Context: an optimization exercise on an open-source flow, tuned for small area and a short achievable clock period. The choices shown serve that exercise and are no tape-out recipe. At most, simulation tests tie the RTL to the original design; equivalence was not proved. Some runs may be left out. An edit can pass the tests and still lose a function that they never use. The RTL of runs 11 to 13 was laid out without a check of its function. Power is estimated from default activity; no workload was simulated.

**flow/design.v**
```verilog
module ex_alu(d1, d2x, z, sub, fwdA, fwdB, add, slt, k1, k2, k3, sh, sop, y);
input [31:0] d1;         
input [31:0] d2x;        
input [31:0] z;          
input sub, fwdA, fwdB, add, slt, sh;
input k1, k2, k3;        
input [1:0] sop;         
output [31:0] y;
wire [31:0] an, bn, zx, g, p, s, ng, shv;
cx_xor2 u1 (.a(z[0]), .b(sub), .y(zx[0]));
cx_mx2i u2 (.a0(d1[0]), .a1(z[0]), .s(fwdA), .y(an[0]));
cx_mx2i u3 (.a0(d2x[0]), .a1(zx[0]), .s(fwdB), .y(bn[0]));
cx_nor2 u4 (.a(an[0]), .b(bn[0]), .y(g[0]));
cx_xor2 u5 (.a(an[0]), .b(bn[0]), .y(p[0]));
cx_xor2 u6 (.a(z[1]), .b(sub), .y(zx[1]));
cx_mx2i u7 (.a0(d1[1]), .a1(z[1]), .s(fwdA), .y(an[1]));
cx_mx2i u8 (.a0(d2x[1]), .a1(zx[1]), .s(fwdB), .y(bn[1]));
cx_nor2 u9 (.a(an[1]), .b(bn[1]), .y(g[1]));
cx_xor2 u10 (.a(an[1]), .b(bn[1]), .y(p[1]));
cx_xor2 u11 (.a(z[2]), .b(sub), .y(zx[2]));
cx_mx2i u12 (.a0(d1[2]), .a1(z[2]), .s(fwdA), .y(an[2]));
cx_mx2i u13 (.a0(d2x[2]), .a1(zx[2]), .s(fwdB), .y(bn[2]));
cx_nor2 u14 (.a(an[2]), .b(bn[2]), .y(g[2]));
cx_xor2 u15 (.a(an[2]), .b(bn[2]), .y(p[2]));
cx_xor2 u16 (.a(z[3]), .b(sub), .y(zx[3]));
cx_mx2i u17 (.a0(d1[3]), .a1(z[3]), .s(fwdA), .y(an[3]));
cx_mx2i u18 (.a0(d2x[3]), .a1(zx[3]), .s(fwdB), .y(bn[3]));
cx_nor2 u19 (.a(an[3]), .b(bn[3]), .y(g[3]));
cx_xor2 u20 (.a(an[3]), .b(bn[3]), .y(p[3]));
cx_xor2 u21 (.a(z[4]), .b(sub), .y(zx[4]));
cx_mx2i u22 (.a0(d1[4]), .a1(z[4]), .s(fwdA), .y(an[4]));
cx_mx2i u23 (.a0(d2x[4]), .a1(zx[4]), .s(fwdB), .y(bn[4]));
cx_nor2 u24 (.a(an[4]), .b(bn[4]), .y(g[4]));
cx_xor2 u25 (.a(an[4]), .b(bn[4]), .y(p[4]));
cx_xor2 u26 (.a(z[5]), .b(sub), .y(zx[5]));
cx_mx2i u27 (.a0(d1[5]), .a1(z[5]), .s(fwdA), .y(an[5]));
cx_mx2i u28 (.a0(d2x[5]), .a1(zx[5]), .s(fwdB), .y(bn[5]));
cx_nor2 u29 (.a(an[5]), .b(bn[5]), .y(g[5]));
cx_xor2 u30 (.a(an[5]), .b(bn[5]), .y(p[5]));
cx_xor2 u31 (.a(z[6]), .b(sub), .y(zx[6]));
cx_mx2i u32 (.a0(d1[6]), .a1(z[6]), .s(fwdA), .y(an[6]));
cx_mx2i u33 (.a0(d2x[6]), .a1(zx[6]), .s(fwdB), .y(bn[6]));
cx_nor2 u34 (.a(an[6]), .b(bn[6]), .y(g[6]));
cx_xor2 u35 (.a(an[6]), .b(bn[6]), .y(p[6]));
cx_xor2 u36 (.a(z[7]), .b(sub), .y(zx[7]));
cx_mx2i u37 (.a0(d1[7]), .a1(z[7]), .s(fwdA), .y(an[7]));
cx_mx2i u38 (.a0(d2x[7]), .a1(zx[7]), .s(fwdB), .y(bn[7]));
cx_nor2 u39 (.a(an[7]), .b(bn[7]), .y(g[7]));
cx_xor2 u40 (.a(an[7]), .b(bn[7]), .y(p[7]));
cx_xor2 u41 (.a(z[8]), .b(sub), .y(zx[8]));
cx_mx2i u42 (.a0(d1[8]), .a1(z[8]), .s(fwdA), .y(an[8]));
cx_mx2i u43 (.a0(d2x[8]), .a1(zx[8]), .s(fwdB), .y(bn[8]));
cx_nor2 u44 (.a(an[8]), .b(bn[8]), .y(g[8]));
cx_xor2 u45 (.a(an[8]), .b(bn[8]), .y(p[8]));
cx_xor2 u46 (.a(z[9]), .b(sub), .y(zx[9]));
cx_mx2i u47 (.a0(d1[9]), .a1(z[9]), .s(fwdA), .y(an[9]));
cx_mx2i u48 (.a0(d2x[9]), .a1(zx[9]), .s(fwdB), .y(bn[9]));
cx_nor2 u49 (.a(an[9]), .b(bn[9]), .y(g[9]));
cx_xor2 u50 (.a(an[9]), .b(bn[9]), .y(p[9]));
cx_xor2 u51 (.a(z[10]), .b(sub), .y(zx[10]));
cx_mx2i u52 (.a0(d1[10]), .a1(z[10]), .s(fwdA), .y(an[10]));
cx_mx2i u53 (.a0(d2x[10]), .a1(zx[10]), .s(fwdB), .y(bn[10]));
cx_nor2 u54 (.a(an[10]), .b(bn[10]), .y(g[10]));
cx_xor2 u55 (.a(an[10]), .b(bn[10]), .y(p[10]));
cx_xor2 u56 (.a(z[11]), .b(sub), .y(zx[11]));
cx_mx2i u57 (.a0(d1[11]), .a1(z[11]), .s(fwdA), .y(an[11]));
cx_mx2i u58 (.a0(d2x[11]), .a1(zx[11]), .s(fwdB), .y(bn[11]));
cx_nor2 u59 (.a(an[11]), .b(bn[11]), .y(g[11]));
cx_xor2 u60 (.a(an[11]), .b(bn[11]), .y(p[11]));
cx_xor2 u61 (.a(z[12]), .b(sub), .y(zx[12]));
cx_mx2i u62 (.a0(d1[12]), .a1(z[12]), .s(fwdA), .y(an[12]));
cx_mx2i u63 (.a0(d2x[12]), .a1(zx[12]), .s(fwdB), .y(bn[12]));
cx_nor2 u64 (.a(an[12]), .b(bn[12]), .y(g[12]));
cx_xor2 u65 (.a(an[12]), .b(bn[12]), .y(p[12]));
cx_xor2 u66 (.a(z[13]), .b(sub), .y(zx[13]));
cx_mx2i u67 (.a0(d1[13]), .a1(z[13]), .s(fwdA), .y(an[13]));
cx_mx2i u68 (.a0(d2x[13]), .a1(zx[13]), .s(fwdB), .y(bn[13]));
cx_nor2 u69 (.a(an[13]), .b(bn[13]), .y(g[13]));
cx_xor2 u70 (.a(an[13]), .b(bn[13]), .y(p[13]));
cx_xor2 u71 (.a(z[14]), .b(sub), .y(zx[14]));
cx_mx2i u72 (.a0(d1[14]), .a1(z[14]), .s(fwdA), .y(an[14]));
cx_mx2i u73 (.a0(d2x[14]), .a1(zx[14]), .s(fwdB), .y(bn[14]));
cx_nor2 u74 (.a(an[14]), .b(bn[14]), .y(g[14]));
cx_xor2 u75 (.a(an[14]), .b(bn[14]), .y(p[14]));
cx_xor2 u76 (.a(z[15]), .b(sub), .y(zx[15]));
cx_mx2i u77 (.a0(d1[15]), .a1(z[15]), .s(fwdA), .y(an[15]));
cx_mx2i u78 (.a0(d2x[15]), .a1(zx[15]), .s(fwdB), .y(bn[15]));
cx_nor2 u79 (.a(an[15]), .b(bn[15]), .y(g[15]));
cx_xor2 u80 (.a(an[15]), .b(bn[15]), .y(p[15]));
cx_xor2 u81 (.a(z[16]), .b(sub), .y(zx[16]));
cx_mx2i u82 (.a0(d1[16]), .a1(z[16]), .s(fwdA), .y(an[16]));
cx_mx2i u83 (.a0(d2x[16]), .a1(zx[16]), .s(fwdB), .y(bn[16]));
cx_nor2 u84 (.a(an[16]), .b(bn[16]), .y(g[16]));
cx_xor2 u85 (.a(an[16]), .b(bn[16]), .y(p[16]));
cx_xor2 u86 (.a(z[17]), .b(sub), .y(zx[17]));
cx_mx2i u87 (.a0(d1[17]), .a1(z[17]), .s(fwdA), .y(an[17]));
cx_mx2i u88 (.a0(d2x[17]), .a1(zx[17]), .s(fwdB), .y(bn[17]));
cx_nor2 u89 (.a(an[17]), .b(bn[17]), .y(g[17]));
cx_xor2 u90 (.a(an[17]), .b(bn[17]), .y(p[17]));
cx_xor2 u91 (.a(z[18]), .b(sub), .y(zx[18]));
cx_mx2i u92 (.a0(d1[18]), .a1(z[18]), .s(fwdA), .y(an[18]));
cx_mx2i u93 (.a0(d2x[18]), .a1(zx[18]), .s(fwdB), .y(bn[18]));
cx_nor2 u94 (.a(an[18]), .b(bn[18]), .y(g[18]));
cx_xor2 u95 (.a(an[18]), .b(bn[18]), .y(p[18]));
cx_xor2 u96 (.a(z[19]), .b(sub), .y(zx[19]));
cx_mx2i u97 (.a0(d1[19]), .a1(z[19]), .s(fwdA), .y(an[19]));
cx_mx2i u98 (.a0(d2x[19]), .a1(zx[19]), .s(fwdB), .y(bn[19]));
cx_nor2 u99 (.a(an[19]), .b(bn[19]), .y(g[19]));
cx_xor2 u100 (.a(an[19]), .b(bn[19]), .y(p[19]));
cx_xor2 u101 (.a(z[20]), .b(sub), .y(zx[20]));
cx_mx2i u102 (.a0(d1[20]), .a1(z[20]), .s(fwdA), .y(an[20]));
cx_mx2i u103 (.a0(d2x[20]), .a1(zx[20]), .s(fwdB), .y(bn[20]));
cx_nor2 u104 (.a(an[20]), .b(bn[20]), .y(g[20]));
cx_xor2 u105 (.a(an[20]), .b(bn[20]), .y(p[20]));
cx_xor2 u106 (.a(z[21]), .b(sub), .y(zx[21]));
cx_mx2i u107 (.a0(d1[21]), .a1(z[21]), .s(fwdA), .y(an[21]));
cx_mx2i u108 (.a0(d2x[21]), .a1(zx[21]), .s(fwdB), .y(bn[21]));
cx_nor2 u109 (.a(an[21]), .b(bn[21]), .y(g[21]));
cx_xor2 u110 (.a(an[21]), .b(bn[21]), .y(p[21]));
cx_xor2 u111 (.a(z[22]), .b(sub), .y(zx[22]));
cx_mx2i u112 (.a0(d1[22]), .a1(z[22]), .s(fwdA), .y(an[22]));
cx_mx2i u113 (.a0(d2x[22]), .a1(zx[22]), .s(fwdB), .y(bn[22]));
cx_nor2 u114 (.a(an[22]), .b(bn[22]), .y(g[22]));
cx_xor2 u115 (.a(an[22]), .b(bn[22]), .y(p[22]));
cx_xor2 u116 (.a(z[23]), .b(sub), .y(zx[23]));
cx_mx2i u117 (.a0(d1[23]), .a1(z[23]), .s(fwdA), .y(an[23]));
cx_mx2i u118 (.a0(d2x[23]), .a1(zx[23]), .s(fwdB), .y(bn[23]));
cx_nor2 u119 (.a(an[23]), .b(bn[23]), .y(g[23]));
cx_xor2 u120 (.a(an[23]), .b(bn[23]), .y(p[23]));
cx_xor2 u121 (.a(z[24]), .b(sub), .y(zx[24]));
cx_mx2i u122 (.a0(d1[24]), .a1(z[24]), .s(fwdA), .y(an[24]));
cx_mx2i u123 (.a0(d2x[24]), .a1(zx[24]), .s(fwdB), .y(bn[24]));
cx_nor2 u124 (.a(an[24]), .b(bn[24]), .y(g[24]));
cx_xor2 u125 (.a(an[24]), .b(bn[24]), .y(p[24]));
cx_xor2 u126 (.a(z[25]), .b(sub), .y(zx[25]));
cx_mx2i u127 (.a0(d1[25]), .a1(z[25]), .s(fwdA), .y(an[25]));
cx_mx2i u128 (.a0(d2x[25]), .a1(zx[25]), .s(fwdB), .y(bn[25]));
cx_nor2 u129 (.a(an[25]), .b(bn[25]), .y(g[25]));
cx_xor2 u130 (.a(an[25]), .b(bn[25]), .y(p[25]));
cx_xor2 u131 (.a(z[26]), .b(sub), .y(zx[26]));
cx_mx2i u132 (.a0(d1[26]), .a1(z[26]), .s(fwdA), .y(an[26]));
cx_mx2i u133 (.a0(d2x[26]), .a1(zx[26]), .s(fwdB), .y(bn[26]));
cx_nor2 u134 (.a(an[26]), .b(bn[26]), .y(g[26]));
cx_xor2 u135 (.a(an[26]), .b(bn[26]), .y(p[26]));
cx_xor2 u136 (.a(z[27]), .b(sub), .y(zx[27]));
cx_mx2i u137 (.a0(d1[27]), .a1(z[27]), .s(fwdA), .y(an[27]));
cx_mx2i u138 (.a0(d2x[27]), .a1(zx[27]), .s(fwdB), .y(bn[27]));
cx_nor2 u139 (.a(an[27]), .b(bn[27]), .y(g[27]));
cx_xor2 u140 (.a(an[27]), .b(bn[27]), .y(p[27]));
cx_xor2 u141 (.a(z[28]), .b(sub), .y(zx[28]));
cx_mx2i u142 (.a0(d1[28]), .a1(z[28]), .s(fwdA), .y(an[28]));
cx_mx2i u143 (.a0(d2x[28]), .a1(zx[28]), .s(fwdB), .y(bn[28]));
cx_nor2 u144 (.a(an[28]), .b(bn[28]), .y(g[28]));
cx_xor2 u145 (.a(an[28]), .b(bn[28]), .y(p[28]));
cx_xor2 u146 (.a(z[29]), .b(sub), .y(zx[29]));
cx_mx2i u147 (.a0(d1[29]), .a1(z[29]), .s(fwdA), .y(an[29]));
cx_mx2i u148 (.a0(d2x[29]), .a1(zx[29]), .s(fwdB), .y(bn[29]));
cx_nor2 u149 (.a(an[29]), .b(bn[29]), .y(g[29]));
cx_xor2 u150 (.a(an[29]), .b(bn[29]), .y(p[29]));
cx_xor2 u151 (.a(z[30]), .b(sub), .y(zx[30]));
cx_mx2i u152 (.a0(d1[30]), .a1(z[30]), .s(fwdA), .y(an[30]));
cx_mx2i u153 (.a0(d2x[30]), .a1(zx[30]), .s(fwdB), .y(bn[30]));
cx_nor2 u154 (.a(an[30]), .b(bn[30]), .y(g[30]));
cx_xor2 u155 (.a(an[30]), .b(bn[30]), .y(p[30]));
cx_xor2 u156 (.a(z[31]), .b(sub), .y(zx[31]));
cx_mx2i u157 (.a0(d1[31]), .a1(z[31]), .s(fwdA), .y(an[31]));
cx_mx2i u158 (.a0(d2x[31]), .a1(zx[31]), .s(fwdB), .y(bn[31]));
cx_nor2 u159 (.a(an[31]), .b(bn[31]), .y(g[31]));
cx_xor2 u160 (.a(an[31]), .b(bn[31]), .y(p[31]));
wire gc161;
cx_a21oi u162 (.a1(p[0]), .a2(sub), .b1(g[0]), .y(gc161));
wire iv163;
cx_inv u164 (.a(p[1]), .y(iv163));
wire G165;
cx_o21bai u166 (.a1(iv163), .a2(gc161), .b1_n(g[1]), .y(G165));
wire G167;
cx_a21oi u168 (.a1(p[3]), .a2(g[2]), .b1(g[3]), .y(G167));
wire P169;
cx_nand2 u170 (.a(p[3]), .b(p[2]), .y(P169));
wire G171;
cx_a21oi u172 (.a1(p[5]), .a2(g[4]), .b1(g[5]), .y(G171));
wire P173;
cx_nand2 u174 (.a(p[5]), .b(p[4]), .y(P173));
wire G175;
cx_a21oi u176 (.a1(p[7]), .a2(g[6]), .b1(g[7]), .y(G175));
wire P177;
cx_nand2 u178 (.a(p[7]), .b(p[6]), .y(P177));
wire G179;
cx_a21oi u180 (.a1(p[9]), .a2(g[8]), .b1(g[9]), .y(G179));
wire P181;
cx_nand2 u182 (.a(p[9]), .b(p[8]), .y(P181));
wire G183;
cx_a21oi u184 (.a1(p[11]), .a2(g[10]), .b1(g[11]), .y(G183));
wire P185;
cx_nand2 u186 (.a(p[11]), .b(p[10]), .y(P185));
wire G187;
cx_a21oi u188 (.a1(p[13]), .a2(g[12]), .b1(g[13]), .y(G187));
wire P189;
cx_nand2 u190 (.a(p[13]), .b(p[12]), .y(P189));
wire G191;
cx_a21oi u192 (.a1(p[15]), .a2(g[14]), .b1(g[15]), .y(G191));
wire P193;
cx_nand2 u194 (.a(p[15]), .b(p[14]), .y(P193));
wire G195;
cx_a21oi u196 (.a1(p[17]), .a2(g[16]), .b1(g[17]), .y(G195));
wire P197;
cx_nand2 u198 (.a(p[17]), .b(p[16]), .y(P197));
wire G199;
cx_a21oi u200 (.a1(p[19]), .a2(g[18]), .b1(g[19]), .y(G199));
wire P201;
cx_nand2 u202 (.a(p[19]), .b(p[18]), .y(P201));
wire G203;
cx_a21oi u204 (.a1(p[21]), .a2(g[20]), .b1(g[21]), .y(G203));
wire P205;
cx_nand2 u206 (.a(p[21]), .b(p[20]), .y(P205));
wire G207;
cx_a21oi u208 (.a1(p[23]), .a2(g[22]), .b1(g[23]), .y(G207));
wire P209;
cx_nand2 u210 (.a(p[23]), .b(p[22]), .y(P209));
wire G211;
cx_a21oi u212 (.a1(p[25]), .a2(g[24]), .b1(g[25]), .y(G211));
wire P213;
cx_nand2 u214 (.a(p[25]), .b(p[24]), .y(P213));
wire G215;
cx_a21oi u216 (.a1(p[27]), .a2(g[26]), .b1(g[27]), .y(G215));
wire P217;
cx_nand2 u218 (.a(p[27]), .b(p[26]), .y(P217));
wire G219;
cx_a21oi u220 (.a1(p[29]), .a2(g[28]), .b1(g[29]), .y(G219));
wire P221;
cx_nand2 u222 (.a(p[29]), .b(p[28]), .y(P221));
wire G223;
cx_a21oi u224 (.a1(p[31]), .a2(g[30]), .b1(g[31]), .y(G223));
wire P225;
cx_nand2 u226 (.a(p[31]), .b(p[30]), .y(P225));
wire G227;
cx_a21oi u228 (.a1(p[2]), .a2(G165), .b1(g[2]), .y(G227));
wire iv229;
cx_inv u230 (.a(P169), .y(iv229));
wire G231;
cx_a21boi u232 (.a1(iv229), .a2(G165), .b1_n(G167), .y(G231));
wire iv233;
cx_inv u234 (.a(p[6]), .y(iv233));
wire G235;
cx_o21bai u236 (.a1(iv233), .a2(G171), .b1_n(g[6]), .y(G235));
wire P237;
cx_nor2 u238 (.a(iv233), .b(P173), .y(P237));
wire G239;
cx_o21ai u240 (.a1(P177), .a2(G171), .b1(G175), .y(G239));
wire P241;
cx_nor2 u242 (.a(P177), .b(P173), .y(P241));
wire iv243;
cx_inv u244 (.a(p[10]), .y(iv243));
wire G245;
cx_o21bai u246 (.a1(iv243), .a2(G179), .b1_n(g[10]), .y(G245));
wire P247;
cx_nor2 u248 (.a(iv243), .b(P181), .y(P247));
wire G249;
cx_o21ai u250 (.a1(P185), .a2(G179), .b1(G183), .y(G249));
wire P251;
cx_nor2 u252 (.a(P185), .b(P181), .y(P251));
wire iv253;
cx_inv u254 (.a(p[14]), .y(iv253));
wire G255;
cx_o21bai u256 (.a1(iv253), .a2(G187), .b1_n(g[14]), .y(G255));
wire P257;
cx_nor2 u258 (.a(iv253), .b(P189), .y(P257));
wire G259;
cx_o21ai u260 (.a1(P193), .a2(G187), .b1(G191), .y(G259));
wire P261;
cx_nor2 u262 (.a(P193), .b(P189), .y(P261));
wire iv263;
cx_inv u264 (.a(p[18]), .y(iv263));
wire G265;
cx_o21bai u266 (.a1(iv263), .a2(G195), .b1_n(g[18]), .y(G265));
wire P267;
cx_nor2 u268 (.a(iv263), .b(P197), .y(P267));
wire G269;
cx_o21ai u270 (.a1(P201), .a2(G195), .b1(G199), .y(G269));
wire P271;
cx_nor2 u272 (.a(P201), .b(P197), .y(P271));
wire iv273;
cx_inv u274 (.a(p[22]), .y(iv273));
wire G275;
cx_o21bai u276 (.a1(iv273), .a2(G203), .b1_n(g[22]), .y(G275));
wire P277;
cx_nor2 u278 (.a(iv273), .b(P205), .y(P277));
wire G279;
cx_o21ai u280 (.a1(P209), .a2(G203), .b1(G207), .y(G279));
wire P281;
cx_nor2 u282 (.a(P209), .b(P205), .y(P281));
wire iv283;
cx_inv u284 (.a(p[26]), .y(iv283));
wire G285;
cx_o21bai u286 (.a1(iv283), .a2(G211), .b1_n(g[26]), .y(G285));
wire P287;
cx_nor2 u288 (.a(iv283), .b(P213), .y(P287));
wire G289;
cx_o21ai u290 (.a1(P217), .a2(G211), .b1(G215), .y(G289));
wire P291;
cx_nor2 u292 (.a(P217), .b(P213), .y(P291));
wire iv293;
cx_inv u294 (.a(p[30]), .y(iv293));
wire G295;
cx_o21bai u296 (.a1(iv293), .a2(G219), .b1_n(g[30]), .y(G295));
wire P297;
cx_nor2 u298 (.a(iv293), .b(P221), .y(P297));
wire G299;
cx_o21ai u300 (.a1(P225), .a2(G219), .b1(G223), .y(G299));
wire P301;
cx_nor2 u302 (.a(P225), .b(P221), .y(P301));
wire iv303;
cx_inv u304 (.a(p[4]), .y(iv303));
wire G305;
cx_o21bai u306 (.a1(iv303), .a2(G231), .b1_n(g[4]), .y(G305));
wire G307;
cx_o21ai u308 (.a1(P173), .a2(G231), .b1(G171), .y(G307));
wire iv309;
cx_inv u310 (.a(P237), .y(iv309));
wire G311;
cx_o21bai u312 (.a1(iv309), .a2(G231), .b1_n(G235), .y(G311));
wire iv313;
cx_inv u314 (.a(P241), .y(iv313));
wire G315;
cx_o21bai u316 (.a1(iv313), .a2(G231), .b1_n(G239), .y(G315));
wire G317;
cx_a21oi u318 (.a1(p[12]), .a2(G249), .b1(g[12]), .y(G317));
wire P319;
cx_nand2 u320 (.a(p[12]), .b(P251), .y(P319));
wire iv321;
cx_inv u322 (.a(P189), .y(iv321));
wire G323;
cx_a21boi u324 (.a1(iv321), .a2(G249), .b1_n(G187), .y(G323));
wire P325;
cx_nand2 u326 (.a(iv321), .b(P251), .y(P325));
wire G327;
cx_a21oi u328 (.a1(P257), .a2(G249), .b1(G255), .y(G327));
wire P329;
cx_nand2 u330 (.a(P257), .b(P251), .y(P329));
wire G331;
cx_a21oi u332 (.a1(P261), .a2(G249), .b1(G259), .y(G331));
wire P333;
cx_nand2 u334 (.a(P261), .b(P251), .y(P333));
wire G335;
cx_a21oi u336 (.a1(p[20]), .a2(G269), .b1(g[20]), .y(G335));
wire P337;
cx_nand2 u338 (.a(p[20]), .b(P271), .y(P337));
wire iv339;
cx_inv u340 (.a(P205), .y(iv339));
wire G341;
cx_a21boi u342 (.a1(iv339), .a2(G269), .b1_n(G203), .y(G341));
wire P343;
cx_nand2 u344 (.a(iv339), .b(P271), .y(P343));
wire G345;
cx_a21oi u346 (.a1(P277), .a2(G269), .b1(G275), .y(G345));
wire P347;
cx_nand2 u348 (.a(P277), .b(P271), .y(P347));
wire G349;
cx_a21oi u350 (.a1(P281), .a2(G269), .b1(G279), .y(G349));
wire P351;
cx_nand2 u352 (.a(P281), .b(P271), .y(P351));
wire G353;
cx_a21oi u354 (.a1(p[28]), .a2(G289), .b1(g[28]), .y(G353));
wire P355;
cx_nand2 u356 (.a(p[28]), .b(P291), .y(P355));
wire iv357;
cx_inv u358 (.a(P221), .y(iv357));
wire G359;
cx_a21boi u360 (.a1(iv357), .a2(G289), .b1_n(G219), .y(G359));
wire P361;
cx_nand2 u362 (.a(iv357), .b(P291), .y(P361));
wire G363;
cx_a21oi u364 (.a1(P297), .a2(G289), .b1(G295), .y(G363));
wire P365;
cx_nand2 u366 (.a(P297), .b(P291), .y(P365));
wire G367;
cx_a21oi u368 (.a1(P301), .a2(G289), .b1(G299), .y(G367));
wire P369;
cx_nand2 u370 (.a(P301), .b(P291), .y(P369));
wire G371;
cx_a21oi u372 (.a1(p[8]), .a2(G315), .b1(g[8]), .y(G371));
wire iv373;
cx_inv u374 (.a(P181), .y(iv373));
wire G375;
cx_a21boi u376 (.a1(iv373), .a2(G315), .b1_n(G179), .y(G375));
wire G377;
cx_a21oi u378 (.a1(P247), .a2(G315), .b1(G245), .y(G377));
wire G379;
cx_a21oi u380 (.a1(P251), .a2(G315), .b1(G249), .y(G379));
wire iv381;
cx_inv u382 (.a(P319), .y(iv381));
wire G383;
cx_a21boi u384 (.a1(iv381), .a2(G315), .b1_n(G317), .y(G383));
wire iv385;
cx_inv u386 (.a(P325), .y(iv385));
wire G387;
cx_a21boi u388 (.a1(iv385), .a2(G315), .b1_n(G323), .y(G387));
wire iv389;
cx_inv u390 (.a(P329), .y(iv389));
wire G391;
cx_a21boi u392 (.a1(iv389), .a2(G315), .b1_n(G327), .y(G391));
wire iv393;
cx_inv u394 (.a(P333), .y(iv393));
wire G395;
cx_a21boi u396 (.a1(iv393), .a2(G315), .b1_n(G331), .y(G395));
wire iv397;
cx_inv u398 (.a(p[24]), .y(iv397));
wire G399;
cx_o21bai u400 (.a1(iv397), .a2(G349), .b1_n(g[24]), .y(G399));
wire P401;
cx_nor2 u402 (.a(iv397), .b(P351), .y(P401));
wire G403;
cx_o21ai u404 (.a1(P213), .a2(G349), .b1(G211), .y(G403));
wire P405;
cx_nor2 u406 (.a(P213), .b(P351), .y(P405));
wire iv407;
cx_inv u408 (.a(P287), .y(iv407));
wire G409;
cx_o21bai u410 (.a1(iv407), .a2(G349), .b1_n(G285), .y(G409));
wire P411;
cx_nor2 u412 (.a(iv407), .b(P351), .y(P411));
wire iv413;
cx_inv u414 (.a(P291), .y(iv413));
wire G415;
cx_o21bai u416 (.a1(iv413), .a2(G349), .b1_n(G289), .y(G415));
wire P417;
cx_nor2 u418 (.a(iv413), .b(P351), .y(P417));
wire G419;
cx_o21ai u420 (.a1(P355), .a2(G349), .b1(G353), .y(G419));
wire P421;
cx_nor2 u422 (.a(P355), .b(P351), .y(P421));
wire G423;
cx_o21ai u424 (.a1(P361), .a2(G349), .b1(G359), .y(G423));
wire P425;
cx_nor2 u426 (.a(P361), .b(P351), .y(P425));
wire G427;
cx_o21ai u428 (.a1(P365), .a2(G349), .b1(G363), .y(G427));
wire P429;
cx_nor2 u430 (.a(P365), .b(P351), .y(P429));
wire G431;
cx_o21ai u432 (.a1(P369), .a2(G349), .b1(G367), .y(G431));
wire P433;
cx_nor2 u434 (.a(P369), .b(P351), .y(P433));
wire iv435;
cx_inv u436 (.a(p[16]), .y(iv435));
wire G437;
cx_o21bai u438 (.a1(iv435), .a2(G395), .b1_n(g[16]), .y(G437));
wire G439;
cx_o21ai u440 (.a1(P197), .a2(G395), .b1(G195), .y(G439));
wire iv441;
cx_inv u442 (.a(P267), .y(iv441));
wire G443;
cx_o21bai u444 (.a1(iv441), .a2(G395), .b1_n(G265), .y(G443));
wire iv445;
cx_inv u446 (.a(P271), .y(iv445));
wire G447;
cx_o21bai u448 (.a1(iv445), .a2(G395), .b1_n(G269), .y(G447));
wire G449;
cx_o21ai u450 (.a1(P337), .a2(G395), .b1(G335), .y(G449));
wire G451;
cx_o21ai u452 (.a1(P343), .a2(G395), .b1(G341), .y(G451));
wire G453;
cx_o21ai u454 (.a1(P347), .a2(G395), .b1(G345), .y(G453));
wire G455;
cx_o21ai u456 (.a1(P351), .a2(G395), .b1(G349), .y(G455));
wire iv457;
cx_inv u458 (.a(P401), .y(iv457));
wire G459;
cx_o21bai u460 (.a1(iv457), .a2(G395), .b1_n(G399), .y(G459));
wire iv461;
cx_inv u462 (.a(P405), .y(iv461));
wire G463;
cx_o21bai u464 (.a1(iv461), .a2(G395), .b1_n(G403), .y(G463));
wire iv465;
cx_inv u466 (.a(P411), .y(iv465));
wire G467;
cx_o21bai u468 (.a1(iv465), .a2(G395), .b1_n(G409), .y(G467));
wire iv469;
cx_inv u470 (.a(P417), .y(iv469));
wire G471;
cx_o21bai u472 (.a1(iv469), .a2(G395), .b1_n(G415), .y(G471));
wire iv473;
cx_inv u474 (.a(P421), .y(iv473));
wire G475;
cx_o21bai u476 (.a1(iv473), .a2(G395), .b1_n(G419), .y(G475));
wire iv477;
cx_inv u478 (.a(P425), .y(iv477));
wire G479;
cx_o21bai u480 (.a1(iv477), .a2(G395), .b1_n(G423), .y(G479));
wire iv481;
cx_inv u482 (.a(P429), .y(iv481));
wire G483;
cx_o21bai u484 (.a1(iv481), .a2(G395), .b1_n(G427), .y(G483));
wire iv485;
cx_inv u486 (.a(P433), .y(iv485));
wire G487;
cx_o21bai u488 (.a1(iv485), .a2(G395), .b1_n(G431), .y(G487));
cx_xor2 u489 (.a(p[0]), .b(sub), .y(s[0]));
cx_xnor2 u490 (.a(p[1]), .b(gc161), .y(s[1]));
cx_xor2 u491 (.a(p[2]), .b(G165), .y(s[2]));
cx_xnor2 u492 (.a(p[3]), .b(G227), .y(s[3]));
cx_xnor2 u493 (.a(p[4]), .b(G231), .y(s[4]));
cx_xor2 u494 (.a(p[5]), .b(G305), .y(s[5]));
cx_xor2 u495 (.a(p[6]), .b(G307), .y(s[6]));
cx_xor2 u496 (.a(p[7]), .b(G311), .y(s[7]));
cx_xor2 u497 (.a(p[8]), .b(G315), .y(s[8]));
cx_xnor2 u498 (.a(p[9]), .b(G371), .y(s[9]));
cx_xnor2 u499 (.a(p[10]), .b(G375), .y(s[10]));
cx_xnor2 u500 (.a(p[11]), .b(G377), .y(s[11]));
cx_xnor2 u501 (.a(p[12]), .b(G379), .y(s[12]));
cx_xnor2 u502 (.a(p[13]), .b(G383), .y(s[13]));
cx_xnor2 u503 (.a(p[14]), .b(G387), .y(s[14]));
cx_xnor2 u504 (.a(p[15]), .b(G391), .y(s[15]));
cx_xnor2 u505 (.a(p[16]), .b(G395), .y(s[16]));
cx_xor2 u506 (.a(p[17]), .b(G437), .y(s[17]));
cx_xor2 u507 (.a(p[18]), .b(G439), .y(s[18]));
cx_xor2 u508 (.a(p[19]), .b(G443), .y(s[19]));
cx_xor2 u509 (.a(p[20]), .b(G447), .y(s[20]));
cx_xor2 u510 (.a(p[21]), .b(G449), .y(s[21]));
cx_xor2 u511 (.a(p[22]), .b(G451), .y(s[22]));
cx_xor2 u512 (.a(p[23]), .b(G453), .y(s[23]));
cx_xor2 u513 (.a(p[24]), .b(G455), .y(s[24]));
cx_xor2 u514 (.a(p[25]), .b(G459), .y(s[25]));
cx_xor2 u515 (.a(p[26]), .b(G463), .y(s[26]));
cx_xor2 u516 (.a(p[27]), .b(G467), .y(s[27]));
cx_xor2 u517 (.a(p[28]), .b(G471), .y(s[28]));
cx_xor2 u518 (.a(p[29]), .b(G475), .y(s[29]));
cx_xor2 u519 (.a(p[30]), .b(G479), .y(s[30]));
cx_xor2 u520 (.a(p[31]), .b(G483), .y(s[31]));
cx_nor2 u521 (.a(g[0]), .b(p[0]), .y(ng[0]));
cx_nor2 u522 (.a(g[1]), .b(p[1]), .y(ng[1]));
cx_nor2 u523 (.a(g[2]), .b(p[2]), .y(ng[2]));
cx_nor2 u524 (.a(g[3]), .b(p[3]), .y(ng[3]));
cx_nor2 u525 (.a(g[4]), .b(p[4]), .y(ng[4]));
cx_nor2 u526 (.a(g[5]), .b(p[5]), .y(ng[5]));
cx_nor2 u527 (.a(g[6]), .b(p[6]), .y(ng[6]));
cx_nor2 u528 (.a(g[7]), .b(p[7]), .y(ng[7]));
cx_nor2 u529 (.a(g[8]), .b(p[8]), .y(ng[8]));
cx_nor2 u530 (.a(g[9]), .b(p[9]), .y(ng[9]));
cx_nor2 u531 (.a(g[10]), .b(p[10]), .y(ng[10]));
cx_nor2 u532 (.a(g[11]), .b(p[11]), .y(ng[11]));
cx_nor2 u533 (.a(g[12]), .b(p[12]), .y(ng[12]));
cx_nor2 u534 (.a(g[13]), .b(p[13]), .y(ng[13]));
cx_nor2 u535 (.a(g[14]), .b(p[14]), .y(ng[14]));
cx_nor2 u536 (.a(g[15]), .b(p[15]), .y(ng[15]));
cx_nor2 u537 (.a(g[16]), .b(p[16]), .y(ng[16]));
cx_nor2 u538 (.a(g[17]), .b(p[17]), .y(ng[17]));
cx_nor2 u539 (.a(g[18]), .b(p[18]), .y(ng[18]));
cx_nor2 u540 (.a(g[19]), .b(p[19]), .y(ng[19]));
cx_nor2 u541 (.a(g[20]), .b(p[20]), .y(ng[20]));
cx_nor2 u542 (.a(g[21]), .b(p[21]), .y(ng[21]));
cx_nor2 u543 (.a(g[22]), .b(p[22]), .y(ng[22]));
cx_nor2 u544 (.a(g[23]), .b(p[23]), .y(ng[23]));
cx_nor2 u545 (.a(g[24]), .b(p[24]), .y(ng[24]));
cx_nor2 u546 (.a(g[25]), .b(p[25]), .y(ng[25]));
cx_nor2 u547 (.a(g[26]), .b(p[26]), .y(ng[26]));
cx_nor2 u548 (.a(g[27]), .b(p[27]), .y(ng[27]));
cx_nor2 u549 (.a(g[28]), .b(p[28]), .y(ng[28]));
cx_nor2 u550 (.a(g[29]), .b(p[29]), .y(ng[29]));
cx_nor2 u551 (.a(g[30]), .b(p[30]), .y(ng[30]));
cx_nor2 u552 (.a(g[31]), .b(p[31]), .y(ng[31]));
wire f = sop[1] & ~bn[31];    
wire fn_ = ~f;
wire [31:0] l0;
wire [31:0] l1;
wire [31:0] l2;
wire [31:0] l3;
wire [31:0] l4;
wire [31:0] l5;
cx_mx2i u553 (.a0(bn[31]), .a1(bn[0]), .s(sop[0]), .y(l0[0]));
cx_mx2i u554 (.a0(bn[30]), .a1(bn[1]), .s(sop[0]), .y(l0[1]));
cx_mx2i u555 (.a0(bn[29]), .a1(bn[2]), .s(sop[0]), .y(l0[2]));
cx_mx2i u556 (.a0(bn[28]), .a1(bn[3]), .s(sop[0]), .y(l0[3]));
cx_mx2i u557 (.a0(bn[27]), .a1(bn[4]), .s(sop[0]), .y(l0[4]));
cx_mx2i u558 (.a0(bn[26]), .a1(bn[5]), .s(sop[0]), .y(l0[5]));
cx_mx2i u559 (.a0(bn[25]), .a1(bn[6]), .s(sop[0]), .y(l0[6]));
cx_mx2i u560 (.a0(bn[24]), .a1(bn[7]), .s(sop[0]), .y(l0[7]));
cx_mx2i u561 (.a0(bn[23]), .a1(bn[8]), .s(sop[0]), .y(l0[8]));
cx_mx2i u562 (.a0(bn[22]), .a1(bn[9]), .s(sop[0]), .y(l0[9]));
cx_mx2i u563 (.a0(bn[21]), .a1(bn[10]), .s(sop[0]), .y(l0[10]));
cx_mx2i u564 (.a0(bn[20]), .a1(bn[11]), .s(sop[0]), .y(l0[11]));
cx_mx2i u565 (.a0(bn[19]), .a1(bn[12]), .s(sop[0]), .y(l0[12]));
cx_mx2i u566 (.a0(bn[18]), .a1(bn[13]), .s(sop[0]), .y(l0[13]));
cx_mx2i u567 (.a0(bn[17]), .a1(bn[14]), .s(sop[0]), .y(l0[14]));
cx_mx2i u568 (.a0(bn[16]), .a1(bn[15]), .s(sop[0]), .y(l0[15]));
cx_mx2i u569 (.a0(bn[15]), .a1(bn[16]), .s(sop[0]), .y(l0[16]));
cx_mx2i u570 (.a0(bn[14]), .a1(bn[17]), .s(sop[0]), .y(l0[17]));
cx_mx2i u571 (.a0(bn[13]), .a1(bn[18]), .s(sop[0]), .y(l0[18]));
cx_mx2i u572 (.a0(bn[12]), .a1(bn[19]), .s(sop[0]), .y(l0[19]));
cx_mx2i u573 (.a0(bn[11]), .a1(bn[20]), .s(sop[0]), .y(l0[20]));
cx_mx2i u574 (.a0(bn[10]), .a1(bn[21]), .s(sop[0]), .y(l0[21]));
cx_mx2i u575 (.a0(bn[9]), .a1(bn[22]), .s(sop[0]), .y(l0[22]));
cx_mx2i u576 (.a0(bn[8]), .a1(bn[23]), .s(sop[0]), .y(l0[23]));
cx_mx2i u577 (.a0(bn[7]), .a1(bn[24]), .s(sop[0]), .y(l0[24]));
cx_mx2i u578 (.a0(bn[6]), .a1(bn[25]), .s(sop[0]), .y(l0[25]));
cx_mx2i u579 (.a0(bn[5]), .a1(bn[26]), .s(sop[0]), .y(l0[26]));
cx_mx2i u580 (.a0(bn[4]), .a1(bn[27]), .s(sop[0]), .y(l0[27]));
cx_mx2i u581 (.a0(bn[3]), .a1(bn[28]), .s(sop[0]), .y(l0[28]));
cx_mx2i u582 (.a0(bn[2]), .a1(bn[29]), .s(sop[0]), .y(l0[29]));
cx_mx2i u583 (.a0(bn[1]), .a1(bn[30]), .s(sop[0]), .y(l0[30]));
cx_mx2i u584 (.a0(bn[0]), .a1(bn[31]), .s(sop[0]), .y(l0[31]));
cx_mx2i u585 (.a0(l0[0]), .a1(l0[16]), .s(d1[4]), .y(l1[0]));
cx_mx2i u586 (.a0(l0[1]), .a1(l0[17]), .s(d1[4]), .y(l1[1]));
cx_mx2i u587 (.a0(l0[2]), .a1(l0[18]), .s(d1[4]), .y(l1[2]));
cx_mx2i u588 (.a0(l0[3]), .a1(l0[19]), .s(d1[4]), .y(l1[3]));
cx_mx2i u589 (.a0(l0[4]), .a1(l0[20]), .s(d1[4]), .y(l1[4]));
cx_mx2i u590 (.a0(l0[5]), .a1(l0[21]), .s(d1[4]), .y(l1[5]));
cx_mx2i u591 (.a0(l0[6]), .a1(l0[22]), .s(d1[4]), .y(l1[6]));
cx_mx2i u592 (.a0(l0[7]), .a1(l0[23]), .s(d1[4]), .y(l1[7]));
cx_mx2i u593 (.a0(l0[8]), .a1(l0[24]), .s(d1[4]), .y(l1[8]));
cx_mx2i u594 (.a0(l0[9]), .a1(l0[25]), .s(d1[4]), .y(l1[9]));
cx_mx2i u595 (.a0(l0[10]), .a1(l0[26]), .s(d1[4]), .y(l1[10]));
cx_mx2i u596 (.a0(l0[11]), .a1(l0[27]), .s(d1[4]), .y(l1[11]));
cx_mx2i u597 (.a0(l0[12]), .a1(l0[28]), .s(d1[4]), .y(l1[12]));
cx_mx2i u598 (.a0(l0[13]), .a1(l0[29]), .s(d1[4]), .y(l1[13]));
cx_mx2i u599 (.a0(l0[14]), .a1(l0[30]), .s(d1[4]), .y(l1[14]));
cx_mx2i u600 (.a0(l0[15]), .a1(l0[31]), .s(d1[4]), .y(l1[15]));
cx_mx2i u601 (.a0(l0[16]), .a1(f), .s(d1[4]), .y(l1[16]));
cx_mx2i u602 (.a0(l0[17]), .a1(f), .s(d1[4]), .y(l1[17]));
cx_mx2i u603 (.a0(l0[18]), .a1(f), .s(d1[4]), .y(l1[18]));
cx_mx2i u604 (.a0(l0[19]), .a1(f), .s(d1[4]), .y(l1[19]));
cx_mx2i u605 (.a0(l0[20]), .a1(f), .s(d1[4]), .y(l1[20]));
cx_mx2i u606 (.a0(l0[21]), .a1(f), .s(d1[4]), .y(l1[21]));
cx_mx2i u607 (.a0(l0[22]), .a1(f), .s(d1[4]), .y(l1[22]));
cx_mx2i u608 (.a0(l0[23]), .a1(f), .s(d1[4]), .y(l1[23]));
cx_mx2i u609 (.a0(l0[24]), .a1(f), .s(d1[4]), .y(l1[24]));
cx_mx2i u610 (.a0(l0[25]), .a1(f), .s(d1[4]), .y(l1[25]));
cx_mx2i u611 (.a0(l0[26]), .a1(f), .s(d1[4]), .y(l1[26]));
cx_mx2i u612 (.a0(l0[27]), .a1(f), .s(d1[4]), .y(l1[27]));
cx_mx2i u613 (.a0(l0[28]), .a1(f), .s(d1[4]), .y(l1[28]));
cx_mx2i u614 (.a0(l0[29]), .a1(f), .s(d1[4]), .y(l1[29]));
cx_mx2i u615 (.a0(l0[30]), .a1(f), .s(d1[4]), .y(l1[30]));
cx_mx2i u616 (.a0(l0[31]), .a1(f), .s(d1[4]), .y(l1[31]));
cx_mx2i u617 (.a0(l1[0]), .a1(l1[8]), .s(d1[3]), .y(l2[0]));
cx_mx2i u618 (.a0(l1[1]), .a1(l1[9]), .s(d1[3]), .y(l2[1]));
cx_mx2i u619 (.a0(l1[2]), .a1(l1[10]), .s(d1[3]), .y(l2[2]));
cx_mx2i u620 (.a0(l1[3]), .a1(l1[11]), .s(d1[3]), .y(l2[3]));
cx_mx2i u621 (.a0(l1[4]), .a1(l1[12]), .s(d1[3]), .y(l2[4]));
cx_mx2i u622 (.a0(l1[5]), .a1(l1[13]), .s(d1[3]), .y(l2[5]));
cx_mx2i u623 (.a0(l1[6]), .a1(l1[14]), .s(d1[3]), .y(l2[6]));
cx_mx2i u624 (.a0(l1[7]), .a1(l1[15]), .s(d1[3]), .y(l2[7]));
cx_mx2i u625 (.a0(l1[8]), .a1(l1[16]), .s(d1[3]), .y(l2[8]));
cx_mx2i u626 (.a0(l1[9]), .a1(l1[17]), .s(d1[3]), .y(l2[9]));
cx_mx2i u627 (.a0(l1[10]), .a1(l1[18]), .s(d1[3]), .y(l2[10]));
cx_mx2i u628 (.a0(l1[11]), .a1(l1[19]), .s(d1[3]), .y(l2[11]));
cx_mx2i u629 (.a0(l1[12]), .a1(l1[20]), .s(d1[3]), .y(l2[12]));
cx_mx2i u630 (.a0(l1[13]), .a1(l1[21]), .s(d1[3]), .y(l2[13]));
cx_mx2i u631 (.a0(l1[14]), .a1(l1[22]), .s(d1[3]), .y(l2[14]));
cx_mx2i u632 (.a0(l1[15]), .a1(l1[23]), .s(d1[3]), .y(l2[15]));
cx_mx2i u633 (.a0(l1[16]), .a1(l1[24]), .s(d1[3]), .y(l2[16]));
cx_mx2i u634 (.a0(l1[17]), .a1(l1[25]), .s(d1[3]), .y(l2[17]));
cx_mx2i u635 (.a0(l1[18]), .a1(l1[26]), .s(d1[3]), .y(l2[18]));
cx_mx2i u636 (.a0(l1[19]), .a1(l1[27]), .s(d1[3]), .y(l2[19]));
cx_mx2i u637 (.a0(l1[20]), .a1(l1[28]), .s(d1[3]), .y(l2[20]));
cx_mx2i u638 (.a0(l1[21]), .a1(l1[29]), .s(d1[3]), .y(l2[21]));
cx_mx2i u639 (.a0(l1[22]), .a1(l1[30]), .s(d1[3]), .y(l2[22]));
cx_mx2i u640 (.a0(l1[23]), .a1(l1[31]), .s(d1[3]), .y(l2[23]));
cx_mx2i u641 (.a0(l1[24]), .a1(fn_), .s(d1[3]), .y(l2[24]));
cx_mx2i u642 (.a0(l1[25]), .a1(fn_), .s(d1[3]), .y(l2[25]));
cx_mx2i u643 (.a0(l1[26]), .a1(fn_), .s(d1[3]), .y(l2[26]));
cx_mx2i u644 (.a0(l1[27]), .a1(fn_), .s(d1[3]), .y(l2[27]));
cx_mx2i u645 (.a0(l1[28]), .a1(fn_), .s(d1[3]), .y(l2[28]));
cx_mx2i u646 (.a0(l1[29]), .a1(fn_), .s(d1[3]), .y(l2[29]));
cx_mx2i u647 (.a0(l1[30]), .a1(fn_), .s(d1[3]), .y(l2[30]));
cx_mx2i u648 (.a0(l1[31]), .a1(fn_), .s(d1[3]), .y(l2[31]));
cx_mx2i u649 (.a0(l2[0]), .a1(l2[4]), .s(d1[2]), .y(l3[0]));
cx_mx2i u650 (.a0(l2[1]), .a1(l2[5]), .s(d1[2]), .y(l3[1]));
cx_mx2i u651 (.a0(l2[2]), .a1(l2[6]), .s(d1[2]), .y(l3[2]));
cx_mx2i u652 (.a0(l2[3]), .a1(l2[7]), .s(d1[2]), .y(l3[3]));
cx_mx2i u653 (.a0(l2[4]), .a1(l2[8]), .s(d1[2]), .y(l3[4]));
cx_mx2i u654 (.a0(l2[5]), .a1(l2[9]), .s(d1[2]), .y(l3[5]));
cx_mx2i u655 (.a0(l2[6]), .a1(l2[10]), .s(d1[2]), .y(l3[6]));
cx_mx2i u656 (.a0(l2[7]), .a1(l2[11]), .s(d1[2]), .y(l3[7]));
cx_mx2i u657 (.a0(l2[8]), .a1(l2[12]), .s(d1[2]), .y(l3[8]));
cx_mx2i u658 (.a0(l2[9]), .a1(l2[13]), .s(d1[2]), .y(l3[9]));
cx_mx2i u659 (.a0(l2[10]), .a1(l2[14]), .s(d1[2]), .y(l3[10]));
cx_mx2i u660 (.a0(l2[11]), .a1(l2[15]), .s(d1[2]), .y(l3[11]));
cx_mx2i u661 (.a0(l2[12]), .a1(l2[16]), .s(d1[2]), .y(l3[12]));
cx_mx2i u662 (.a0(l2[13]), .a1(l2[17]), .s(d1[2]), .y(l3[13]));
cx_mx2i u663 (.a0(l2[14]), .a1(l2[18]), .s(d1[2]), .y(l3[14]));
cx_mx2i u664 (.a0(l2[15]), .a1(l2[19]), .s(d1[2]), .y(l3[15]));
cx_mx2i u665 (.a0(l2[16]), .a1(l2[20]), .s(d1[2]), .y(l3[16]));
cx_mx2i u666 (.a0(l2[17]), .a1(l2[21]), .s(d1[2]), .y(l3[17]));
cx_mx2i u667 (.a0(l2[18]), .a1(l2[22]), .s(d1[2]), .y(l3[18]));
cx_mx2i u668 (.a0(l2[19]), .a1(l2[23]), .s(d1[2]), .y(l3[19]));
cx_mx2i u669 (.a0(l2[20]), .a1(l2[24]), .s(d1[2]), .y(l3[20]));
cx_mx2i u670 (.a0(l2[21]), .a1(l2[25]), .s(d1[2]), .y(l3[21]));
cx_mx2i u671 (.a0(l2[22]), .a1(l2[26]), .s(d1[2]), .y(l3[22]));
cx_mx2i u672 (.a0(l2[23]), .a1(l2[27]), .s(d1[2]), .y(l3[23]));
cx_mx2i u673 (.a0(l2[24]), .a1(l2[28]), .s(d1[2]), .y(l3[24]));
cx_mx2i u674 (.a0(l2[25]), .a1(l2[29]), .s(d1[2]), .y(l3[25]));
cx_mx2i u675 (.a0(l2[26]), .a1(l2[30]), .s(d1[2]), .y(l3[26]));
cx_mx2i u676 (.a0(l2[27]), .a1(l2[31]), .s(d1[2]), .y(l3[27]));
cx_mx2i u677 (.a0(l2[28]), .a1(f), .s(d1[2]), .y(l3[28]));
cx_mx2i u678 (.a0(l2[29]), .a1(f), .s(d1[2]), .y(l3[29]));
cx_mx2i u679 (.a0(l2[30]), .a1(f), .s(d1[2]), .y(l3[30]));
cx_mx2i u680 (.a0(l2[31]), .a1(f), .s(d1[2]), .y(l3[31]));
cx_mx2i u681 (.a0(l3[0]), .a1(l3[2]), .s(d1[1]), .y(l4[0]));
cx_mx2i u682 (.a0(l3[1]), .a1(l3[3]), .s(d1[1]), .y(l4[1]));
cx_mx2i u683 (.a0(l3[2]), .a1(l3[4]), .s(d1[1]), .y(l4[2]));
cx_mx2i u684 (.a0(l3[3]), .a1(l3[5]), .s(d1[1]), .y(l4[3]));
cx_mx2i u685 (.a0(l3[4]), .a1(l3[6]), .s(d1[1]), .y(l4[4]));
cx_mx2i u686 (.a0(l3[5]), .a1(l3[7]), .s(d1[1]), .y(l4[5]));
cx_mx2i u687 (.a0(l3[6]), .a1(l3[8]), .s(d1[1]), .y(l4[6]));
cx_mx2i u688 (.a0(l3[7]), .a1(l3[9]), .s(d1[1]), .y(l4[7]));
cx_mx2i u689 (.a0(l3[8]), .a1(l3[10]), .s(d1[1]), .y(l4[8]));
cx_mx2i u690 (.a0(l3[9]), .a1(l3[11]), .s(d1[1]), .y(l4[9]));
cx_mx2i u691 (.a0(l3[10]), .a1(l3[12]), .s(d1[1]), .y(l4[10]));
cx_mx2i u692 (.a0(l3[11]), .a1(l3[13]), .s(d1[1]), .y(l4[11]));
cx_mx2i u693 (.a0(l3[12]), .a1(l3[14]), .s(d1[1]), .y(l4[12]));
cx_mx2i u694 (.a0(l3[13]), .a1(l3[15]), .s(d1[1]), .y(l4[13]));
cx_mx2i u695 (.a0(l3[14]), .a1(l3[16]), .s(d1[1]), .y(l4[14]));
cx_mx2i u696 (.a0(l3[15]), .a1(l3[17]), .s(d1[1]), .y(l4[15]));
cx_mx2i u697 (.a0(l3[16]), .a1(l3[18]), .s(d1[1]), .y(l4[16]));
cx_mx2i u698 (.a0(l3[17]), .a1(l3[19]), .s(d1[1]), .y(l4[17]));
cx_mx2i u699 (.a0(l3[18]), .a1(l3[20]), .s(d1[1]), .y(l4[18]));
cx_mx2i u700 (.a0(l3[19]), .a1(l3[21]), .s(d1[1]), .y(l4[19]));
cx_mx2i u701 (.a0(l3[20]), .a1(l3[22]), .s(d1[1]), .y(l4[20]));
cx_mx2i u702 (.a0(l3[21]), .a1(l3[23]), .s(d1[1]), .y(l4[21]));
cx_mx2i u703 (.a0(l3[22]), .a1(l3[24]), .s(d1[1]), .y(l4[22]));
cx_mx2i u704 (.a0(l3[23]), .a1(l3[25]), .s(d1[1]), .y(l4[23]));
cx_mx2i u705 (.a0(l3[24]), .a1(l3[26]), .s(d1[1]), .y(l4[24]));
cx_mx2i u706 (.a0(l3[25]), .a1(l3[27]), .s(d1[1]), .y(l4[25]));
cx_mx2i u707 (.a0(l3[26]), .a1(l3[28]), .s(d1[1]), .y(l4[26]));
cx_mx2i u708 (.a0(l3[27]), .a1(l3[29]), .s(d1[1]), .y(l4[27]));
cx_mx2i u709 (.a0(l3[28]), .a1(l3[30]), .s(d1[1]), .y(l4[28]));
cx_mx2i u710 (.a0(l3[29]), .a1(l3[31]), .s(d1[1]), .y(l4[29]));
cx_mx2i u711 (.a0(l3[30]), .a1(fn_), .s(d1[1]), .y(l4[30]));
cx_mx2i u712 (.a0(l3[31]), .a1(fn_), .s(d1[1]), .y(l4[31]));
cx_mx2i u713 (.a0(l4[0]), .a1(l4[1]), .s(d1[0]), .y(l5[0]));
cx_mx2i u714 (.a0(l4[1]), .a1(l4[2]), .s(d1[0]), .y(l5[1]));
cx_mx2i u715 (.a0(l4[2]), .a1(l4[3]), .s(d1[0]), .y(l5[2]));
cx_mx2i u716 (.a0(l4[3]), .a1(l4[4]), .s(d1[0]), .y(l5[3]));
cx_mx2i u717 (.a0(l4[4]), .a1(l4[5]), .s(d1[0]), .y(l5[4]));
cx_mx2i u718 (.a0(l4[5]), .a1(l4[6]), .s(d1[0]), .y(l5[5]));
cx_mx2i u719 (.a0(l4[6]), .a1(l4[7]), .s(d1[0]), .y(l5[6]));
cx_mx2i u720 (.a0(l4[7]), .a1(l4[8]), .s(d1[0]), .y(l5[7]));
cx_mx2i u721 (.a0(l4[8]), .a1(l4[9]), .s(d1[0]), .y(l5[8]));
cx_mx2i u722 (.a0(l4[9]), .a1(l4[10]), .s(d1[0]), .y(l5[9]));
cx_mx2i u723 (.a0(l4[10]), .a1(l4[11]), .s(d1[0]), .y(l5[10]));
cx_mx2i u724 (.a0(l4[11]), .a1(l4[12]), .s(d1[0]), .y(l5[11]));
cx_mx2i u725 (.a0(l4[12]), .a1(l4[13]), .s(d1[0]), .y(l5[12]));
cx_mx2i u726 (.a0(l4[13]), .a1(l4[14]), .s(d1[0]), .y(l5[13]));
cx_mx2i u727 (.a0(l4[14]), .a1(l4[15]), .s(d1[0]), .y(l5[14]));
cx_mx2i u728 (.a0(l4[15]), .a1(l4[16]), .s(d1[0]), .y(l5[15]));
cx_mx2i u729 (.a0(l4[16]), .a1(l4[17]), .s(d1[0]), .y(l5[16]));
cx_mx2i u730 (.a0(l4[17]), .a1(l4[18]), .s(d1[0]), .y(l5[17]));
cx_mx2i u731 (.a0(l4[18]), .a1(l4[19]), .s(d1[0]), .y(l5[18]));
cx_mx2i u732 (.a0(l4[19]), .a1(l4[20]), .s(d1[0]), .y(l5[19]));
cx_mx2i u733 (.a0(l4[20]), .a1(l4[21]), .s(d1[0]), .y(l5[20]));
cx_mx2i u734 (.a0(l4[21]), .a1(l4[22]), .s(d1[0]), .y(l5[21]));
cx_mx2i u735 (.a0(l4[22]), .a1(l4[23]), .s(d1[0]), .y(l5[22]));
cx_mx2i u736 (.a0(l4[23]), .a1(l4[24]), .s(d1[0]), .y(l5[23]));
cx_mx2i u737 (.a0(l4[24]), .a1(l4[25]), .s(d1[0]), .y(l5[24]));
cx_mx2i u738 (.a0(l4[25]), .a1(l4[26]), .s(d1[0]), .y(l5[25]));
cx_mx2i u739 (.a0(l4[26]), .a1(l4[27]), .s(d1[0]), .y(l5[26]));
cx_mx2i u740 (.a0(l4[27]), .a1(l4[28]), .s(d1[0]), .y(l5[27]));
cx_mx2i u741 (.a0(l4[28]), .a1(l4[29]), .s(d1[0]), .y(l5[28]));
cx_mx2i u742 (.a0(l4[29]), .a1(l4[30]), .s(d1[0]), .y(l5[29]));
cx_mx2i u743 (.a0(l4[30]), .a1(l4[31]), .s(d1[0]), .y(l5[30]));
cx_mx2i u744 (.a0(l4[31]), .a1(f), .s(d1[0]), .y(l5[31]));
cx_mx2i u745 (.a0(l5[31]), .a1(l5[0]), .s(sop[0]), .y(shv[0]));
cx_mx2i u746 (.a0(l5[30]), .a1(l5[1]), .s(sop[0]), .y(shv[1]));
cx_mx2i u747 (.a0(l5[29]), .a1(l5[2]), .s(sop[0]), .y(shv[2]));
cx_mx2i u748 (.a0(l5[28]), .a1(l5[3]), .s(sop[0]), .y(shv[3]));
cx_mx2i u749 (.a0(l5[27]), .a1(l5[4]), .s(sop[0]), .y(shv[4]));
cx_mx2i u750 (.a0(l5[26]), .a1(l5[5]), .s(sop[0]), .y(shv[5]));
cx_mx2i u751 (.a0(l5[25]), .a1(l5[6]), .s(sop[0]), .y(shv[6]));
cx_mx2i u752 (.a0(l5[24]), .a1(l5[7]), .s(sop[0]), .y(shv[7]));
cx_mx2i u753 (.a0(l5[23]), .a1(l5[8]), .s(sop[0]), .y(shv[8]));
cx_mx2i u754 (.a0(l5[22]), .a1(l5[9]), .s(sop[0]), .y(shv[9]));
cx_mx2i u755 (.a0(l5[21]), .a1(l5[10]), .s(sop[0]), .y(shv[10]));
cx_mx2i u756 (.a0(l5[20]), .a1(l5[11]), .s(sop[0]), .y(shv[11]));
cx_mx2i u757 (.a0(l5[19]), .a1(l5[12]), .s(sop[0]), .y(shv[12]));
cx_mx2i u758 (.a0(l5[18]), .a1(l5[13]), .s(sop[0]), .y(shv[13]));
cx_mx2i u759 (.a0(l5[17]), .a1(l5[14]), .s(sop[0]), .y(shv[14]));
cx_mx2i u760 (.a0(l5[16]), .a1(l5[15]), .s(sop[0]), .y(shv[15]));
cx_mx2i u761 (.a0(l5[15]), .a1(l5[16]), .s(sop[0]), .y(shv[16]));
cx_mx2i u762 (.a0(l5[14]), .a1(l5[17]), .s(sop[0]), .y(shv[17]));
cx_mx2i u763 (.a0(l5[13]), .a1(l5[18]), .s(sop[0]), .y(shv[18]));
cx_mx2i u764 (.a0(l5[12]), .a1(l5[19]), .s(sop[0]), .y(shv[19]));
cx_mx2i u765 (.a0(l5[11]), .a1(l5[20]), .s(sop[0]), .y(shv[20]));
cx_mx2i u766 (.a0(l5[10]), .a1(l5[21]), .s(sop[0]), .y(shv[21]));
cx_mx2i u767 (.a0(l5[9]), .a1(l5[22]), .s(sop[0]), .y(shv[22]));
cx_mx2i u768 (.a0(l5[8]), .a1(l5[23]), .s(sop[0]), .y(shv[23]));
cx_mx2i u769 (.a0(l5[7]), .a1(l5[24]), .s(sop[0]), .y(shv[24]));
cx_mx2i u770 (.a0(l5[6]), .a1(l5[25]), .s(sop[0]), .y(shv[25]));
cx_mx2i u771 (.a0(l5[5]), .a1(l5[26]), .s(sop[0]), .y(shv[26]));
cx_mx2i u772 (.a0(l5[4]), .a1(l5[27]), .s(sop[0]), .y(shv[27]));
cx_mx2i u773 (.a0(l5[3]), .a1(l5[28]), .s(sop[0]), .y(shv[28]));
cx_mx2i u774 (.a0(l5[2]), .a1(l5[29]), .s(sop[0]), .y(shv[29]));
cx_mx2i u775 (.a0(l5[1]), .a1(l5[30]), .s(sop[0]), .y(shv[30]));
cx_mx2i u776 (.a0(l5[0]), .a1(l5[31]), .s(sop[0]), .y(shv[31]));
wire x777;
cx_nand2 u778 (.a(add), .b(s[0]), .y(x777));
wire x779;
cx_a222oi u780 (.a1(g[0]), .a2(k1), .b1(p[0]), .b2(k2), .c1(ng[0]), .c2(k3), .y(x779));
wire x781;
cx_a22oi u782 (.a1(sh), .a2(shv[0]), .b1(slt), .b2(s[31]), .y(x781));
cx_nand3 u783 (.a(x777), .b(x779), .c(x781), .y(y[0]));
wire x784;
cx_nand2 u785 (.a(add), .b(s[1]), .y(x784));
wire x786;
cx_a222oi u787 (.a1(g[1]), .a2(k1), .b1(p[1]), .b2(k2), .c1(ng[1]), .c2(k3), .y(x786));
wire x788;
cx_nand2 u789 (.a(sh), .b(shv[1]), .y(x788));
cx_nand3 u790 (.a(x784), .b(x786), .c(x788), .y(y[1]));
wire x791;
cx_nand2 u792 (.a(add), .b(s[2]), .y(x791));
wire x793;
cx_a222oi u794 (.a1(g[2]), .a2(k1), .b1(p[2]), .b2(k2), .c1(ng[2]), .c2(k3), .y(x793));
wire x795;
cx_nand2 u796 (.a(sh), .b(shv[2]), .y(x795));
cx_nand3 u797 (.a(x791), .b(x793), .c(x795), .y(y[2]));
wire x798;
cx_nand2 u799 (.a(add), .b(s[3]), .y(x798));
wire x800;
cx_a222oi u801 (.a1(g[3]), .a2(k1), .b1(p[3]), .b2(k2), .c1(ng[3]), .c2(k3), .y(x800));
wire x802;
cx_nand2 u803 (.a(sh), .b(shv[3]), .y(x802));
cx_nand3 u804 (.a(x798), .b(x800), .c(x802), .y(y[3]));
wire x805;
cx_nand2 u806 (.a(add), .b(s[4]), .y(x805));
wire x807;
cx_a222oi u808 (.a1(g[4]), .a2(k1), .b1(p[4]), .b2(k2), .c1(ng[4]), .c2(k3), .y(x807));
wire x809;
cx_nand2 u810 (.a(sh), .b(shv[4]), .y(x809));
cx_nand3 u811 (.a(x805), .b(x807), .c(x809), .y(y[4]));
wire x812;
cx_nand2 u813 (.a(add), .b(s[5]), .y(x812));
wire x814;
cx_a222oi u815 (.a1(g[5]), .a2(k1), .b1(p[5]), .b2(k2), .c1(ng[5]), .c2(k3), .y(x814));
wire x816;
cx_nand2 u817 (.a(sh), .b(shv[5]), .y(x816));
cx_nand3 u818 (.a(x812), .b(x814), .c(x816), .y(y[5]));
wire x819;
cx_nand2 u820 (.a(add), .b(s[6]), .y(x819));
wire x821;
cx_a222oi u822 (.a1(g[6]), .a2(k1), .b1(p[6]), .b2(k2), .c1(ng[6]), .c2(k3), .y(x821));
wire x823;
cx_nand2 u824 (.a(sh), .b(shv[6]), .y(x823));
cx_nand3 u825 (.a(x819), .b(x821), .c(x823), .y(y[6]));
wire x826;
cx_nand2 u827 (.a(add), .b(s[7]), .y(x826));
wire x828;
cx_a222oi u829 (.a1(g[7]), .a2(k1), .b1(p[7]), .b2(k2), .c1(ng[7]), .c2(k3), .y(x828));
wire x830;
cx_nand2 u831 (.a(sh), .b(shv[7]), .y(x830));
cx_nand3 u832 (.a(x826), .b(x828), .c(x830), .y(y[7]));
wire x833;
cx_nand2 u834 (.a(add), .b(s[8]), .y(x833));
wire x835;
cx_a222oi u836 (.a1(g[8]), .a2(k1), .b1(p[8]), .b2(k2), .c1(ng[8]), .c2(k3), .y(x835));
wire x837;
cx_nand2 u838 (.a(sh), .b(shv[8]), .y(x837));
cx_nand3 u839 (.a(x833), .b(x835), .c(x837), .y(y[8]));
wire x840;
cx_nand2 u841 (.a(add), .b(s[9]), .y(x840));
wire x842;
cx_a222oi u843 (.a1(g[9]), .a2(k1), .b1(p[9]), .b2(k2), .c1(ng[9]), .c2(k3), .y(x842));
wire x844;
cx_nand2 u845 (.a(sh), .b(shv[9]), .y(x844));
cx_nand3 u846 (.a(x840), .b(x842), .c(x844), .y(y[9]));
wire x847;
cx_nand2 u848 (.a(add), .b(s[10]), .y(x847));
wire x849;
cx_a222oi u850 (.a1(g[10]), .a2(k1), .b1(p[10]), .b2(k2), .c1(ng[10]), .c2(k3), .y(x849));
wire x851;
cx_nand2 u852 (.a(sh), .b(shv[10]), .y(x851));
cx_nand3 u853 (.a(x847), .b(x849), .c(x851), .y(y[10]));
wire x854;
cx_nand2 u855 (.a(add), .b(s[11]), .y(x854));
wire x856;
cx_a222oi u857 (.a1(g[11]), .a2(k1), .b1(p[11]), .b2(k2), .c1(ng[11]), .c2(k3), .y(x856));
wire x858;
cx_nand2 u859 (.a(sh), .b(shv[11]), .y(x858));
cx_nand3 u860 (.a(x854), .b(x856), .c(x858), .y(y[11]));
wire x861;
cx_nand2 u862 (.a(add), .b(s[12]), .y(x861));
wire x863;
cx_a222oi u864 (.a1(g[12]), .a2(k1), .b1(p[12]), .b2(k2), .c1(ng[12]), .c2(k3), .y(x863));
wire x865;
cx_nand2 u866 (.a(sh), .b(shv[12]), .y(x865));
cx_nand3 u867 (.a(x861), .b(x863), .c(x865), .y(y[12]));
wire x868;
cx_nand2 u869 (.a(add), .b(s[13]), .y(x868));
wire x870;
cx_a222oi u871 (.a1(g[13]), .a2(k1), .b1(p[13]), .b2(k2), .c1(ng[13]), .c2(k3), .y(x870));
wire x872;
cx_nand2 u873 (.a(sh), .b(shv[13]), .y(x872));
cx_nand3 u874 (.a(x868), .b(x870), .c(x872), .y(y[13]));
wire x875;
cx_nand2 u876 (.a(add), .b(s[14]), .y(x875));
wire x877;
cx_a222oi u878 (.a1(g[14]), .a2(k1), .b1(p[14]), .b2(k2), .c1(ng[14]), .c2(k3), .y(x877));
wire x879;
cx_nand2 u880 (.a(sh), .b(shv[14]), .y(x879));
cx_nand3 u881 (.a(x875), .b(x877), .c(x879), .y(y[14]));
wire x882;
cx_nand2 u883 (.a(add), .b(s[15]), .y(x882));
wire x884;
cx_a222oi u885 (.a1(g[15]), .a2(k1), .b1(p[15]), .b2(k2), .c1(ng[15]), .c2(k3), .y(x884));
wire x886;
cx_nand2 u887 (.a(sh), .b(shv[15]), .y(x886));
cx_nand3 u888 (.a(x882), .b(x884), .c(x886), .y(y[15]));
wire x889;
cx_nand2 u890 (.a(add), .b(s[16]), .y(x889));
wire x891;
cx_a222oi u892 (.a1(g[16]), .a2(k1), .b1(p[16]), .b2(k2), .c1(ng[16]), .c2(k3), .y(x891));
wire x893;
cx_nand2 u894 (.a(sh), .b(shv[16]), .y(x893));
cx_nand3 u895 (.a(x889), .b(x891), .c(x893), .y(y[16]));
wire x896;
cx_nand2 u897 (.a(add), .b(s[17]), .y(x896));
wire x898;
cx_a222oi u899 (.a1(g[17]), .a2(k1), .b1(p[17]), .b2(k2), .c1(ng[17]), .c2(k3), .y(x898));
wire x900;
cx_nand2 u901 (.a(sh), .b(shv[17]), .y(x900));
cx_nand3 u902 (.a(x896), .b(x898), .c(x900), .y(y[17]));
wire x903;
cx_nand2 u904 (.a(add), .b(s[18]), .y(x903));
wire x905;
cx_a222oi u906 (.a1(g[18]), .a2(k1), .b1(p[18]), .b2(k2), .c1(ng[18]), .c2(k3), .y(x905));
wire x907;
cx_nand2 u908 (.a(sh), .b(shv[18]), .y(x907));
cx_nand3 u909 (.a(x903), .b(x905), .c(x907), .y(y[18]));
wire x910;
cx_nand2 u911 (.a(add), .b(s[19]), .y(x910));
wire x912;
cx_a222oi u913 (.a1(g[19]), .a2(k1), .b1(p[19]), .b2(k2), .c1(ng[19]), .c2(k3), .y(x912));
wire x914;
cx_nand2 u915 (.a(sh), .b(shv[19]), .y(x914));
cx_nand3 u916 (.a(x910), .b(x912), .c(x914), .y(y[19]));
wire x917;
cx_nand2 u918 (.a(add), .b(s[20]), .y(x917));
wire x919;
cx_a222oi u920 (.a1(g[20]), .a2(k1), .b1(p[20]), .b2(k2), .c1(ng[20]), .c2(k3), .y(x919));
wire x921;
cx_nand2 u922 (.a(sh), .b(shv[20]), .y(x921));
cx_nand3 u923 (.a(x917), .b(x919), .c(x921), .y(y[20]));
wire x924;
cx_nand2 u925 (.a(add), .b(s[21]), .y(x924));
wire x926;
cx_a222oi u927 (.a1(g[21]), .a2(k1), .b1(p[21]), .b2(k2), .c1(ng[21]), .c2(k3), .y(x926));
wire x928;
cx_nand2 u929 (.a(sh), .b(shv[21]), .y(x928));
cx_nand3 u930 (.a(x924), .b(x926), .c(x928), .y(y[21]));
wire x931;
cx_nand2 u932 (.a(add), .b(s[22]), .y(x931));
wire x933;
cx_a222oi u934 (.a1(g[22]), .a2(k1), .b1(p[22]), .b2(k2), .c1(ng[22]), .c2(k3), .y(x933));
wire x935;
cx_nand2 u936 (.a(sh), .b(shv[22]), .y(x935));
cx_nand3 u937 (.a(x931), .b(x933), .c(x935), .y(y[22]));
wire x938;
cx_nand2 u939 (.a(add), .b(s[23]), .y(x938));
wire x940;
cx_a222oi u941 (.a1(g[23]), .a2(k1), .b1(p[23]), .b2(k2), .c1(ng[23]), .c2(k3), .y(x940));
wire x942;
cx_nand2 u943 (.a(sh), .b(shv[23]), .y(x942));
cx_nand3 u944 (.a(x938), .b(x940), .c(x942), .y(y[23]));
wire x945;
cx_nand2 u946 (.a(add), .b(s[24]), .y(x945));
wire x947;
cx_a222oi u948 (.a1(g[24]), .a2(k1), .b1(p[24]), .b2(k2), .c1(ng[24]), .c2(k3), .y(x947));
wire x949;
cx_nand2 u950 (.a(sh), .b(shv[24]), .y(x949));
cx_nand3 u951 (.a(x945), .b(x947), .c(x949), .y(y[24]));
wire x952;
cx_nand2 u953 (.a(add), .b(s[25]), .y(x952));
wire x954;
cx_a222oi u955 (.a1(g[25]), .a2(k1), .b1(p[25]), .b2(k2), .c1(ng[25]), .c2(k3), .y(x954));
wire x956;
cx_nand2 u957 (.a(sh), .b(shv[25]), .y(x956));
cx_nand3 u958 (.a(x952), .b(x954), .c(x956), .y(y[25]));
wire x959;
cx_nand2 u960 (.a(add), .b(s[26]), .y(x959));
wire x961;
cx_a222oi u962 (.a1(g[26]), .a2(k1), .b1(p[26]), .b2(k2), .c1(ng[26]), .c2(k3), .y(x961));
wire x963;
cx_nand2 u964 (.a(sh), .b(shv[26]), .y(x963));
cx_nand3 u965 (.a(x959), .b(x961), .c(x963), .y(y[26]));
wire x966;
cx_nand2 u967 (.a(add), .b(s[27]), .y(x966));
wire x968;
cx_a222oi u969 (.a1(g[27]), .a2(k1), .b1(p[27]), .b2(k2), .c1(ng[27]), .c2(k3), .y(x968));
wire x970;
cx_nand2 u971 (.a(sh), .b(shv[27]), .y(x970));
cx_nand3 u972 (.a(x966), .b(x968), .c(x970), .y(y[27]));
wire x973;
cx_nand2 u974 (.a(add), .b(s[28]), .y(x973));
wire x975;
cx_a222oi u976 (.a1(g[28]), .a2(k1), .b1(p[28]), .b2(k2), .c1(ng[28]), .c2(k3), .y(x975));
wire x977;
cx_nand2 u978 (.a(sh), .b(shv[28]), .y(x977));
cx_nand3 u979 (.a(x973), .b(x975), .c(x977), .y(y[28]));
wire x980;
cx_nand2 u981 (.a(add), .b(s[29]), .y(x980));
wire x982;
cx_a222oi u983 (.a1(g[29]), .a2(k1), .b1(p[29]), .b2(k2), .c1(ng[29]), .c2(k3), .y(x982));
wire x984;
cx_nand2 u985 (.a(sh), .b(shv[29]), .y(x984));
cx_nand3 u986 (.a(x980), .b(x982), .c(x984), .y(y[29]));
wire x987;
cx_nand2 u988 (.a(add), .b(s[30]), .y(x987));
wire x989;
cx_a222oi u990 (.a1(g[30]), .a2(k1), .b1(p[30]), .b2(k2), .c1(ng[30]), .c2(k3), .y(x989));
wire x991;
cx_nand2 u992 (.a(sh), .b(shv[30]), .y(x991));
cx_nand3 u993 (.a(x987), .b(x989), .c(x991), .y(y[30]));
wire x994;
cx_nand2 u995 (.a(add), .b(s[31]), .y(x994));
wire x996;
cx_a222oi u997 (.a1(g[31]), .a2(k1), .b1(p[31]), .b2(k2), .c1(ng[31]), .c2(k3), .y(x996));
wire x998;
cx_nand2 u999 (.a(sh), .b(shv[31]), .y(x998));
cx_nand3 u1000 (.a(x994), .b(x996), .c(x998), .y(y[31]));
endmodule
module cx_nand2(a, b, y); input a, b; output y; assign y = ~(a & b); endmodule
module cx_nor2(a, b, y); input a, b; output y; assign y = ~(a | b); endmodule
module cx_xor2(a, b, y); input a, b; output y; assign y = a ^ b; endmodule
module cx_xnor2(a, b, y); input a, b; output y; assign y = ~(a ^ b); endmodule
module cx_inv(a, y); input a; output y; assign y = ~a; endmodule
module cx_a21oi(a1, a2, b1, y); input a1, a2, b1; output y; assign y = ~((a1 & a2) | b1); endmodule
module cx_o21ai(a1, a2, b1, y); input a1, a2, b1; output y; assign y = ~((a1 | a2) & b1); endmodule
module cx_a22oi(a1, a2, b1, b2, y); input a1, a2, b1, b2; output y; assign y = ~((a1 & a2) | (b1 & b2)); endmodule
module cx_a222oi(a1, a2, b1, b2, c1, c2, y); input a1, a2, b1, b2, c1, c2; output y;
    assign y = ~((a1 & a2) | (b1 & b2) | (c1 & c2)); endmodule
module cx_mx2i(a0, a1, s, y); input a0, a1, s; output y; assign y = ~(s ? a1 : a0); endmodule
module cx_a21boi(a1, a2, b1_n, y); input a1, a2, b1_n; output y; assign y = ~((a1 & a2) | ~b1_n); endmodule
module cx_o21bai(a1, a2, b1_n, y); input a1, a2, b1_n; output y; assign y = ~((a1 | a2) & ~b1_n); endmodule
module cx_nand3(a, b, c, y); input a, b, c; output y; assign y = ~(a & b & c); endmodule
module cx_nand4(a, b, c, d, y); input a, b, c, d; output y; assign y = ~(a & b & c & d); endmodule
module cx_nor3(a, b, c, y); input a, b, c; output y; assign y = ~(a | b | c); endmodule
module cx_and3(a, b, c, y); input a, b, c; output y; assign y = a & b & c; endmodule
module CPU(reset, clk, imem_addr, imem_data, mem_addr, mem_wdata, mem_rdata, mem_read, mem_write);
input reset, clk;
output [31:0] imem_addr;
input [31:0] imem_data;
output [31:0] mem_addr;
output [31:0] mem_wdata;
input [31:0] mem_rdata;
output mem_read;
output mem_write;
reg [31:0] PC;
reg [31:0] ir;           
reg [31:0] pc4_id;       
reg [31:0] rf1n_id, rf2n_id;  
reg        hit1_id, hit2_id;  
reg        br_id, jmp_id, jr_id, und_id, sw_id, nas1_id, as2_id, nbs_id, link_id;
reg        exh_rs, exh_rt, memh_rs, memh_rt;
reg [31:0] d1_ex;        
reg [31:0] d2x_ex;       
reg [31:0] e_ex;         
reg        fwdA_ex, fwdB_ex, fwdS_ex;
reg        mrd_ex, mwr_ex, rw_ex, mv_ex, wv_ex, link_ex;
reg [4:0]  wreg_ex;
reg        sub_ex, add_ex, slt_ex, sh_ex, k1_ex, k2_ex, k3_ex;
reg [1:0]  sop_ex;
reg [31:0] outZ_mem, d2_mem;
reg        mrd_mem, mwr_mem, mv_mem, wv_mem, link_mem;
reg [4:0]  wreg_mem;
reg [31:0] wdatan_wb;
reg [31:0] rf [1:31];
reg [31:1] rvalid;
wire ifflush;
wire [4:0] wreg;
wire [4:0] nrs = imem_data[25:21];
wire [4:0] nrt = imem_data[20:16];
wire [30:0] sel1, sel2;
wire [31:0] rf1n_if, rf2n_if;
rf_dec dc1 (.n(nrs), .valid(rvalid), .sel(sel1));
rf_dec dc2 (.n(nrt), .valid(rvalid), .sel(sel2));
genvar gj, gb;
generate
    for (gb = 0; gb < 32; gb = gb + 1) begin : rdcol
        wire [30:0] col;
        for (gj = 1; gj < 32; gj = gj + 1) begin : c
            assign col[gj-1] = rf[gj][gb];
        end
        rf_rdbit_n u1 (.s(sel1), .d(col), .yn(rf1n_if[gb]));
        rf_rdbit_n u2 (.s(sel2), .d(col), .yn(rf2n_if[gb]));
    end
endgenerate
wire hit1_if = wv_mem && (wreg_mem == nrs);
wire hit2_if = wv_mem && (wreg_mem == nrt);
wire [31:0] ir_next = ifflush ? 32'h0 : imem_data;
wire n_br, n_jmp, n_jr, n_und, n_sw, n_as1, n_as2, n_link;
id_decode pdec (.ir(ir_next), .is_branch(n_br), .is_jump(n_jmp), .is_jr(n_jr), .undef(n_und),
    .is_lw(), .is_sw(n_sw), .regwrite(), .wreg(), .mv(), .wv(), .alusrc1(n_as1), .alusrc2(n_as2),
    .link(n_link), .sub(), .add(), .slt(), .log(), .sh(), .lop(), .sop(), .lu_out());
wire [4:0] rs_next = ir_next[25:21];
wire [4:0] rt_next = ir_next[20:16];
wire [4:0] rs = ir[25:21];
wire [4:0] rt = ir[20:16];
wire is_lw, regwrite, mv, wv;
wire sub_d, add_d, slt_d, log_d, sh_d;
wire [1:0] lop_d, sop_d;
wire [31:0] lu_out;
id_decode dec (.ir(ir), .is_branch(), .is_jump(), .is_jr(), .undef(),
    .is_lw(is_lw), .is_sw(), .regwrite(regwrite), .wreg(wreg), .mv(mv), .wv(wv),
    .alusrc1(), .alusrc2(), .link(),
    .sub(sub_d), .add(add_d), .slt(slt_d), .log(log_d), .sh(sh_d), .lop(lop_d), .sop(sop_d),
    .lu_out(lu_out));
wire [31:0] rf1, rf2;
generate
    for (gb = 0; gb < 32; gb = gb + 1) begin : byp
        cx_mx2i m1 (.a0(rf1n_id[gb]), .a1(wdatan_wb[gb]), .s(hit1_id), .y(rf1[gb]));
        cx_mx2i m2 (.a0(rf2n_id[gb]), .a1(wdatan_wb[gb]), .s(hit2_id), .y(rf2[gb]));
    end
endgenerate
wire loaduse = !sw_id && mrd_ex && (exh_rs || exh_rt);
wire special = rw_ex && (br_id || jr_id) && (wreg_ex != 5'd0) && (exh_rs || exh_rt);
wire exflush = loaduse || special;
assign ifflush = br_id || jmp_id || jr_id || exflush;
wire fwdA_d = nas1_id && mv_ex && exh_rs;
wire fwdB_d = !as2_id && mv_ex && exh_rt;
wire fwdS_d = sw_id && mv_ex && exh_rt;
wire wbA = nas1_id && wv_mem && memh_rs;
wire wbB = !nbs_id && wv_mem && memh_rt && !(rw_ex && exh_rs);
wire [31:0] rt_val = wbB ? outZ_mem : rf2;
wire eab, ezb, eaz;
cpu_eq32 c0 (.x(rf1), .y(rf2), .e(eab));
cpu_eq32 c1 (.x(outZ_mem), .y(rf2), .e(ezb));
cpu_eq32 c2 (.x(rf1), .y(outZ_mem), .e(eaz));
wire fa = mv_mem && memh_rs;
wire fb = mv_mem && memh_rt;
wire br_ok = br_id && !und_id && !exflush;
wire [3:0] brsel = {br_ok && fa && fb, br_ok && !fa && fb, br_ok && fa && !fb, br_ok && !fa && !fb};
wire [31:0] pc_other, pc_btgt, pc4_next;
next_pc npc (.pc(PC), .ir(ir), .rf1(rf1), .undef(und_id), .exflush(exflush), .is_branch(br_id),
    .is_jump(jmp_id), .is_jr(jr_id), .pc_other(pc_other), .btgt(pc_btgt), .pc4(pc4_next));
wire [1:0] brt;
br_taken bt0 (.sel(brsel), .eab(eab), .ezb(ezb), .eaz(eaz), .t(brt[0]));
br_taken bt1 (.sel(brsel), .eab(eab), .ezb(ezb), .eaz(eaz), .t(brt[1]));
wire [31:0] PC_next;
generate
    for (gb = 0; gb < 32; gb = gb + 1) begin : pcm
        cpu_mux2 m (.a0(pc_other[gb]), .a1(pc_btgt[gb]), .s(brt[gb/16]), .y(PC_next[gb]));
    end
endgenerate
assign imem_addr = PC;
always @(negedge reset or posedge clk)
    if (!reset) PC <= 32'h0;
    else PC <= PC_next;
always @(negedge reset or posedge clk)
    if (!reset) begin
        ir <= 32'h0;
        br_id <= 1'b0; jmp_id <= 1'b0; jr_id <= 1'b0; und_id <= 1'b0; sw_id <= 1'b0;
        nas1_id <= 1'b0; as2_id <= 1'b0; nbs_id <= 1'b0; link_id <= 1'b0;
    end else begin
        ir <= ir_next;
        br_id <= n_br; jmp_id <= n_jmp; jr_id <= n_jr; und_id <= n_und; sw_id <= n_sw;
        nas1_id <= !n_as1; as2_id <= n_as2; nbs_id <= n_as2 && !n_sw; link_id <= n_link;
    end
always @(posedge clk) begin
    pc4_id <= pc4_next;
    rf1n_id <= rf1n_if;
    rf2n_id <= rf2n_if;
    exh_rs <= (wreg == rs_next);
    exh_rt <= (wreg == rt_next);
    memh_rs <= (wreg_ex == rs_next);
    memh_rt <= (wreg_ex == rt_next);
end
always @(negedge reset or posedge clk)
    if (!reset) begin
        hit1_id <= 1'b0; hit2_id <= 1'b0;
    end else begin
        hit1_id <= hit1_if; hit2_id <= hit2_if;
    end
always @(posedge clk) begin
    d1_ex <= !nas1_id ? {27'h0, ir[10:6]} : (wbA ? outZ_mem : rf1);
    d2x_ex <= (as2_id ? lu_out : rt_val) ^ {32{sub_d}};
    e_ex  <= link_id ? pc4_id : rt_val;
    wreg_ex <= wreg;
    sub_ex <= sub_d; add_ex <= add_d; slt_ex <= slt_d; sh_ex <= sh_d; sop_ex <= sop_d;
    k1_ex <= log_d && !lop_d[1];                 
    k2_ex <= log_d && (lop_d == 2'd1 || lop_d == 2'd2);   
    k3_ex <= log_d && (lop_d == 2'd3);           
    link_ex <= link_id;
end
always @(negedge reset or posedge clk)
    if (!reset) begin
        fwdA_ex <= 1'b0; fwdB_ex <= 1'b0; fwdS_ex <= 1'b0; mrd_ex <= 1'b0; mwr_ex <= 1'b0;
        rw_ex <= 1'b0; mv_ex <= 1'b0; wv_ex <= 1'b0;
    end else if (exflush) begin
        fwdA_ex <= 1'b0; fwdB_ex <= 1'b0; fwdS_ex <= 1'b0; mrd_ex <= 1'b0; mwr_ex <= 1'b0;
        rw_ex <= 1'b0; mv_ex <= 1'b0; wv_ex <= 1'b0;
    end else begin
        fwdA_ex <= fwdA_d; fwdB_ex <= fwdB_d; fwdS_ex <= fwdS_d; mrd_ex <= is_lw; mwr_ex <= sw_id;
        rw_ex <= regwrite; mv_ex <= mv; wv_ex <= wv;
    end
wire [31:0] alu_out;
ex_alu alu0 (.d1(d1_ex), .d2x(d2x_ex), .z(outZ_mem), .sub(sub_ex), .fwdA(fwdA_ex), .fwdB(fwdB_ex),
    .add(add_ex), .slt(slt_ex), .k1(k1_ex), .k2(k2_ex), .k3(k3_ex), .sh(sh_ex), .sop(sop_ex), .y(alu_out));
always @(posedge clk) begin
    outZ_mem <= alu_out;
    d2_mem <= fwdS_ex ? outZ_mem : e_ex;
    wreg_mem <= wreg_ex;
    link_mem <= link_ex;
end
always @(negedge reset or posedge clk)
    if (!reset) begin
        mrd_mem <= 1'b0; mwr_mem <= 1'b0; mv_mem <= 1'b0; wv_mem <= 1'b0;
    end else begin
        mrd_mem <= mrd_ex; mwr_mem <= mwr_ex; mv_mem <= mv_ex; wv_mem <= wv_ex;
    end
assign mem_addr = outZ_mem;
assign mem_wdata = d2_mem;
assign mem_read = mrd_mem;
assign mem_write = mwr_mem;
wire [31:0] wdata = mrd_mem ? mem_rdata : link_mem ? d2_mem : outZ_mem;
always @(posedge clk) wdatan_wb <= ~wdata;
integer i;
always @(posedge clk)
    for (i = 1; i < 32; i = i + 1)
        if (wv_mem && wreg_mem == i) rf[i] <= wdata;
always @(negedge reset or posedge clk)
    if (!reset) rvalid <= 31'h0;
    else for (i = 1; i < 32; i = i + 1)
        if (wv_mem && wreg_mem == i) rvalid[i] <= 1'b1;
endmodule
module id_decode(ir, is_branch, is_jump, is_jr, undef, is_lw, is_sw, regwrite, wreg, mv, wv,
    alusrc1, alusrc2, link, sub, add, slt, log, sh, lop, sop, lu_out);
input [31:0] ir;
output is_branch, is_jump, is_jr, undef, is_lw, is_sw, regwrite, mv, wv, alusrc1, alusrc2, link;
output [4:0] wreg;
output reg sub, add, slt, log, sh;
output reg [1:0] lop, sop;
output [31:0] lu_out;
wire [5:0] op = ir[31:26];
wire [5:0] fn = ir[5:0];
wire [4:0] rt = ir[20:16];
wire [4:0] rd = ir[15:11];
wire [15:0] imm16 = ir[15:0];
wire opR = (op == 6'h00);
wire fn_alu = (fn[5:3] == 3'b100);                        
wire fn_sh  = (fn == 6'h00) || (fn == 6'h02) || (fn == 6'h03);
wire fn_slt = (fn == 6'h2a);
wire fn_jr  = (fn == 6'h08) || (fn == 6'h09);
assign is_branch = (op == 6'h01) || (op[5:2] == 4'b0001);
assign is_jump   = (op == 6'h02) || (op == 6'h03);
assign is_jr     = opR && fn_jr;
wire is_itype  = (op[5:3] == 3'b001) || (op == 6'h10);      
assign is_lw = (op == 6'h23);
assign is_sw = (op == 6'h2b);
wire defined = is_branch || is_jump || is_itype || is_lw || is_sw ||
               (opR && (fn_jr || fn_alu || fn_sh || fn_slt));
assign undef = !defined;
assign regwrite = !((op == 6'h10) || is_sw || ((op[5:3] == 3'b000) && op != 6'h00 && op != 6'h03) ||
                    (opR && fn == 6'h08));
wire [1:0] regdst = opR ? 2'b00 : (op == 6'h03) ? 2'b10 :
                    ((op >= 6'h04 && op <= 6'h10) || op == 6'h01 || op == 6'h02 || is_lw || is_sw) ? 2'b01 : 2'b11;
assign wreg = (regdst == 2'b00) ? rd : (regdst == 2'b01) ? rt : (regdst == 2'b10) ? 5'd31 : 5'd26;
assign mv = regwrite && (wreg != 5'd0);
assign wv = mv && (regdst != 2'b11);
assign alusrc1 = opR && (fn[5:2] == 4'b0000);
assign alusrc2 = (op[5:3] != 3'b000) && (op != 6'h10);
wire memtoreg_alu = is_itype && op != 6'h10 || (opR && (fn_alu || fn_sh || fn_slt));
assign link = regwrite && !is_lw && !memtoreg_alu && (regdst != 2'b11);    
wire extop = !(op == 6'h0c || op == 6'h0d || op == 6'h0e);
wire luop = (op == 6'h0f);
assign lu_out = luop ? {imm16, 16'h0000} : {extop ? {16{imm16[15]}} : 16'h0000, imm16};
always @(*) begin
    sub = 1'b0; add = 1'b1; slt = 1'b0; log = 1'b0; sh = 1'b0; lop = 2'd0; sop = 2'd0;
    if (opR) begin
        case (fn)
        6'h22, 6'h23: sub = 1'b1;
        6'h24: begin add = 1'b0; log = 1'b1; lop = 2'd0; end
        6'h25: begin add = 1'b0; log = 1'b1; lop = 2'd1; end
        6'h26: begin add = 1'b0; log = 1'b1; lop = 2'd2; end
        6'h27: begin add = 1'b0; log = 1'b1; lop = 2'd3; end
        6'h00: begin add = 1'b0; sh = 1'b1; sop = 2'b00; end
        6'h02: begin add = 1'b0; sh = 1'b1; sop = 2'b01; end
        6'h03: begin add = 1'b0; sh = 1'b1; sop = 2'b11; end
        6'h2a: begin add = 1'b0; slt = 1'b1; sub = 1'b1; end
        default: ;
        endcase
    end else begin
        case (op)
        6'h0c: begin add = 1'b0; log = 1'b1; lop = 2'd0; end
        6'h0d: begin add = 1'b0; log = 1'b1; lop = 2'd1; end
        6'h0e: begin add = 1'b0; log = 1'b1; lop = 2'd2; end
        6'h0a: begin add = 1'b0; slt = 1'b1; sub = 1'b1; end
        6'h0b: add = 1'b0;
        default: ;
        endcase
    end
end
endmodule
module br_taken(sel, eab, ezb, eaz, t);
input [3:0] sel;
input eab, ezb, eaz;
output t;
assign t = (sel[0] & eab) | (sel[1] & ezb) | (sel[2] & eaz) | sel[3];
endmodule
module cpu_eq32(x, y, e);
input [31:0] x, y;
output e;
assign e = (x == y);
endmodule
module next_pc(pc, ir, rf1, undef, exflush, is_branch, is_jump, is_jr, pc_other, btgt, pc4);
input [31:0] pc, ir, rf1;
input undef, exflush, is_branch, is_jump, is_jr;
output [31:0] pc_other, btgt, pc4;
wire [31:0] off = {{14{ir[15]}}, ir[15:0], 2'b00};
cpu_adder32 add (.a(pc), .b(off), .cin(1'b0), .y(btgt));
assign pc4 = {pc[31:2] + 30'd1, pc[1:0]};
wire [31:0] pcm4 = {pc[31:2] - 30'd1, pc[1:0]};
assign pc_other = undef ? 32'h8 :
                  exflush ? pcm4 :
                  is_branch ? pc :
                  is_jump ? {pc4[31:28], ir[25:0], 2'b00} :
                  is_jr ? rf1 :
                  pc4;
endmodule
module cpu_mux2(a0, a1, s, y);
input a0, a1, s;
output y;
assign y = s ? a1 : a0;
endmodule
module rf_rdbit_n(s, d, yn);
input [30:0] s, d;
output yn;
wire [10:0] g;
wire [2:0] h;
genvar k;
generate
    for (k = 0; k < 10; k = k + 1) begin : grp
        cx_a222oi u (.a1(s[3*k]), .a2(d[3*k]), .b1(s[3*k+1]), .b2(d[3*k+1]), .c1(s[3*k+2]), .c2(d[3*k+2]), .y(g[k]));
    end
endgenerate
cx_nand2 u10 (.a(s[30]), .b(d[30]), .y(g[10]));
cx_nand4 v0 (.a(g[0]), .b(g[1]), .c(g[2]), .d(g[3]), .y(h[0]));
cx_nand4 v1 (.a(g[4]), .b(g[5]), .c(g[6]), .d(g[7]), .y(h[1]));
cx_nand3 v2 (.a(g[8]), .b(g[9]), .c(g[10]), .y(h[2]));
cx_nor3 o (.a(h[0]), .b(h[1]), .c(h[2]), .y(yn));
endmodule
module rf_dec(n, valid, sel);
input [4:0] n;
input [31:1] valid;
output [30:0] sel;
wire [4:0] nn;
wire [7:0] hi;
wire [3:0] lo;
genvar k;
generate
    for (k = 0; k < 5; k = k + 1) begin : iv
        cx_inv u (.a(n[k]), .y(nn[k]));
    end
    for (k = 0; k < 8; k = k + 1) begin : h
        cx_nor3 u (.a(k & 4 ? nn[4] : n[4]), .b(k & 2 ? nn[3] : n[3]), .c(k & 1 ? nn[2] : n[2]), .y(hi[k]));
    end
    for (k = 0; k < 4; k = k + 1) begin : l
        cx_nor2 u (.a(k & 2 ? nn[1] : n[1]), .b(k & 1 ? nn[0] : n[0]), .y(lo[k]));
    end
    for (k = 1; k < 32; k = k + 1) begin : s
        cx_and3 u (.a(valid[k]), .b(hi[k/4]), .c(lo[k%4]), .y(sel[k-1]));
    end
endgenerate
endmodule
module cpu_adder32(a, b, cin, y);
input [31:0] a, b;
input cin;
output [31:0] y;
wire [31:0] g = a & b, p = a ^ b;
wire g0c = g[0] | (p[0] & cin);
wire n0_g = g[1] | (p[1] & g0c);
wire n0_p = p[1] & p[0];
wire n1_g = g[3] | (p[3] & g[2]);
wire n1_p = p[3] & p[2];
wire n2_g = g[5] | (p[5] & g[4]);
wire n2_p = p[5] & p[4];
wire n3_g = g[7] | (p[7] & g[6]);
wire n3_p = p[7] & p[6];
wire n4_g = g[9] | (p[9] & g[8]);
wire n4_p = p[9] & p[8];
wire n5_g = g[11] | (p[11] & g[10]);
wire n5_p = p[11] & p[10];
wire n6_g = g[13] | (p[13] & g[12]);
wire n6_p = p[13] & p[12];
wire n7_g = g[15] | (p[15] & g[14]);
wire n7_p = p[15] & p[14];
wire n8_g = g[17] | (p[17] & g[16]);
wire n8_p = p[17] & p[16];
wire n9_g = g[19] | (p[19] & g[18]);
wire n9_p = p[19] & p[18];
wire n10_g = g[21] | (p[21] & g[20]);
wire n10_p = p[21] & p[20];
wire n11_g = g[23] | (p[23] & g[22]);
wire n11_p = p[23] & p[22];
wire n12_g = g[25] | (p[25] & g[24]);
wire n12_p = p[25] & p[24];
wire n13_g = g[27] | (p[27] & g[26]);
wire n13_p = p[27] & p[26];
wire n14_g = g[29] | (p[29] & g[28]);
wire n14_p = p[29] & p[28];
wire n15_g = g[31] | (p[31] & g[30]);
wire n15_p = p[31] & p[30];
wire n16_g = g[2] | (p[2] & n0_g);
wire n16_p = p[2] & n0_p;
wire n17_g = n1_g | (n1_p & n0_g);
wire n17_p = n1_p & n0_p;
wire n18_g = g[6] | (p[6] & n2_g);
wire n18_p = p[6] & n2_p;
wire n19_g = n3_g | (n3_p & n2_g);
wire n19_p = n3_p & n2_p;
wire n20_g = g[10] | (p[10] & n4_g);
wire n20_p = p[10] & n4_p;
wire n21_g = n5_g | (n5_p & n4_g);
wire n21_p = n5_p & n4_p;
wire n22_g = g[14] | (p[14] & n6_g);
wire n22_p = p[14] & n6_p;
wire n23_g = n7_g | (n7_p & n6_g);
wire n23_p = n7_p & n6_p;
wire n24_g = g[18] | (p[18] & n8_g);
wire n24_p = p[18] & n8_p;
wire n25_g = n9_g | (n9_p & n8_g);
wire n25_p = n9_p & n8_p;
wire n26_g = g[22] | (p[22] & n10_g);
wire n26_p = p[22] & n10_p;
wire n27_g = n11_g | (n11_p & n10_g);
wire n27_p = n11_p & n10_p;
wire n28_g = g[26] | (p[26] & n12_g);
wire n28_p = p[26] & n12_p;
wire n29_g = n13_g | (n13_p & n12_g);
wire n29_p = n13_p & n12_p;
wire n30_g = g[30] | (p[30] & n14_g);
wire n30_p = p[30] & n14_p;
wire n31_g = n15_g | (n15_p & n14_g);
wire n31_p = n15_p & n14_p;
wire n32_g = g[4] | (p[4] & n17_g);
wire n32_p = p[4] & n17_p;
wire n33_g = n2_g | (n2_p & n17_g);
wire n33_p = n2_p & n17_p;
wire n34_g = n18_g | (n18_p & n17_g);
wire n34_p = n18_p & n17_p;
wire n35_g = n19_g | (n19_p & n17_g);
wire n35_p = n19_p & n17_p;
wire n36_g = g[12] | (p[12] & n21_g);
wire n36_p = p[12] & n21_p;
wire n37_g = n6_g | (n6_p & n21_g);
wire n37_p = n6_p & n21_p;
wire n38_g = n22_g | (n22_p & n21_g);
wire n38_p = n22_p & n21_p;
wire n39_g = n23_g | (n23_p & n21_g);
wire n39_p = n23_p & n21_p;
wire n40_g = g[20] | (p[20] & n25_g);
wire n40_p = p[20] & n25_p;
wire n41_g = n10_g | (n10_p & n25_g);
wire n41_p = n10_p & n25_p;
wire n42_g = n26_g | (n26_p & n25_g);
wire n42_p = n26_p & n25_p;
wire n43_g = n27_g | (n27_p & n25_g);
wire n43_p = n27_p & n25_p;
wire n44_g = g[28] | (p[28] & n29_g);
wire n44_p = p[28] & n29_p;
wire n45_g = n14_g | (n14_p & n29_g);
wire n45_p = n14_p & n29_p;
wire n46_g = n30_g | (n30_p & n29_g);
wire n46_p = n30_p & n29_p;
wire n47_g = n31_g | (n31_p & n29_g);
wire n47_p = n31_p & n29_p;
wire n48_g = g[8] | (p[8] & n35_g);
wire n48_p = p[8] & n35_p;
wire n49_g = n4_g | (n4_p & n35_g);
wire n49_p = n4_p & n35_p;
wire n50_g = n20_g | (n20_p & n35_g);
wire n50_p = n20_p & n35_p;
wire n51_g = n21_g | (n21_p & n35_g);
wire n51_p = n21_p & n35_p;
wire n52_g = n36_g | (n36_p & n35_g);
wire n52_p = n36_p & n35_p;
wire n53_g = n37_g | (n37_p & n35_g);
wire n53_p = n37_p & n35_p;
wire n54_g = n38_g | (n38_p & n35_g);
wire n54_p = n38_p & n35_p;
wire n55_g = n39_g | (n39_p & n35_g);
wire n55_p = n39_p & n35_p;
wire n56_g = g[24] | (p[24] & n43_g);
wire n56_p = p[24] & n43_p;
wire n57_g = n12_g | (n12_p & n43_g);
wire n57_p = n12_p & n43_p;
wire n58_g = n28_g | (n28_p & n43_g);
wire n58_p = n28_p & n43_p;
wire n59_g = n29_g | (n29_p & n43_g);
wire n59_p = n29_p & n43_p;
wire n60_g = n44_g | (n44_p & n43_g);
wire n60_p = n44_p & n43_p;
wire n61_g = n45_g | (n45_p & n43_g);
wire n61_p = n45_p & n43_p;
wire n62_g = n46_g | (n46_p & n43_g);
wire n62_p = n46_p & n43_p;
wire n63_g = n47_g | (n47_p & n43_g);
wire n63_p = n47_p & n43_p;
wire n64_g = g[16] | (p[16] & n55_g);
wire n64_p = p[16] & n55_p;
wire n65_g = n8_g | (n8_p & n55_g);
wire n65_p = n8_p & n55_p;
wire n66_g = n24_g | (n24_p & n55_g);
wire n66_p = n24_p & n55_p;
wire n67_g = n25_g | (n25_p & n55_g);
wire n67_p = n25_p & n55_p;
wire n68_g = n40_g | (n40_p & n55_g);
wire n68_p = n40_p & n55_p;
wire n69_g = n41_g | (n41_p & n55_g);
wire n69_p = n41_p & n55_p;
wire n70_g = n42_g | (n42_p & n55_g);
wire n70_p = n42_p & n55_p;
wire n71_g = n43_g | (n43_p & n55_g);
wire n71_p = n43_p & n55_p;
wire n72_g = n56_g | (n56_p & n55_g);
wire n72_p = n56_p & n55_p;
wire n73_g = n57_g | (n57_p & n55_g);
wire n73_p = n57_p & n55_p;
wire n74_g = n58_g | (n58_p & n55_g);
wire n74_p = n58_p & n55_p;
wire n75_g = n59_g | (n59_p & n55_g);
wire n75_p = n59_p & n55_p;
wire n76_g = n60_g | (n60_p & n55_g);
wire n76_p = n60_p & n55_p;
wire n77_g = n61_g | (n61_p & n55_g);
wire n77_p = n61_p & n55_p;
wire n78_g = n62_g | (n62_p & n55_g);
wire n78_p = n62_p & n55_p;
wire n79_g = n63_g | (n63_p & n55_g);
wire n79_p = n63_p & n55_p;
wire [31:0] c = {n78_g, n77_g, n76_g, n75_g, n74_g, n73_g, n72_g, n71_g, n70_g, n69_g, n68_g, n67_g, n66_g, n65_g, n64_g, n55_g, n54_g, n53_g, n52_g, n51_g, n50_g, n49_g, n48_g, n35_g, n34_g, n33_g, n32_g, n17_g, n16_g, n0_g, g0c, cin};
assign y = p ^ c;
endmodule
```
**flow/flow/run.sh**
```bash
#!/bin/bash
# Layout: the standard ORFS flow (standard.sh), with
#  - timing repair aimed below the clock period (repair_timing runs until the setup
#    slack reaches SETUP_SLACK_MARGIN),
#  - plain buffers on the ports instead of the delay cells buffer_ports picks,
#  - clock tree synthesis without dummy loads.
# ORFS writes each step's full log under orfs/logs; make's own output goes to flow.log.
set -euo pipefail
bash standard.sh \
    SETUP_SLACK_MARGIN=6.5 \
    "BUFFER_PORTS_ARGS=-buffer_cell sky130_fd_sc_hd__buf_2" \
    "CTS_ARGS=-sink_clustering_enable -repair_clock_nets -dont_use_dummy_load" \
    finish > flow.log 2>&1
```
**flow/standard.sh**
```bash
#!/bin/bash
# synth_recipe.tcl (not shown) runs the flow's synth.tcl, then flattens the netlist and writes it again
# the make line also repeats each setting of config.mk as NAME=value (left out here)
make -C /OpenROAD-flow-scripts/flow DESIGN_CONFIG=/design/flow/config.mk WORK_HOME=/design/flow/orfs CLKGATE_MAP_FILE= SYNTH_SCRIPT=/design/flow/synth_recipe.tcl "${@:-finish}"
```
**flow/config.mk**
```make
export PLATFORM = sky130hd
export DESIGN_NAME = CPU
export DESIGN_NICKNAME = CPU
export VERILOG_FILES = /design/flow/design.v
export SDC_FILE = /design/flow/constraint.sdc
export NUM_CORES = 8
export LEC_CHECK = 0
export CAP_MARGIN = 20
export CORE_MARGIN = 2
export CORE_UTILIZATION = 40
export SLEW_MARGIN = 20
export SYNTH_HIERARCHICAL = 1
```
**flow/constraint.sdc**
```tcl
create_clock -name core_clock -period 10.0 [get_ports {clk}]
set_input_delay 2.0000 -clock core_clock [delete_from_list [all_inputs] [get_ports {clk}]]
set_output_delay 2.0000 -clock core_clock [all_outputs]
set_load 0.01 [all_outputs]
```
Fig. 1: run 1, sequential cells coloured by netlist name
Scale bar: 100 um. Other sequential cells in the stronger grey, the rest of the logic in the fainter grey.
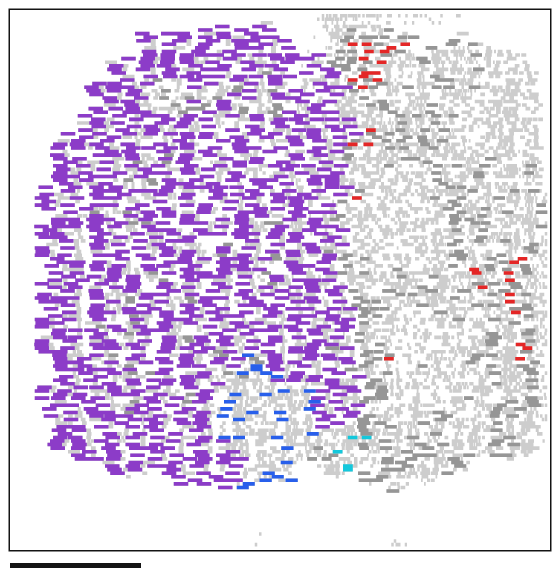
legend:
  e_ex:
    colour: red
    flops: 32
  wreg_ex:
    colour: cyan
    flops: 5
  rvalid:
    colour: blue
    flops: 31
    where: south
  rf:
    colour: purple
    flops: 992
not coloured: 363

Fig. 2: run 1, routing congestion map
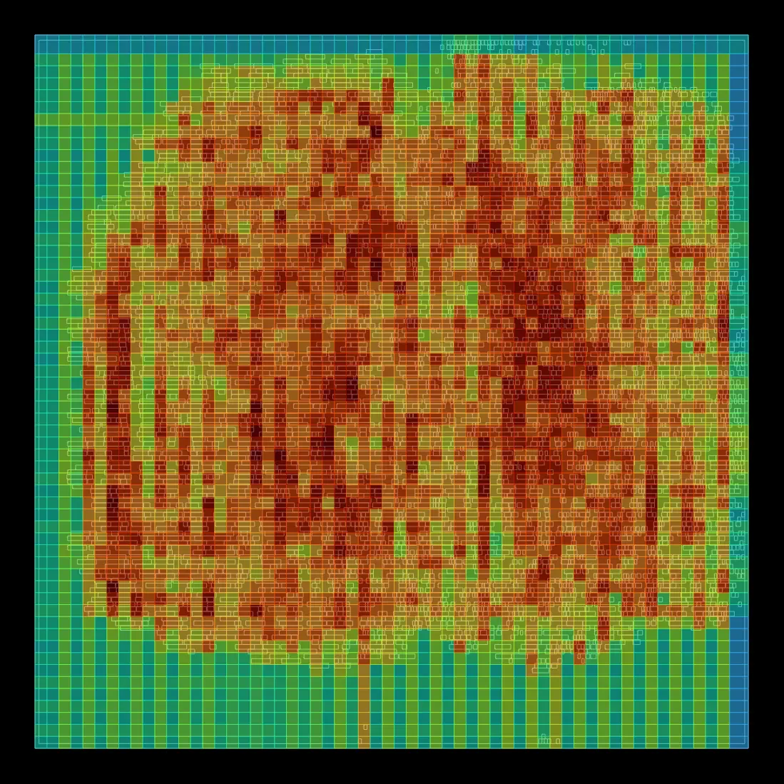
routing layer with the top usage in global route: met2
GRT Util Overall: 30.95%
GR met3 Demand/Resource: 8.219%
global routing met2 resource utilization: 47.08%

Fig. 3: run 1, port wiring
Scale bar: 100 um.
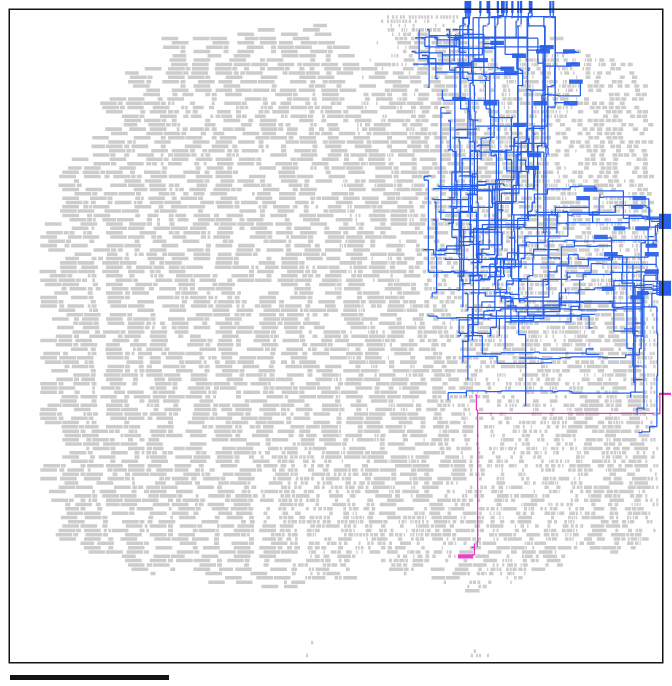
legend:
  mem_read:
    colour: magenta
    direction: output
    edge: east
    end_cells: 1
    buffers: 2
    wire: 235 um
  mem_addr:
    colour: blue
    direction: output
    edge: 18 north, 14 east
    end_cells: 32
    buffers: 37
    wire: 9830 um

==> notes.md, run 1 <==
* Clock transition at the registers of the reported paths: 0.05 ns
- The worst setup path is launched from a primary input.
* Netlist Area Pre-Place: 66260 um^2
* Synth Warn #: 9
* Overflow after GRT: 0
- Setup crit end kind: flip-flop
- Per report_power, the Clock row totals 4.77 mW.
* Sink Count: 1423
- Counting the fill cells in the layout gives 14670.
- Reg-to-reg critical path endpoint: PC[18]
- Data arrival time at the worst-slack endpoint: 4.21 ns
- In this run the power density over the cells is 224.4 nW/um^2.
- Measured in cells, the most critical reg-to-reg path has a length of 10.
- Least-Margin Pin Slew: 1.261 ns
- Buffers placed on the I/O ports in this run total 163.
* Post-Syn Instances: 4983
* Power share of the combinational group: 22.8%
- In this run the most critical hold path is launched from link_ex.
- Horizontal die dimension: 411.0 um
- WHS Endpoint: link_mem
* Average size of a mapped cell: 13.30 um^2
- Reg power frac: 49.1%
- Summed over all nets, the half-perimeter wirelength after detailed placement is 169.6 mm.
- Switch share: 32.95%
- Across all setup checks in the final design, the least slack found is 6.456 ns.
- From synthesis to final layout, the design area changed by 13.87%.
- Number of global-route vias before repair: 49550
- Clock network power share: 28.2%
- Hold-fix buffers at CTS: 0
- The clock passes through at most 3 buffers.
- Setup repair after global routing left no endpoint under its margin.
- Per report_power, the Combinational row totals 3.86 mW.
* Resized Gates After CTS: 136
- Top power group: sequential cells
- By startpoint and endpoint, the worst setup path is classified as in2reg.
- Fraction of final layout cells with drive strength greater than 1: 18.92%
* Outcome: finished clean
- Site Rows: 149
- The number of max-slew violations in the final report was 0.
- Largest net degree at the start of global routing: 98
- Top-level port count: 164
* # setup viols final: 0
* 1st-pass router iterations: 15
- Adding up every negative setup slack in the final design gives 0 ns.
- Avg WL per Cell: 36.18 um
- The initial antenna violation count is 16.
## run 1: how the worst max path moves through the flow
stage,startpoint,end,slack (ns),cells after the start
floorplan,imem_data[30],link_id,6.37,7
global placement,imem_data[24],rf1n_id[20],5.32,8
detailed placement,imem_data[24],rf1n_id[18],5.27,8
CTS,PC[11],imem_addr[11],6.51,1
global route,imem_data[20],rf2n_id[18],6.50,8
finish,imem_data[16],rf2n_id[5],6.46,7
## run 1: cells in the final DEF, fill, tap and decap left out, types with 122 or more instances in the layout
| cell type | count |
|---|---|
| sky130_fd_sc_hd__nor2_1 | 166 |
| sky130_fd_sc_hd__mux2i_1 | 351 |
| sky130_fd_sc_hd__a222oi_1 | 673 |
| sky130_fd_sc_hd__edfxtp_1 | 992 |
| sky130_fd_sc_hd__dfxtp_1 | 277 |
| sky130_fd_sc_hd__xor2_1 | 212 |
| sky130_fd_sc_hd__buf_2 | 161 |
| sky130_fd_sc_hd__nand4_1 | 145 |
| sky130_fd_sc_hd__nand3_1 | 122 |
| sky130_fd_sc_hd__clkbuf_16 | 152 |
| sky130_fd_sc_hd__buf_4 | 142 |
| sky130_fd_sc_hd__nand2_1 | 324 |
## run 1: critical path: stages
cell	delay, ns
sky130_fd_sc_hd__buf_2	0.18
sky130_fd_sc_hd__nor2_1	0.52
sky130_fd_sc_hd__and3_1	0.25
sky130_fd_sc_hd__buf_4	0.59
sky130_fd_sc_hd__a222oi_1	0.28
sky130_fd_sc_hd__nand4_1	0.28
sky130_fd_sc_hd__nor3_2	0.07
## run 1: through the flow
stage                     instance area [um^2]  instances
after floorplan                          66290       4985
after global placement                   70610       7333
after detailed placement                 70620       7333
after CTS                                75020       7504
after global routing                     75440       7518
final                                    75460       7526
## run 1: per-layer routing
layer / routed length (um) / part of all wire, % / up-vias / global-route usage [%]
li1: - / - / 21350 / -
met1: 99240 / 36 / 26010 / 39.75
met2: 119300 / 44 / 4011 / 47.08
met3: 35400 / 13 / 839 / 8.219
met4: 18320 / 6.7 / 8 / 18.07
met5: 52 / 0.019 / - / 0
## run 1: final cells by class
type	count	area [um^2]	share of cell area [%]
sequential	1423	39180	51.92
multi-input combinational	3298	26850	35.58
clock buffer	151	3779	5.008
tap	2189	2739	3.630
timing repair buffer	347	2482	3.290
inverter	110	412.9	0.5472
antenna	8	20.02	0.02653
Fig. 4: run 1, gate families picked out
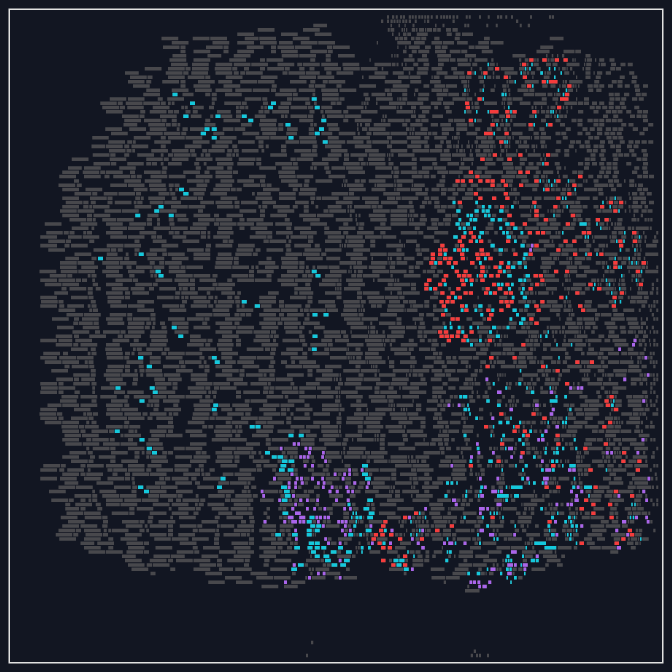

==> run 2, diff against run 1 <==
--- a/flow/flow/run.sh
+++ b/flow/flow/run.sh
@@ -11,3 +11,3 @@
     "BUFFER_PORTS_ARGS=-buffer_cell sky130_fd_sc_hd__buf_2" \
-    "CTS_ARGS=-sink_clustering_enable -repair_clock_nets -dont_use_dummy_load" \
+    "CTS_ARGS=-sink_clustering_enable -repair_clock_nets -dont_use_dummy_load -buf_list sky130_fd_sc_hd__clkbuf_16 -sink_clustering_size 20 -sink_clustering_max_diameter 100" \
     finish > flow.log 2>&1
Fig. 5: run 2, gate families picked out
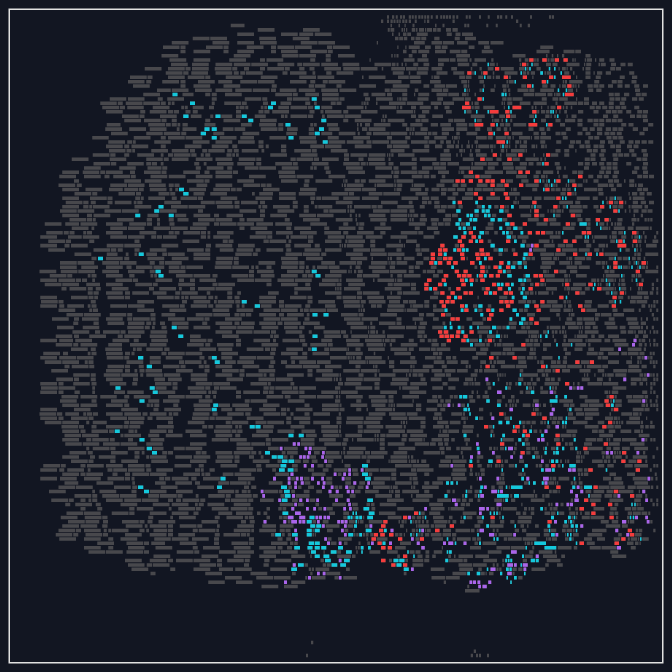
legend:
  and/or cells:
    colour: purple
    cells: 202
  xor and xnor cells:
    colour: red
    cells: 300
  nor cells:
    colour: cyan
    cells: 485

Fig. 6: run 2, zoomed window
Region (296, 296) to (321, 321) um. Cells in grey, sequential cells in the stronger grey; small squares are vias.
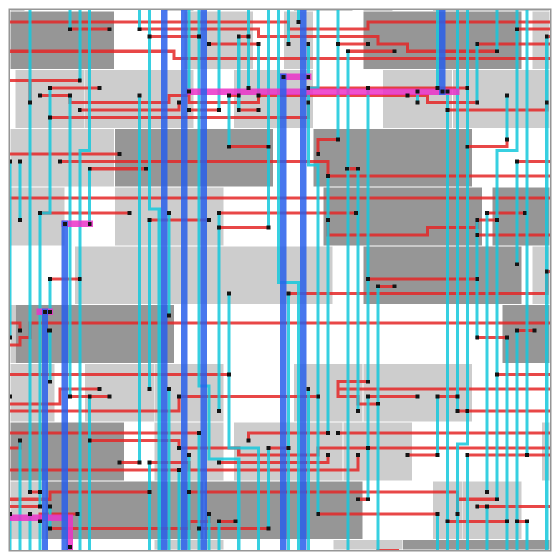
legend:
  metal 4:
    colour: blue
  metal 2:
    colour: cyan
  metal 1:
    colour: red
  metal 3:
    colour: magenta
sequential cells in the window: 10
cells with their middle in the window: 30
most frequent: dfxtp_1 (10), xor2_1 (6), mux2i_2 (5)
netlist names of flops here include: d2x_ex (9), d1_ex (1)

==> run 2 against run 1 <==
  * Design area decreased by 2.2%
  * Largest cell class unchanged
  * Final cell count decreased by 1.0%
  * Synthesized area unchanged
  * Maximum frequency increased by 0.24%
  * Still clean
  * Combinational power about the same
==> notes.md, run 2 <==
* Outcome: finished clean
- Fraction of final layout cells with drive strength greater than 1: 18.01%
- Synthesis produced a netlist whose cell count is 4983.
- For this run, global-route usage on met1 was measured as 39.88%.
- The tree built by TritonCTS fans out to 1423 sinks.
* Avg WL per Cell: 36.34 um
- The die is 411.0 um wide.
- Initial antenna violation count: 12
- STA classifies the critical path endpoint as a flip-flop.
- Most frequent cells in the layout: 992 x sky130_fd_sc_hd__edfxtp_1, 673 x sky130_fd_sc_hd__a222oi_1, 342 x sky130_fd_sc_hd__mux2i_1
* Site Rows: 149
- Power spread over the standard cell area amounts to 210.1 nW/um^2.
- No sink is reached through more buffers than the 3 on the longest clock path.
- Setup repair after global routing left no endpoint under its margin.
- Clock-pin slew was measured on the worst setup and hold paths at 0.09 ns.
* Post-Place Cell Area: 70620 um^2
* Crit path largest cell delay: 0.51 ns
* Overflow after GRT: 0
* Number of global-route vias before repair: 48910
- Data on the critical path arrives at its endpoint at 4.10 ns.
* Most frequent standard cell in the layout excluding fill and tap cells: sky130_fd_sc_hd__edfxtp_1
- Average size of a mapped cell: 13.30 um^2
- CP dominant cell by count: sky130_fd_sc_hd__nor3_2
- Yosys printed 9 warnings.
- # setup viols final: 0
- Detailed placement ended at an HPWL of 169.6 mm.
- Entering global routing, the biggest net connects 98 pins.
- Hold-fix buffers at CTS: 0
- GR met3 Demand/Resource: 7.416%
- The area growth from synthesis to layout is 11.36%.
- Critical path's slowest cell: sky130_fd_sc_hd__buf_4
- Critical Setup Path Class: in2reg
- Netlist Area Pre-Place: 66260 um^2
- The global routing stage identified its most utilized layer as met2.
- The first detailed-routing pass ran for 12 iterations.
* Max-Slew Margin vs Limit: 11.98%
- In this run the count of I/O pins placed on the die edge is 164.
* Worst-path cell chain: buf_2 > inv_1 > nor3_2 > and3_1 > buf_4 > a222oi_1 > nand4_1 > nor3_2
- Global routing met2 resource utilization: 47.34%
* Count of pins over their slew limit: 0
- The count of buffers added on input and output ports is 163.
Fig. 7: run 2, sequential cells coloured by netlist name
Scale bar: 100 um. Other sequential cells in the stronger grey, the rest of the logic in the fainter grey.
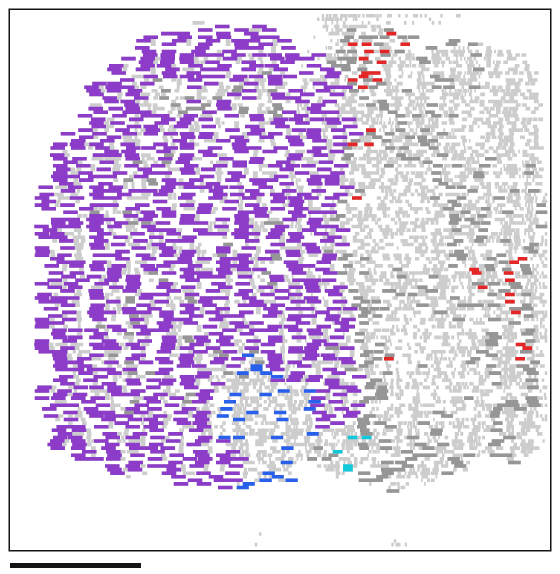
legend:
  rvalid:
    colour: blue
    flops: 31
    where: south
  e_ex:
    colour: red
    flops: 32
  rf:
    colour: purple
    flops: 992
  wreg_ex:
    colour: cyan
    flops: 5

## run 2: final timing paths
path                          startpoint         end  slack (ns)  depth (start not counted)
hold reg to reg                  link_ex    link_mem        0.33                          0
max in group asynchronous          reset     hit2_id        7.37                          2
hold / removal                   link_ex    link_mem        0.33                          0
setup reg to reg              wreg_ex[1]      PC[18]        6.54                         10
setup / recovery           imem_data[19]  rf2n_id[2]        6.46                          8
min in group asynchronous          reset      ir[28]        1.32                          1
## run 2: power by group
| part | internal [mW] | switching [mW] | total [mW] |
|---|---|---|---|
| clock network | 1.46 | 1.90 | 3.36 |
| registers | 7.45 | 0.855 | 8.30 |
| logic | 1.25 | 2.59 | 3.84 |
| total | 10.2 | 5.34 | 15.5 |
## run 2: worst max-delay path, delay by kind of cell
family	cells	cell delay (ns)
compound gates	1	0.15
buf+inv	3	1.03
simple gates	4	0.82
## run 2: metrics by stage
stage	hold WS [ns]	utilization, %	power, mW	worst slack [ns]	cells
floorplan	0.3096	-	10.17	6.369	4985
global placement	0.3142	42.85	11.93	5.322	7333
detailed placement	0.3145	42.85	11.98	5.270	7333
CTS	0.3319	44.43	15.31	6.492	7427
global route	0.3377	44.76	15.97	6.494	7443
finish	0.3323	44.77	15.50	6.464	7449
## run 2: area by class of cell
type	count	area, um^2	share of cell area (%)
well taps	2189	2739	3.712
multi-input cells	3298	26940	36.51
clock buffers	82	2052	2.781
flip-flops and latches	1423	39160	53.07
inverters	110	412.9	0.5596
diodes	7	17.52	0.02374
repair buffers	340	2462	3.337
## run 2: what timing repair did
action / 4_1_cts / 5_1_grt
resized for setup: 133 / 97
setup buffers: 9 / 14
cloned: 3 / 1
setup endpoints to repair: 181 / 137
pin swaps: 2 / 3
## run 2: routing by layer
layer | wire, um | vias to the layer above
met5 | 47 | -
met4 | 17540 | 8
met3 | 34640 | 751
met2 | 119500 | 4045
met1 | 98980 | 25820
li1 | - | 21170
Fig. 8: run 2, routing congestion map
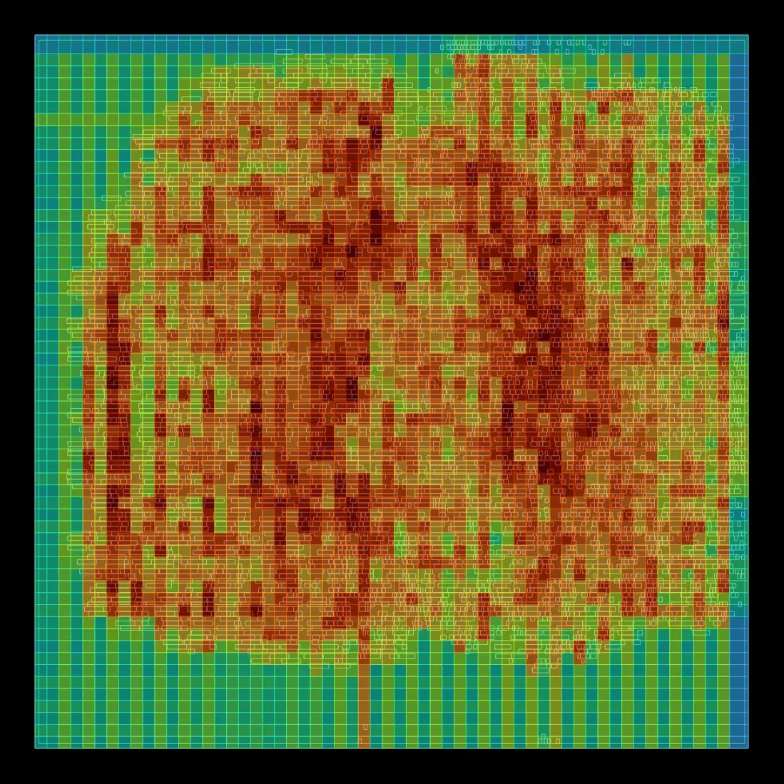

==> run 3, diff against run 2 <==
--- a/flow/design.v
+++ b/flow/design.v
@@ -1112,3 +1112,3 @@
 wire loaduse = !sw_id && mrd_ex && (exh_rs || exh_rt);
-wire special = rw_ex && (br_id || jr_id) && (wreg_ex != 5'd0) && (exh_rs || exh_rt);
+wire special = mv_ex && (br_id || jr_id) && (exh_rs || exh_rt);    
 wire exflush = loaduse || special;
--- a/flow/flow/run.sh
+++ b/flow/flow/run.sh
@@ -5,3 +5,4 @@
 #  - plain buffers on the ports instead of the delay cells buffer_ports picks,
-#  - clock tree synthesis without dummy loads.
+#  - clock tree synthesis without dummy loads, with larger leaf clusters and only the
+#    largest clock buffer, which needs fewer buffers in all.
 # ORFS writes each step's full log under orfs/logs; make's own output goes to flow.log.
@@ -9,3 +10,3 @@
 bash standard.sh \
-    SETUP_SLACK_MARGIN=6.5 \
+    SETUP_SLACK_MARGIN=6.2 \
     "BUFFER_PORTS_ARGS=-buffer_cell sky130_fd_sc_hd__buf_2" \
Fig. 9: run 3, routing congestion map
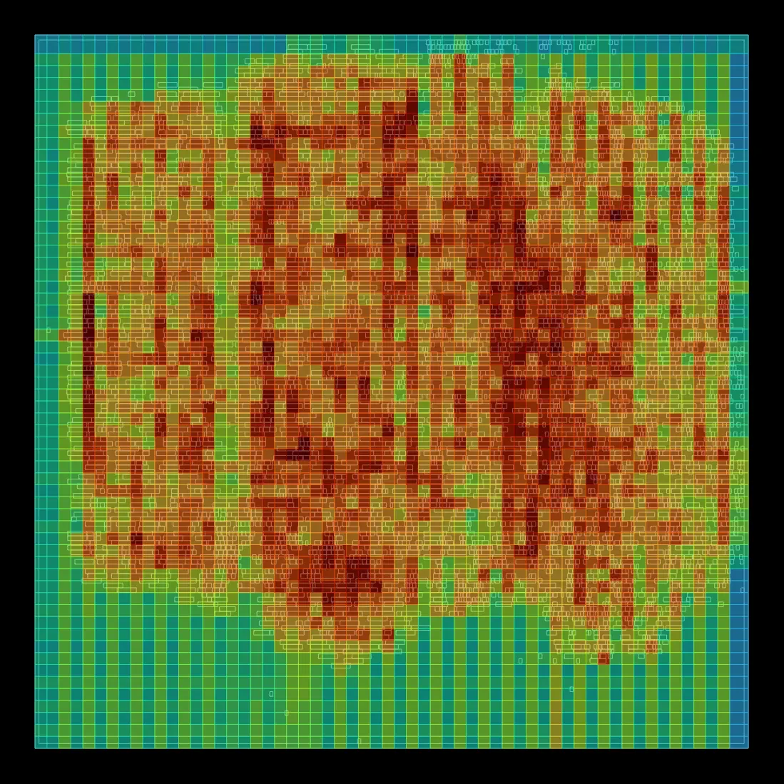
global routing met2 resource utilization: 45.05%
Avg WL per Cell: 34.92 um
Layout Utilization: 44.38%
GRT Util Overall: 29.51%

Fig. 10: run 3, gate families picked out
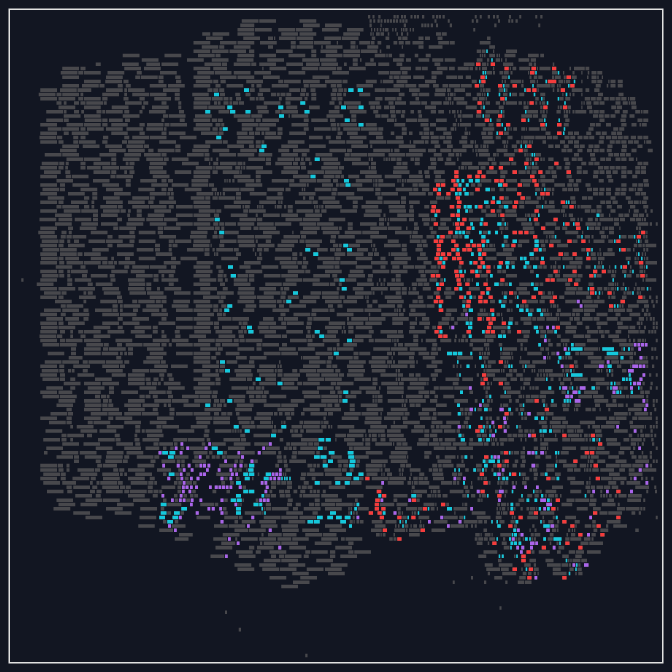
legend:
  xor and xnor cells:
    colour: red
    cells: 298
  and/or cells:
    colour: purple
    cells: 200
  nor cells:
    colour: cyan
    cells: 483

Fig. 11: run 3, zoomed window
Region (296, 296) to (321, 321) um. Cells in grey, sequential cells in the stronger grey; small squares are vias.
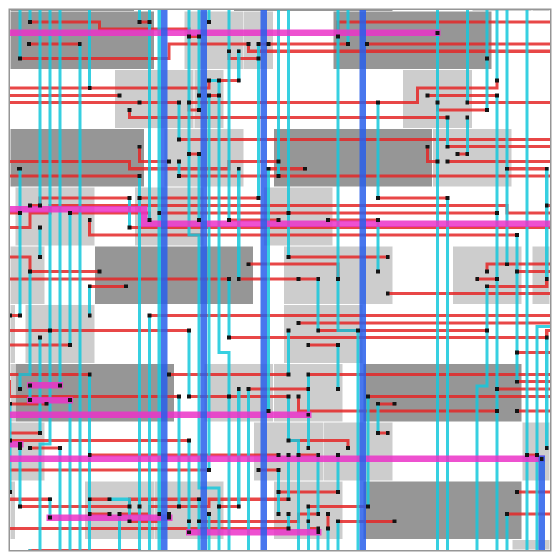
legend:
  metal 1:
    colour: red
  metal 3:
    colour: magenta
  metal 2:
    colour: cyan
  metal 4:
    colour: blue
cells with their middle in the window: 31
most frequent: dfxtp_1 (8), xor2_1 (6), mux2i_1 (5)
sequential cells in the window: 8
netlist names of flops here include: d2x_ex (6)

==> run 3 against run 2 <==
  * Routed wire length decreased by 4.1%
  * Combinational power increased by 4%
  * Maximum frequency decreased by 8.8%
  * Design area decreased by 1.0%
  * Sequential power decreased by 2%
  * Still clean on timing, DRC and antenna
  * Via count decreased by 0.75%
  * Critical endpoint is now rf1n_id[8]
  * Die area about the same
  * First-iteration DRC count decreased by 1.7%
  * Highest routed layer unchanged
  * Synthesized cell count about the same
==> notes.md, run 3 <==
* Netlist Area Pre-Place: 66220 um^2
- Hold WS: 0.3300 ns
- Measured against its own limit, the worst slew margin works out to 21.46%.
- Largest net degree at the start of global routing: 98
- Counting every sink on the clock net gives 1423.
* Signed area change from the synthesized netlist to the final layout: 10.31%
* Cell family with most CP delay: buffers and inverters
- HPWL after detailed placement: 163.8 mm
- By startpoint and endpoint, the worst setup path is classified as in2reg.
* Number of global-route vias before repair: 48710
- Root buffer cell: sky130_fd_sc_hd__clkbuf_16
- In this design, the critical path's most frequently occurring cell is sky130_fd_sc_hd__nor3_2.
* Setup crit end kind: flip-flop
* Filler cell count: 14720
- Overall power of the completed layout: 15.49 mW
- After clock tree synthesis, the clock-pin slew on the worst setup and hold paths is 0.09 ns.
- Number of buffer and inverter stages on the critical path: 3
- At the pin with the least slew margin, the transition time is 1.178 ns.
* Worst-path cell chain: buf_2 > inv_1 > nor3_2 > and3_1 > buf_4 > a222oi_1 > nand4_1 > nor3_2
* Most frequent cells in the layout: 992 x sky130_fd_sc_hd__edfxtp_1, 673 x sky130_fd_sc_hd__a222oi_1, 367 x sky130_fd_sc_hd__mux2i_1
- Summed over all failing endpoints, the final setup total negative slack is 0 ns.
* Overflow after GRT: 0
* Average size of a mapped cell: 13.30 um^2
- Data arrival time at the worst-slack endpoint: 4.45 ns
- In this run the worst hold path is classified as reg2reg.
* Outcome: finished clean
- Initial antenna violation count: 7
- The first routing iteration left 11770 violations.
- Synth Warn #: 9
- The clock passes through at most 3 buffers.
- Placed cell count: 7347
* Post-Syn Instances: 4981
* Hold-fix buffers at CTS: 0
- After the flow finishes, the layout carries non-filler instances totaling 7439.
- The worst setup path is launched from a primary input.
- # setup viols final: 0
* Top-level port count: 164
- Across all setup checks in the final design, the least slack found is 6.125 ns.
- Number of vias in the routed layout: 51400
- Input and output buffers added on the ports amount to 163.
- Highest net fanout along the worst path: 32
- Cells with a size suffix above 1 make up 15.93% of the layout.
- Power density relative to cell area: 212.1 nW/um^2
* Site Rows: 149
* Critical path's slowest cell: sky130_fd_sc_hd__buf_4
- In this run the horizontal extent of the chip is 410.9 um.
* Final Cycle Share: 38.75%
- Setup repair after global routing left no endpoint under its margin.
- 1st-pass router iterations: 11
- Setup slack after placement: 5.453 ns
* Post-layout min period: 3.875 ns
- Crit path largest cell delay: 0.49 ns
==> run 3: changes by cell type in the layout (fill, tap and decap cells not counted), sizes merged, moves of 3 or more <==
cell | before | now
diode | 7 | 2
nand2 | 328 | 332
nor2 | 203 | 199
inv | 105 | 108
nor4b | 35 | 38
==> run 3: timing repair <==
action,4_1_cts,5_1_grt
gates cloned,0,0
endpoints found under the hold margin,0,0
buffers inserted,3,2
gates resized for setup,10,30
endpoints found under the setup margin,65,55
pin swaps,1,1
==> run 3: per-layer routing <==
layer	share of wire, %	track usage [%]	wire length, um
met1	37	38.89	96930
met2	44	45.05	113800
met3	13	7.531	33520
met4	5.9	14.78	15440
met5	0.028	0.1696	72
==> run 3: power breakdown <==
group	leakage [nW]	internal, mW	total (mW)	switching [mW]
combinational	11.2	1.28	3.99	2.72
clock	1.02	1.48	3.38	1.91
sequential	13.1	7.43	8.12	0.687
total	25.4	10.2	15.5	5.31
==> run 3: worst paths after layout <==
path | cells past startpoint | slack (ns) | startpoint | endpoint
min in group asynchronous | 1 | 1.36 | reset | PC[25]
worst max register to register | 9 | 6.17 | hit2_id | PC[14]
worst min-delay path | 0 | 0.33 | link_ex | link_mem
worst max-delay path | 8 | 6.12 | imem_data[25] | rf1n_id[8]
worst min register to register | 0 | 0.33 | link_ex | link_mem
max in group asynchronous | 2 | 7.16 | reset | fwdA_ex
==> run 3: area by class of cell <==
type	instances	area (um^2)	share of cell area (%)
sequential	1423	39050	53.45
multi-input combinational	3291	26550	36.34
tap	2189	2739	3.749
timing repair buffer	337	2211	3.026
clock buffer	83	2077	2.843
inverter	114	427.9	0.5858
antenna	2	5.005	0.006851
==> run 3: through the flow <==
step                instance area, um^2  util (%)
global placement                  70680     42.94
detailed placement                70690     42.94
global route                      73050     44.37
CTS                               72870     44.26
floorplan                         66240         -
finish                            73050     44.38
Fig. 12: run 3, port wiring
Scale bar: 100 um.
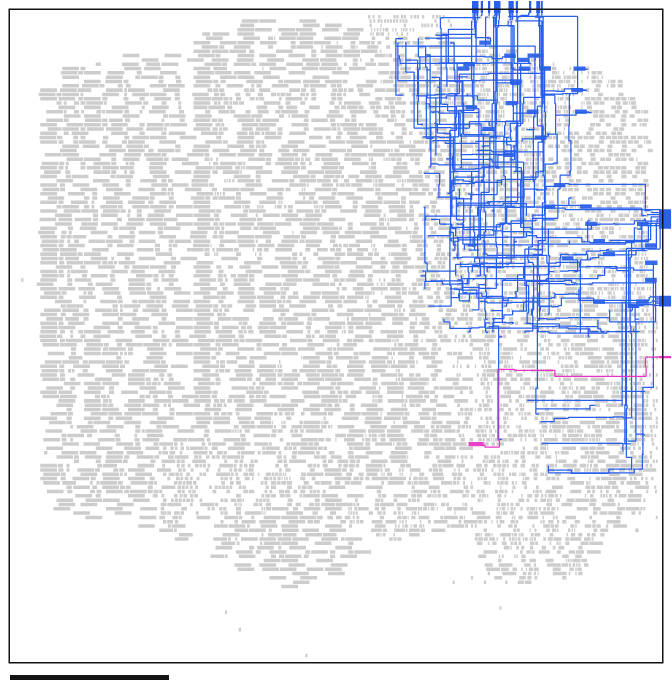

==> run 4, diff against run 3 <==
--- a/flow/flow/run.sh
+++ b/flow/flow/run.sh
@@ -10,3 +10,3 @@
 bash standard.sh \
-    SETUP_SLACK_MARGIN=6.2 \
+    SETUP_SLACK_MARGIN=5.9 \
     "BUFFER_PORTS_ARGS=-buffer_cell sky130_fd_sc_hd__buf_2" \
Fig. 13: run 4, port wiring
Scale bar: 100 um.
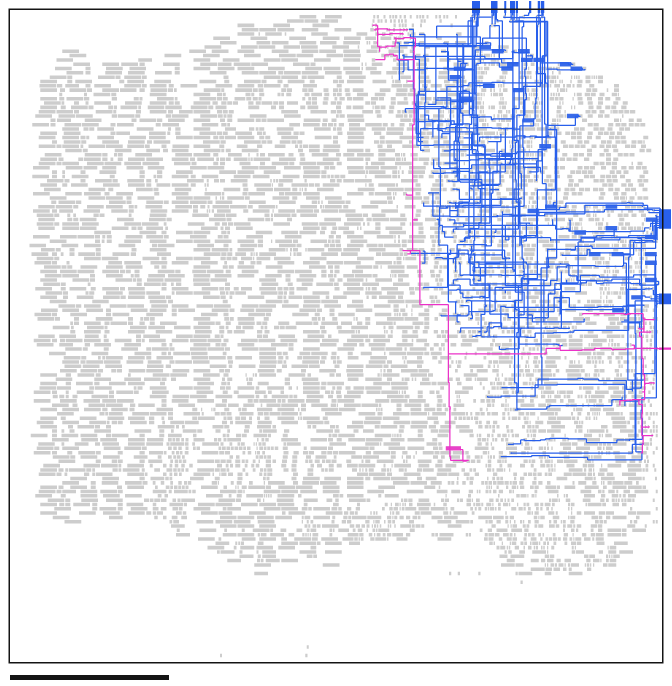
legend:
  mem_addr:
    colour: blue
    direction: output
    edge: 18 north, 14 east
    end_cells: 32
    buffers: 48
    wire: 10100 um
  mem_read:
    colour: magenta
    direction: output
    edge: east
    end_cells: 1
    buffers: 2
    wire: 808 um

Fig. 14: run 4, sequential cells coloured by netlist name
Scale bar: 100 um. Other sequential cells in the stronger grey, the rest of the logic in the fainter grey.
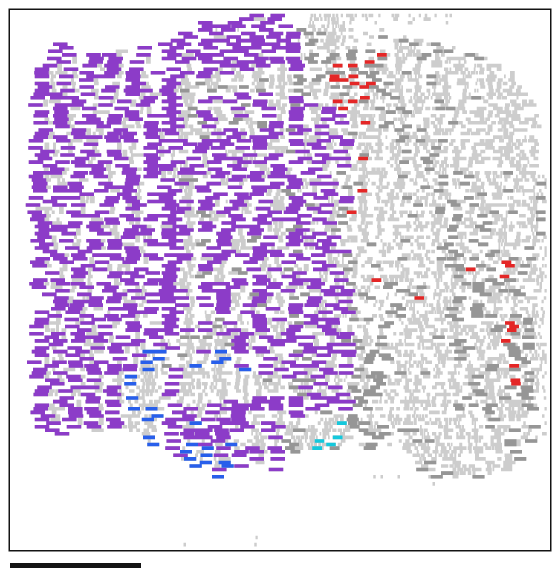
legend:
  rvalid:
    colour: blue
    flops: 31
  wreg_ex:
    colour: cyan
    flops: 5
    where: south
  rf:
    colour: purple
    flops: 992
  e_ex:
    colour: red
    flops: 32
not coloured: 363

Fig. 15: run 4, routing congestion map
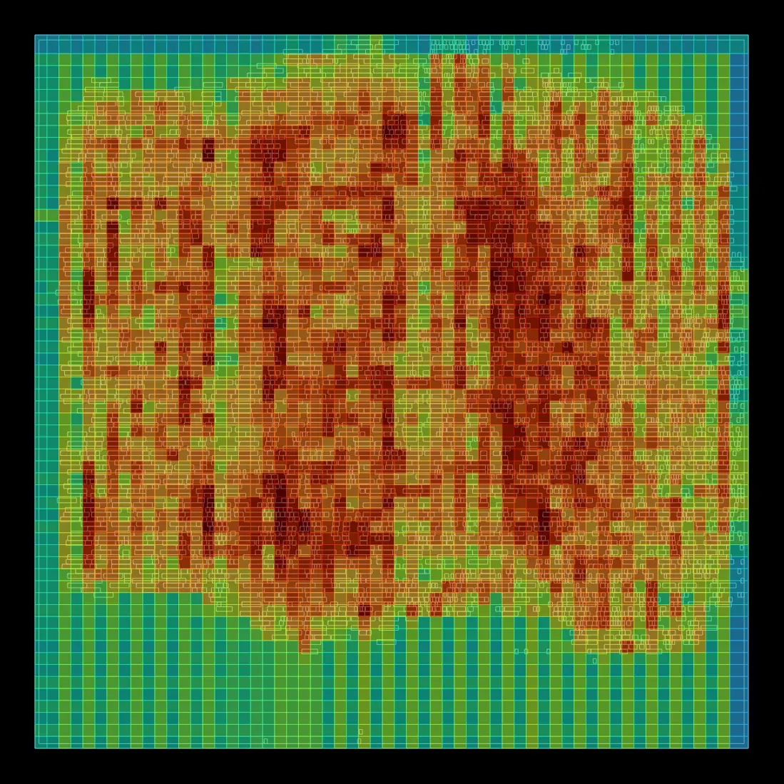
GRT Util Overall: 29.79%
GR met3 Demand/Resource: 8.185%

==> run 4 against run 3 <==
  * Maximum frequency fell by 4.3%
  * Routed wire length grew 0.86%
  * Die area unchanged
  * Sequential share of layout area up 0.13 points
  * Critical path type unchanged
  * Clock-buffer cell count is 1 lower
  * Still clean on timing, DRC and antenna
  * Clock power is 1% lower
  * Core utilization fell by 0.12 points
  * Synthesized cell count stayed put
==> notes.md, run 4 <==
- Capturing instance or port of the critical path: rf2n_id[9]
* Final Cell Area: 72850 um^2
- Post-layout min period: 4.049 ns
- First element of the critical path: imem_data[17]
- The worst setup path is launched from a primary input.
* Clock transition at the registers of the reported paths: 0.09 ns
- Layout Utilization: 44.25%
* Power density relative to cell area: 212.5 nW/um^2
* Avg WL per Cell: 35.26 um
- Summed over all layers, the global routing overflow is 0.
* Outcome: finished clean
* Site Rows: 149
* Internal reg-to-reg setup slack: 5.98 ns
* IO Port Bufs: 163
* Most frequent standard cell in the layout excluding fill and tap cells: sky130_fd_sc_hd__edfxtp_1
* Data arrival time at the worst-slack endpoint: 4.59 ns
- A synthesized cell averages 13.30 um^2.
* Highest net fanout along the worst path: 24
* Post-Place Cell Area: 70660 um^2
- Number of vias in the routed layout: 51470
- Routing layer with the top usage in global route: met2
- Synthesis handed over a netlist of 4981 instances.
- The mapped netlist covers 66220 um^2.
- Fraction of final layout cells with drive strength greater than 1: 15.35%
- Root buffer cell: sky130_fd_sc_hd__clkbuf_16
- Counting cells, the worst reg-to-reg path comes to 10.
- The die is 410.9 um wide.
* Number of global-route vias before repair: 48190
- Relative to the synthesized area, the layout overhead comes to 10.01%.
* Min setup slack post-route: 5.951 ns
- Synth Warn #: 9
- At the pin with the least slew margin, the transition time is 1.187 ns.
- Most frequent cells in the layout: 992 x sky130_fd_sc_hd__edfxtp_1, 673 x sky130_fd_sc_hd__a222oi_1, 384 x sky130_fd_sc_hd__mux2i_1
- Unrepaired setup endpoints after global routing: no
- STA classifies the critical path endpoint as a flip-flop.
- The initial antenna violation count was 9.
- The first detailed-routing pass took 14 iterations.
* Reg-to-reg critical path endpoint: PC[28]
- Headroom to the max-slew limit came out at 20.20%.
- For met1 alone, demand over resource in global routing was 39.23%.
* # setup viols final: 0
* TNS Setup: 0 ns
* Hold WC Path Type: reg2reg
* Maximum clock path buffer count: 3
- Global routing met2 resource utilization: 44.75%
- Top-level port count: 164
- In this run, the number of DRC markers left after iteration 0 of detailed routing was 11500.
run 4: cell type report:
| class | instances | area [um^2] |
|---|---|---|
| diodes | 2 | 5.005 |
| clock buffers | 82 | 2052 |
| fillers | 14850 | 91770 |
| inverters | 114 | 427.9 |
| multi-input cells | 3291 | 26450 |
| flip-flops and latches | 1423 | 39040 |
| well taps | 2189 | 2739 |
| repair buffers | 329 | 2135 |
run 4: per-layer routing:
layer | part of all wire [%] | wire length [um]
met1 | 37 | 97450
met2 | 43 | 113800
met3 | 13 | 34440
met4 | 6.2 | 16280
met5 | 0.021 | 56
run 4: repair_timing:
action	4_1_cts	5_1_grt
setup endpoints to repair	33	48
gates cloned	0	0
hold buffers	0	0
resized for setup	4	2
setup buffers	0	2
pin swaps	0	1
run 4: how the worst min path moves through the flow:
| stage | end | cells after the start | start |
|---|---|---|---|
| after floorplan | link_mem | 0 | link_ex |
| after global placement | link_mem | 0 | link_ex |
| after detailed placement | link_mem | 0 | link_ex |
| after CTS | link_mem | 0 | link_ex |
| after global routing | link_mem | 0 | link_ex |
| final | link_mem | 0 | link_ex |
run 4: through the flow:
| step | power (mW) | hold WS (ns) | instances |
|---|---|---|---|
| after floorplan | 10.23 | 0.3096 | 4983 |
| after global placement | 12.01 | 0.3136 | 7341 |
| after detailed placement | 12.07 | 0.3127 | 7341 |
| after CTS | 15.33 | 0.3321 | 7423 |
| after global routing | 15.95 | 0.3453 | 7428 |
| final | 15.48 | 0.3308 | 7430 |
run 4: power breakdown:
part	switching (mW)	internal, mW	leakage [nW]
logic	2.75	1.28	11.1
registers	0.670	7.43	13.1
clock network	1.89	1.46	1.01
run 4: worst max-delay path, stage by stage:
cell and delay (ns):
sky130_fd_sc_hd__buf_2 0.26, sky130_fd_sc_hd__inv_1 0.10, sky130_fd_sc_hd__nor2_1 0.53, sky130_fd_sc_hd__and3_1 0.66, sky130_fd_sc_hd__buf_4 0.54, sky130_fd_sc_hd__a222oi_1 0.22, sky130_fd_sc_hd__nand4_1 0.17, sky130_fd_sc_hd__nor3_2 0.06
==> run 5, diff against run 4 <==
--- a/flow/flow/run.sh
+++ b/flow/flow/run.sh
@@ -10,3 +10,3 @@
 bash standard.sh \
-    SETUP_SLACK_MARGIN=5.9 \
+    SETUP_SLACK_MARGIN=6.5 \
     "BUFFER_PORTS_ARGS=-buffer_cell sky130_fd_sc_hd__buf_2" \
--- a/flow/config.mk
+++ b/flow/config.mk
@@ -10,2 +10,3 @@
 export CORE_UTILIZATION = 40
+export PLACE_DENSITY = 0.72
 export SLEW_MARGIN = 20
Fig. 16: run 5, zoomed window
Region (296, 296) to (321, 321) um. Cells in grey, sequential cells in the stronger grey; small squares are vias.
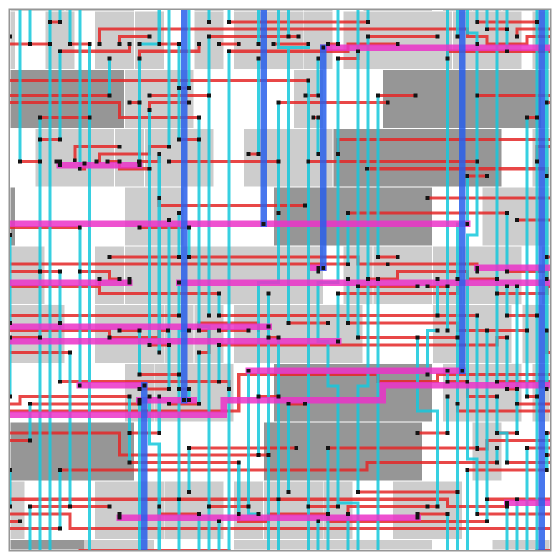
legend:
  metal 2:
    colour: cyan
  metal 1:
    colour: red
  metal 3:
    colour: magenta
  metal 4:
    colour: blue
netlist names of flops here include: d1_ex (5), outZ_mem (2)
sequential cells in the window: 7
cells with their middle in the window: 46
most frequent: nand2_1 (11), a21boi_0 (5), dfxtp_1 (5)

Fig. 17: run 5, sequential cells coloured by netlist name
Scale bar: 100 um. Other sequential cells in the stronger grey, the rest of the logic in the fainter grey.
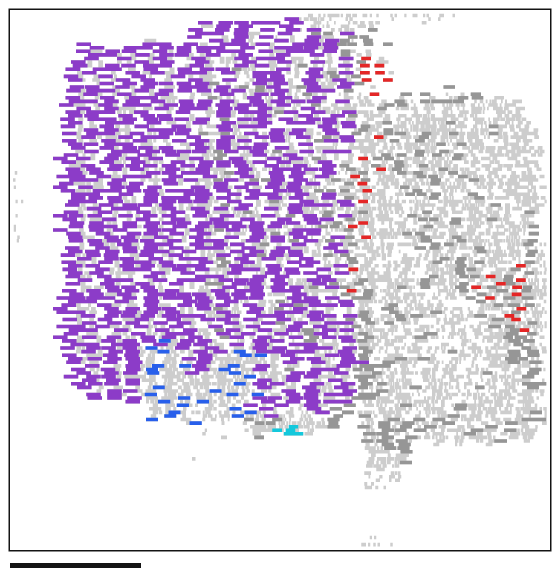
legend:
  rf:
    colour: purple
    flops: 992
  e_ex:
    colour: red
    flops: 32
  rvalid:
    colour: blue
    flops: 31
  wreg_ex:
    colour: cyan
    flops: 5
    where: south

Fig. 18: run 5, port wiring
Scale bar: 100 um.
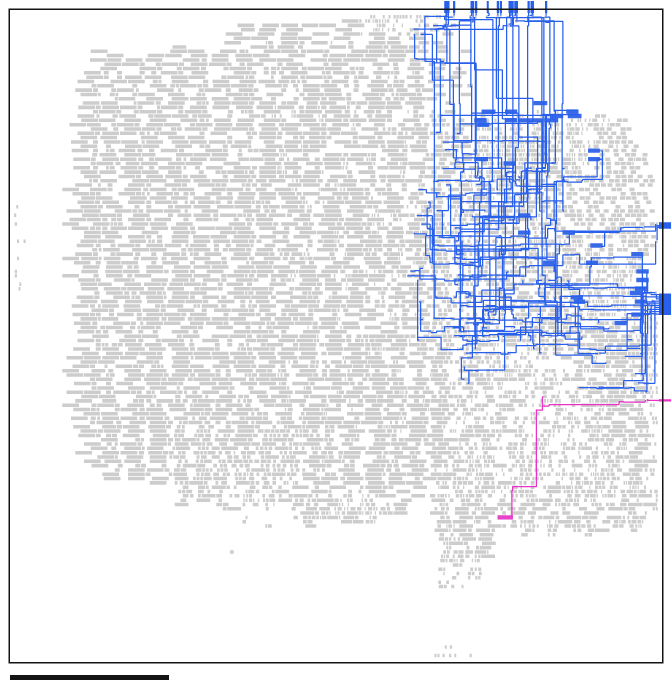
legend:
  mem_addr:
    colour: blue
    direction: output
    edge: 19 north, 13 east
    end_cells: 32
    buffers: 36
    wire: 9370 um
  mem_read:
    colour: magenta
    direction: output
    edge: east
    end_cells: 1
    buffers: 1
    wire: 174 um

==> run 5 against run 4 <==
  * Still clean
  * Global-route usage down 1.5 points
  * Design area is 0.91% higher
  * Core utilization up 0.40 points
  * Final cell count about the same
  * Largest cell class unchanged
  * Combinational power down 5.0%
==> notes.md, run 5 <==
- The flow ran to the end and the layout has no timing, DRC or antenna violations.
- Leaving out fill and tap cells, the most frequent cell in the layout is sky130_fd_sc_hd__edfxtp_1.
- Fraction of final layout cells with drive strength greater than 1: 17.82%
- For the finished layout, the period the worst path requires is 3.597 ns.
* 1st-iter DRT viols: 12060
- Summing every instance area after synthesis gives 66220 um^2.
- Clock-pin slew was measured on the worst setup and hold paths at 0.08 ns.
* 1st-pass router iterations: 14
- Setup violations remaining at the end of the flow were counted as 0.
- Reg power frac: 53.5%
- The share of total power dissipated in the clock network is 21.5%.
- The placed instances occupy a cell area of 70490 um^2.
- Maximum clock path buffer count: 3
- IO Port Bufs: 163
- Initial antenna violation count: 17
* Category of the worst setup path launch point: primary input
* Power share of the combinational group: 25.0%
- Number of global-route vias before repair: 49220
- Hold WC Path Type: reg2reg
- Power density relative to cell area: 209.4 nW/um^2
* TNS Setup: 0 ns
- Sink Count: 1423
- The finished cells cover 73510 um^2.
- Leaving out fill and tap cells, the most frequent cells in the layout are 992 x sky130_fd_sc_hd__edfxtp_1, 673 x sky130_fd_sc_hd__a222oi_1, 343 x sky130_fd_sc_hd__mux2i_1.
- Signed area change from the synthesized netlist to the final layout: 11.00%
- Data arrival time at the worst-slack endpoint: 4.21 ns
- In this run switching power makes up 34.09% of total power.
- During I/O placement, the number of pins put on the boundary was 164.
* Site Rows: 149
- At the pin with the least slew margin, the transition time is 1.165 ns.
* Unrepaired setup endpoints after global routing: yes
-- run 5: cell type report --
type                            instances  area, um^2
Tap cell                             2189        2739
Multi-Input combinational cell       3293       26870
Inverter                              114       440.4
Clock buffer                           81        2027
Sequential cell                      1423       39120
Timing Repair Buffer                  330        2298
Fill cell                           14700       91110
Antenna cell                            6       15.01
-- run 5: worst max-delay path, cell delays in order --
cell and delay [ns]:
sky130_fd_sc_hd__buf_2 0.25, sky130_fd_sc_hd__inv_1 0.12, sky130_fd_sc_hd__nor2_2 0.44, sky130_fd_sc_hd__and3_1 0.23, sky130_fd_sc_hd__buf_4 0.54, sky130_fd_sc_hd__a222oi_1 0.28
sky130_fd_sc_hd__nand4_1 0.22, sky130_fd_sc_hd__nor3_2 0.06
-- run 5: final timing paths --
check,slack (ns),start,cells past startpoint,end
worst max-delay path,6.40,imem_data[22],8,rf1n_id[13]
worst min register to register,0.33,link_ex,0,link_mem
max in group asynchronous,7.43,reset,2,hit2_id
worst max register to register,6.61,fwdB_ex,11,outZ_mem[8]
min in group asynchronous,1.33,reset,1,PC[21]
worst min-delay path,0.33,link_ex,0,link_mem
-- run 5: timing repair --
action	CTS	global route
buffers inserted	7	19
endpoints found under the setup margin	177	123
pin swaps	7	31
cloned	1	1
gates resized for setup	133	97
-- run 5: through the flow --
step / instances / hold slack, ns / utilization, % / power, mW
global route: 7430 / 0.3402 / 44.65 / 15.82
finish: 7436 / 0.3297 / 44.66 / 15.40
global placement: 7321 / 0.3106 / 42.82 / 11.80
detailed placement: 7321 / 0.3142 / 42.82 / 11.90
floorplan: 4983 / 0.3096 / - / 10.23
CTS: 7410 / 0.3311 / 44.32 / 15.15
-- run 5: power by group through the flow --
stage	registers (mW)	logic, mW	clock network [mW]
after global routing	8.27	4.06	3.50
after CTS	8.19	3.65	3.31
after detailed placement	8.29	3.60	0
after global placement	8.28	3.52	0
final	8.24	3.84	3.31
after floorplan	7.94	2.29	0
-- run 5: routing by layer --
layer,GRT usage (%),share of wire [%],up-vias
li1,-,-,21140
met1,36.36,35,25530
met2,42.29,43,4723
met3,9.313,16,880
met4,15.10,6.4,20
met5,0,0.12,-
Fig. 19: run 5, gate families picked out
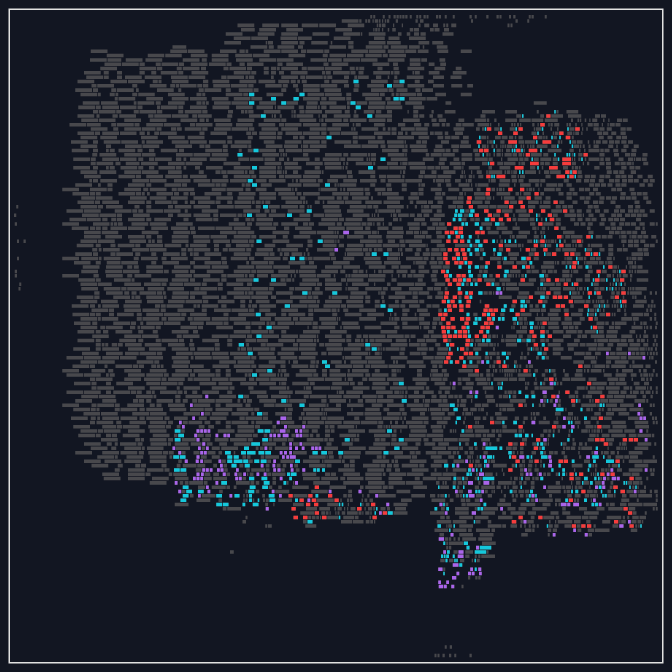

==> run 6, diff against run 5 <==
--- a/flow/config.mk
+++ b/flow/config.mk
@@ -10,3 +10,2 @@
 export CORE_UTILIZATION = 40
-export PLACE_DENSITY = 0.72
 export SLEW_MARGIN = 20
Fig. 20: run 6, gate families picked out
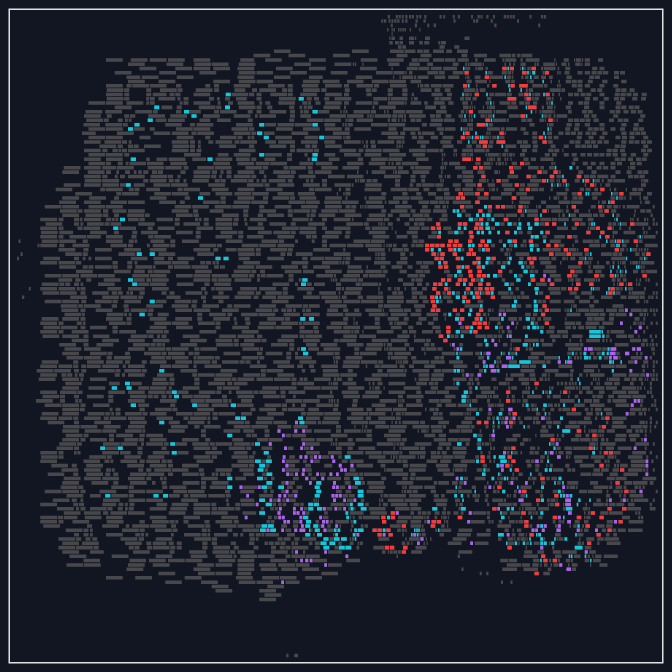
legend:
  xor and xnor cells:
    colour: red
    cells: 298
  nor cells:
    colour: cyan
    cells: 483
  and/or cells:
    colour: purple
    cells: 200

Fig. 21: run 6, zoomed window
Region (296, 296) to (321, 321) um. Cells in grey, sequential cells in the stronger grey; small squares are vias.
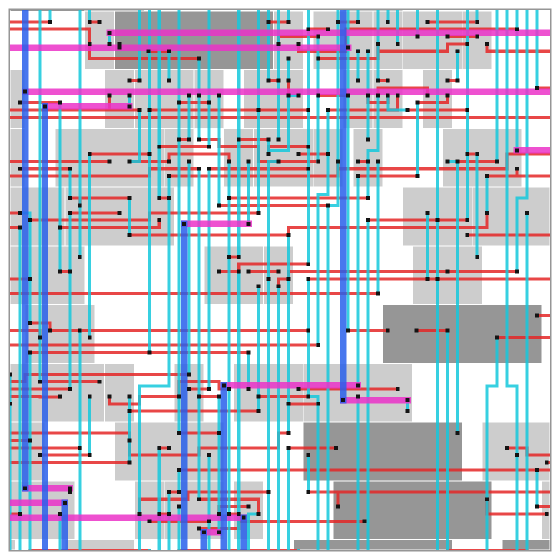
legend:
  metal 1:
    colour: red
  metal 3:
    colour: magenta
  metal 2:
    colour: cyan
  metal 4:
    colour: blue
cells with their middle in the window: 45
most frequent: nand2_1 (18), mux2i_2 (8)
sequential cells in the window: 4
netlist names of flops here include: d1_ex (2), d2x_ex (2)

==> run 6 against run 5 <==
  * Sequential share of layout area decreased by 0.31 points
  * Combinational power increased by 5.2%
  * Global-route usage increased by 2.5 points
  * Via count decreased by 1.2%
  * Setup slack improved by 0.074 ns
  * Die area unchanged
  * Clock power increased by 2%
  * Register-to-register slack got worse by 0.06 ns
  * Flip-flop and latch count unchanged
  * Sequential power about the same
  * Critical path type unchanged
  * Critical endpoint is now rf2n_id[16]
==> notes.md, run 6 <==
* Final Cycle Share: 35.23%
- Sequential cells burn 52.7% of the power.
* FF-to-FF path depth: 10
- Overflow after GRT: 0
- Average size of a mapped cell: 13.30 um^2
- Setup crit end kind: flip-flop
- Fraction of final layout cells with drive strength greater than 1: 18.05%
- Netlist Area Pre-Place: 66220 um^2
- Across every metal layer, demand over resource in global routing totals 30.75%.
* Initial antenna violation count: 12
* Outcome: finished clean
- The worst hold path was traced through 0 stages.
- Power of the combinational group: 4.04 mW
- Filler cell count: 14770
* Critical Setup Path Class: in2reg
- The tree is rooted in a sky130_fd_sc_hd__clkbuf_16.
* Setup slack after placement: 5.310 ns
- Signed area change from the synthesized netlist to the final layout: 11.69%
- Hold repair after CTS inserted 0 buffers.
* Unrepaired setup endpoints after global routing: yes
- Maximum clock path buffer count: 3
- For this run, the detailed router's first-pass iteration total came to 17.
- Largest net degree at the start of global routing: 98
- In this run the critical register-to-register path is launched from hit1_id.
* TNS Setup: 0 ns
* Category of the worst setup path launch point: primary input
- Internal reg-to-reg setup slack: 6.55 ns
- Number of global-route vias before repair: 48590
* Hold WC Path Type: reg2reg
- Site Rows: 149
* Power in the clock group: 3.36 mW
- In the synthesized netlist, the number of instances is 4981.
- After clock tree synthesis, the clock-pin slew on the worst setup and hold paths is 0.08 ns.
- Power share of the combinational group: 25.8%
- Summed over all nets, the switching power comes to 5.404 mW.
- For this block, the initial DRC count from the detailed router was 11500.
- Post-layout min period: 3.523 ns
- Sink Count: 1423
- The startpoint identified for the worst hold timing path is link_ex.
- Leaving out fill and tap cells, the most frequent cell in the layout is sky130_fd_sc_hd__edfxtp_1.
* Most frequent cells in the layout: 992 x sky130_fd_sc_hd__edfxtp_1, 673 x sky130_fd_sc_hd__a222oi_1, 348 x sky130_fd_sc_hd__mux2i_1
* Synth Warn #: 9
- Sequential cells consume a total of 8.24 mW.
- Power density relative to cell area: 211.5 nW/um^2
- Along the worst path, the maximum fanout reaches 32.
* Least-Margin Pin Slew: 1.168 ns
- Data on the critical path arrives at its endpoint at 4.15 ns.
- Multi-input logic area: 26940 um^2
Fig. 22: run 6, port wiring
Scale bar: 100 um.
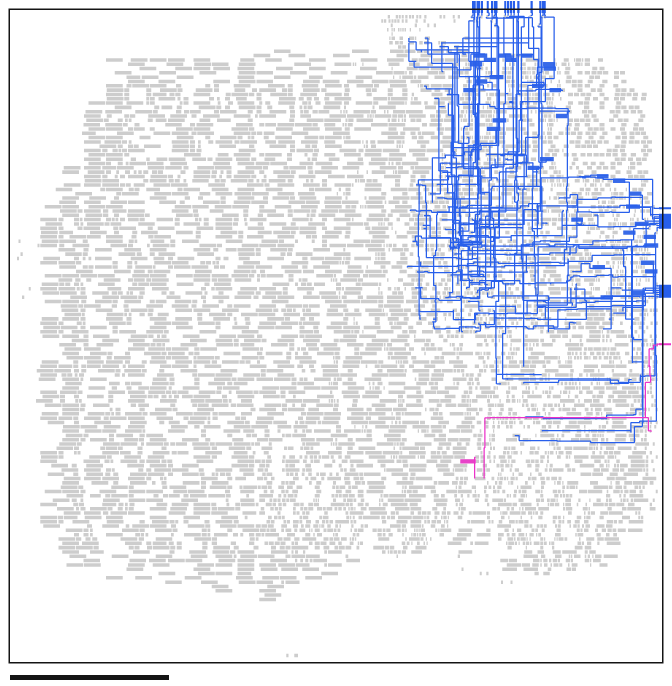
legend:
  mem_read:
    colour: magenta
    direction: output
    edge: east
    end_cells: 1
    buffers: 2
    wire: 225 um
  mem_addr:
    colour: blue
    direction: output
    edge: 18 north, 14 east
    end_cells: 32
    buffers: 43
    wire: 9920 um

==> run 6: metrics by stage <==
stage | hold slack [ns] | std cells | power (mW) | cell area [um^2] | util, %
6_report | 0.3294 | 7461 | 15.64 | 73960 | 44.93
5_1_grt | 0.3467 | 7458 | 16.11 | 73960 | 44.93
4_1_cts | 0.3293 | 7439 | 15.39 | 73320 | 44.54
3_5_place_dp | 0.3120 | 7348 | 12.06 | 70720 | 42.96
3_3_place_gp | 0.3116 | 7348 | 12.00 | 70700 | 42.95
2_1_floorplan | 0.3096 | 4983 | 10.23 | 66250 | -
==> run 6: worst max path at each step <==
| stage | start | to | cells after the start |
|---|---|---|---|
| after global routing | fwdB_ex | outZ_mem[0] | 11 |
| after floorplan | imem_data[30] | link_id | 7 |
| after detailed placement | imem_data[16] | rf2n_id[16] | 7 |
| after CTS | fwdB_ex | outZ_mem[29] | 12 |
| after global placement | imem_data[18] | rf2n_id[16] | 8 |
| final | imem_data[20] | rf2n_id[16] | 8 |
==> run 6: final cells by class <==
| type | instances | share of cell area [%] |
|---|---|---|
| Sequential cell | 1423 | 52.90 |
| Multi-Input combinational cell | 3292 | 36.43 |
| Tap cell | 2189 | 3.703 |
| Timing Repair Buffer | 358 | 3.608 |
| Clock buffer | 82 | 2.774 |
| Inverter | 114 | 0.5785 |
| Antenna cell | 3 | 0.01015 |
==> run 6: critical path, stage by stage <==
cell and delay (ns):
sky130_fd_sc_hd__buf_2 0.24, sky130_fd_sc_hd__inv_1 0.18, sky130_fd_sc_hd__nor3_2 0.33, sky130_fd_sc_hd__and3_1 0.20, sky130_fd_sc_hd__buf_4 0.54, sky130_fd_sc_hd__a222oi_1 0.26
sky130_fd_sc_hd__nand4_1 0.26, sky130_fd_sc_hd__nor3_2 0.09
==> run 6: repair_timing <==
item / CTS / global route
endpoints found under the setup margin: 147 / 145
gates cloned: 2 / 1
pin swaps: 2 / 2
gates resized for setup: 129 / 93
buffers inserted: 7 / 14
==> run 6: per-layer routing <==
metal	share of wire, %	GRT usage (%)
met2	43	45.91
met5	0.065	0
met1	36	39.12
met4	6.1	15.82
met3	14	11.12
==> run 7, diff against run 6 <==
--- a/flow/flow/run.sh
+++ b/flow/flow/run.sh
@@ -10,3 +10,3 @@
 bash standard.sh \
-    SETUP_SLACK_MARGIN=6.5 \
+    SETUP_SLACK_MARGIN=6.7 \
     "BUFFER_PORTS_ARGS=-buffer_cell sky130_fd_sc_hd__buf_2" \
Fig. 23: run 7, routing congestion map
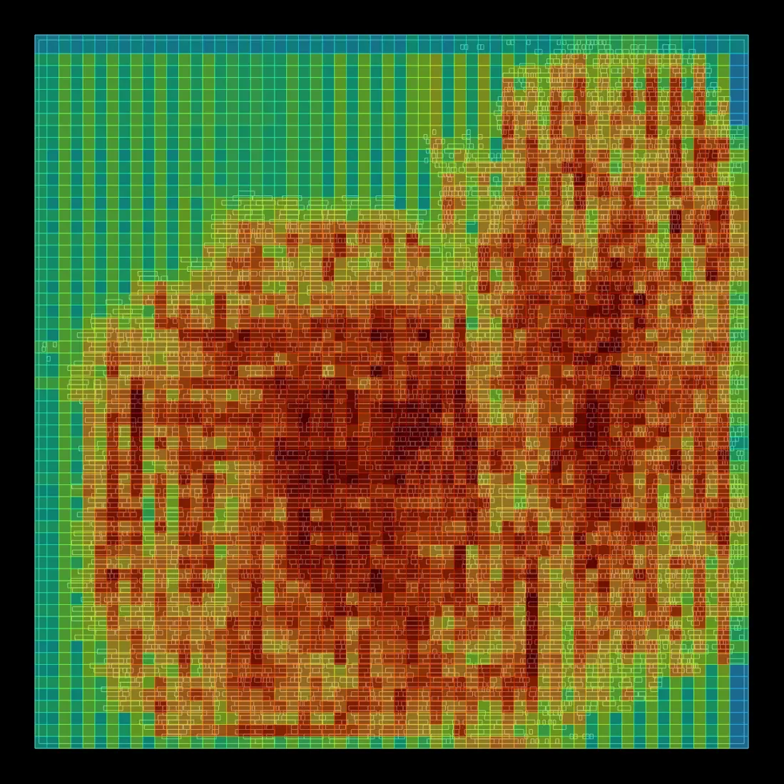
global routing met2 resource utilization: 48.87%
GRT Util Overall: 33.53%

Fig. 24: run 7, sequential cells coloured by netlist name
Scale bar: 100 um. Other sequential cells in the stronger grey, the rest of the logic in the fainter grey.
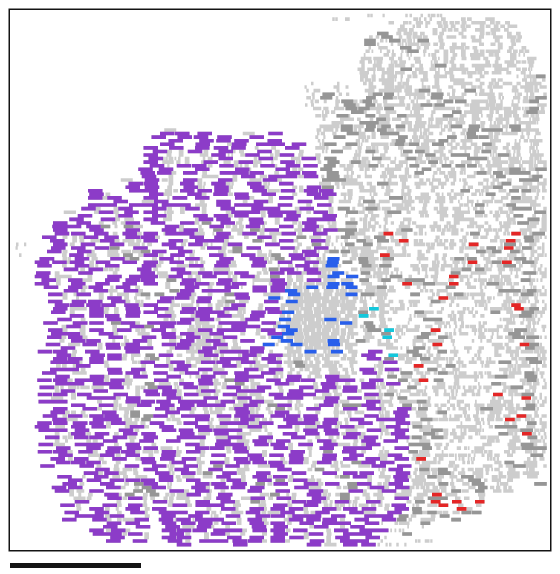
legend:
  rvalid:
    colour: blue
    flops: 31
    where: centre
  wreg_ex:
    colour: cyan
    flops: 5
  e_ex:
    colour: red
    flops: 32
  rf:
    colour: purple
    flops: 992
not coloured: 363

==> run 7 against run 6 <==
  * Setup slack better by 0.073 ns
  * Clock skew rose by 0.021 ns
  * Still clean
  * Clock power about the same
  * Register-to-register slack improved by 0.21 ns
  * Critical path type unchanged
==> notes.md, run 7 <==
* Outcome: finished clean
- Summing all non-filler instances in the final layout gives an area of 76910 um^2.
- Horizontal die dimension: 410.9 um
* Setup slack after placement: 5.430 ns
- HPWL after detailed placement: 171.3 mm
- Average size of a mapped cell: 13.30 um^2
* Count of pins over their slew limit: 0
- Largest net degree at the start of global routing: 98
* TNS Setup: 0 ns
- The cell sitting at the root of the clock tree is a sky130_fd_sc_hd__clkbuf_16.
* GR met3 Demand/Resource: 14.83%
* Least-Margin Pin Slew: 1.181 ns
- Headroom to the max-slew limit came out at 21.29%.
- Hold WS: 0.3298 ns
* Synth Warn #: 9
- Power share of the combinational group: 29.2%
- Netlist Area Pre-Place: 66220 um^2
- Unrepaired setup endpoints after global routing: yes
- Summing all placed instances gives a cell area of 70620 um^2.
- The worst setup path is launched from a primary input.
- Buffers inserted to repair hold after CTS numbered 0.
- 1st-iter DRT viols: 14090
* Site Rows: 149
- For this run, the slowest stage of the critical path takes 0.88 ns.
- After detailed placement, the design holds a cell count of 7318.
* # setup viols final: 0
- The worst path in the final design needs a cycle of 3.450 ns, including I/O delays and setup.
- Initial antenna violation count: 7
- STA classifies the critical path endpoint as a flip-flop.
* Final Non-Filler Cells: 7621
- The setup path with the least slack is of type in2reg.
* Worst-path cell chain: buf_4 > nor2_4 > and3_4 > buf_12 > a222oi_1 > nand4_1 > nor3_2
- The post-route netlist has 22.94% of its cells at a drive strength greater than 1.
- The area growth from synthesis to layout is 16.13%.
- Layout Utilization: 46.72%
- IO Port Bufs: 163
* Maximum clock path buffer count: 3
- Post-Syn Instances: 4981
- Switch share: 35.28%
- Most frequent cells in the layout: 992 x sky130_fd_sc_hd__edfxtp_1, 673 x sky130_fd_sc_hd__a222oi_1, 327 x sky130_fd_sc_hd__nand2_1
- Power dissipated by switching net loads: 5.710 mW
- 1st-pass router iterations: 17
* Overflow after GRT: 0
- Cell family with most CP delay: compound AO/OA/AOI/OAI gates
- The number of global-route vias before repair came to 51550.
* Clock transition at the registers of the reported paths: 0.08 ns
- Hold WC Path Type: reg2reg
* Data arrival time at the worst-slack endpoint: 4.11 ns
- Number of buffer and inverter stages on the critical path: 2
- Reg power frac: 49.9%
- Power density relative to cell area: 210.5 nW/um^2
* Met1 GRT Util: 40.30%
- After layout, the worst setup slack is 6.550 ns.
- The final critical path takes up 34.50% of the cycle.
Fig. 25: run 7, port wiring
Scale bar: 100 um.
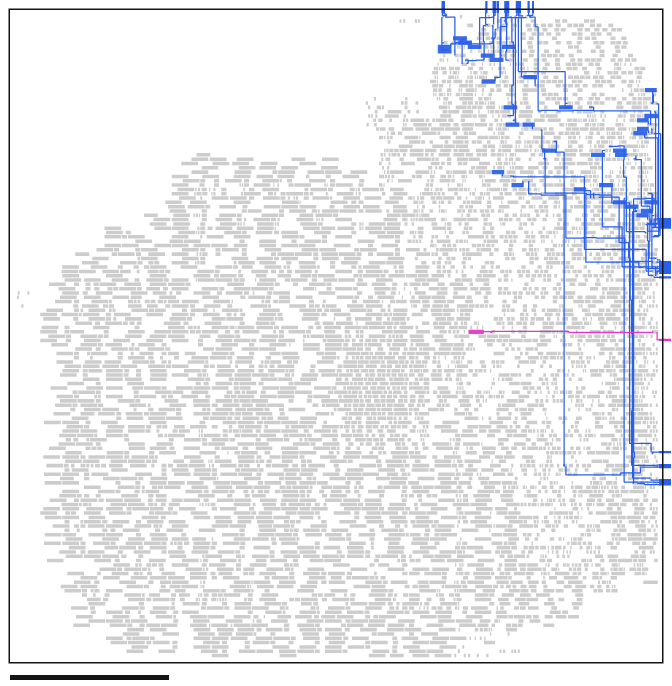
legend:
  mem_read:
    colour: magenta
    direction: output
    edge: east
    end_cells: 1
    buffers: 1
    wire: 118 um
  mem_addr:
    colour: blue
    direction: output
    edge: 18 east, 14 north
    end_cells: 32
    buffers: 43
    wire: 3410 um

==> run 7: cell count changes in the layout (fill, tap and decap cells not counted), moves of 14 or more <==
cell                      previous run  this run
sky130_fd_sc_hd__xor2_1            209       194
sky130_fd_sc_hd__mux2i_1           348       313
sky130_fd_sc_hd__buf_12              4        66
sky130_fd_sc_hd__and3_4              1        60
sky130_fd_sc_hd__buf_2             161       141
sky130_fd_sc_hd__and3_1             83        22
sky130_fd_sc_hd__mux2i_2            24        38
sky130_fd_sc_hd__mux2i_4            20        41
sky130_fd_sc_hd__and3_2              0        21
sky130_fd_sc_hd__buf_4             132       226
sky130_fd_sc_hd__xor2_2              7        21
sky130_fd_sc_hd__dfxtp_4            13        31
==> run 7: power groups by stage <==
stage | clock network, mW | logic (mW) | registers (mW)
after floorplan | 0 | 2.29 | 7.94
after global placement | 0 | 3.75 | 8.26
after global routing | 3.60 | 4.92 | 8.10
final | 3.39 | 4.72 | 8.07
after detailed placement | 0 | 3.81 | 8.27
after CTS | 3.40 | 4.42 | 7.99
==> run 7: layer usage <==
metal | vias to the layer above | wire length, um
met3 | 1246 | 46460
met5 | - | 307
li1 | 21540 | -
met4 | 10 | 25020
met1 | 27170 | 102900
met2 | 4906 | 123500
==> run 7: final timing paths <==
kind                               start           end  slack (ns)  cells past startpoint
max                        imem_data[17]   rf2n_id[16]        6.55                      7
min                              link_ex      link_mem        0.33                      0
max reg2reg                      fwdB_ex  outZ_mem[20]        6.76                     11
min reg2reg                      link_ex      link_mem        0.33                      0
max in group asynchronous          reset       fwdB_ex        7.44                      2
min in group asynchronous          reset         PC[3]        1.40                      1
==> run 7: repair_timing <==
action                                  4_1_cts  5_1_grt
gates resized for setup                     326      159
pin swaps                                    19       35
cloned                                       16        9
endpoints found under the setup margin      202      139
buffers inserted                            145       42
==> run 7: final cells by class <==
| cell class | count | area (um^2) |
|---|---|---|
| multi-input cells | 3312 | 27930 |
| well taps | 2189 | 2739 |
| inverters | 114 | 457.9 |
| repair buffers | 492 | 4488 |
| diodes | 8 | 20.02 |
| clock buffers | 83 | 2077 |
| fillers | 14410 | 87710 |
| flip-flops and latches | 1423 | 39200 |
==> run 8, diff against run 7 <==
--- a/flow/flow/run.sh
+++ b/flow/flow/run.sh
@@ -10,3 +10,3 @@
 bash standard.sh \
-    SETUP_SLACK_MARGIN=6.7 \
+    SETUP_SLACK_MARGIN=6.5 \
     "BUFFER_PORTS_ARGS=-buffer_cell sky130_fd_sc_hd__buf_2" \
--- a/flow/config.mk
+++ b/flow/config.mk
@@ -9,3 +9,3 @@
 export CORE_MARGIN = 2
-export CORE_UTILIZATION = 40
+export CORE_UTILIZATION = 50
 export SLEW_MARGIN = 20
Fig. 26: run 8, routing congestion map
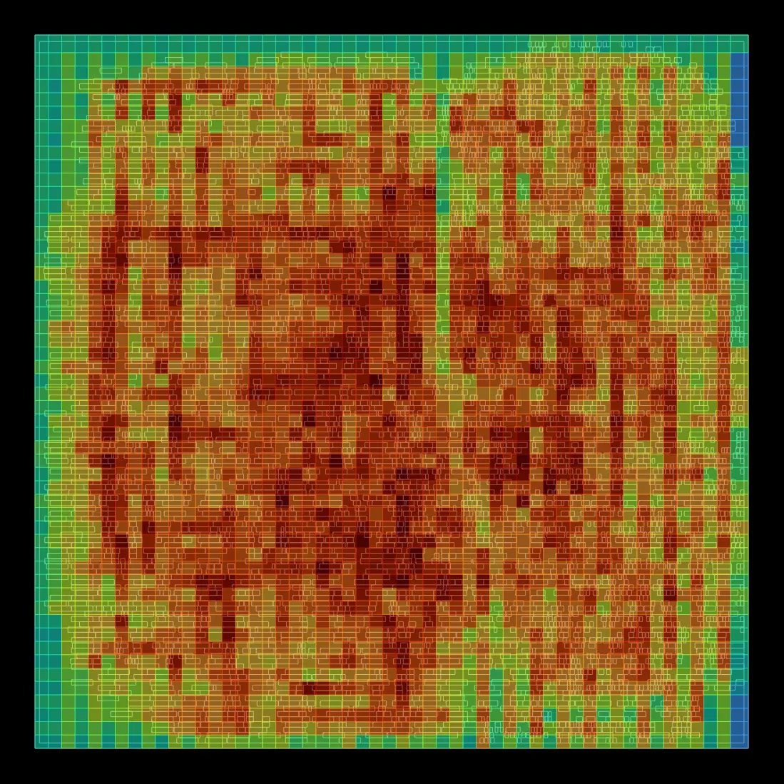
Layout Utilization: 56.23%
met1 GRT Util: 51.33%
GRT Util Overall: 40.19%
global routing met2 resource utilization: 59.03%

Fig. 27: run 8, port wiring
Scale bar: 100 um.
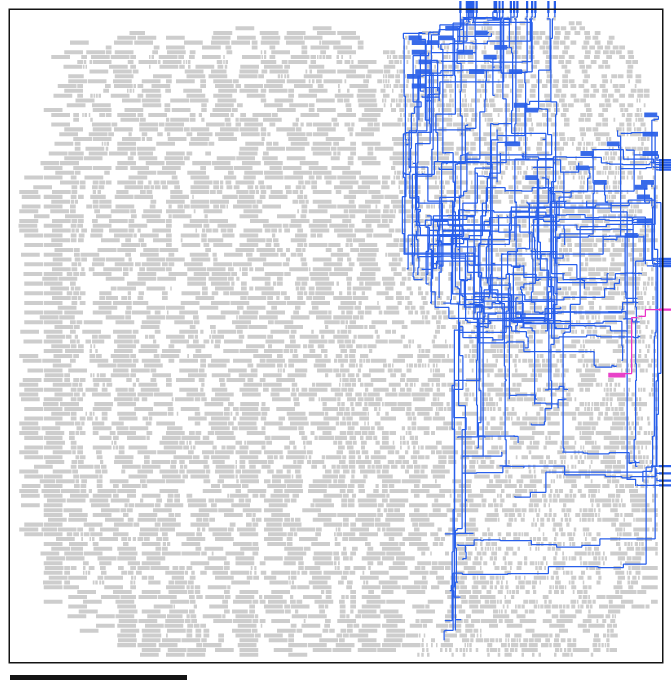
legend:
  mem_addr:
    colour: blue
    direction: output
    edge: 19 north, 13 east
    end_cells: 32
    buffers: 54
    wire: 12300 um
  mem_read:
    colour: magenta
    direction: output
    edge: east
    end_cells: 1
    buffers: 1
    wire: 55.5 um

Fig. 28: run 8, sequential cells coloured by netlist name
Scale bar: 100 um. Other sequential cells in the stronger grey, the rest of the logic in the fainter grey.
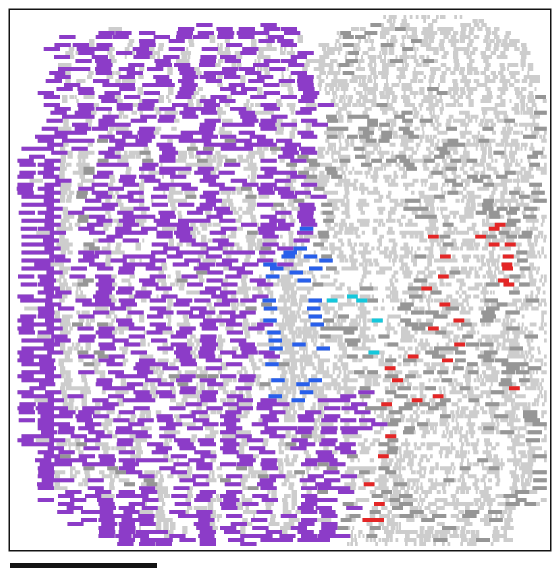
legend:
  wreg_ex:
    colour: cyan
    flops: 5
  e_ex:
    colour: red
    flops: 32
  rvalid:
    colour: blue
    flops: 31
    where: centre
  rf:
    colour: purple
    flops: 992

==> run 8 against run 7 <==
  * Global-route usage is 6.7 points higher
  * Clock power hardly changed
  * First-iteration DRC count is 0.59% higher
  * Sequential power hardly changed
  * Clock-buffer cell count stayed put
  * Synthesized area stayed put
  * Routed wire length is 5.5% lower
  * Via count is 2.4% lower
  * Synthesized cell count stayed put
  * Highest routed layer unchanged
  * Sequential share of layout area is 1.9 points higher
  * Still clean
  * Die area is 20% lower
==> notes.md, run 8 <==
- The critical path goes through buf_2 > inv_1 > nor3_2 > and3_4 > buf_6 > a222oi_1 > nand4_1 > nor3_2.
* IO Port Bufs: 163
- CP dominant cell by count: sky130_fd_sc_hd__nor3_2
- The critical path starts at imem_data[18].
- For the final routed database, the setup TNS stands at 0 ns.
* Crit path largest cell delay: 0.49 ns
- Entering global routing, the biggest net connects 98 pins.
- Sink Count: 1423
- The number of hold buffers added after CTS was 0.
* Final Non-Filler Cells: 7053
- Count of pins over their slew limit: 0
* Overflow after GRT: 0
- The number of global-route vias before repair came to 50000.
* Startpoint of the worst hold path: link_ex
- The worst setup path is of the in2reg kind.
- 1st-iter DRT viols: 14180
- During I/O placement, the number of pins put on the boundary was 164.
- Filler cell count: 10780
- # setup viols final: 0
* Clock transition at the registers of the reported paths: 0.08 ns
* Power density relative to cell area: 213.1 nW/um^2
* Maximum clock path buffer count: 3
* Min setup slack post-route: 6.409 ns
- The initial antenna violation count came to 12.
- Highest net fanout along the worst path: 19
* Least-Margin Pin Slew: 1.209 ns
* Outcome: finished clean
- In the final routed layout, each cell accounts on average for 39.98 um.
* HPWL after detailed placement: 175.8 mm
* Number of vias in the routed layout: 53560
* Most frequent cells in the layout: 992 x sky130_fd_sc_hd__edfxtp_1, 673 x sky130_fd_sc_hd__a222oi_1, 339 x sky130_fd_sc_hd__mux2i_1
- 1st-pass router iterations: 17
* Most frequent standard cell in the layout excluding fill and tap cells: sky130_fd_sc_hd__edfxtp_1
- Fraction of final layout cells with drive strength greater than 1: 19.03%
==> run 8: repair_timing <==
action,in CTS,in global routing
pin swaps,5,13
endpoints found under the setup margin,170,143
buffers inserted,12,33
hold endpoints to repair,0,0
resized for setup,221,122
cloned,0,1
==> run 8: worst paths after layout <==
check                      slack (ns)  cells past startpoint    endpoint
setup / recovery                 6.41                      8  rf2n_id[1]
hold / removal                   0.33                      0    link_mem
setup reg to reg                 6.61                      5  d2x_ex[14]
hold reg to reg                  0.33                      0    link_mem
max in group asynchronous        7.30                      2     hit2_id
min in group asynchronous        1.30                      1      PC[27]
==> run 8: where the power goes <==
part	internal, mW	switching (mW)
Combinational	1.35	2.94
Clock	1.47	1.91
Sequential	7.44	0.640
Total	10.3	5.49
==> run 8: critical path: cells and delay by family <==
kind / cells / cell delay [ns]
compound gates: 1 / 0.17
simple gates: 4 / 1.03
buf+inv: 3 / 0.92
==> run 8: cell type report <==
cell class                 count  share of cell area [%]
inverter                     114                  0.5788
multi-input combinational   3292                   36.73
clock buffer                  83                   2.810
sequential                  1423                   52.89
timing repair buffer         380                   3.994
tap                         1755                   2.970
antenna                        6                 0.02031
==> run 8: per-layer routing <==
metal	share of wire, %	vias to the layer above	wire (um)	track usage, %
met5	0.044	-	124	0.2137
met4	7.1	16	20140	22.40
met3	15	1099	43300	14.79
met2	42	4940	119000	59.03
met1	35	26270	99380	51.33
li1	-	21240	-	-
==> run 8: metrics by stage <==
step | hold WS (ns) | area (um^2) | total power [mW]
after global placement | 0.3105 | 70160 | 12.09
after global routing | 0.3463 | 73910 | 16.18
after floorplan | 0.3096 | 66250 | 10.23
after CTS | 0.3302 | 73080 | 15.52
final | 0.3293 | 73930 | 15.75
after detailed placement | 0.3146 | 70180 | 12.14
==> run 9, diff against run 8 <==
--- a/flow/config.mk
+++ b/flow/config.mk
@@ -7,6 +7,6 @@
 export LEC_CHECK = 0
-export CAP_MARGIN = 20
+export CAP_MARGIN = 5
 export CORE_MARGIN = 2
-export CORE_UTILIZATION = 50
-export SLEW_MARGIN = 20
+export CORE_UTILIZATION = 40
+export SLEW_MARGIN = 5
 export SYNTH_HIERARCHICAL = 1
Fig. 29: run 9, routing congestion map
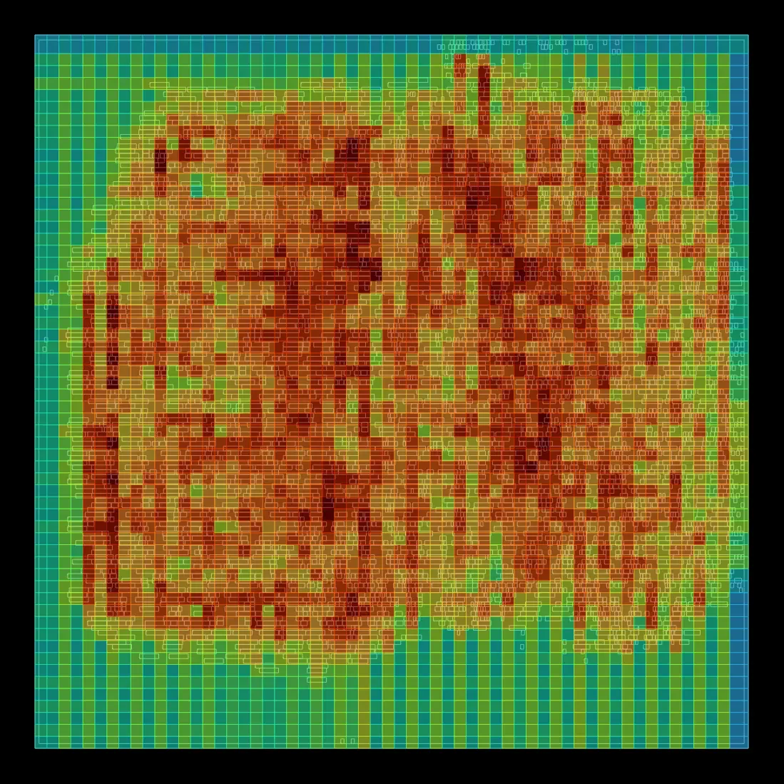
Avg WL per Cell: 36.16 um
met1 GRT Util: 39.42%
Layout Utilization: 44.89%
GR met3 Demand/Resource: 10.66%
GRT Util Overall: 30.75%

Fig. 30: run 9, sequential cells coloured by netlist name
Scale bar: 100 um. Other sequential cells in the stronger grey, the rest of the logic in the fainter grey.
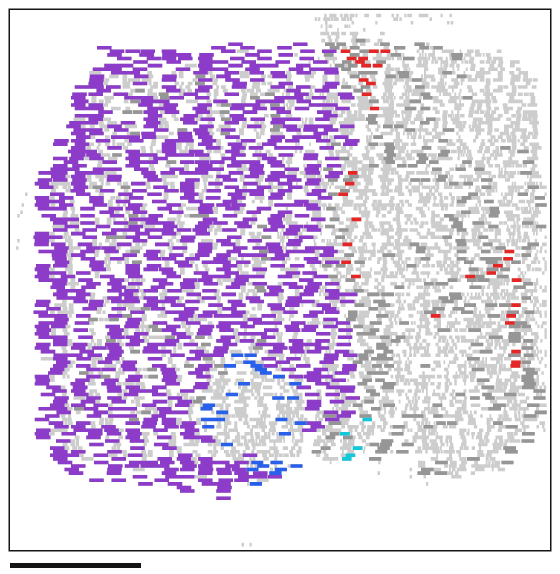
legend:
  wreg_ex:
    colour: cyan
    flops: 5
  rvalid:
    colour: blue
    flops: 31
    where: south
  rf:
    colour: purple
    flops: 992
  e_ex:
    colour: red
    flops: 32

Fig. 31: run 9, port wiring
Scale bar: 100 um.
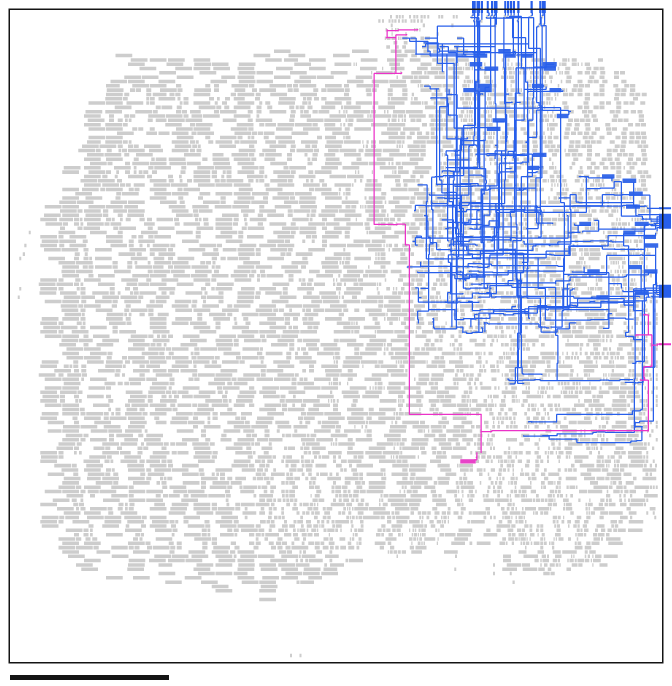
legend:
  mem_addr:
    colour: blue
    direction: output
    edge: 18 north, 14 east
    end_cells: 32
    buffers: 43
    wire: 9910 um
  mem_read:
    colour: magenta
    direction: output
    edge: east
    end_cells: 1
    buffers: 2
    wire: 607 um

==> run 9 against run 8 <==
  * Now fails the layout checks on antenna violations
  * Combinational power shrank 7.0%
  * Largest cell class unchanged
  * First-iteration DRC count fell by 18%
  * Routed wire length down 4.4%
  * Largest power group unchanged
==> notes.md, run 9 <==
- Final Cell Area: 73900 um^2
- Pin placement for this block handled 164 I/O pins.
- Checks failing in the layout checks: antenna violations
- CP dominant cell by count: sky130_fd_sc_hd__nor3_2
* Most frequent cells in the layout: 992 x sky130_fd_sc_hd__edfxtp_1, 673 x sky130_fd_sc_hd__a222oi_1, 343 x sky130_fd_sc_hd__mux2i_1
- Number of buffer and inverter stages on the critical path: 3
- Hold WS: 0.3327 ns
- Maximum clock path buffer count: 3
* Post-Syn Instances: 4981
- Internal portion of total power: 10.21 mW
* FF-to-FF path depth: 6
* Clock transition at the registers of the reported paths: 0.08 ns
* Most frequent standard cell in the layout excluding fill and tap cells: sky130_fd_sc_hd__edfxtp_1
- After the first detailed-routing iteration, the DRC count stood at 11600.
- The number of endpoints with negative hold slack in the final report was 0.
* Internal reg-to-reg setup slack: 6.55 ns
* TNS Setup: 0 ns
- The worst path uses 35.30% of the clock period.
* Fraction of final layout cells with drive strength greater than 1: 17.93%
* Netlist Area Pre-Place: 66220 um^2
- The number of global-route vias before repair came to 48610.
- Setup crit end kind: flip-flop
- Worst-path cell chain: buf_2 > inv_1 > nor3_2 > and3_1 > buf_4 > a222oi_1 > nand4_1 > nor3_2
- Site Rows: 149
- Category of the worst setup path launch point: primary input
- Dividing the synthesized area by the synthesized cell count gives 13.30 um^2.
* Signed area change from the synthesized netlist to the final layout: 11.59%
* Antenna viol nets, final: 1
- In this run the tool buffered the top-level ports with 163 buffer cells.
- Combinational cells account for 25.6% of the total power.
* Reg power frac: 52.9%
- Hold-fix buffers at CTS: 0
* Switch share: 34.54%
* Outcome: failed layout checks
- The initial antenna violation count is 15.
* Depth of the worst hold-timing path: 0
- The analysis attributes to net switching a power of 5.389 mW.
- Among cell families on the critical path, the largest total delay comes from buffers and inverters.
* Hold WC Path Type: reg2reg
- Root buffer cell: sky130_fd_sc_hd__clkbuf_16
- Critical path's slowest cell: sky130_fd_sc_hd__buf_4
* Horizontal die dimension: 410.9 um
- For this run the aggregate overflow at the end of global routing stands at 0.
- 1st-pass router iterations: 13
* Number of stages on the worst setup path: 8
* Synth Warn #: 9
- The critical path in this run is classified as in2reg.
- The number of max-slew violations in the final report was 0.
- Unrepaired setup endpoints after global routing: yes
- Highest net fanout along the worst path: 32
* Post-Place Cell Area: 70710 um^2
- Number of vias in the routed layout: 51600
- Power density relative to cell area: 211.1 nW/um^2
- In this run the tightest slew margin relative to its limit is 14.33%.
* Post-layout min period: 3.530 ns
* # setup viols final: 0
* Crit path largest cell delay: 0.50 ns
- HPWL after detailed placement: 170.2 mm
* Clock network power share: 21.5%
-- run 9: stage by stage --
| stage | std cells | power [mW] | utilization, % | setup WS (ns) |
|---|---|---|---|---|
| 4_1_cts | 7438 | 15.40 | 44.55 | 6.500 |
| 6_report | 7455 | 15.60 | 44.89 | 6.470 |
| 3_3_place_gp | 7348 | 12.00 | 42.95 | 5.417 |
| 2_1_floorplan | 4983 | 10.23 | - | 6.369 |
| 3_5_place_dp | 7349 | 12.06 | 42.95 | 5.345 |
| 5_1_grt | 7448 | 16.07 | 44.88 | 6.463 |
-- run 9: worst paths after layout --
| path | to | from |
|---|---|---|
| worst max-delay path | rf2n_id[4] | imem_data[20] |
| worst min-delay path | link_mem | link_ex |
| worst max register to register | PC[15] | PC[4] |
| worst min register to register | link_mem | link_ex |
| max in group asynchronous | hit2_id | reset |
| min in group asynchronous | PC[13] | reset |
-- run 9: layer usage --
layer / track usage [%] / share of wire [%] / wire length, um
met1: 39.42 / 36 / 97790
met5: 0 / 0.043 / 115
met4: 17.00 / 6.5 / 17560
met3: 10.66 / 14 / 39060
met2: 45.37 / 43 / 115100
-- run 9: final cells by class --
cell class / count / area (um^2)
Antenna cell: 7 / 17.52
Clock buffer: 82 / 2052
Fill cell: 14750 / 90720
Inverter: 114 / 427.9
Multi-Input combinational cell: 3292 / 26960
Sequential cell: 1423 / 39140
Tap cell: 2189 / 2739
Timing Repair Buffer: 348 / 2564
-- run 9: worst reg2reg max path: stages, from the launching register on --
cell and delay (ns):
sky130_fd_sc_hd__dfrtp_4 0.56, sky130_fd_sc_hd__nand4_1 0.43, sky130_fd_sc_hd__nor4_1 1.16, sky130_fd_sc_hd__xor2_1 0.35, sky130_fd_sc_hd__o31ai_1 0.36, sky130_fd_sc_hd__a31oi_1 0.14, sky130_fd_sc_hd__mux2_4 0.31
-- run 9: what timing repair did --
| item | 4_1_cts | 5_1_grt |
|---|---|---|
| endpoints found under the setup margin | 147 | 135 |
| resized for setup | 145 | 110 |
| pin swaps | 2 | 2 |
| endpoints found under the hold margin | 0 | 0 |
| gates cloned | 3 | 0 |
| buffers inserted | 4 | 10 |
-- run 9: power groups by stage --
stage                     Clock, mW  Combinational, mW  Sequential [mW]
after detailed placement          0               3.77             8.29
after CTS                      3.37               3.82             8.21
after global placement            0               3.72             8.28
final                          3.35               3.99             8.26
after global routing           3.56               4.21             8.29
after floorplan                   0               2.29             7.94
Fig. 32: run 9, zoomed window
Region (296, 296) to (321, 321) um. Cells in grey, sequential cells in the stronger grey; small squares are vias.
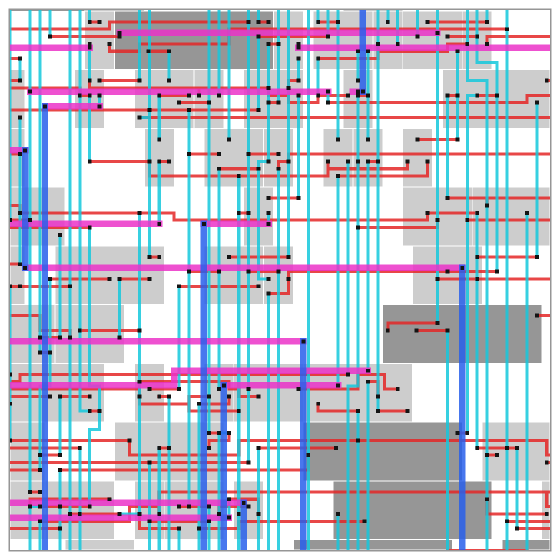

==> run 10, diff against run 9 <==
--- a/flow/flow/run.sh
+++ b/flow/flow/run.sh
@@ -12,3 +12,3 @@
     "BUFFER_PORTS_ARGS=-buffer_cell sky130_fd_sc_hd__buf_2" \
-    "CTS_ARGS=-sink_clustering_enable -repair_clock_nets -dont_use_dummy_load -buf_list sky130_fd_sc_hd__clkbuf_16 -sink_clustering_size 20 -sink_clustering_max_diameter 100" \
+    "CTS_ARGS=-sink_clustering_enable -repair_clock_nets -dont_use_dummy_load -buf_list sky130_fd_sc_hd__clkbuf_16 -sink_clustering_size 26 -sink_clustering_max_diameter 110" \
     finish > flow.log 2>&1
--- a/flow/config.mk
+++ b/flow/config.mk
@@ -7,6 +7,6 @@
 export LEC_CHECK = 0
-export CAP_MARGIN = 5
+export CAP_MARGIN = 20
 export CORE_MARGIN = 2
 export CORE_UTILIZATION = 40
-export SLEW_MARGIN = 5
+export SLEW_MARGIN = 20
 export SYNTH_HIERARCHICAL = 1
Fig. 33: run 10, zoomed window
Region (296, 296) to (321, 321) um. Cells in grey, sequential cells in the stronger grey; small squares are vias.
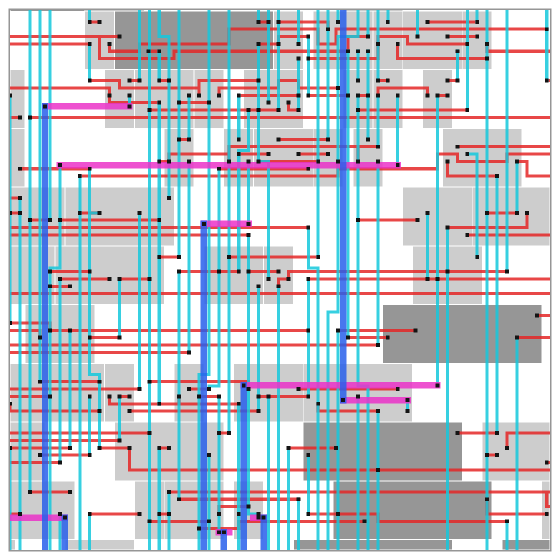
legend:
  metal 3:
    colour: magenta
  metal 4:
    colour: blue
  metal 1:
    colour: red
  metal 2:
    colour: cyan
most frequent: nand2_1 (18)
sequential cells in the window: 4
netlist names of flops here include: d1_ex (2), d2x_ex (2)
cells with their middle in the window: 45

Fig. 34: run 10, sequential cells coloured by netlist name
Scale bar: 100 um. Other sequential cells in the stronger grey, the rest of the logic in the fainter grey.
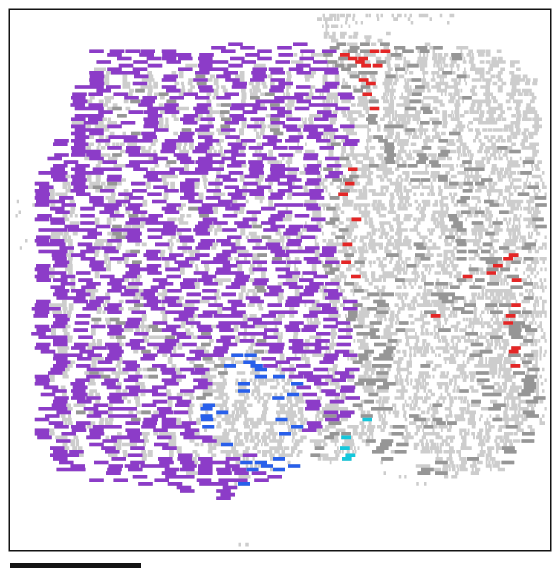
legend:
  e_ex:
    colour: red
    flops: 32
  rf:
    colour: purple
    flops: 992
  wreg_ex:
    colour: cyan
    flops: 5
  rvalid:
    colour: blue
    flops: 31
    where: south

==> run 10 against run 9 <==
  * Design area is 0.41% lower
  * Non-clock buffer count rose by 4
  * Sequential power hardly changed
  * Hold slack barely moved
  * Now clean on timing, DRC and antenna
  * Flip-flop and latch count stayed put
  * Global-route usage about the same
  * Combinational power is essentially flat
  * Sequential share of layout area increased by 0.23 points
  * Highest routed layer unchanged
  * Critical path type unchanged
  * Register-to-register slack barely moved
  * First-iteration DRC count shrank 0.41%
  * Via count is 0.11% lower
  * Largest cell class unchanged
  * Critical endpoint is now rf2n_id[16]
  * Total power is 1.7% lower
==> notes.md, run 10 <==
- Outcome: finished clean
* HPWL after detailed placement: 170.1 mm
- Data arrival time at the worst-slack endpoint: 4.17 ns
- Final Non-Filler Cells: 7449
* Post-layout min period: 3.561 ns
- Maximum clock path buffer count: 3
- Least-Margin Pin Slew: 1.185 ns
- Largest net degree at the start of global routing: 98
* Number of endpoints with negative hold slack in the final report: 0
* Worst r2r src: hit1_id
* # setup viols final: 0
- Most frequent standard cell in the layout excluding fill and tap cells: sky130_fd_sc_hd__edfxtp_1
* Initial antenna violation count: 17
- Average size of a mapped cell: 13.30 um^2
* FF-to-FF path depth: 10
- Critical Setup Path Class: in2reg
* Antenna viol nets, final: 0
* Internal reg-to-reg setup slack: 6.54 ns
* IO Port Bufs: 163
- 1st-pass router iterations: 14
- WHS Endpoint: link_mem
- Min setup slack post-route: 6.439 ns
* Hold-fix buffers at CTS: 0
* Number of global-route vias before repair: 48440
* Netlist Area Pre-Place: 66220 um^2
* Setup crit end kind: flip-flop
- Tracing the worst setup path back leads to its startpoint at imem_data[20].
* Filler cell count: 14780
- The core region is 164600 um^2.
- The worst register-to-register path ends at PC[16].
- The tightest min-delay check is of the reg2reg type.
- From synthesis to final layout, the design area changed by 11.13%.
* Hold WS: 0.3322 ns
- GRT Util Overall: 30.72%
- In the final layout, the share of cells above drive strength 1 is 17.78%.
- 1st-iter DRT viols: 11550
- Site Rows: 149
- Clock-pin slew was measured on the worst setup and hold paths at 0.10 ns.
* Root buffer cell: sky130_fd_sc_hd__clkbuf_16
- Headroom to the max-slew limit came out at 20.91%.
* Power density relative to cell area: 208.3 nW/um^2
* Startpoint of the worst hold path: link_ex
- Top-level port count: 164
- Setup slack after placement: 5.310 ns
- Dividing the detail-routed wire length by the instance count gives 36.16 um.
- After global routing the overflow that remains totals 0.
* Category of the worst setup path launch point: primary input
- Most frequent cells in the layout: 992 x sky130_fd_sc_hd__edfxtp_1, 673 x sky130_fd_sc_hd__a222oi_1, 350 x sky130_fd_sc_hd__mux2i_1
- Unrepaired setup endpoints after global routing: no
- Number of vias in the routed layout: 51540
- Post-Syn Instances: 4981
* Highest net fanout along the worst path: 32
- Adding up every negative setup slack in the final design gives 0 ns.
* Horizontal die dimension: 410.9 um
Fig. 35: run 10, port wiring
Scale bar: 100 um.
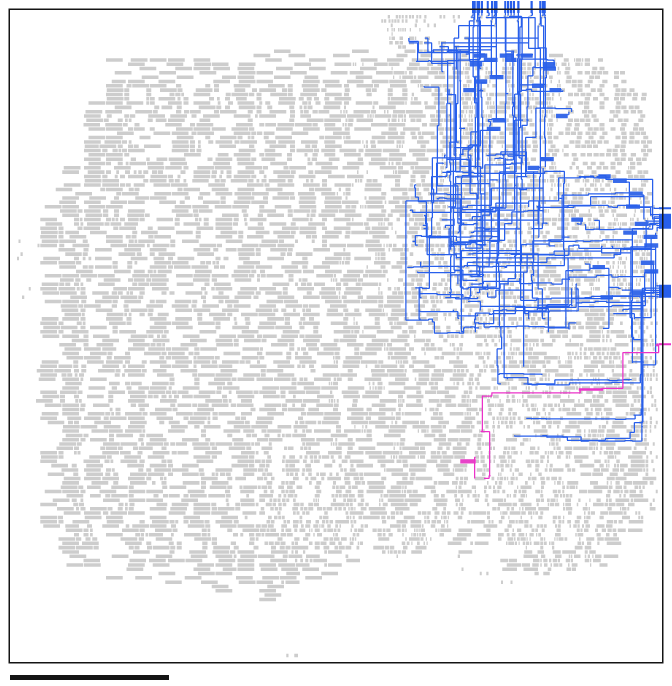
legend:
  mem_addr:
    colour: blue
    direction: output
    edge: 18 north, 14 east
    end_cells: 32
    buffers: 43
    wire: 9660 um
  mem_read:
    colour: magenta
    direction: output
    edge: east
    end_cells: 1
    buffers: 2
    wire: 223 um

[run 10: worst max-delay path by stage]
stage	end	slack [ns]
floorplan	link_id	6.37
global placement	rf2n_id[16]	5.42
detailed placement	rf2n_id[16]	5.31
CTS	outZ_mem[29]	6.50
global route	outZ_mem[28]	6.48
finish	rf2n_id[16]	6.44
[run 10: layout make-up]
cell class | count | area (um^2) | area share (%)
flip-flops and latches | 1423 | 39150 | 53.19
multi-input cells | 3292 | 26960 | 36.63
well taps | 2189 | 2739 | 3.722
repair buffers | 352 | 2618 | 3.557
clock buffers | 67 | 1677 | 2.278
inverters | 114 | 427.9 | 0.5814
diodes | 12 | 30.03 | 0.04080
[run 10: through the flow]
step | util (%) | power (mW) | instance area [um^2]
after detailed placement | 42.96 | 12.06 | 70720
after global placement | 42.95 | 12.00 | 70700
after global routing | 44.69 | 15.79 | 73570
after floorplan | - | 10.23 | 66250
after CTS | 44.33 | 15.11 | 72980
final | 44.71 | 15.33 | 73600
[run 10: per-layer routing]
metal  share of wire, %  track usage [%]
met3                 15            11.48
met1                 36            38.77
met2                 43            45.72
met5              0.046                0
met4                6.3            16.35
[run 10: where the power goes]
group	internal [mW]	total (mW)	switching (mW)
logic	1.32	4.02	2.70
registers	7.46	8.26	0.800
clock network	1.21	3.05	1.85
total	9.99	15.3	5.34
[run 10: timing repair]
action | in CTS | in global routing
setup buffers | 8 | 8
pin swaps | 2 | 4
hold endpoints to repair | 0 | 0
gates cloned | 3 | 0
gates resized for setup | 137 | 95
setup endpoints to repair | 144 | 139
[run 10: worst max-delay path: stages]
cell and delay, ns:
sky130_fd_sc_hd__buf_2 0.25, sky130_fd_sc_hd__inv_1 0.18, sky130_fd_sc_hd__nor3_2 0.34, sky130_fd_sc_hd__and3_1 0.21, sky130_fd_sc_hd__buf_4 0.55, sky130_fd_sc_hd__a222oi_1 0.26
sky130_fd_sc_hd__nand4_1 0.25, sky130_fd_sc_hd__nor3_2 0.09
Fig. 36: run 10, routing congestion map
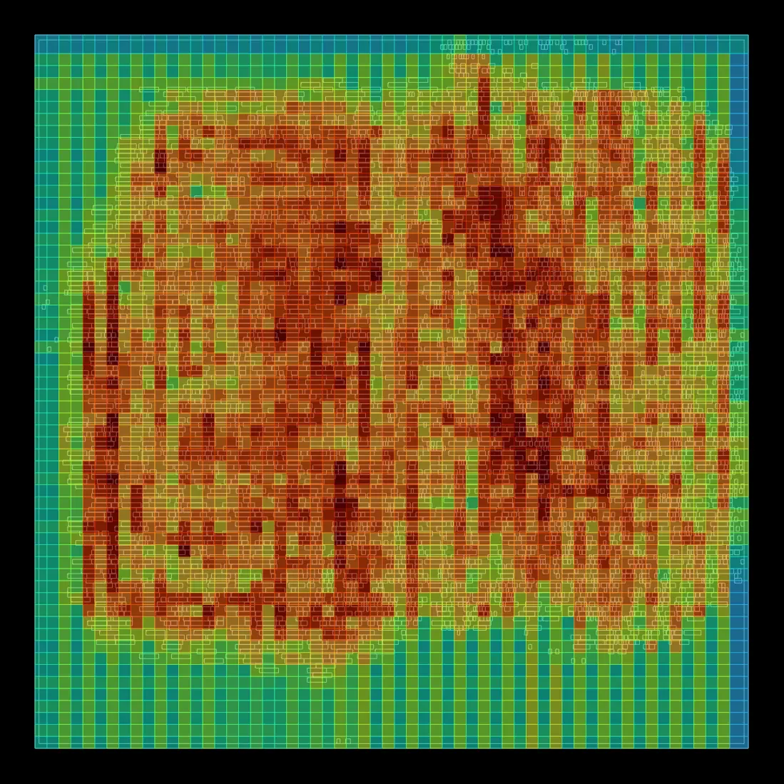

==> run 11, diff against run 10 <==
--- a/flow/design.v
+++ b/flow/design.v
@@ -1343,4 +1343,5 @@
 wire [4:0] nn;
-wire [7:0] hi;
-wire [3:0] lo;
+wire [7:0] hin;
+wire [3:0] lon;
+wire [31:1] vn;
 genvar k;
@@ -1351,9 +1352,10 @@
     for (k = 0; k < 8; k = k + 1) begin : h
-        cx_nor3 u (.a(k & 4 ? nn[4] : n[4]), .b(k & 2 ? nn[3] : n[3]), .c(k & 1 ? nn[2] : n[2]), .y(hi[k]));
+        cx_nand3 u (.a(k & 4 ? n[4] : nn[4]), .b(k & 2 ? n[3] : nn[3]), .c(k & 1 ? n[2] : nn[2]), .y(hin[k]));
     end
     for (k = 0; k < 4; k = k + 1) begin : l
-        cx_nor2 u (.a(k & 2 ? nn[1] : n[1]), .b(k & 1 ? nn[0] : n[0]), .y(lo[k]));
+        cx_nand2 u (.a(k & 2 ? n[1] : nn[1]), .b(k & 1 ? n[0] : nn[0]), .y(lon[k]));
     end
     for (k = 1; k < 32; k = k + 1) begin : s
-        cx_and3 u (.a(valid[k]), .b(hi[k/4]), .c(lo[k%4]), .y(sel[k-1]));
+        cx_inv v (.a(valid[k]), .y(vn[k]));
+        cx_nor3 u (.a(vn[k]), .b(hin[k/4]), .c(lon[k%4]), .y(sel[k-1]));
     end
--- a/flow/flow/run.sh
+++ b/flow/flow/run.sh
@@ -12,3 +12,3 @@
     "BUFFER_PORTS_ARGS=-buffer_cell sky130_fd_sc_hd__buf_2" \
-    "CTS_ARGS=-sink_clustering_enable -repair_clock_nets -dont_use_dummy_load -buf_list sky130_fd_sc_hd__clkbuf_16 -sink_clustering_size 26 -sink_clustering_max_diameter 110" \
+    "CTS_ARGS=-sink_clustering_enable -repair_clock_nets -dont_use_dummy_load -buf_list sky130_fd_sc_hd__clkbuf_16 -sink_clustering_size 20 -sink_clustering_max_diameter 100" \
     finish > flow.log 2>&1
Fig. 37: run 11, routing congestion map
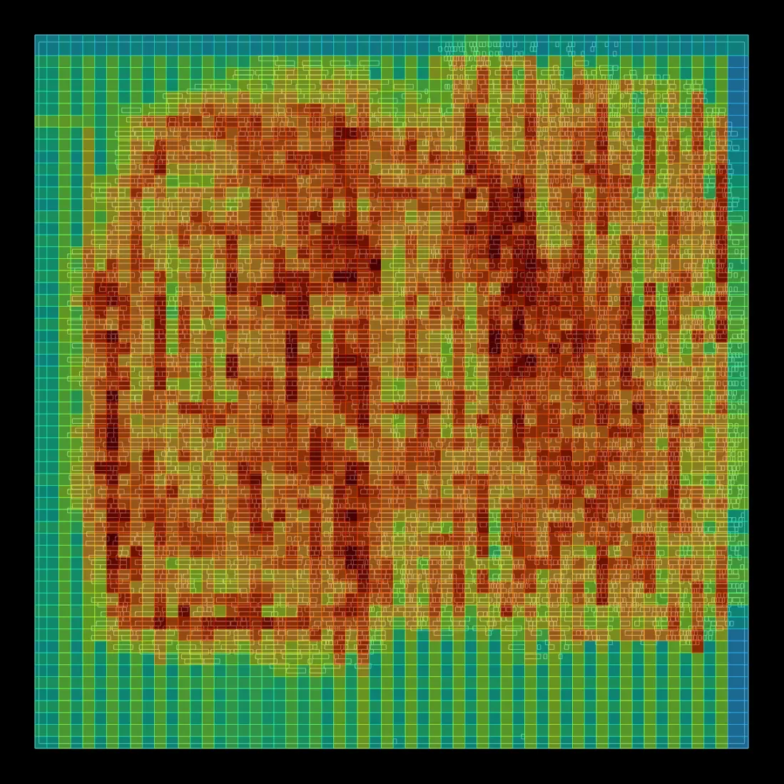
met1 GRT Util: 38.82%
global routing met2 resource utilization: 46.67%
GR met3 Demand/Resource: 9.250%

Fig. 38: run 11, port wiring
Scale bar: 100 um.
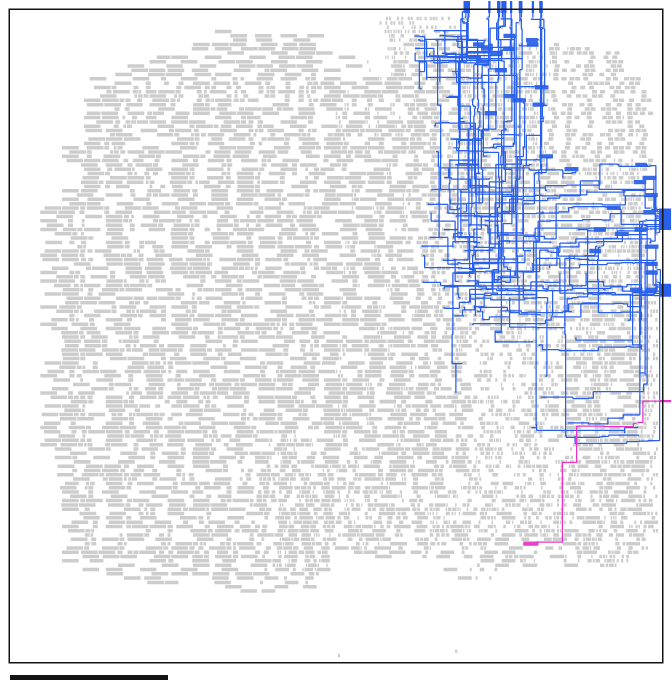
legend:
  mem_addr:
    colour: blue
    direction: output
    edge: 16 east, 16 north
    end_cells: 32
    buffers: 40
    wire: 9590 um
  mem_read:
    colour: magenta
    direction: output
    edge: east
    end_cells: 1
    buffers: 1
    wire: 167 um

Fig. 39: run 11, sequential cells coloured by netlist name
Scale bar: 100 um. Other sequential cells in the stronger grey, the rest of the logic in the fainter grey.
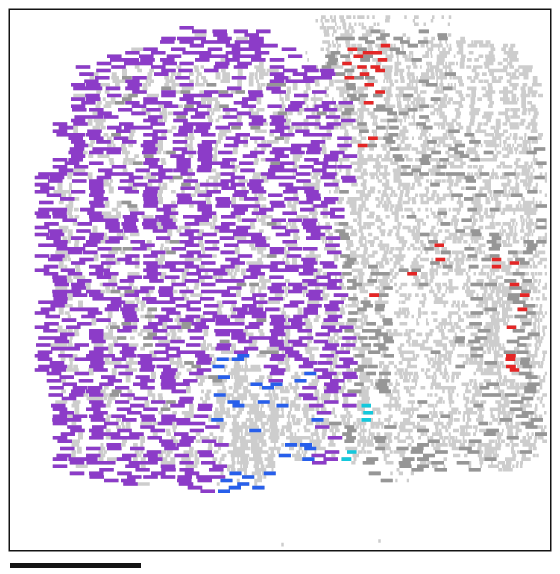
legend:
  rvalid:
    colour: blue
    flops: 31
    where: south
  wreg_ex:
    colour: cyan
    flops: 5
  rf:
    colour: purple
    flops: 992
  e_ex:
    colour: red
    flops: 32
not coloured: 363

==> run 11 against run 10 <==
  * Still clean on timing, DRC and antenna
  * Synthesized area up 0.58%
  * Critical path depth unchanged
  * Via count increased by 0.60%
  * Clock-buffer cell count increased by 15
  * Critical path type unchanged
  * Critical endpoint is now rf1n_id[6]
  * Largest cell class unchanged
  * Highest routed layer unchanged
==> notes.md, run 11 <==
- The flow ran to the end and the layout has no timing, DRC or antenna violations.
- The number of max-slew violations in the final report came to 0.
- Per report_power, the Clock row totals 3.36 mW.
- For the pin with the worst max-slew slack, the measured transition is 1.198 ns.
- Netlist Area Pre-Place: 66610 um^2
- Headroom to the max-slew limit came out at 20.10%.
- In this run, power in flip-flops and latches comes to 8.23 mW.
- Reg-to-reg critical path endpoint: PC[25]
* Final Cycle Share: 36.12%
- The initialized floorplan defines 149 standard-cell rows.
* Largest net degree at the start of global routing: 98
- Number of buffer and inverter stages on the critical path: 3
- Average size of a mapped cell: 13.21 um^2
- The internal portion of the total power is 10.23 mW.
- Most frequent cells in the layout: 992 x sky130_fd_sc_hd__edfxtp_1, 673 x sky130_fd_sc_hd__a222oi_1, 349 x sky130_fd_sc_hd__mux2i_1
* Top-level port count: 164
- Power density relative to cell area: 209.7 nW/um^2
- Top power group: sequential cells
* Horizontal die dimension: 412.1 um
- In this run, power in combinational logic comes to 4.10 mW.
- Placed cell count: 7400
* Worst-path cell chain: buf_2 > inv_1 > nand2_4 > nor3_4 > buf_4 > a222oi_1 > nand4_1 > nor3_2
- Before antenna repair, the detailed router went through 13 iterations.
* Synth Warn #: 9
- STA puts the critical path data arrival time at 4.29 ns.
- For flop-to-flop paths, the worst setup slack is 6.46 ns.
* Unrepaired setup endpoints after global routing: yes
- HPWL after detailed placement: 168.2 mm
* Category of the worst setup path launch point: primary input
- The number of global-route vias before repair came to 49620.
- Hold-fix buffers at CTS: 0
- The number of endpoints with negative hold slack in the final report was 0.
* FF-to-FF path depth: 10
* Overflow after GRT: 0
- STA classifies the critical path endpoint as a flip-flop.
- Clock transition at the registers of the reported paths: 0.08 ns
* Fraction of final layout cells with drive strength greater than 1: 19.12%
* # setup viols final: 0
* Sink Count: 1423
- Hold WC Path Type: reg2reg
* Overall power of the completed layout: 15.70 mW
* Antenna viol nets, final: 0
- In the global route stage, overall resource usage came out at 30.55%.
- Signed area change from the synthesized netlist to the final layout: 12.42%
* Hold WS: 0.3355 ns
- Max-capacitance violation count: 0
* Core Box Area: 165200 um^2
- In the final timing run, aggregate negative setup slack is 0 ns.
* Initial antenna violation count: 7
- Power share of the combinational group: 26.1%
* Avg WL per Cell: 35.65 um
* Depth of the worst hold-timing path: 0
- 1st-iter DRT viols: 11570
- The analysis attributes to net switching a power of 5.468 mW.
- The cell family contributing the most delay on the critical path is simple AND/OR/NAND/NOR gates.
* WHS Endpoint: link_mem
## run 11: cell types whose count changed in the layout (fill, tap and decap cells not counted), moves of 8 or more
cell,before,now
sky130_fd_sc_hd__dfxtp_4,20,11
sky130_fd_sc_hd__mux2i_2,22,30
sky130_fd_sc_hd__clkbuf_16,69,84
sky130_fd_sc_hd__dfxtp_2,14,25
sky130_fd_sc_hd__nor2_2,9,0
sky130_fd_sc_hd__nor3_4,0,63
sky130_fd_sc_hd__inv_1,108,165
sky130_fd_sc_hd__buf_4,125,147
sky130_fd_sc_hd__buf_6,50,41
sky130_fd_sc_hd__nand3_4,0,14
sky130_fd_sc_hd__and3_1,83,22
sky130_fd_sc_hd__nor3_2,80,63
## run 11: how the worst max path moves through the flow
| stage | startpoint | to | slack, ns | depth (start not counted) |
|---|---|---|---|---|
| CTS | PC[17] | imem_addr[17] | 6.50 | 1 |
| global placement | imem_data[25] | rf1n_id[12] | 5.43 | 8 |
| detailed placement | imem_data[25] | rf1n_id[5] | 5.42 | 8 |
| global route | imem_data[21] | rf1n_id[6] | 6.41 | 8 |
| finish | imem_data[21] | rf1n_id[6] | 6.39 | 8 |
| floorplan | imem_data[30] | link_id | 6.37 | 7 |
## run 11: routing by layer
layer  routed length [um]  global-route usage, %  up-vias
li1                     -                      -    21320
met4                17230                  16.55        8
met3                35380                  9.250      781
met2               117800                  46.67     3928
met5                   46                      0        -
met1                97800                  38.82    25820
## run 11: final cells by class
class | count | area, um^2
Clock buffer | 82 | 2052
Sequential cell | 1423 | 39130
Fill cell | 14840 | 90290
Antenna cell | 6 | 15.01
Timing Repair Buffer | 357 | 2636
Inverter | 176 | 683.2
Tap cell | 2189 | 2739
Multi-Input combinational cell | 3291 | 27630
## run 11: per-stage QoR
stage          setup slack (ns)  utilization, %  instance area [um^2]
4_1_cts                   6.501           44.97                 74290
5_1_grt                   6.413           45.33                 74870
2_1_floorplan             6.369               -                 67270
6_report                  6.388           45.34                 74880
3_3_place_gp              5.432           43.37                 71640
3_5_place_dp              5.423           43.40                 71680
## run 11: timing repair
action                                  in CTS  in global routing
buffers inserted                            16                 15
endpoints found under the setup margin     166                102
pin swaps                                    6                 36
resized for setup                          114                 81
endpoints found under the hold margin        0                  0
==> run 12, diff against run 11 <==
--- a/flow/design.v
+++ b/flow/design.v
@@ -1048,3 +1048,3 @@
 reg [31:0] rf1n_id, rf2n_id;  
-reg        hit1_id, hit2_id;  
+reg        hit1_id, hit2_id, hit1c_id, hit2c_id;  
 reg        br_id, jmp_id, jr_id, und_id, sw_id, nas1_id, as2_id, nbs_id, link_id;
@@ -1069,6 +1069,6 @@
 wire [4:0] nrt = imem_data[20:16];
-wire [30:0] sel1, sel2;
+wire [30:0] sel1, sel2, sel1b, sel2b;
 wire [31:0] rf1n_if, rf2n_if;
-rf_dec dc1 (.n(nrs), .valid(rvalid), .sel(sel1));
-rf_dec dc2 (.n(nrt), .valid(rvalid), .sel(sel2));
+rf_dec dc1 (.n(nrs), .valid(rvalid), .sel(sel1), .sel2(sel1b));
+rf_dec dc2 (.n(nrt), .valid(rvalid), .sel(sel2), .sel2(sel2b));
 genvar gj, gb;
@@ -1080,8 +1080,11 @@
         end
-        rf_rdbit_n u1 (.s(sel1), .d(col), .yn(rf1n_if[gb]));
-        rf_rdbit_n u2 (.s(sel2), .d(col), .yn(rf2n_if[gb]));
+        rf_rdbit_n u1 (.s(gb < 16 ? sel1 : sel1b), .d(col), .yn(rf1n_if[gb]));
+        rf_rdbit_n u2 (.s(gb < 16 ? sel2 : sel2b), .d(col), .yn(rf2n_if[gb]));
     end
 endgenerate
-wire hit1_if = wv_mem && (wreg_mem == nrs);
-wire hit2_if = wv_mem && (wreg_mem == nrt);
+wire hit1_if, hit2_if, hit1c_if, hit2c_if;
+cpu_hit h1 (.v(wv_mem), .w(wreg_mem), .n(nrs), .hit(hit1_if));
+cpu_hit h2 (.v(wv_mem), .w(wreg_mem), .n(nrt), .hit(hit2_if));
+cpu_hit h1c (.v(wv_mem), .w(wreg_mem), .n(nrs), .hit(hit1c_if));
+cpu_hit h2c (.v(wv_mem), .w(wreg_mem), .n(nrt), .hit(hit2c_if));
 wire [31:0] ir_next = ifflush ? 32'h0 : imem_data;
@@ -1104,3 +1107,3 @@
     .lu_out(lu_out));
-wire [31:0] rf1, rf2;
+wire [31:0] rf1, rf2, rf1c, rf2c;    
 generate
@@ -1109,2 +1112,4 @@
         cx_mx2i m2 (.a0(rf2n_id[gb]), .a1(wdatan_wb[gb]), .s(hit2_id), .y(rf2[gb]));
+        cx_mx2i m3 (.a0(rf1n_id[gb]), .a1(wdatan_wb[gb]), .s(hit1c_id), .y(rf1c[gb]));
+        cx_mx2i m4 (.a0(rf2n_id[gb]), .a1(wdatan_wb[gb]), .s(hit2c_id), .y(rf2c[gb]));
     end
@@ -1122,5 +1127,5 @@
 wire eab, ezb, eaz;
-cpu_eq32 c0 (.x(rf1), .y(rf2), .e(eab));
-cpu_eq32 c1 (.x(outZ_mem), .y(rf2), .e(ezb));
-cpu_eq32 c2 (.x(rf1), .y(outZ_mem), .e(eaz));
+cpu_eq32 c0 (.x(rf1c), .y(rf2c), .e(eab));
+cpu_eq32 c1 (.x(outZ_mem), .y(rf2c), .e(ezb));
+cpu_eq32 c2 (.x(rf1c), .y(outZ_mem), .e(eaz));
 wire fa = mv_mem && memh_rs;
@@ -1166,5 +1171,5 @@
     if (!reset) begin
-        hit1_id <= 1'b0; hit2_id <= 1'b0;
+        hit1_id <= 1'b0; hit2_id <= 1'b0; hit1c_id <= 1'b0; hit2c_id <= 1'b0;
     end else begin
-        hit1_id <= hit1_if; hit2_id <= hit2_if;
+        hit1_id <= hit1_if; hit2_id <= hit2_if; hit1c_id <= hit1c_if; hit2c_id <= hit2c_if;
     end
@@ -1296,2 +1301,8 @@
 endmodule
+module cpu_hit(v, w, n, hit);
+input v;
+input [4:0] w, n;
+output hit;
+assign hit = v && (w == n);
+endmodule
 module cpu_eq32(x, y, e);
@@ -1338,6 +1349,6 @@
 endmodule
-module rf_dec(n, valid, sel);
+module rf_dec(n, valid, sel, sel2);
 input [4:0] n;
 input [31:1] valid;
-output [30:0] sel;
+output [30:0] sel, sel2;    
 wire [4:0] nn;
@@ -1360,2 +1371,3 @@
         cx_nor3 u (.a(vn[k]), .b(hin[k/4]), .c(lon[k%4]), .y(sel[k-1]));
+        cx_nor3 u2 (.a(vn[k]), .b(hin[k/4]), .c(lon[k%4]), .y(sel2[k-1]));
     end
Fig. 40: run 12, routing congestion map
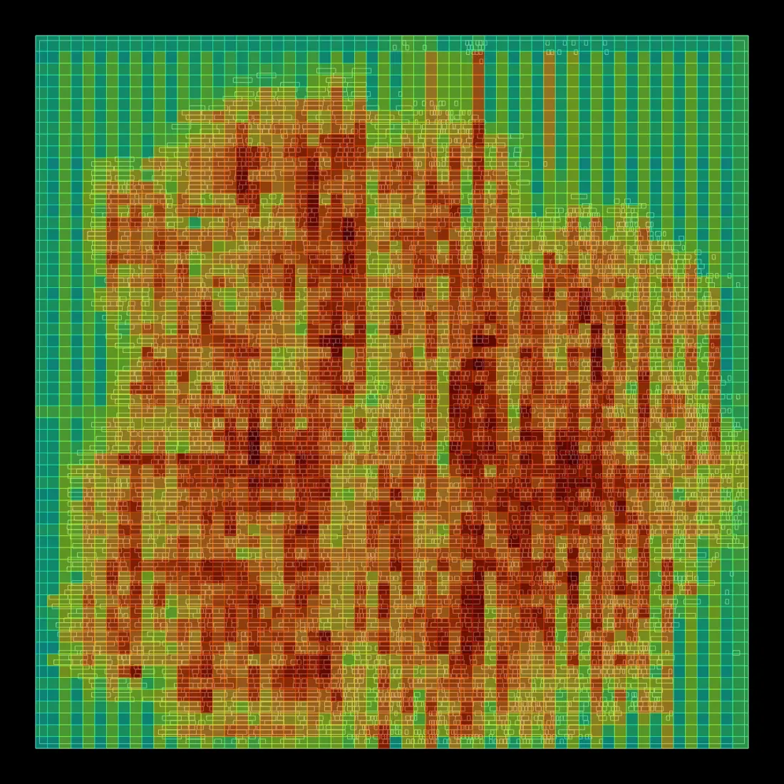
Avg WL per Cell: 34.31 um
Layout Utilization: 45.96%
global routing met2 resource utilization: 47.61%
GRT Util Overall: 29.64%

Fig. 41: run 12, sequential cells coloured by netlist name
Scale bar: 100 um. Other sequential cells in the stronger grey, the rest of the logic in the fainter grey.
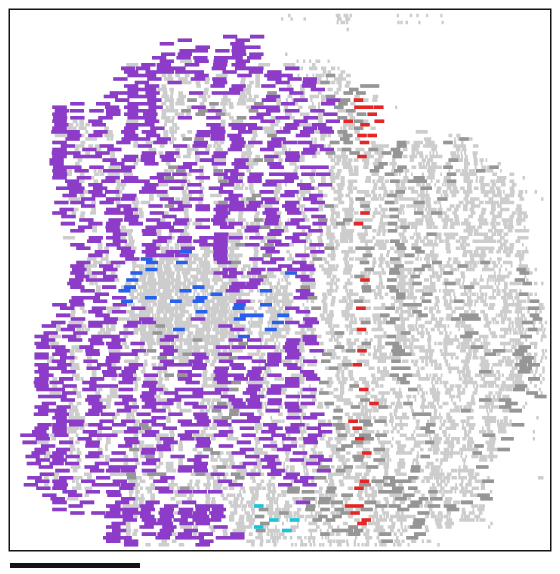
legend:
  e_ex:
    colour: red
    flops: 32
  rf:
    colour: purple
    flops: 992
  wreg_ex:
    colour: cyan
    flops: 5
    where: south
  rvalid:
    colour: blue
    flops: 31

Fig. 42: run 12, port wiring
Scale bar: 100 um.
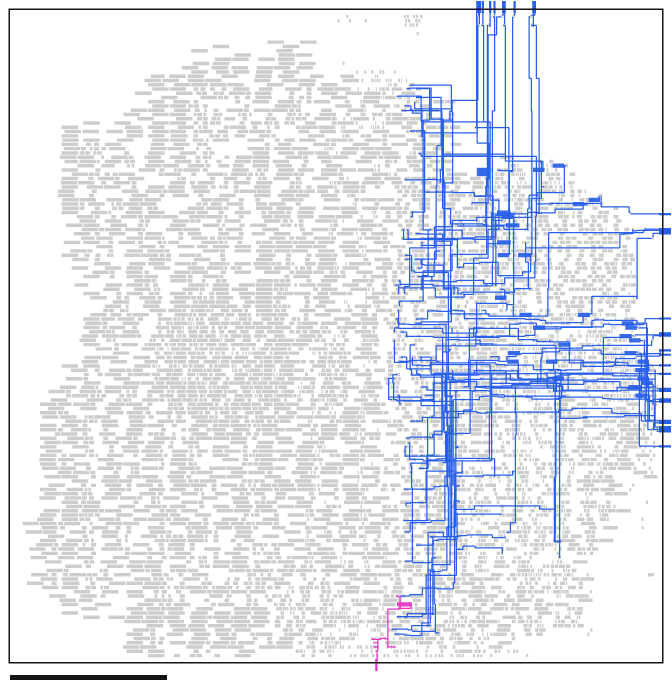
legend:
  mem_read:
    colour: magenta
    direction: output
    edge: south
    end_cells: 1
    buffers: 1
    wire: 89.5 um
  mem_addr:
    colour: blue
    direction: output
    edge: 21 east, 11 north
    end_cells: 32
    buffers: 50
    wire: 11800 um

==> run 12 against run 11 <==
  * Sequential power down 0.7%
  * Final cell count rose by 3.7%
  * Non-clock buffer count increased by 103
  * Design area up 3.8%
  * Setup slack improved by 0.095 ns
  * Critical path depth grew 1
  * Total power is 1.3% higher
  * Flip-flop and latch count up 2
  * Combinational power up 5.1%
  * Clock-buffer cell count up 2
  * Clock skew up 0.0093 ns
  * Register-to-register slack better by 0.02 ns
==> notes.md, run 12 <==
* 1st-pass router iterations: 14
* Average size of a mapped cell: 13.13 um^2
- In the final timing run, aggregate negative setup slack is 0 ns.
- Walking the worst path, the cells encountered are buf_6 > mux2i_1 > xor2_1 > nor4_1 > nand4_1 > nor2_1 > a22oi_1 > nand2_4 > mux2_4.
- The clock net in this run drives a total of 1425 sinks.
- The flow ran to the end and the layout has no timing, DRC or antenna violations.
- Post-Syn Instances: 5180
- Setup slack on the critical path of the routed design comes to 6.483 ns.
* Netlist Area Pre-Place: 67990 um^2
* Setup crit end kind: flip-flop
- Critical Setup Path Class: reg2reg
* Core Box Area: 169100 um^2
- 164 I/O pins were placed.
- Input and output buffers added on the ports amount to 163.
- Detailed routing inserted a total of 53250 vias.
* Startpoint of the worst hold path: link_ex
- Count of pins over their slew limit: 0
* Data arrival time at the worst-slack endpoint: 4.08 ns
* Overall power of the completed layout: 15.90 mW
- The smallest clock period supported by the final layout is computed as 3.517 ns.
- Final Non-Filler Cells: 7799
- Unrepaired setup endpoints after global routing: yes
* Hold-fix buffers at CTS: 0
- Along the worst path, the maximum fanout reaches 32.
- After clock tree synthesis, the clock-pin slew on the worst setup and hold paths is 0.09 ns.
- The HPWL after detailed placement is 178.2 mm.
* # setup viols final: 0
- Overflow after GRT: 0
- 1st-iter DRT viols: 11440
* Placed cell count: 7568
- After detailed placement, the total cell area comes to 72940 um^2.
- In this run the horizontal extent of the chip is 416.3 um.
- The tree is rooted in a sky130_fd_sc_hd__clkbuf_16.
- First element of the critical path: hit2c_id
- Once layout is done, the placed cells without fillers occupy 77710 um^2.
- Leaving out fill and tap cells, the most frequent cell in the layout is sky130_fd_sc_hd__edfxtp_1.
* Largest net degree at the start of global routing: 98
* Setup slack after placement: 4.883 ns
- Least-Margin Pin Slew: 1.152 ns
- Leaving out fill and tap cells, the most frequent cells in the layout are 992 x sky130_fd_sc_hd__edfxtp_1, 675 x sky130_fd_sc_hd__a222oi_1, 426 x sky130_fd_sc_hd__mux2i_1.
- Max-capacitance violation count: 0
- Maximum clock path buffer count: 3
- The area growth from synthesis to layout is 14.30%.
- Cell family with most CP delay: simple AND/OR/NAND/NOR gates
- Site Rows: 151
- Hold WC Path Type: reg2reg
- Hold WS: 0.3255 ns
* Initial antenna violation count: 5
- Category of the worst setup path launch point: flip-flop
- Synth Warn #: 9
* Critical path's slowest cell: sky130_fd_sc_hd__mux2i_1
[run 12: per-layer routing]
layer | routed length (um) | track usage [%] | vias up
li1 | - | - | 22110
met1 | 97860 | 38.29 | 26370
met2 | 122100 | 47.61 | 4040
met3 | 32220 | 6.298 | 726
met4 | 15350 | 13.84 | 4
met5 | 25 | 0 | -
[run 12: final timing paths]
kind / to / slack, ns / cells past startpoint
worst min register to register: link_mem / 0.33 / 0
worst max-delay path: PC[3] / 6.48 / 9
max in group asynchronous: fwdB_ex / 7.20 / 2
worst max register to register: PC[3] / 6.48 / 9
worst min-delay path: link_mem / 0.33 / 0
min in group asynchronous: mwr_mem / 1.28 / 1
[run 12: worst reg2reg max path, cell delays in order (launching register included)]
cell                      delay (ns)
sky130_fd_sc_hd__dfrtp_2        0.36
sky130_fd_sc_hd__buf_6          0.37
sky130_fd_sc_hd__mux2i_1        0.71
sky130_fd_sc_hd__xor2_1         0.16
sky130_fd_sc_hd__nor4_1         0.29
sky130_fd_sc_hd__nand4_1        0.14
sky130_fd_sc_hd__nor2_1         0.43
sky130_fd_sc_hd__a22oi_1        0.20
sky130_fd_sc_hd__nand2_4        0.35
sky130_fd_sc_hd__mux2_4         0.36
[run 12: area by class of cell]
cell class              instances  area [um^2]
fillers                     14860        91380
well taps                    2218         2775
diodes                          4        10.01
inverters                     174        664.4
multi-input cells            3434        28820
repair buffers                460         4178
flip-flops and latches       1425        39160
clock buffers                  84         2102
[run 12: timing repair]
action | 4_1_cts | 5_1_grt
resized for setup | 108 | 67
buffers inserted | 109 | 31
pin swaps | 72 | 11
endpoints found under the setup margin | 171 | 99
[run 12: where the power goes]
group          switching, mW  internal [mW]  total (mW)
clock network           1.92           1.49        3.42
logic                   2.94           1.37        4.31
registers              0.725           7.45        8.17
Fig. 43: run 12, zoomed window
Region (300, 300) to (325, 325) um. Cells in grey, sequential cells in the stronger grey; small squares are vias.
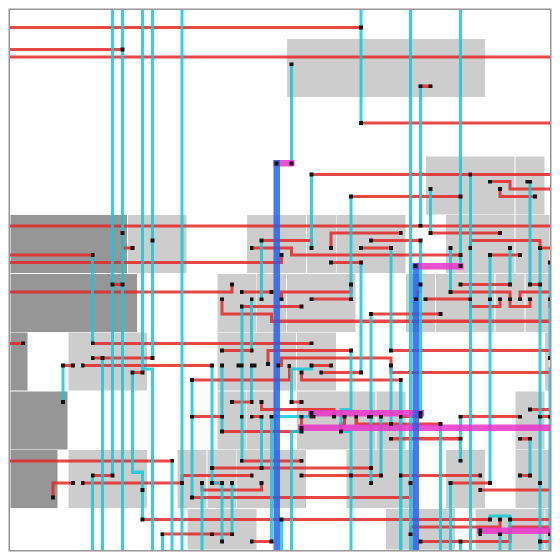

==> run 13, diff against run 12 <==
--- a/flow/design.v
+++ b/flow/design.v
@@ -1047,4 +1047,3 @@
 reg [31:0] pc4_id;       
-reg [31:0] rf1n_id, rf2n_id;  
-reg        hit1_id, hit2_id, hit1c_id, hit2c_id;  
+reg [30:0] sel1_id, sel2_id;  
 reg        br_id, jmp_id, jr_id, und_id, sw_id, nas1_id, as2_id, nbs_id, link_id;
@@ -1062,3 +1061,2 @@
 reg [4:0]  wreg_mem;
-reg [31:0] wdatan_wb;
 reg [31:0] rf [1:31];
@@ -1069,22 +1067,6 @@
 wire [4:0] nrt = imem_data[20:16];
-wire [30:0] sel1, sel2, sel1b, sel2b;
-wire [31:0] rf1n_if, rf2n_if;
-rf_dec dc1 (.n(nrs), .valid(rvalid), .sel(sel1), .sel2(sel1b));
-rf_dec dc2 (.n(nrt), .valid(rvalid), .sel(sel2), .sel2(sel2b));
-genvar gj, gb;
-generate
-    for (gb = 0; gb < 32; gb = gb + 1) begin : rdcol
-        wire [30:0] col;
-        for (gj = 1; gj < 32; gj = gj + 1) begin : c
-            assign col[gj-1] = rf[gj][gb];
-        end
-        rf_rdbit_n u1 (.s(gb < 16 ? sel1 : sel1b), .d(col), .yn(rf1n_if[gb]));
-        rf_rdbit_n u2 (.s(gb < 16 ? sel2 : sel2b), .d(col), .yn(rf2n_if[gb]));
-    end
-endgenerate
-wire hit1_if, hit2_if, hit1c_if, hit2c_if;
-cpu_hit h1 (.v(wv_mem), .w(wreg_mem), .n(nrs), .hit(hit1_if));
-cpu_hit h2 (.v(wv_mem), .w(wreg_mem), .n(nrt), .hit(hit2_if));
-cpu_hit h1c (.v(wv_mem), .w(wreg_mem), .n(nrs), .hit(hit1c_if));
-cpu_hit h2c (.v(wv_mem), .w(wreg_mem), .n(nrt), .hit(hit2c_if));
+wire [31:1] rvalid_next;
+wire [30:0] sel1, sel2;
+rf_dec dc1 (.n(nrs), .valid(rvalid_next), .sel(sel1));
+rf_dec dc2 (.n(nrt), .valid(rvalid_next), .sel(sel2));
 wire [31:0] ir_next = ifflush ? 32'h0 : imem_data;
@@ -1107,11 +1089,16 @@
     .lu_out(lu_out));
-wire [31:0] rf1, rf2, rf1c, rf2c;    
+wire [31:0] rf1n, rf2n, rf1, rf2;
+genvar gj, gb;
 generate
-    for (gb = 0; gb < 32; gb = gb + 1) begin : byp
-        cx_mx2i m1 (.a0(rf1n_id[gb]), .a1(wdatan_wb[gb]), .s(hit1_id), .y(rf1[gb]));
-        cx_mx2i m2 (.a0(rf2n_id[gb]), .a1(wdatan_wb[gb]), .s(hit2_id), .y(rf2[gb]));
-        cx_mx2i m3 (.a0(rf1n_id[gb]), .a1(wdatan_wb[gb]), .s(hit1c_id), .y(rf1c[gb]));
-        cx_mx2i m4 (.a0(rf2n_id[gb]), .a1(wdatan_wb[gb]), .s(hit2c_id), .y(rf2c[gb]));
+    for (gb = 0; gb < 32; gb = gb + 1) begin : rdcol
+        wire [30:0] col;
+        for (gj = 1; gj < 32; gj = gj + 1) begin : c
+            assign col[gj-1] = rf[gj][gb];
+        end
+        rf_rdbit_n u1 (.s(sel1_id), .d(col), .yn(rf1n[gb]));
+        rf_rdbit_n u2 (.s(sel2_id), .d(col), .yn(rf2n[gb]));
     end
 endgenerate
+assign rf1 = ~rf1n;
+assign rf2 = ~rf2n;
 wire loaduse = !sw_id && mrd_ex && (exh_rs || exh_rt);
@@ -1127,5 +1114,5 @@
 wire eab, ezb, eaz;
-cpu_eq32 c0 (.x(rf1c), .y(rf2c), .e(eab));
-cpu_eq32 c1 (.x(outZ_mem), .y(rf2c), .e(ezb));
-cpu_eq32 c2 (.x(rf1c), .y(outZ_mem), .e(eaz));
+cpu_eq32 c0 (.x(rf1n), .y(rf2n), .e(eab));
+cpu_neq32 c1 (.x(outZ_mem), .yn(rf2n), .e(ezb));
+cpu_neq32 c2 (.x(outZ_mem), .yn(rf1n), .e(eaz));
 wire fa = mv_mem && memh_rs;
@@ -1162,4 +1149,4 @@
     pc4_id <= pc4_next;
-    rf1n_id <= rf1n_if;
-    rf2n_id <= rf2n_if;
+    sel1_id <= sel1;
+    sel2_id <= sel2;
     exh_rs <= (wreg == rs_next);
@@ -1169,8 +1156,2 @@
 end
-always @(negedge reset or posedge clk)
-    if (!reset) begin
-        hit1_id <= 1'b0; hit2_id <= 1'b0; hit1c_id <= 1'b0; hit2c_id <= 1'b0;
-    end else begin
-        hit1_id <= hit1_if; hit2_id <= hit2_if; hit1c_id <= hit1c_if; hit2c_id <= hit2c_if;
-    end
 always @(posedge clk) begin
@@ -1217,3 +1198,2 @@
 wire [31:0] wdata = mrd_mem ? mem_rdata : link_mem ? d2_mem : outZ_mem;
-always @(posedge clk) wdatan_wb <= ~wdata;
 integer i;
@@ -1222,6 +1202,10 @@
         if (wv_mem && wreg_mem == i) rf[i] <= wdata;
+generate
+    for (gj = 1; gj < 32; gj = gj + 1) begin : rv
+        assign rvalid_next[gj] = rvalid[gj] || (wv_mem && wreg_mem == gj);
+    end
+endgenerate
 always @(negedge reset or posedge clk)
     if (!reset) rvalid <= 31'h0;
-    else for (i = 1; i < 32; i = i + 1)
-        if (wv_mem && wreg_mem == i) rvalid[i] <= 1'b1;
+    else rvalid <= rvalid_next;
 endmodule
@@ -1301,7 +1285,6 @@
 endmodule
-module cpu_hit(v, w, n, hit);
-input v;
-input [4:0] w, n;
-output hit;
-assign hit = v && (w == n);
+module cpu_neq32(x, yn, e);
+input [31:0] x, yn;
+output e;
+assign e = &(x ^ yn);
 endmodule
@@ -1349,10 +1332,9 @@
 endmodule
-module rf_dec(n, valid, sel, sel2);
+module rf_dec(n, valid, sel);
 input [4:0] n;
 input [31:1] valid;
-output [30:0] sel, sel2;    
+output [30:0] sel;
 wire [4:0] nn;
-wire [7:0] hin;
-wire [3:0] lon;
-wire [31:1] vn;
+wire [7:0] hi;
+wire [3:0] lo;
 genvar k;
@@ -1363,11 +1345,9 @@
     for (k = 0; k < 8; k = k + 1) begin : h
-        cx_nand3 u (.a(k & 4 ? n[4] : nn[4]), .b(k & 2 ? n[3] : nn[3]), .c(k & 1 ? n[2] : nn[2]), .y(hin[k]));
+        cx_nor3 u (.a(k & 4 ? nn[4] : n[4]), .b(k & 2 ? nn[3] : n[3]), .c(k & 1 ? nn[2] : n[2]), .y(hi[k]));
     end
     for (k = 0; k < 4; k = k + 1) begin : l
-        cx_nand2 u (.a(k & 2 ? n[1] : nn[1]), .b(k & 1 ? n[0] : nn[0]), .y(lon[k]));
+        cx_nor2 u (.a(k & 2 ? nn[1] : n[1]), .b(k & 1 ? nn[0] : n[0]), .y(lo[k]));
     end
     for (k = 1; k < 32; k = k + 1) begin : s
-        cx_inv v (.a(valid[k]), .y(vn[k]));
-        cx_nor3 u (.a(vn[k]), .b(hin[k/4]), .c(lon[k%4]), .y(sel[k-1]));
-        cx_nor3 u2 (.a(vn[k]), .b(hin[k/4]), .c(lon[k%4]), .y(sel2[k-1]));
+        cx_and3 u (.a(valid[k]), .b(hi[k/4]), .c(lo[k%4]), .y(sel[k-1]));
     end
Fig. 44: run 13, zoomed window
Region (292, 292) to (317, 317) um. Cells in grey, sequential cells in the stronger grey; small squares are vias.
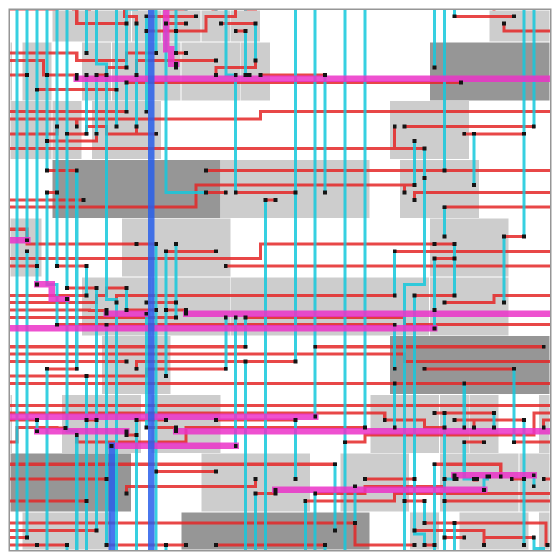
legend:
  metal 3:
    colour: magenta
  metal 4:
    colour: blue
  metal 1:
    colour: red
  metal 2:
    colour: cyan
most frequent: xor2_1 (7), nor2_1 (7), mux2i_1 (7)
cells with their middle in the window: 40
sequential cells in the window: 5
netlist names of flops here include: d1_ex (2), outZ_mem (2)

Fig. 45: run 13, port wiring
Scale bar: 100 um.
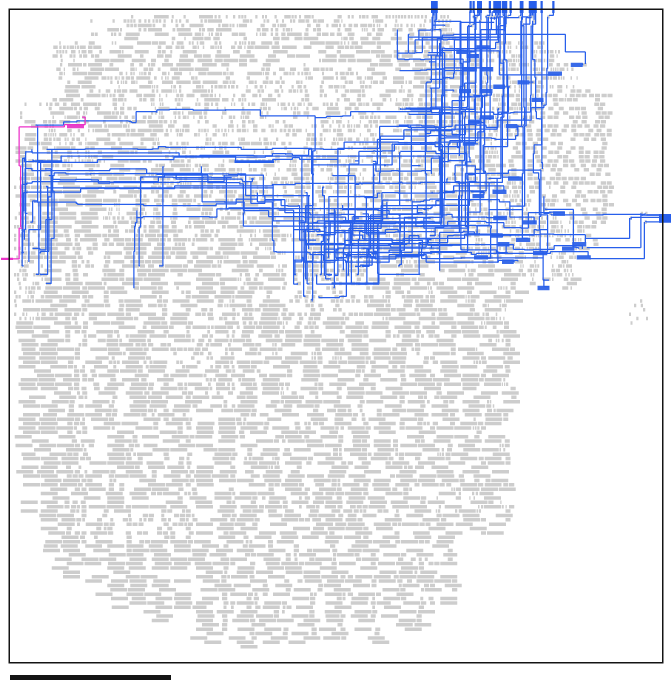
legend:
  mem_read:
    colour: magenta
    direction: output
    edge: west
    end_cells: 1
    buffers: 1
    wire: 139 um
  mem_addr:
    colour: blue
    direction: output
    edge: 28 north, 4 east
    end_cells: 32
    buffers: 48
    wire: 14600 um

==> run 13 against run 12 <==
  * Synthesized area shrank 5.2%
  * Still clean on timing, DRC and antenna
  * Core utilization is 0.25 points lower
  * Routed wire length rose by 1.1%
  * Final cell count shrank 5.2%
  * Highest routed layer unchanged
==> notes.md, run 13 <==
- The critical path goes through buf_12 > buf_12 > a222oi_1 > nand4_1 > nor3_4 > xnor2_1 > nor4_2 > nand4_1 > nor2_2 > buf_4 > a22oi_2 > nand2_4 > buf_12 > mux2_4.
* Number of endpoints with negative hold slack in the final report: 0
- Site Rows: 147
- 1st-iter DRT viols: 13600
- The worst register-to-register path begins at sel1_id[15].
- HPWL after detailed placement: 172.3 mm
- Startpoint of the worst hold path: link_ex
- STA classifies the critical path endpoint as a flip-flop.
- The path class of the tightest hold or removal check is reg2reg.
- Synth Warn #: 9
* Initial antenna violation count: 14
- Antenna viol nets, final: 0
* Outcome: finished clean
- Summing all placed instances gives a cell area of 68940 um^2.
- In this run the deepest clock path goes through 3 buffers.
- Most frequent standard cell in the layout excluding fill and tap cells: sky130_fd_sc_hd__edfxtp_1
* Reg-to-reg critical path endpoint: PC[23]
- TNS Setup: 0 ns
- Power spread over the standard cell area amounts to 213.2 nW/um^2.
* Overall power of the completed layout: 15.61 mW
* Critical path's slowest cell: sky130_fd_sc_hd__nand4_1
* Root buffer cell: sky130_fd_sc_hd__clkbuf_16
* Critical Setup Path Class: reg2reg
- Final Cycle Share: 40.17%
* # setup viols final: 0
- Synthesis handed over a netlist of 4864 instances.
- Fill cells in the final layout number 14320.
Fig. 46: run 13, sequential cells coloured by netlist name
Scale bar: 100 um. Other sequential cells in the stronger grey, the rest of the logic in the fainter grey.
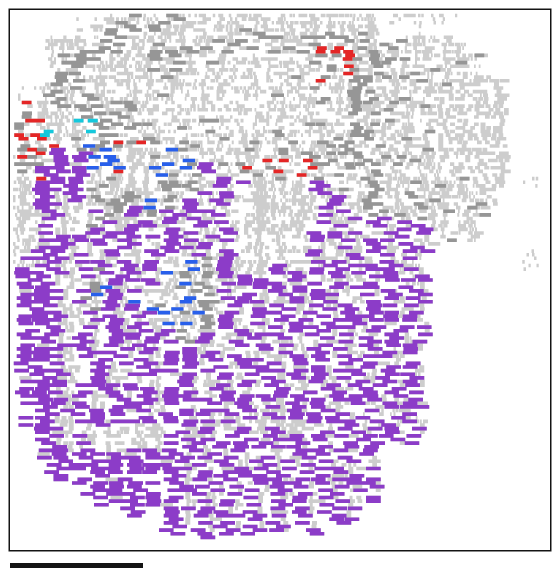
legend:
  e_ex:
    colour: red
    flops: 32
  rvalid:
    colour: blue
    flops: 31
  rf:
    colour: purple
    flops: 992
  wreg_ex:
    colour: cyan
    flops: 5
    where: north-west

==> run 13: power breakdown <==
group | total [mW] | internal (mW) | leakage, nW | switching (mW)
clock network | 3.30 | 1.44 | 0.998 | 1.86
logic | 4.56 | 1.44 | 11.6 | 3.12
registers | 7.75 | 7.16 | 12.8 | 0.593
==> run 13: what timing repair did <==
item / CTS / global route
gates cloned: 2 / 1
buffers inserted: 95 / 11
resized for setup: 219 / 52
pin swaps: 129 / 37
endpoints found under the setup margin: 120 / 62
==> run 13: worst max path at each step <==
stage / depth (start not counted) / endpoint / start / slack [ns]
6_report: 14 / PC[23] / sel1_id[15] / 5.98
5_1_grt: 14 / PC[22] / sel1_id[15] / 6.12
4_1_cts: 13 / PC[23] / sel1_id[15] / 6.32
3_5_place_dp: 11 / PC[28] / sel1_id[21] / 5.17
3_3_place_gp: 11 / PC[6] / sel1_id[21] / 5.08
2_1_floorplan: 7 / link_id / imem_data[30] / 6.37
==> run 13: critical path: cells and delay by family, from the launching register on <==
family,cells,cell delay (ns)
buffers and inverters,4,0.60
xor gates and xnor gates,1,0.13
DFF,1,0.41
and+or+nand+nor,6,1.87
AOI/OAI and AO/OA,2,0.53
muxes,1,0.29
==> run 13: layout make-up <==
type / instances / area, um^2 / area share (%)
clock buffers: 81 / 2027 / 2.768
inverters: 112 / 420.4 / 0.5742
multi-input cells: 3218 / 26130 / 35.69
diodes: 9 / 22.52 / 0.03076
flip-flops and latches: 1387 / 38460 / 52.53
well taps: 2160 / 2703 / 3.691
repair buffers: 428 / 3448 / 4.710
==> run 13: metal layers <==
layer | vias to the layer above | track usage (%) | share of wire [%]
li1 | 20950 | - | -
met5 | - | 0.3271 | 0.024
met3 | 831 | 9.169 | 15
met2 | 4476 | 47.53 | 43
met4 | 8 | 13.73 | 5.4
met1 | 25740 | 42.57 | 37
==> run 13: per-stage QoR <==
| step | hold slack, ns | worst slack [ns] |
|---|---|---|
| floorplan | 0.3096 | 6.369 |
| global placement | 0.3119 | 5.079 |
| finish | 0.3304 | 5.983 |
| CTS | 0.3309 | 6.323 |
| detailed placement | 0.3153 | 5.172 |
| global route | 0.3522 | 6.115 |

-- re-timing with driven ports --
How much do the figures lean on ideal ports? The routed layouts below were timed once more, with nothing changed but the port constraints. Step 1 assumes that a clkbuf_16 drives the clock port and a buf_2 every other input. Step 2 times the ports against the registers' clock, not the clock port: input delays grow and output delays shrink by t, the midpoint of the rising clock arrivals with the driver on. Slacks: no drivers / after step 1 / after step 2; pairs: no drivers / after step 1.
run	t (ns)	setup WS [ns]	hold WS [ns]	worst setup path after step 2
run 1	0.839	6.456 / 6.421 / 5.584	0.326 / 0.326 / 0.326	input to register
run 2	0.786	6.464 / 6.418 / 5.632	0.332 / 0.332 / 0.332	input to register
run 3	0.780	6.125 / 6.127 / 5.347	0.330 / 0.330 / 0.330	input to register
run 4	0.780	5.951 / 5.970 / 5.190	0.331 / 0.331 / 0.331	input to register
run 5	0.772	6.403 / 6.306 / 5.534	0.330 / 0.330 / 0.330	input to register
run 6	0.786	6.477 / 6.395 / 5.608	0.329 / 0.329 / 0.329	input to register
run 7	0.793	6.550 / 6.488 / 5.695	0.330 / 0.330 / 0.330	input to register
run 8	0.783	6.409 / 6.256 / 5.473	0.329 / 0.329 / 0.329	input to register
run 9	0.780	6.470 / 6.392 / 5.612	0.333 / 0.333 / 0.333	input to register
run 10	0.776	6.439 / 6.363 / 5.586	0.332 / 0.332 / 0.332	input to register
run 11	0.775	6.388 / 6.325 / 5.549	0.335 / 0.335 / 0.335	input to register
run 12	0.775	6.483 / 6.449 / 5.759	0.326 / 0.326 / 0.326	input to register
run 13	0.773	5.983 / 5.983 / 5.983	0.330 / 0.330 / 0.330	register to register
For run 8, which loses most, drivers alone change the setup slack by -0.153 ns; drivers and shift together by -0.936 ns.
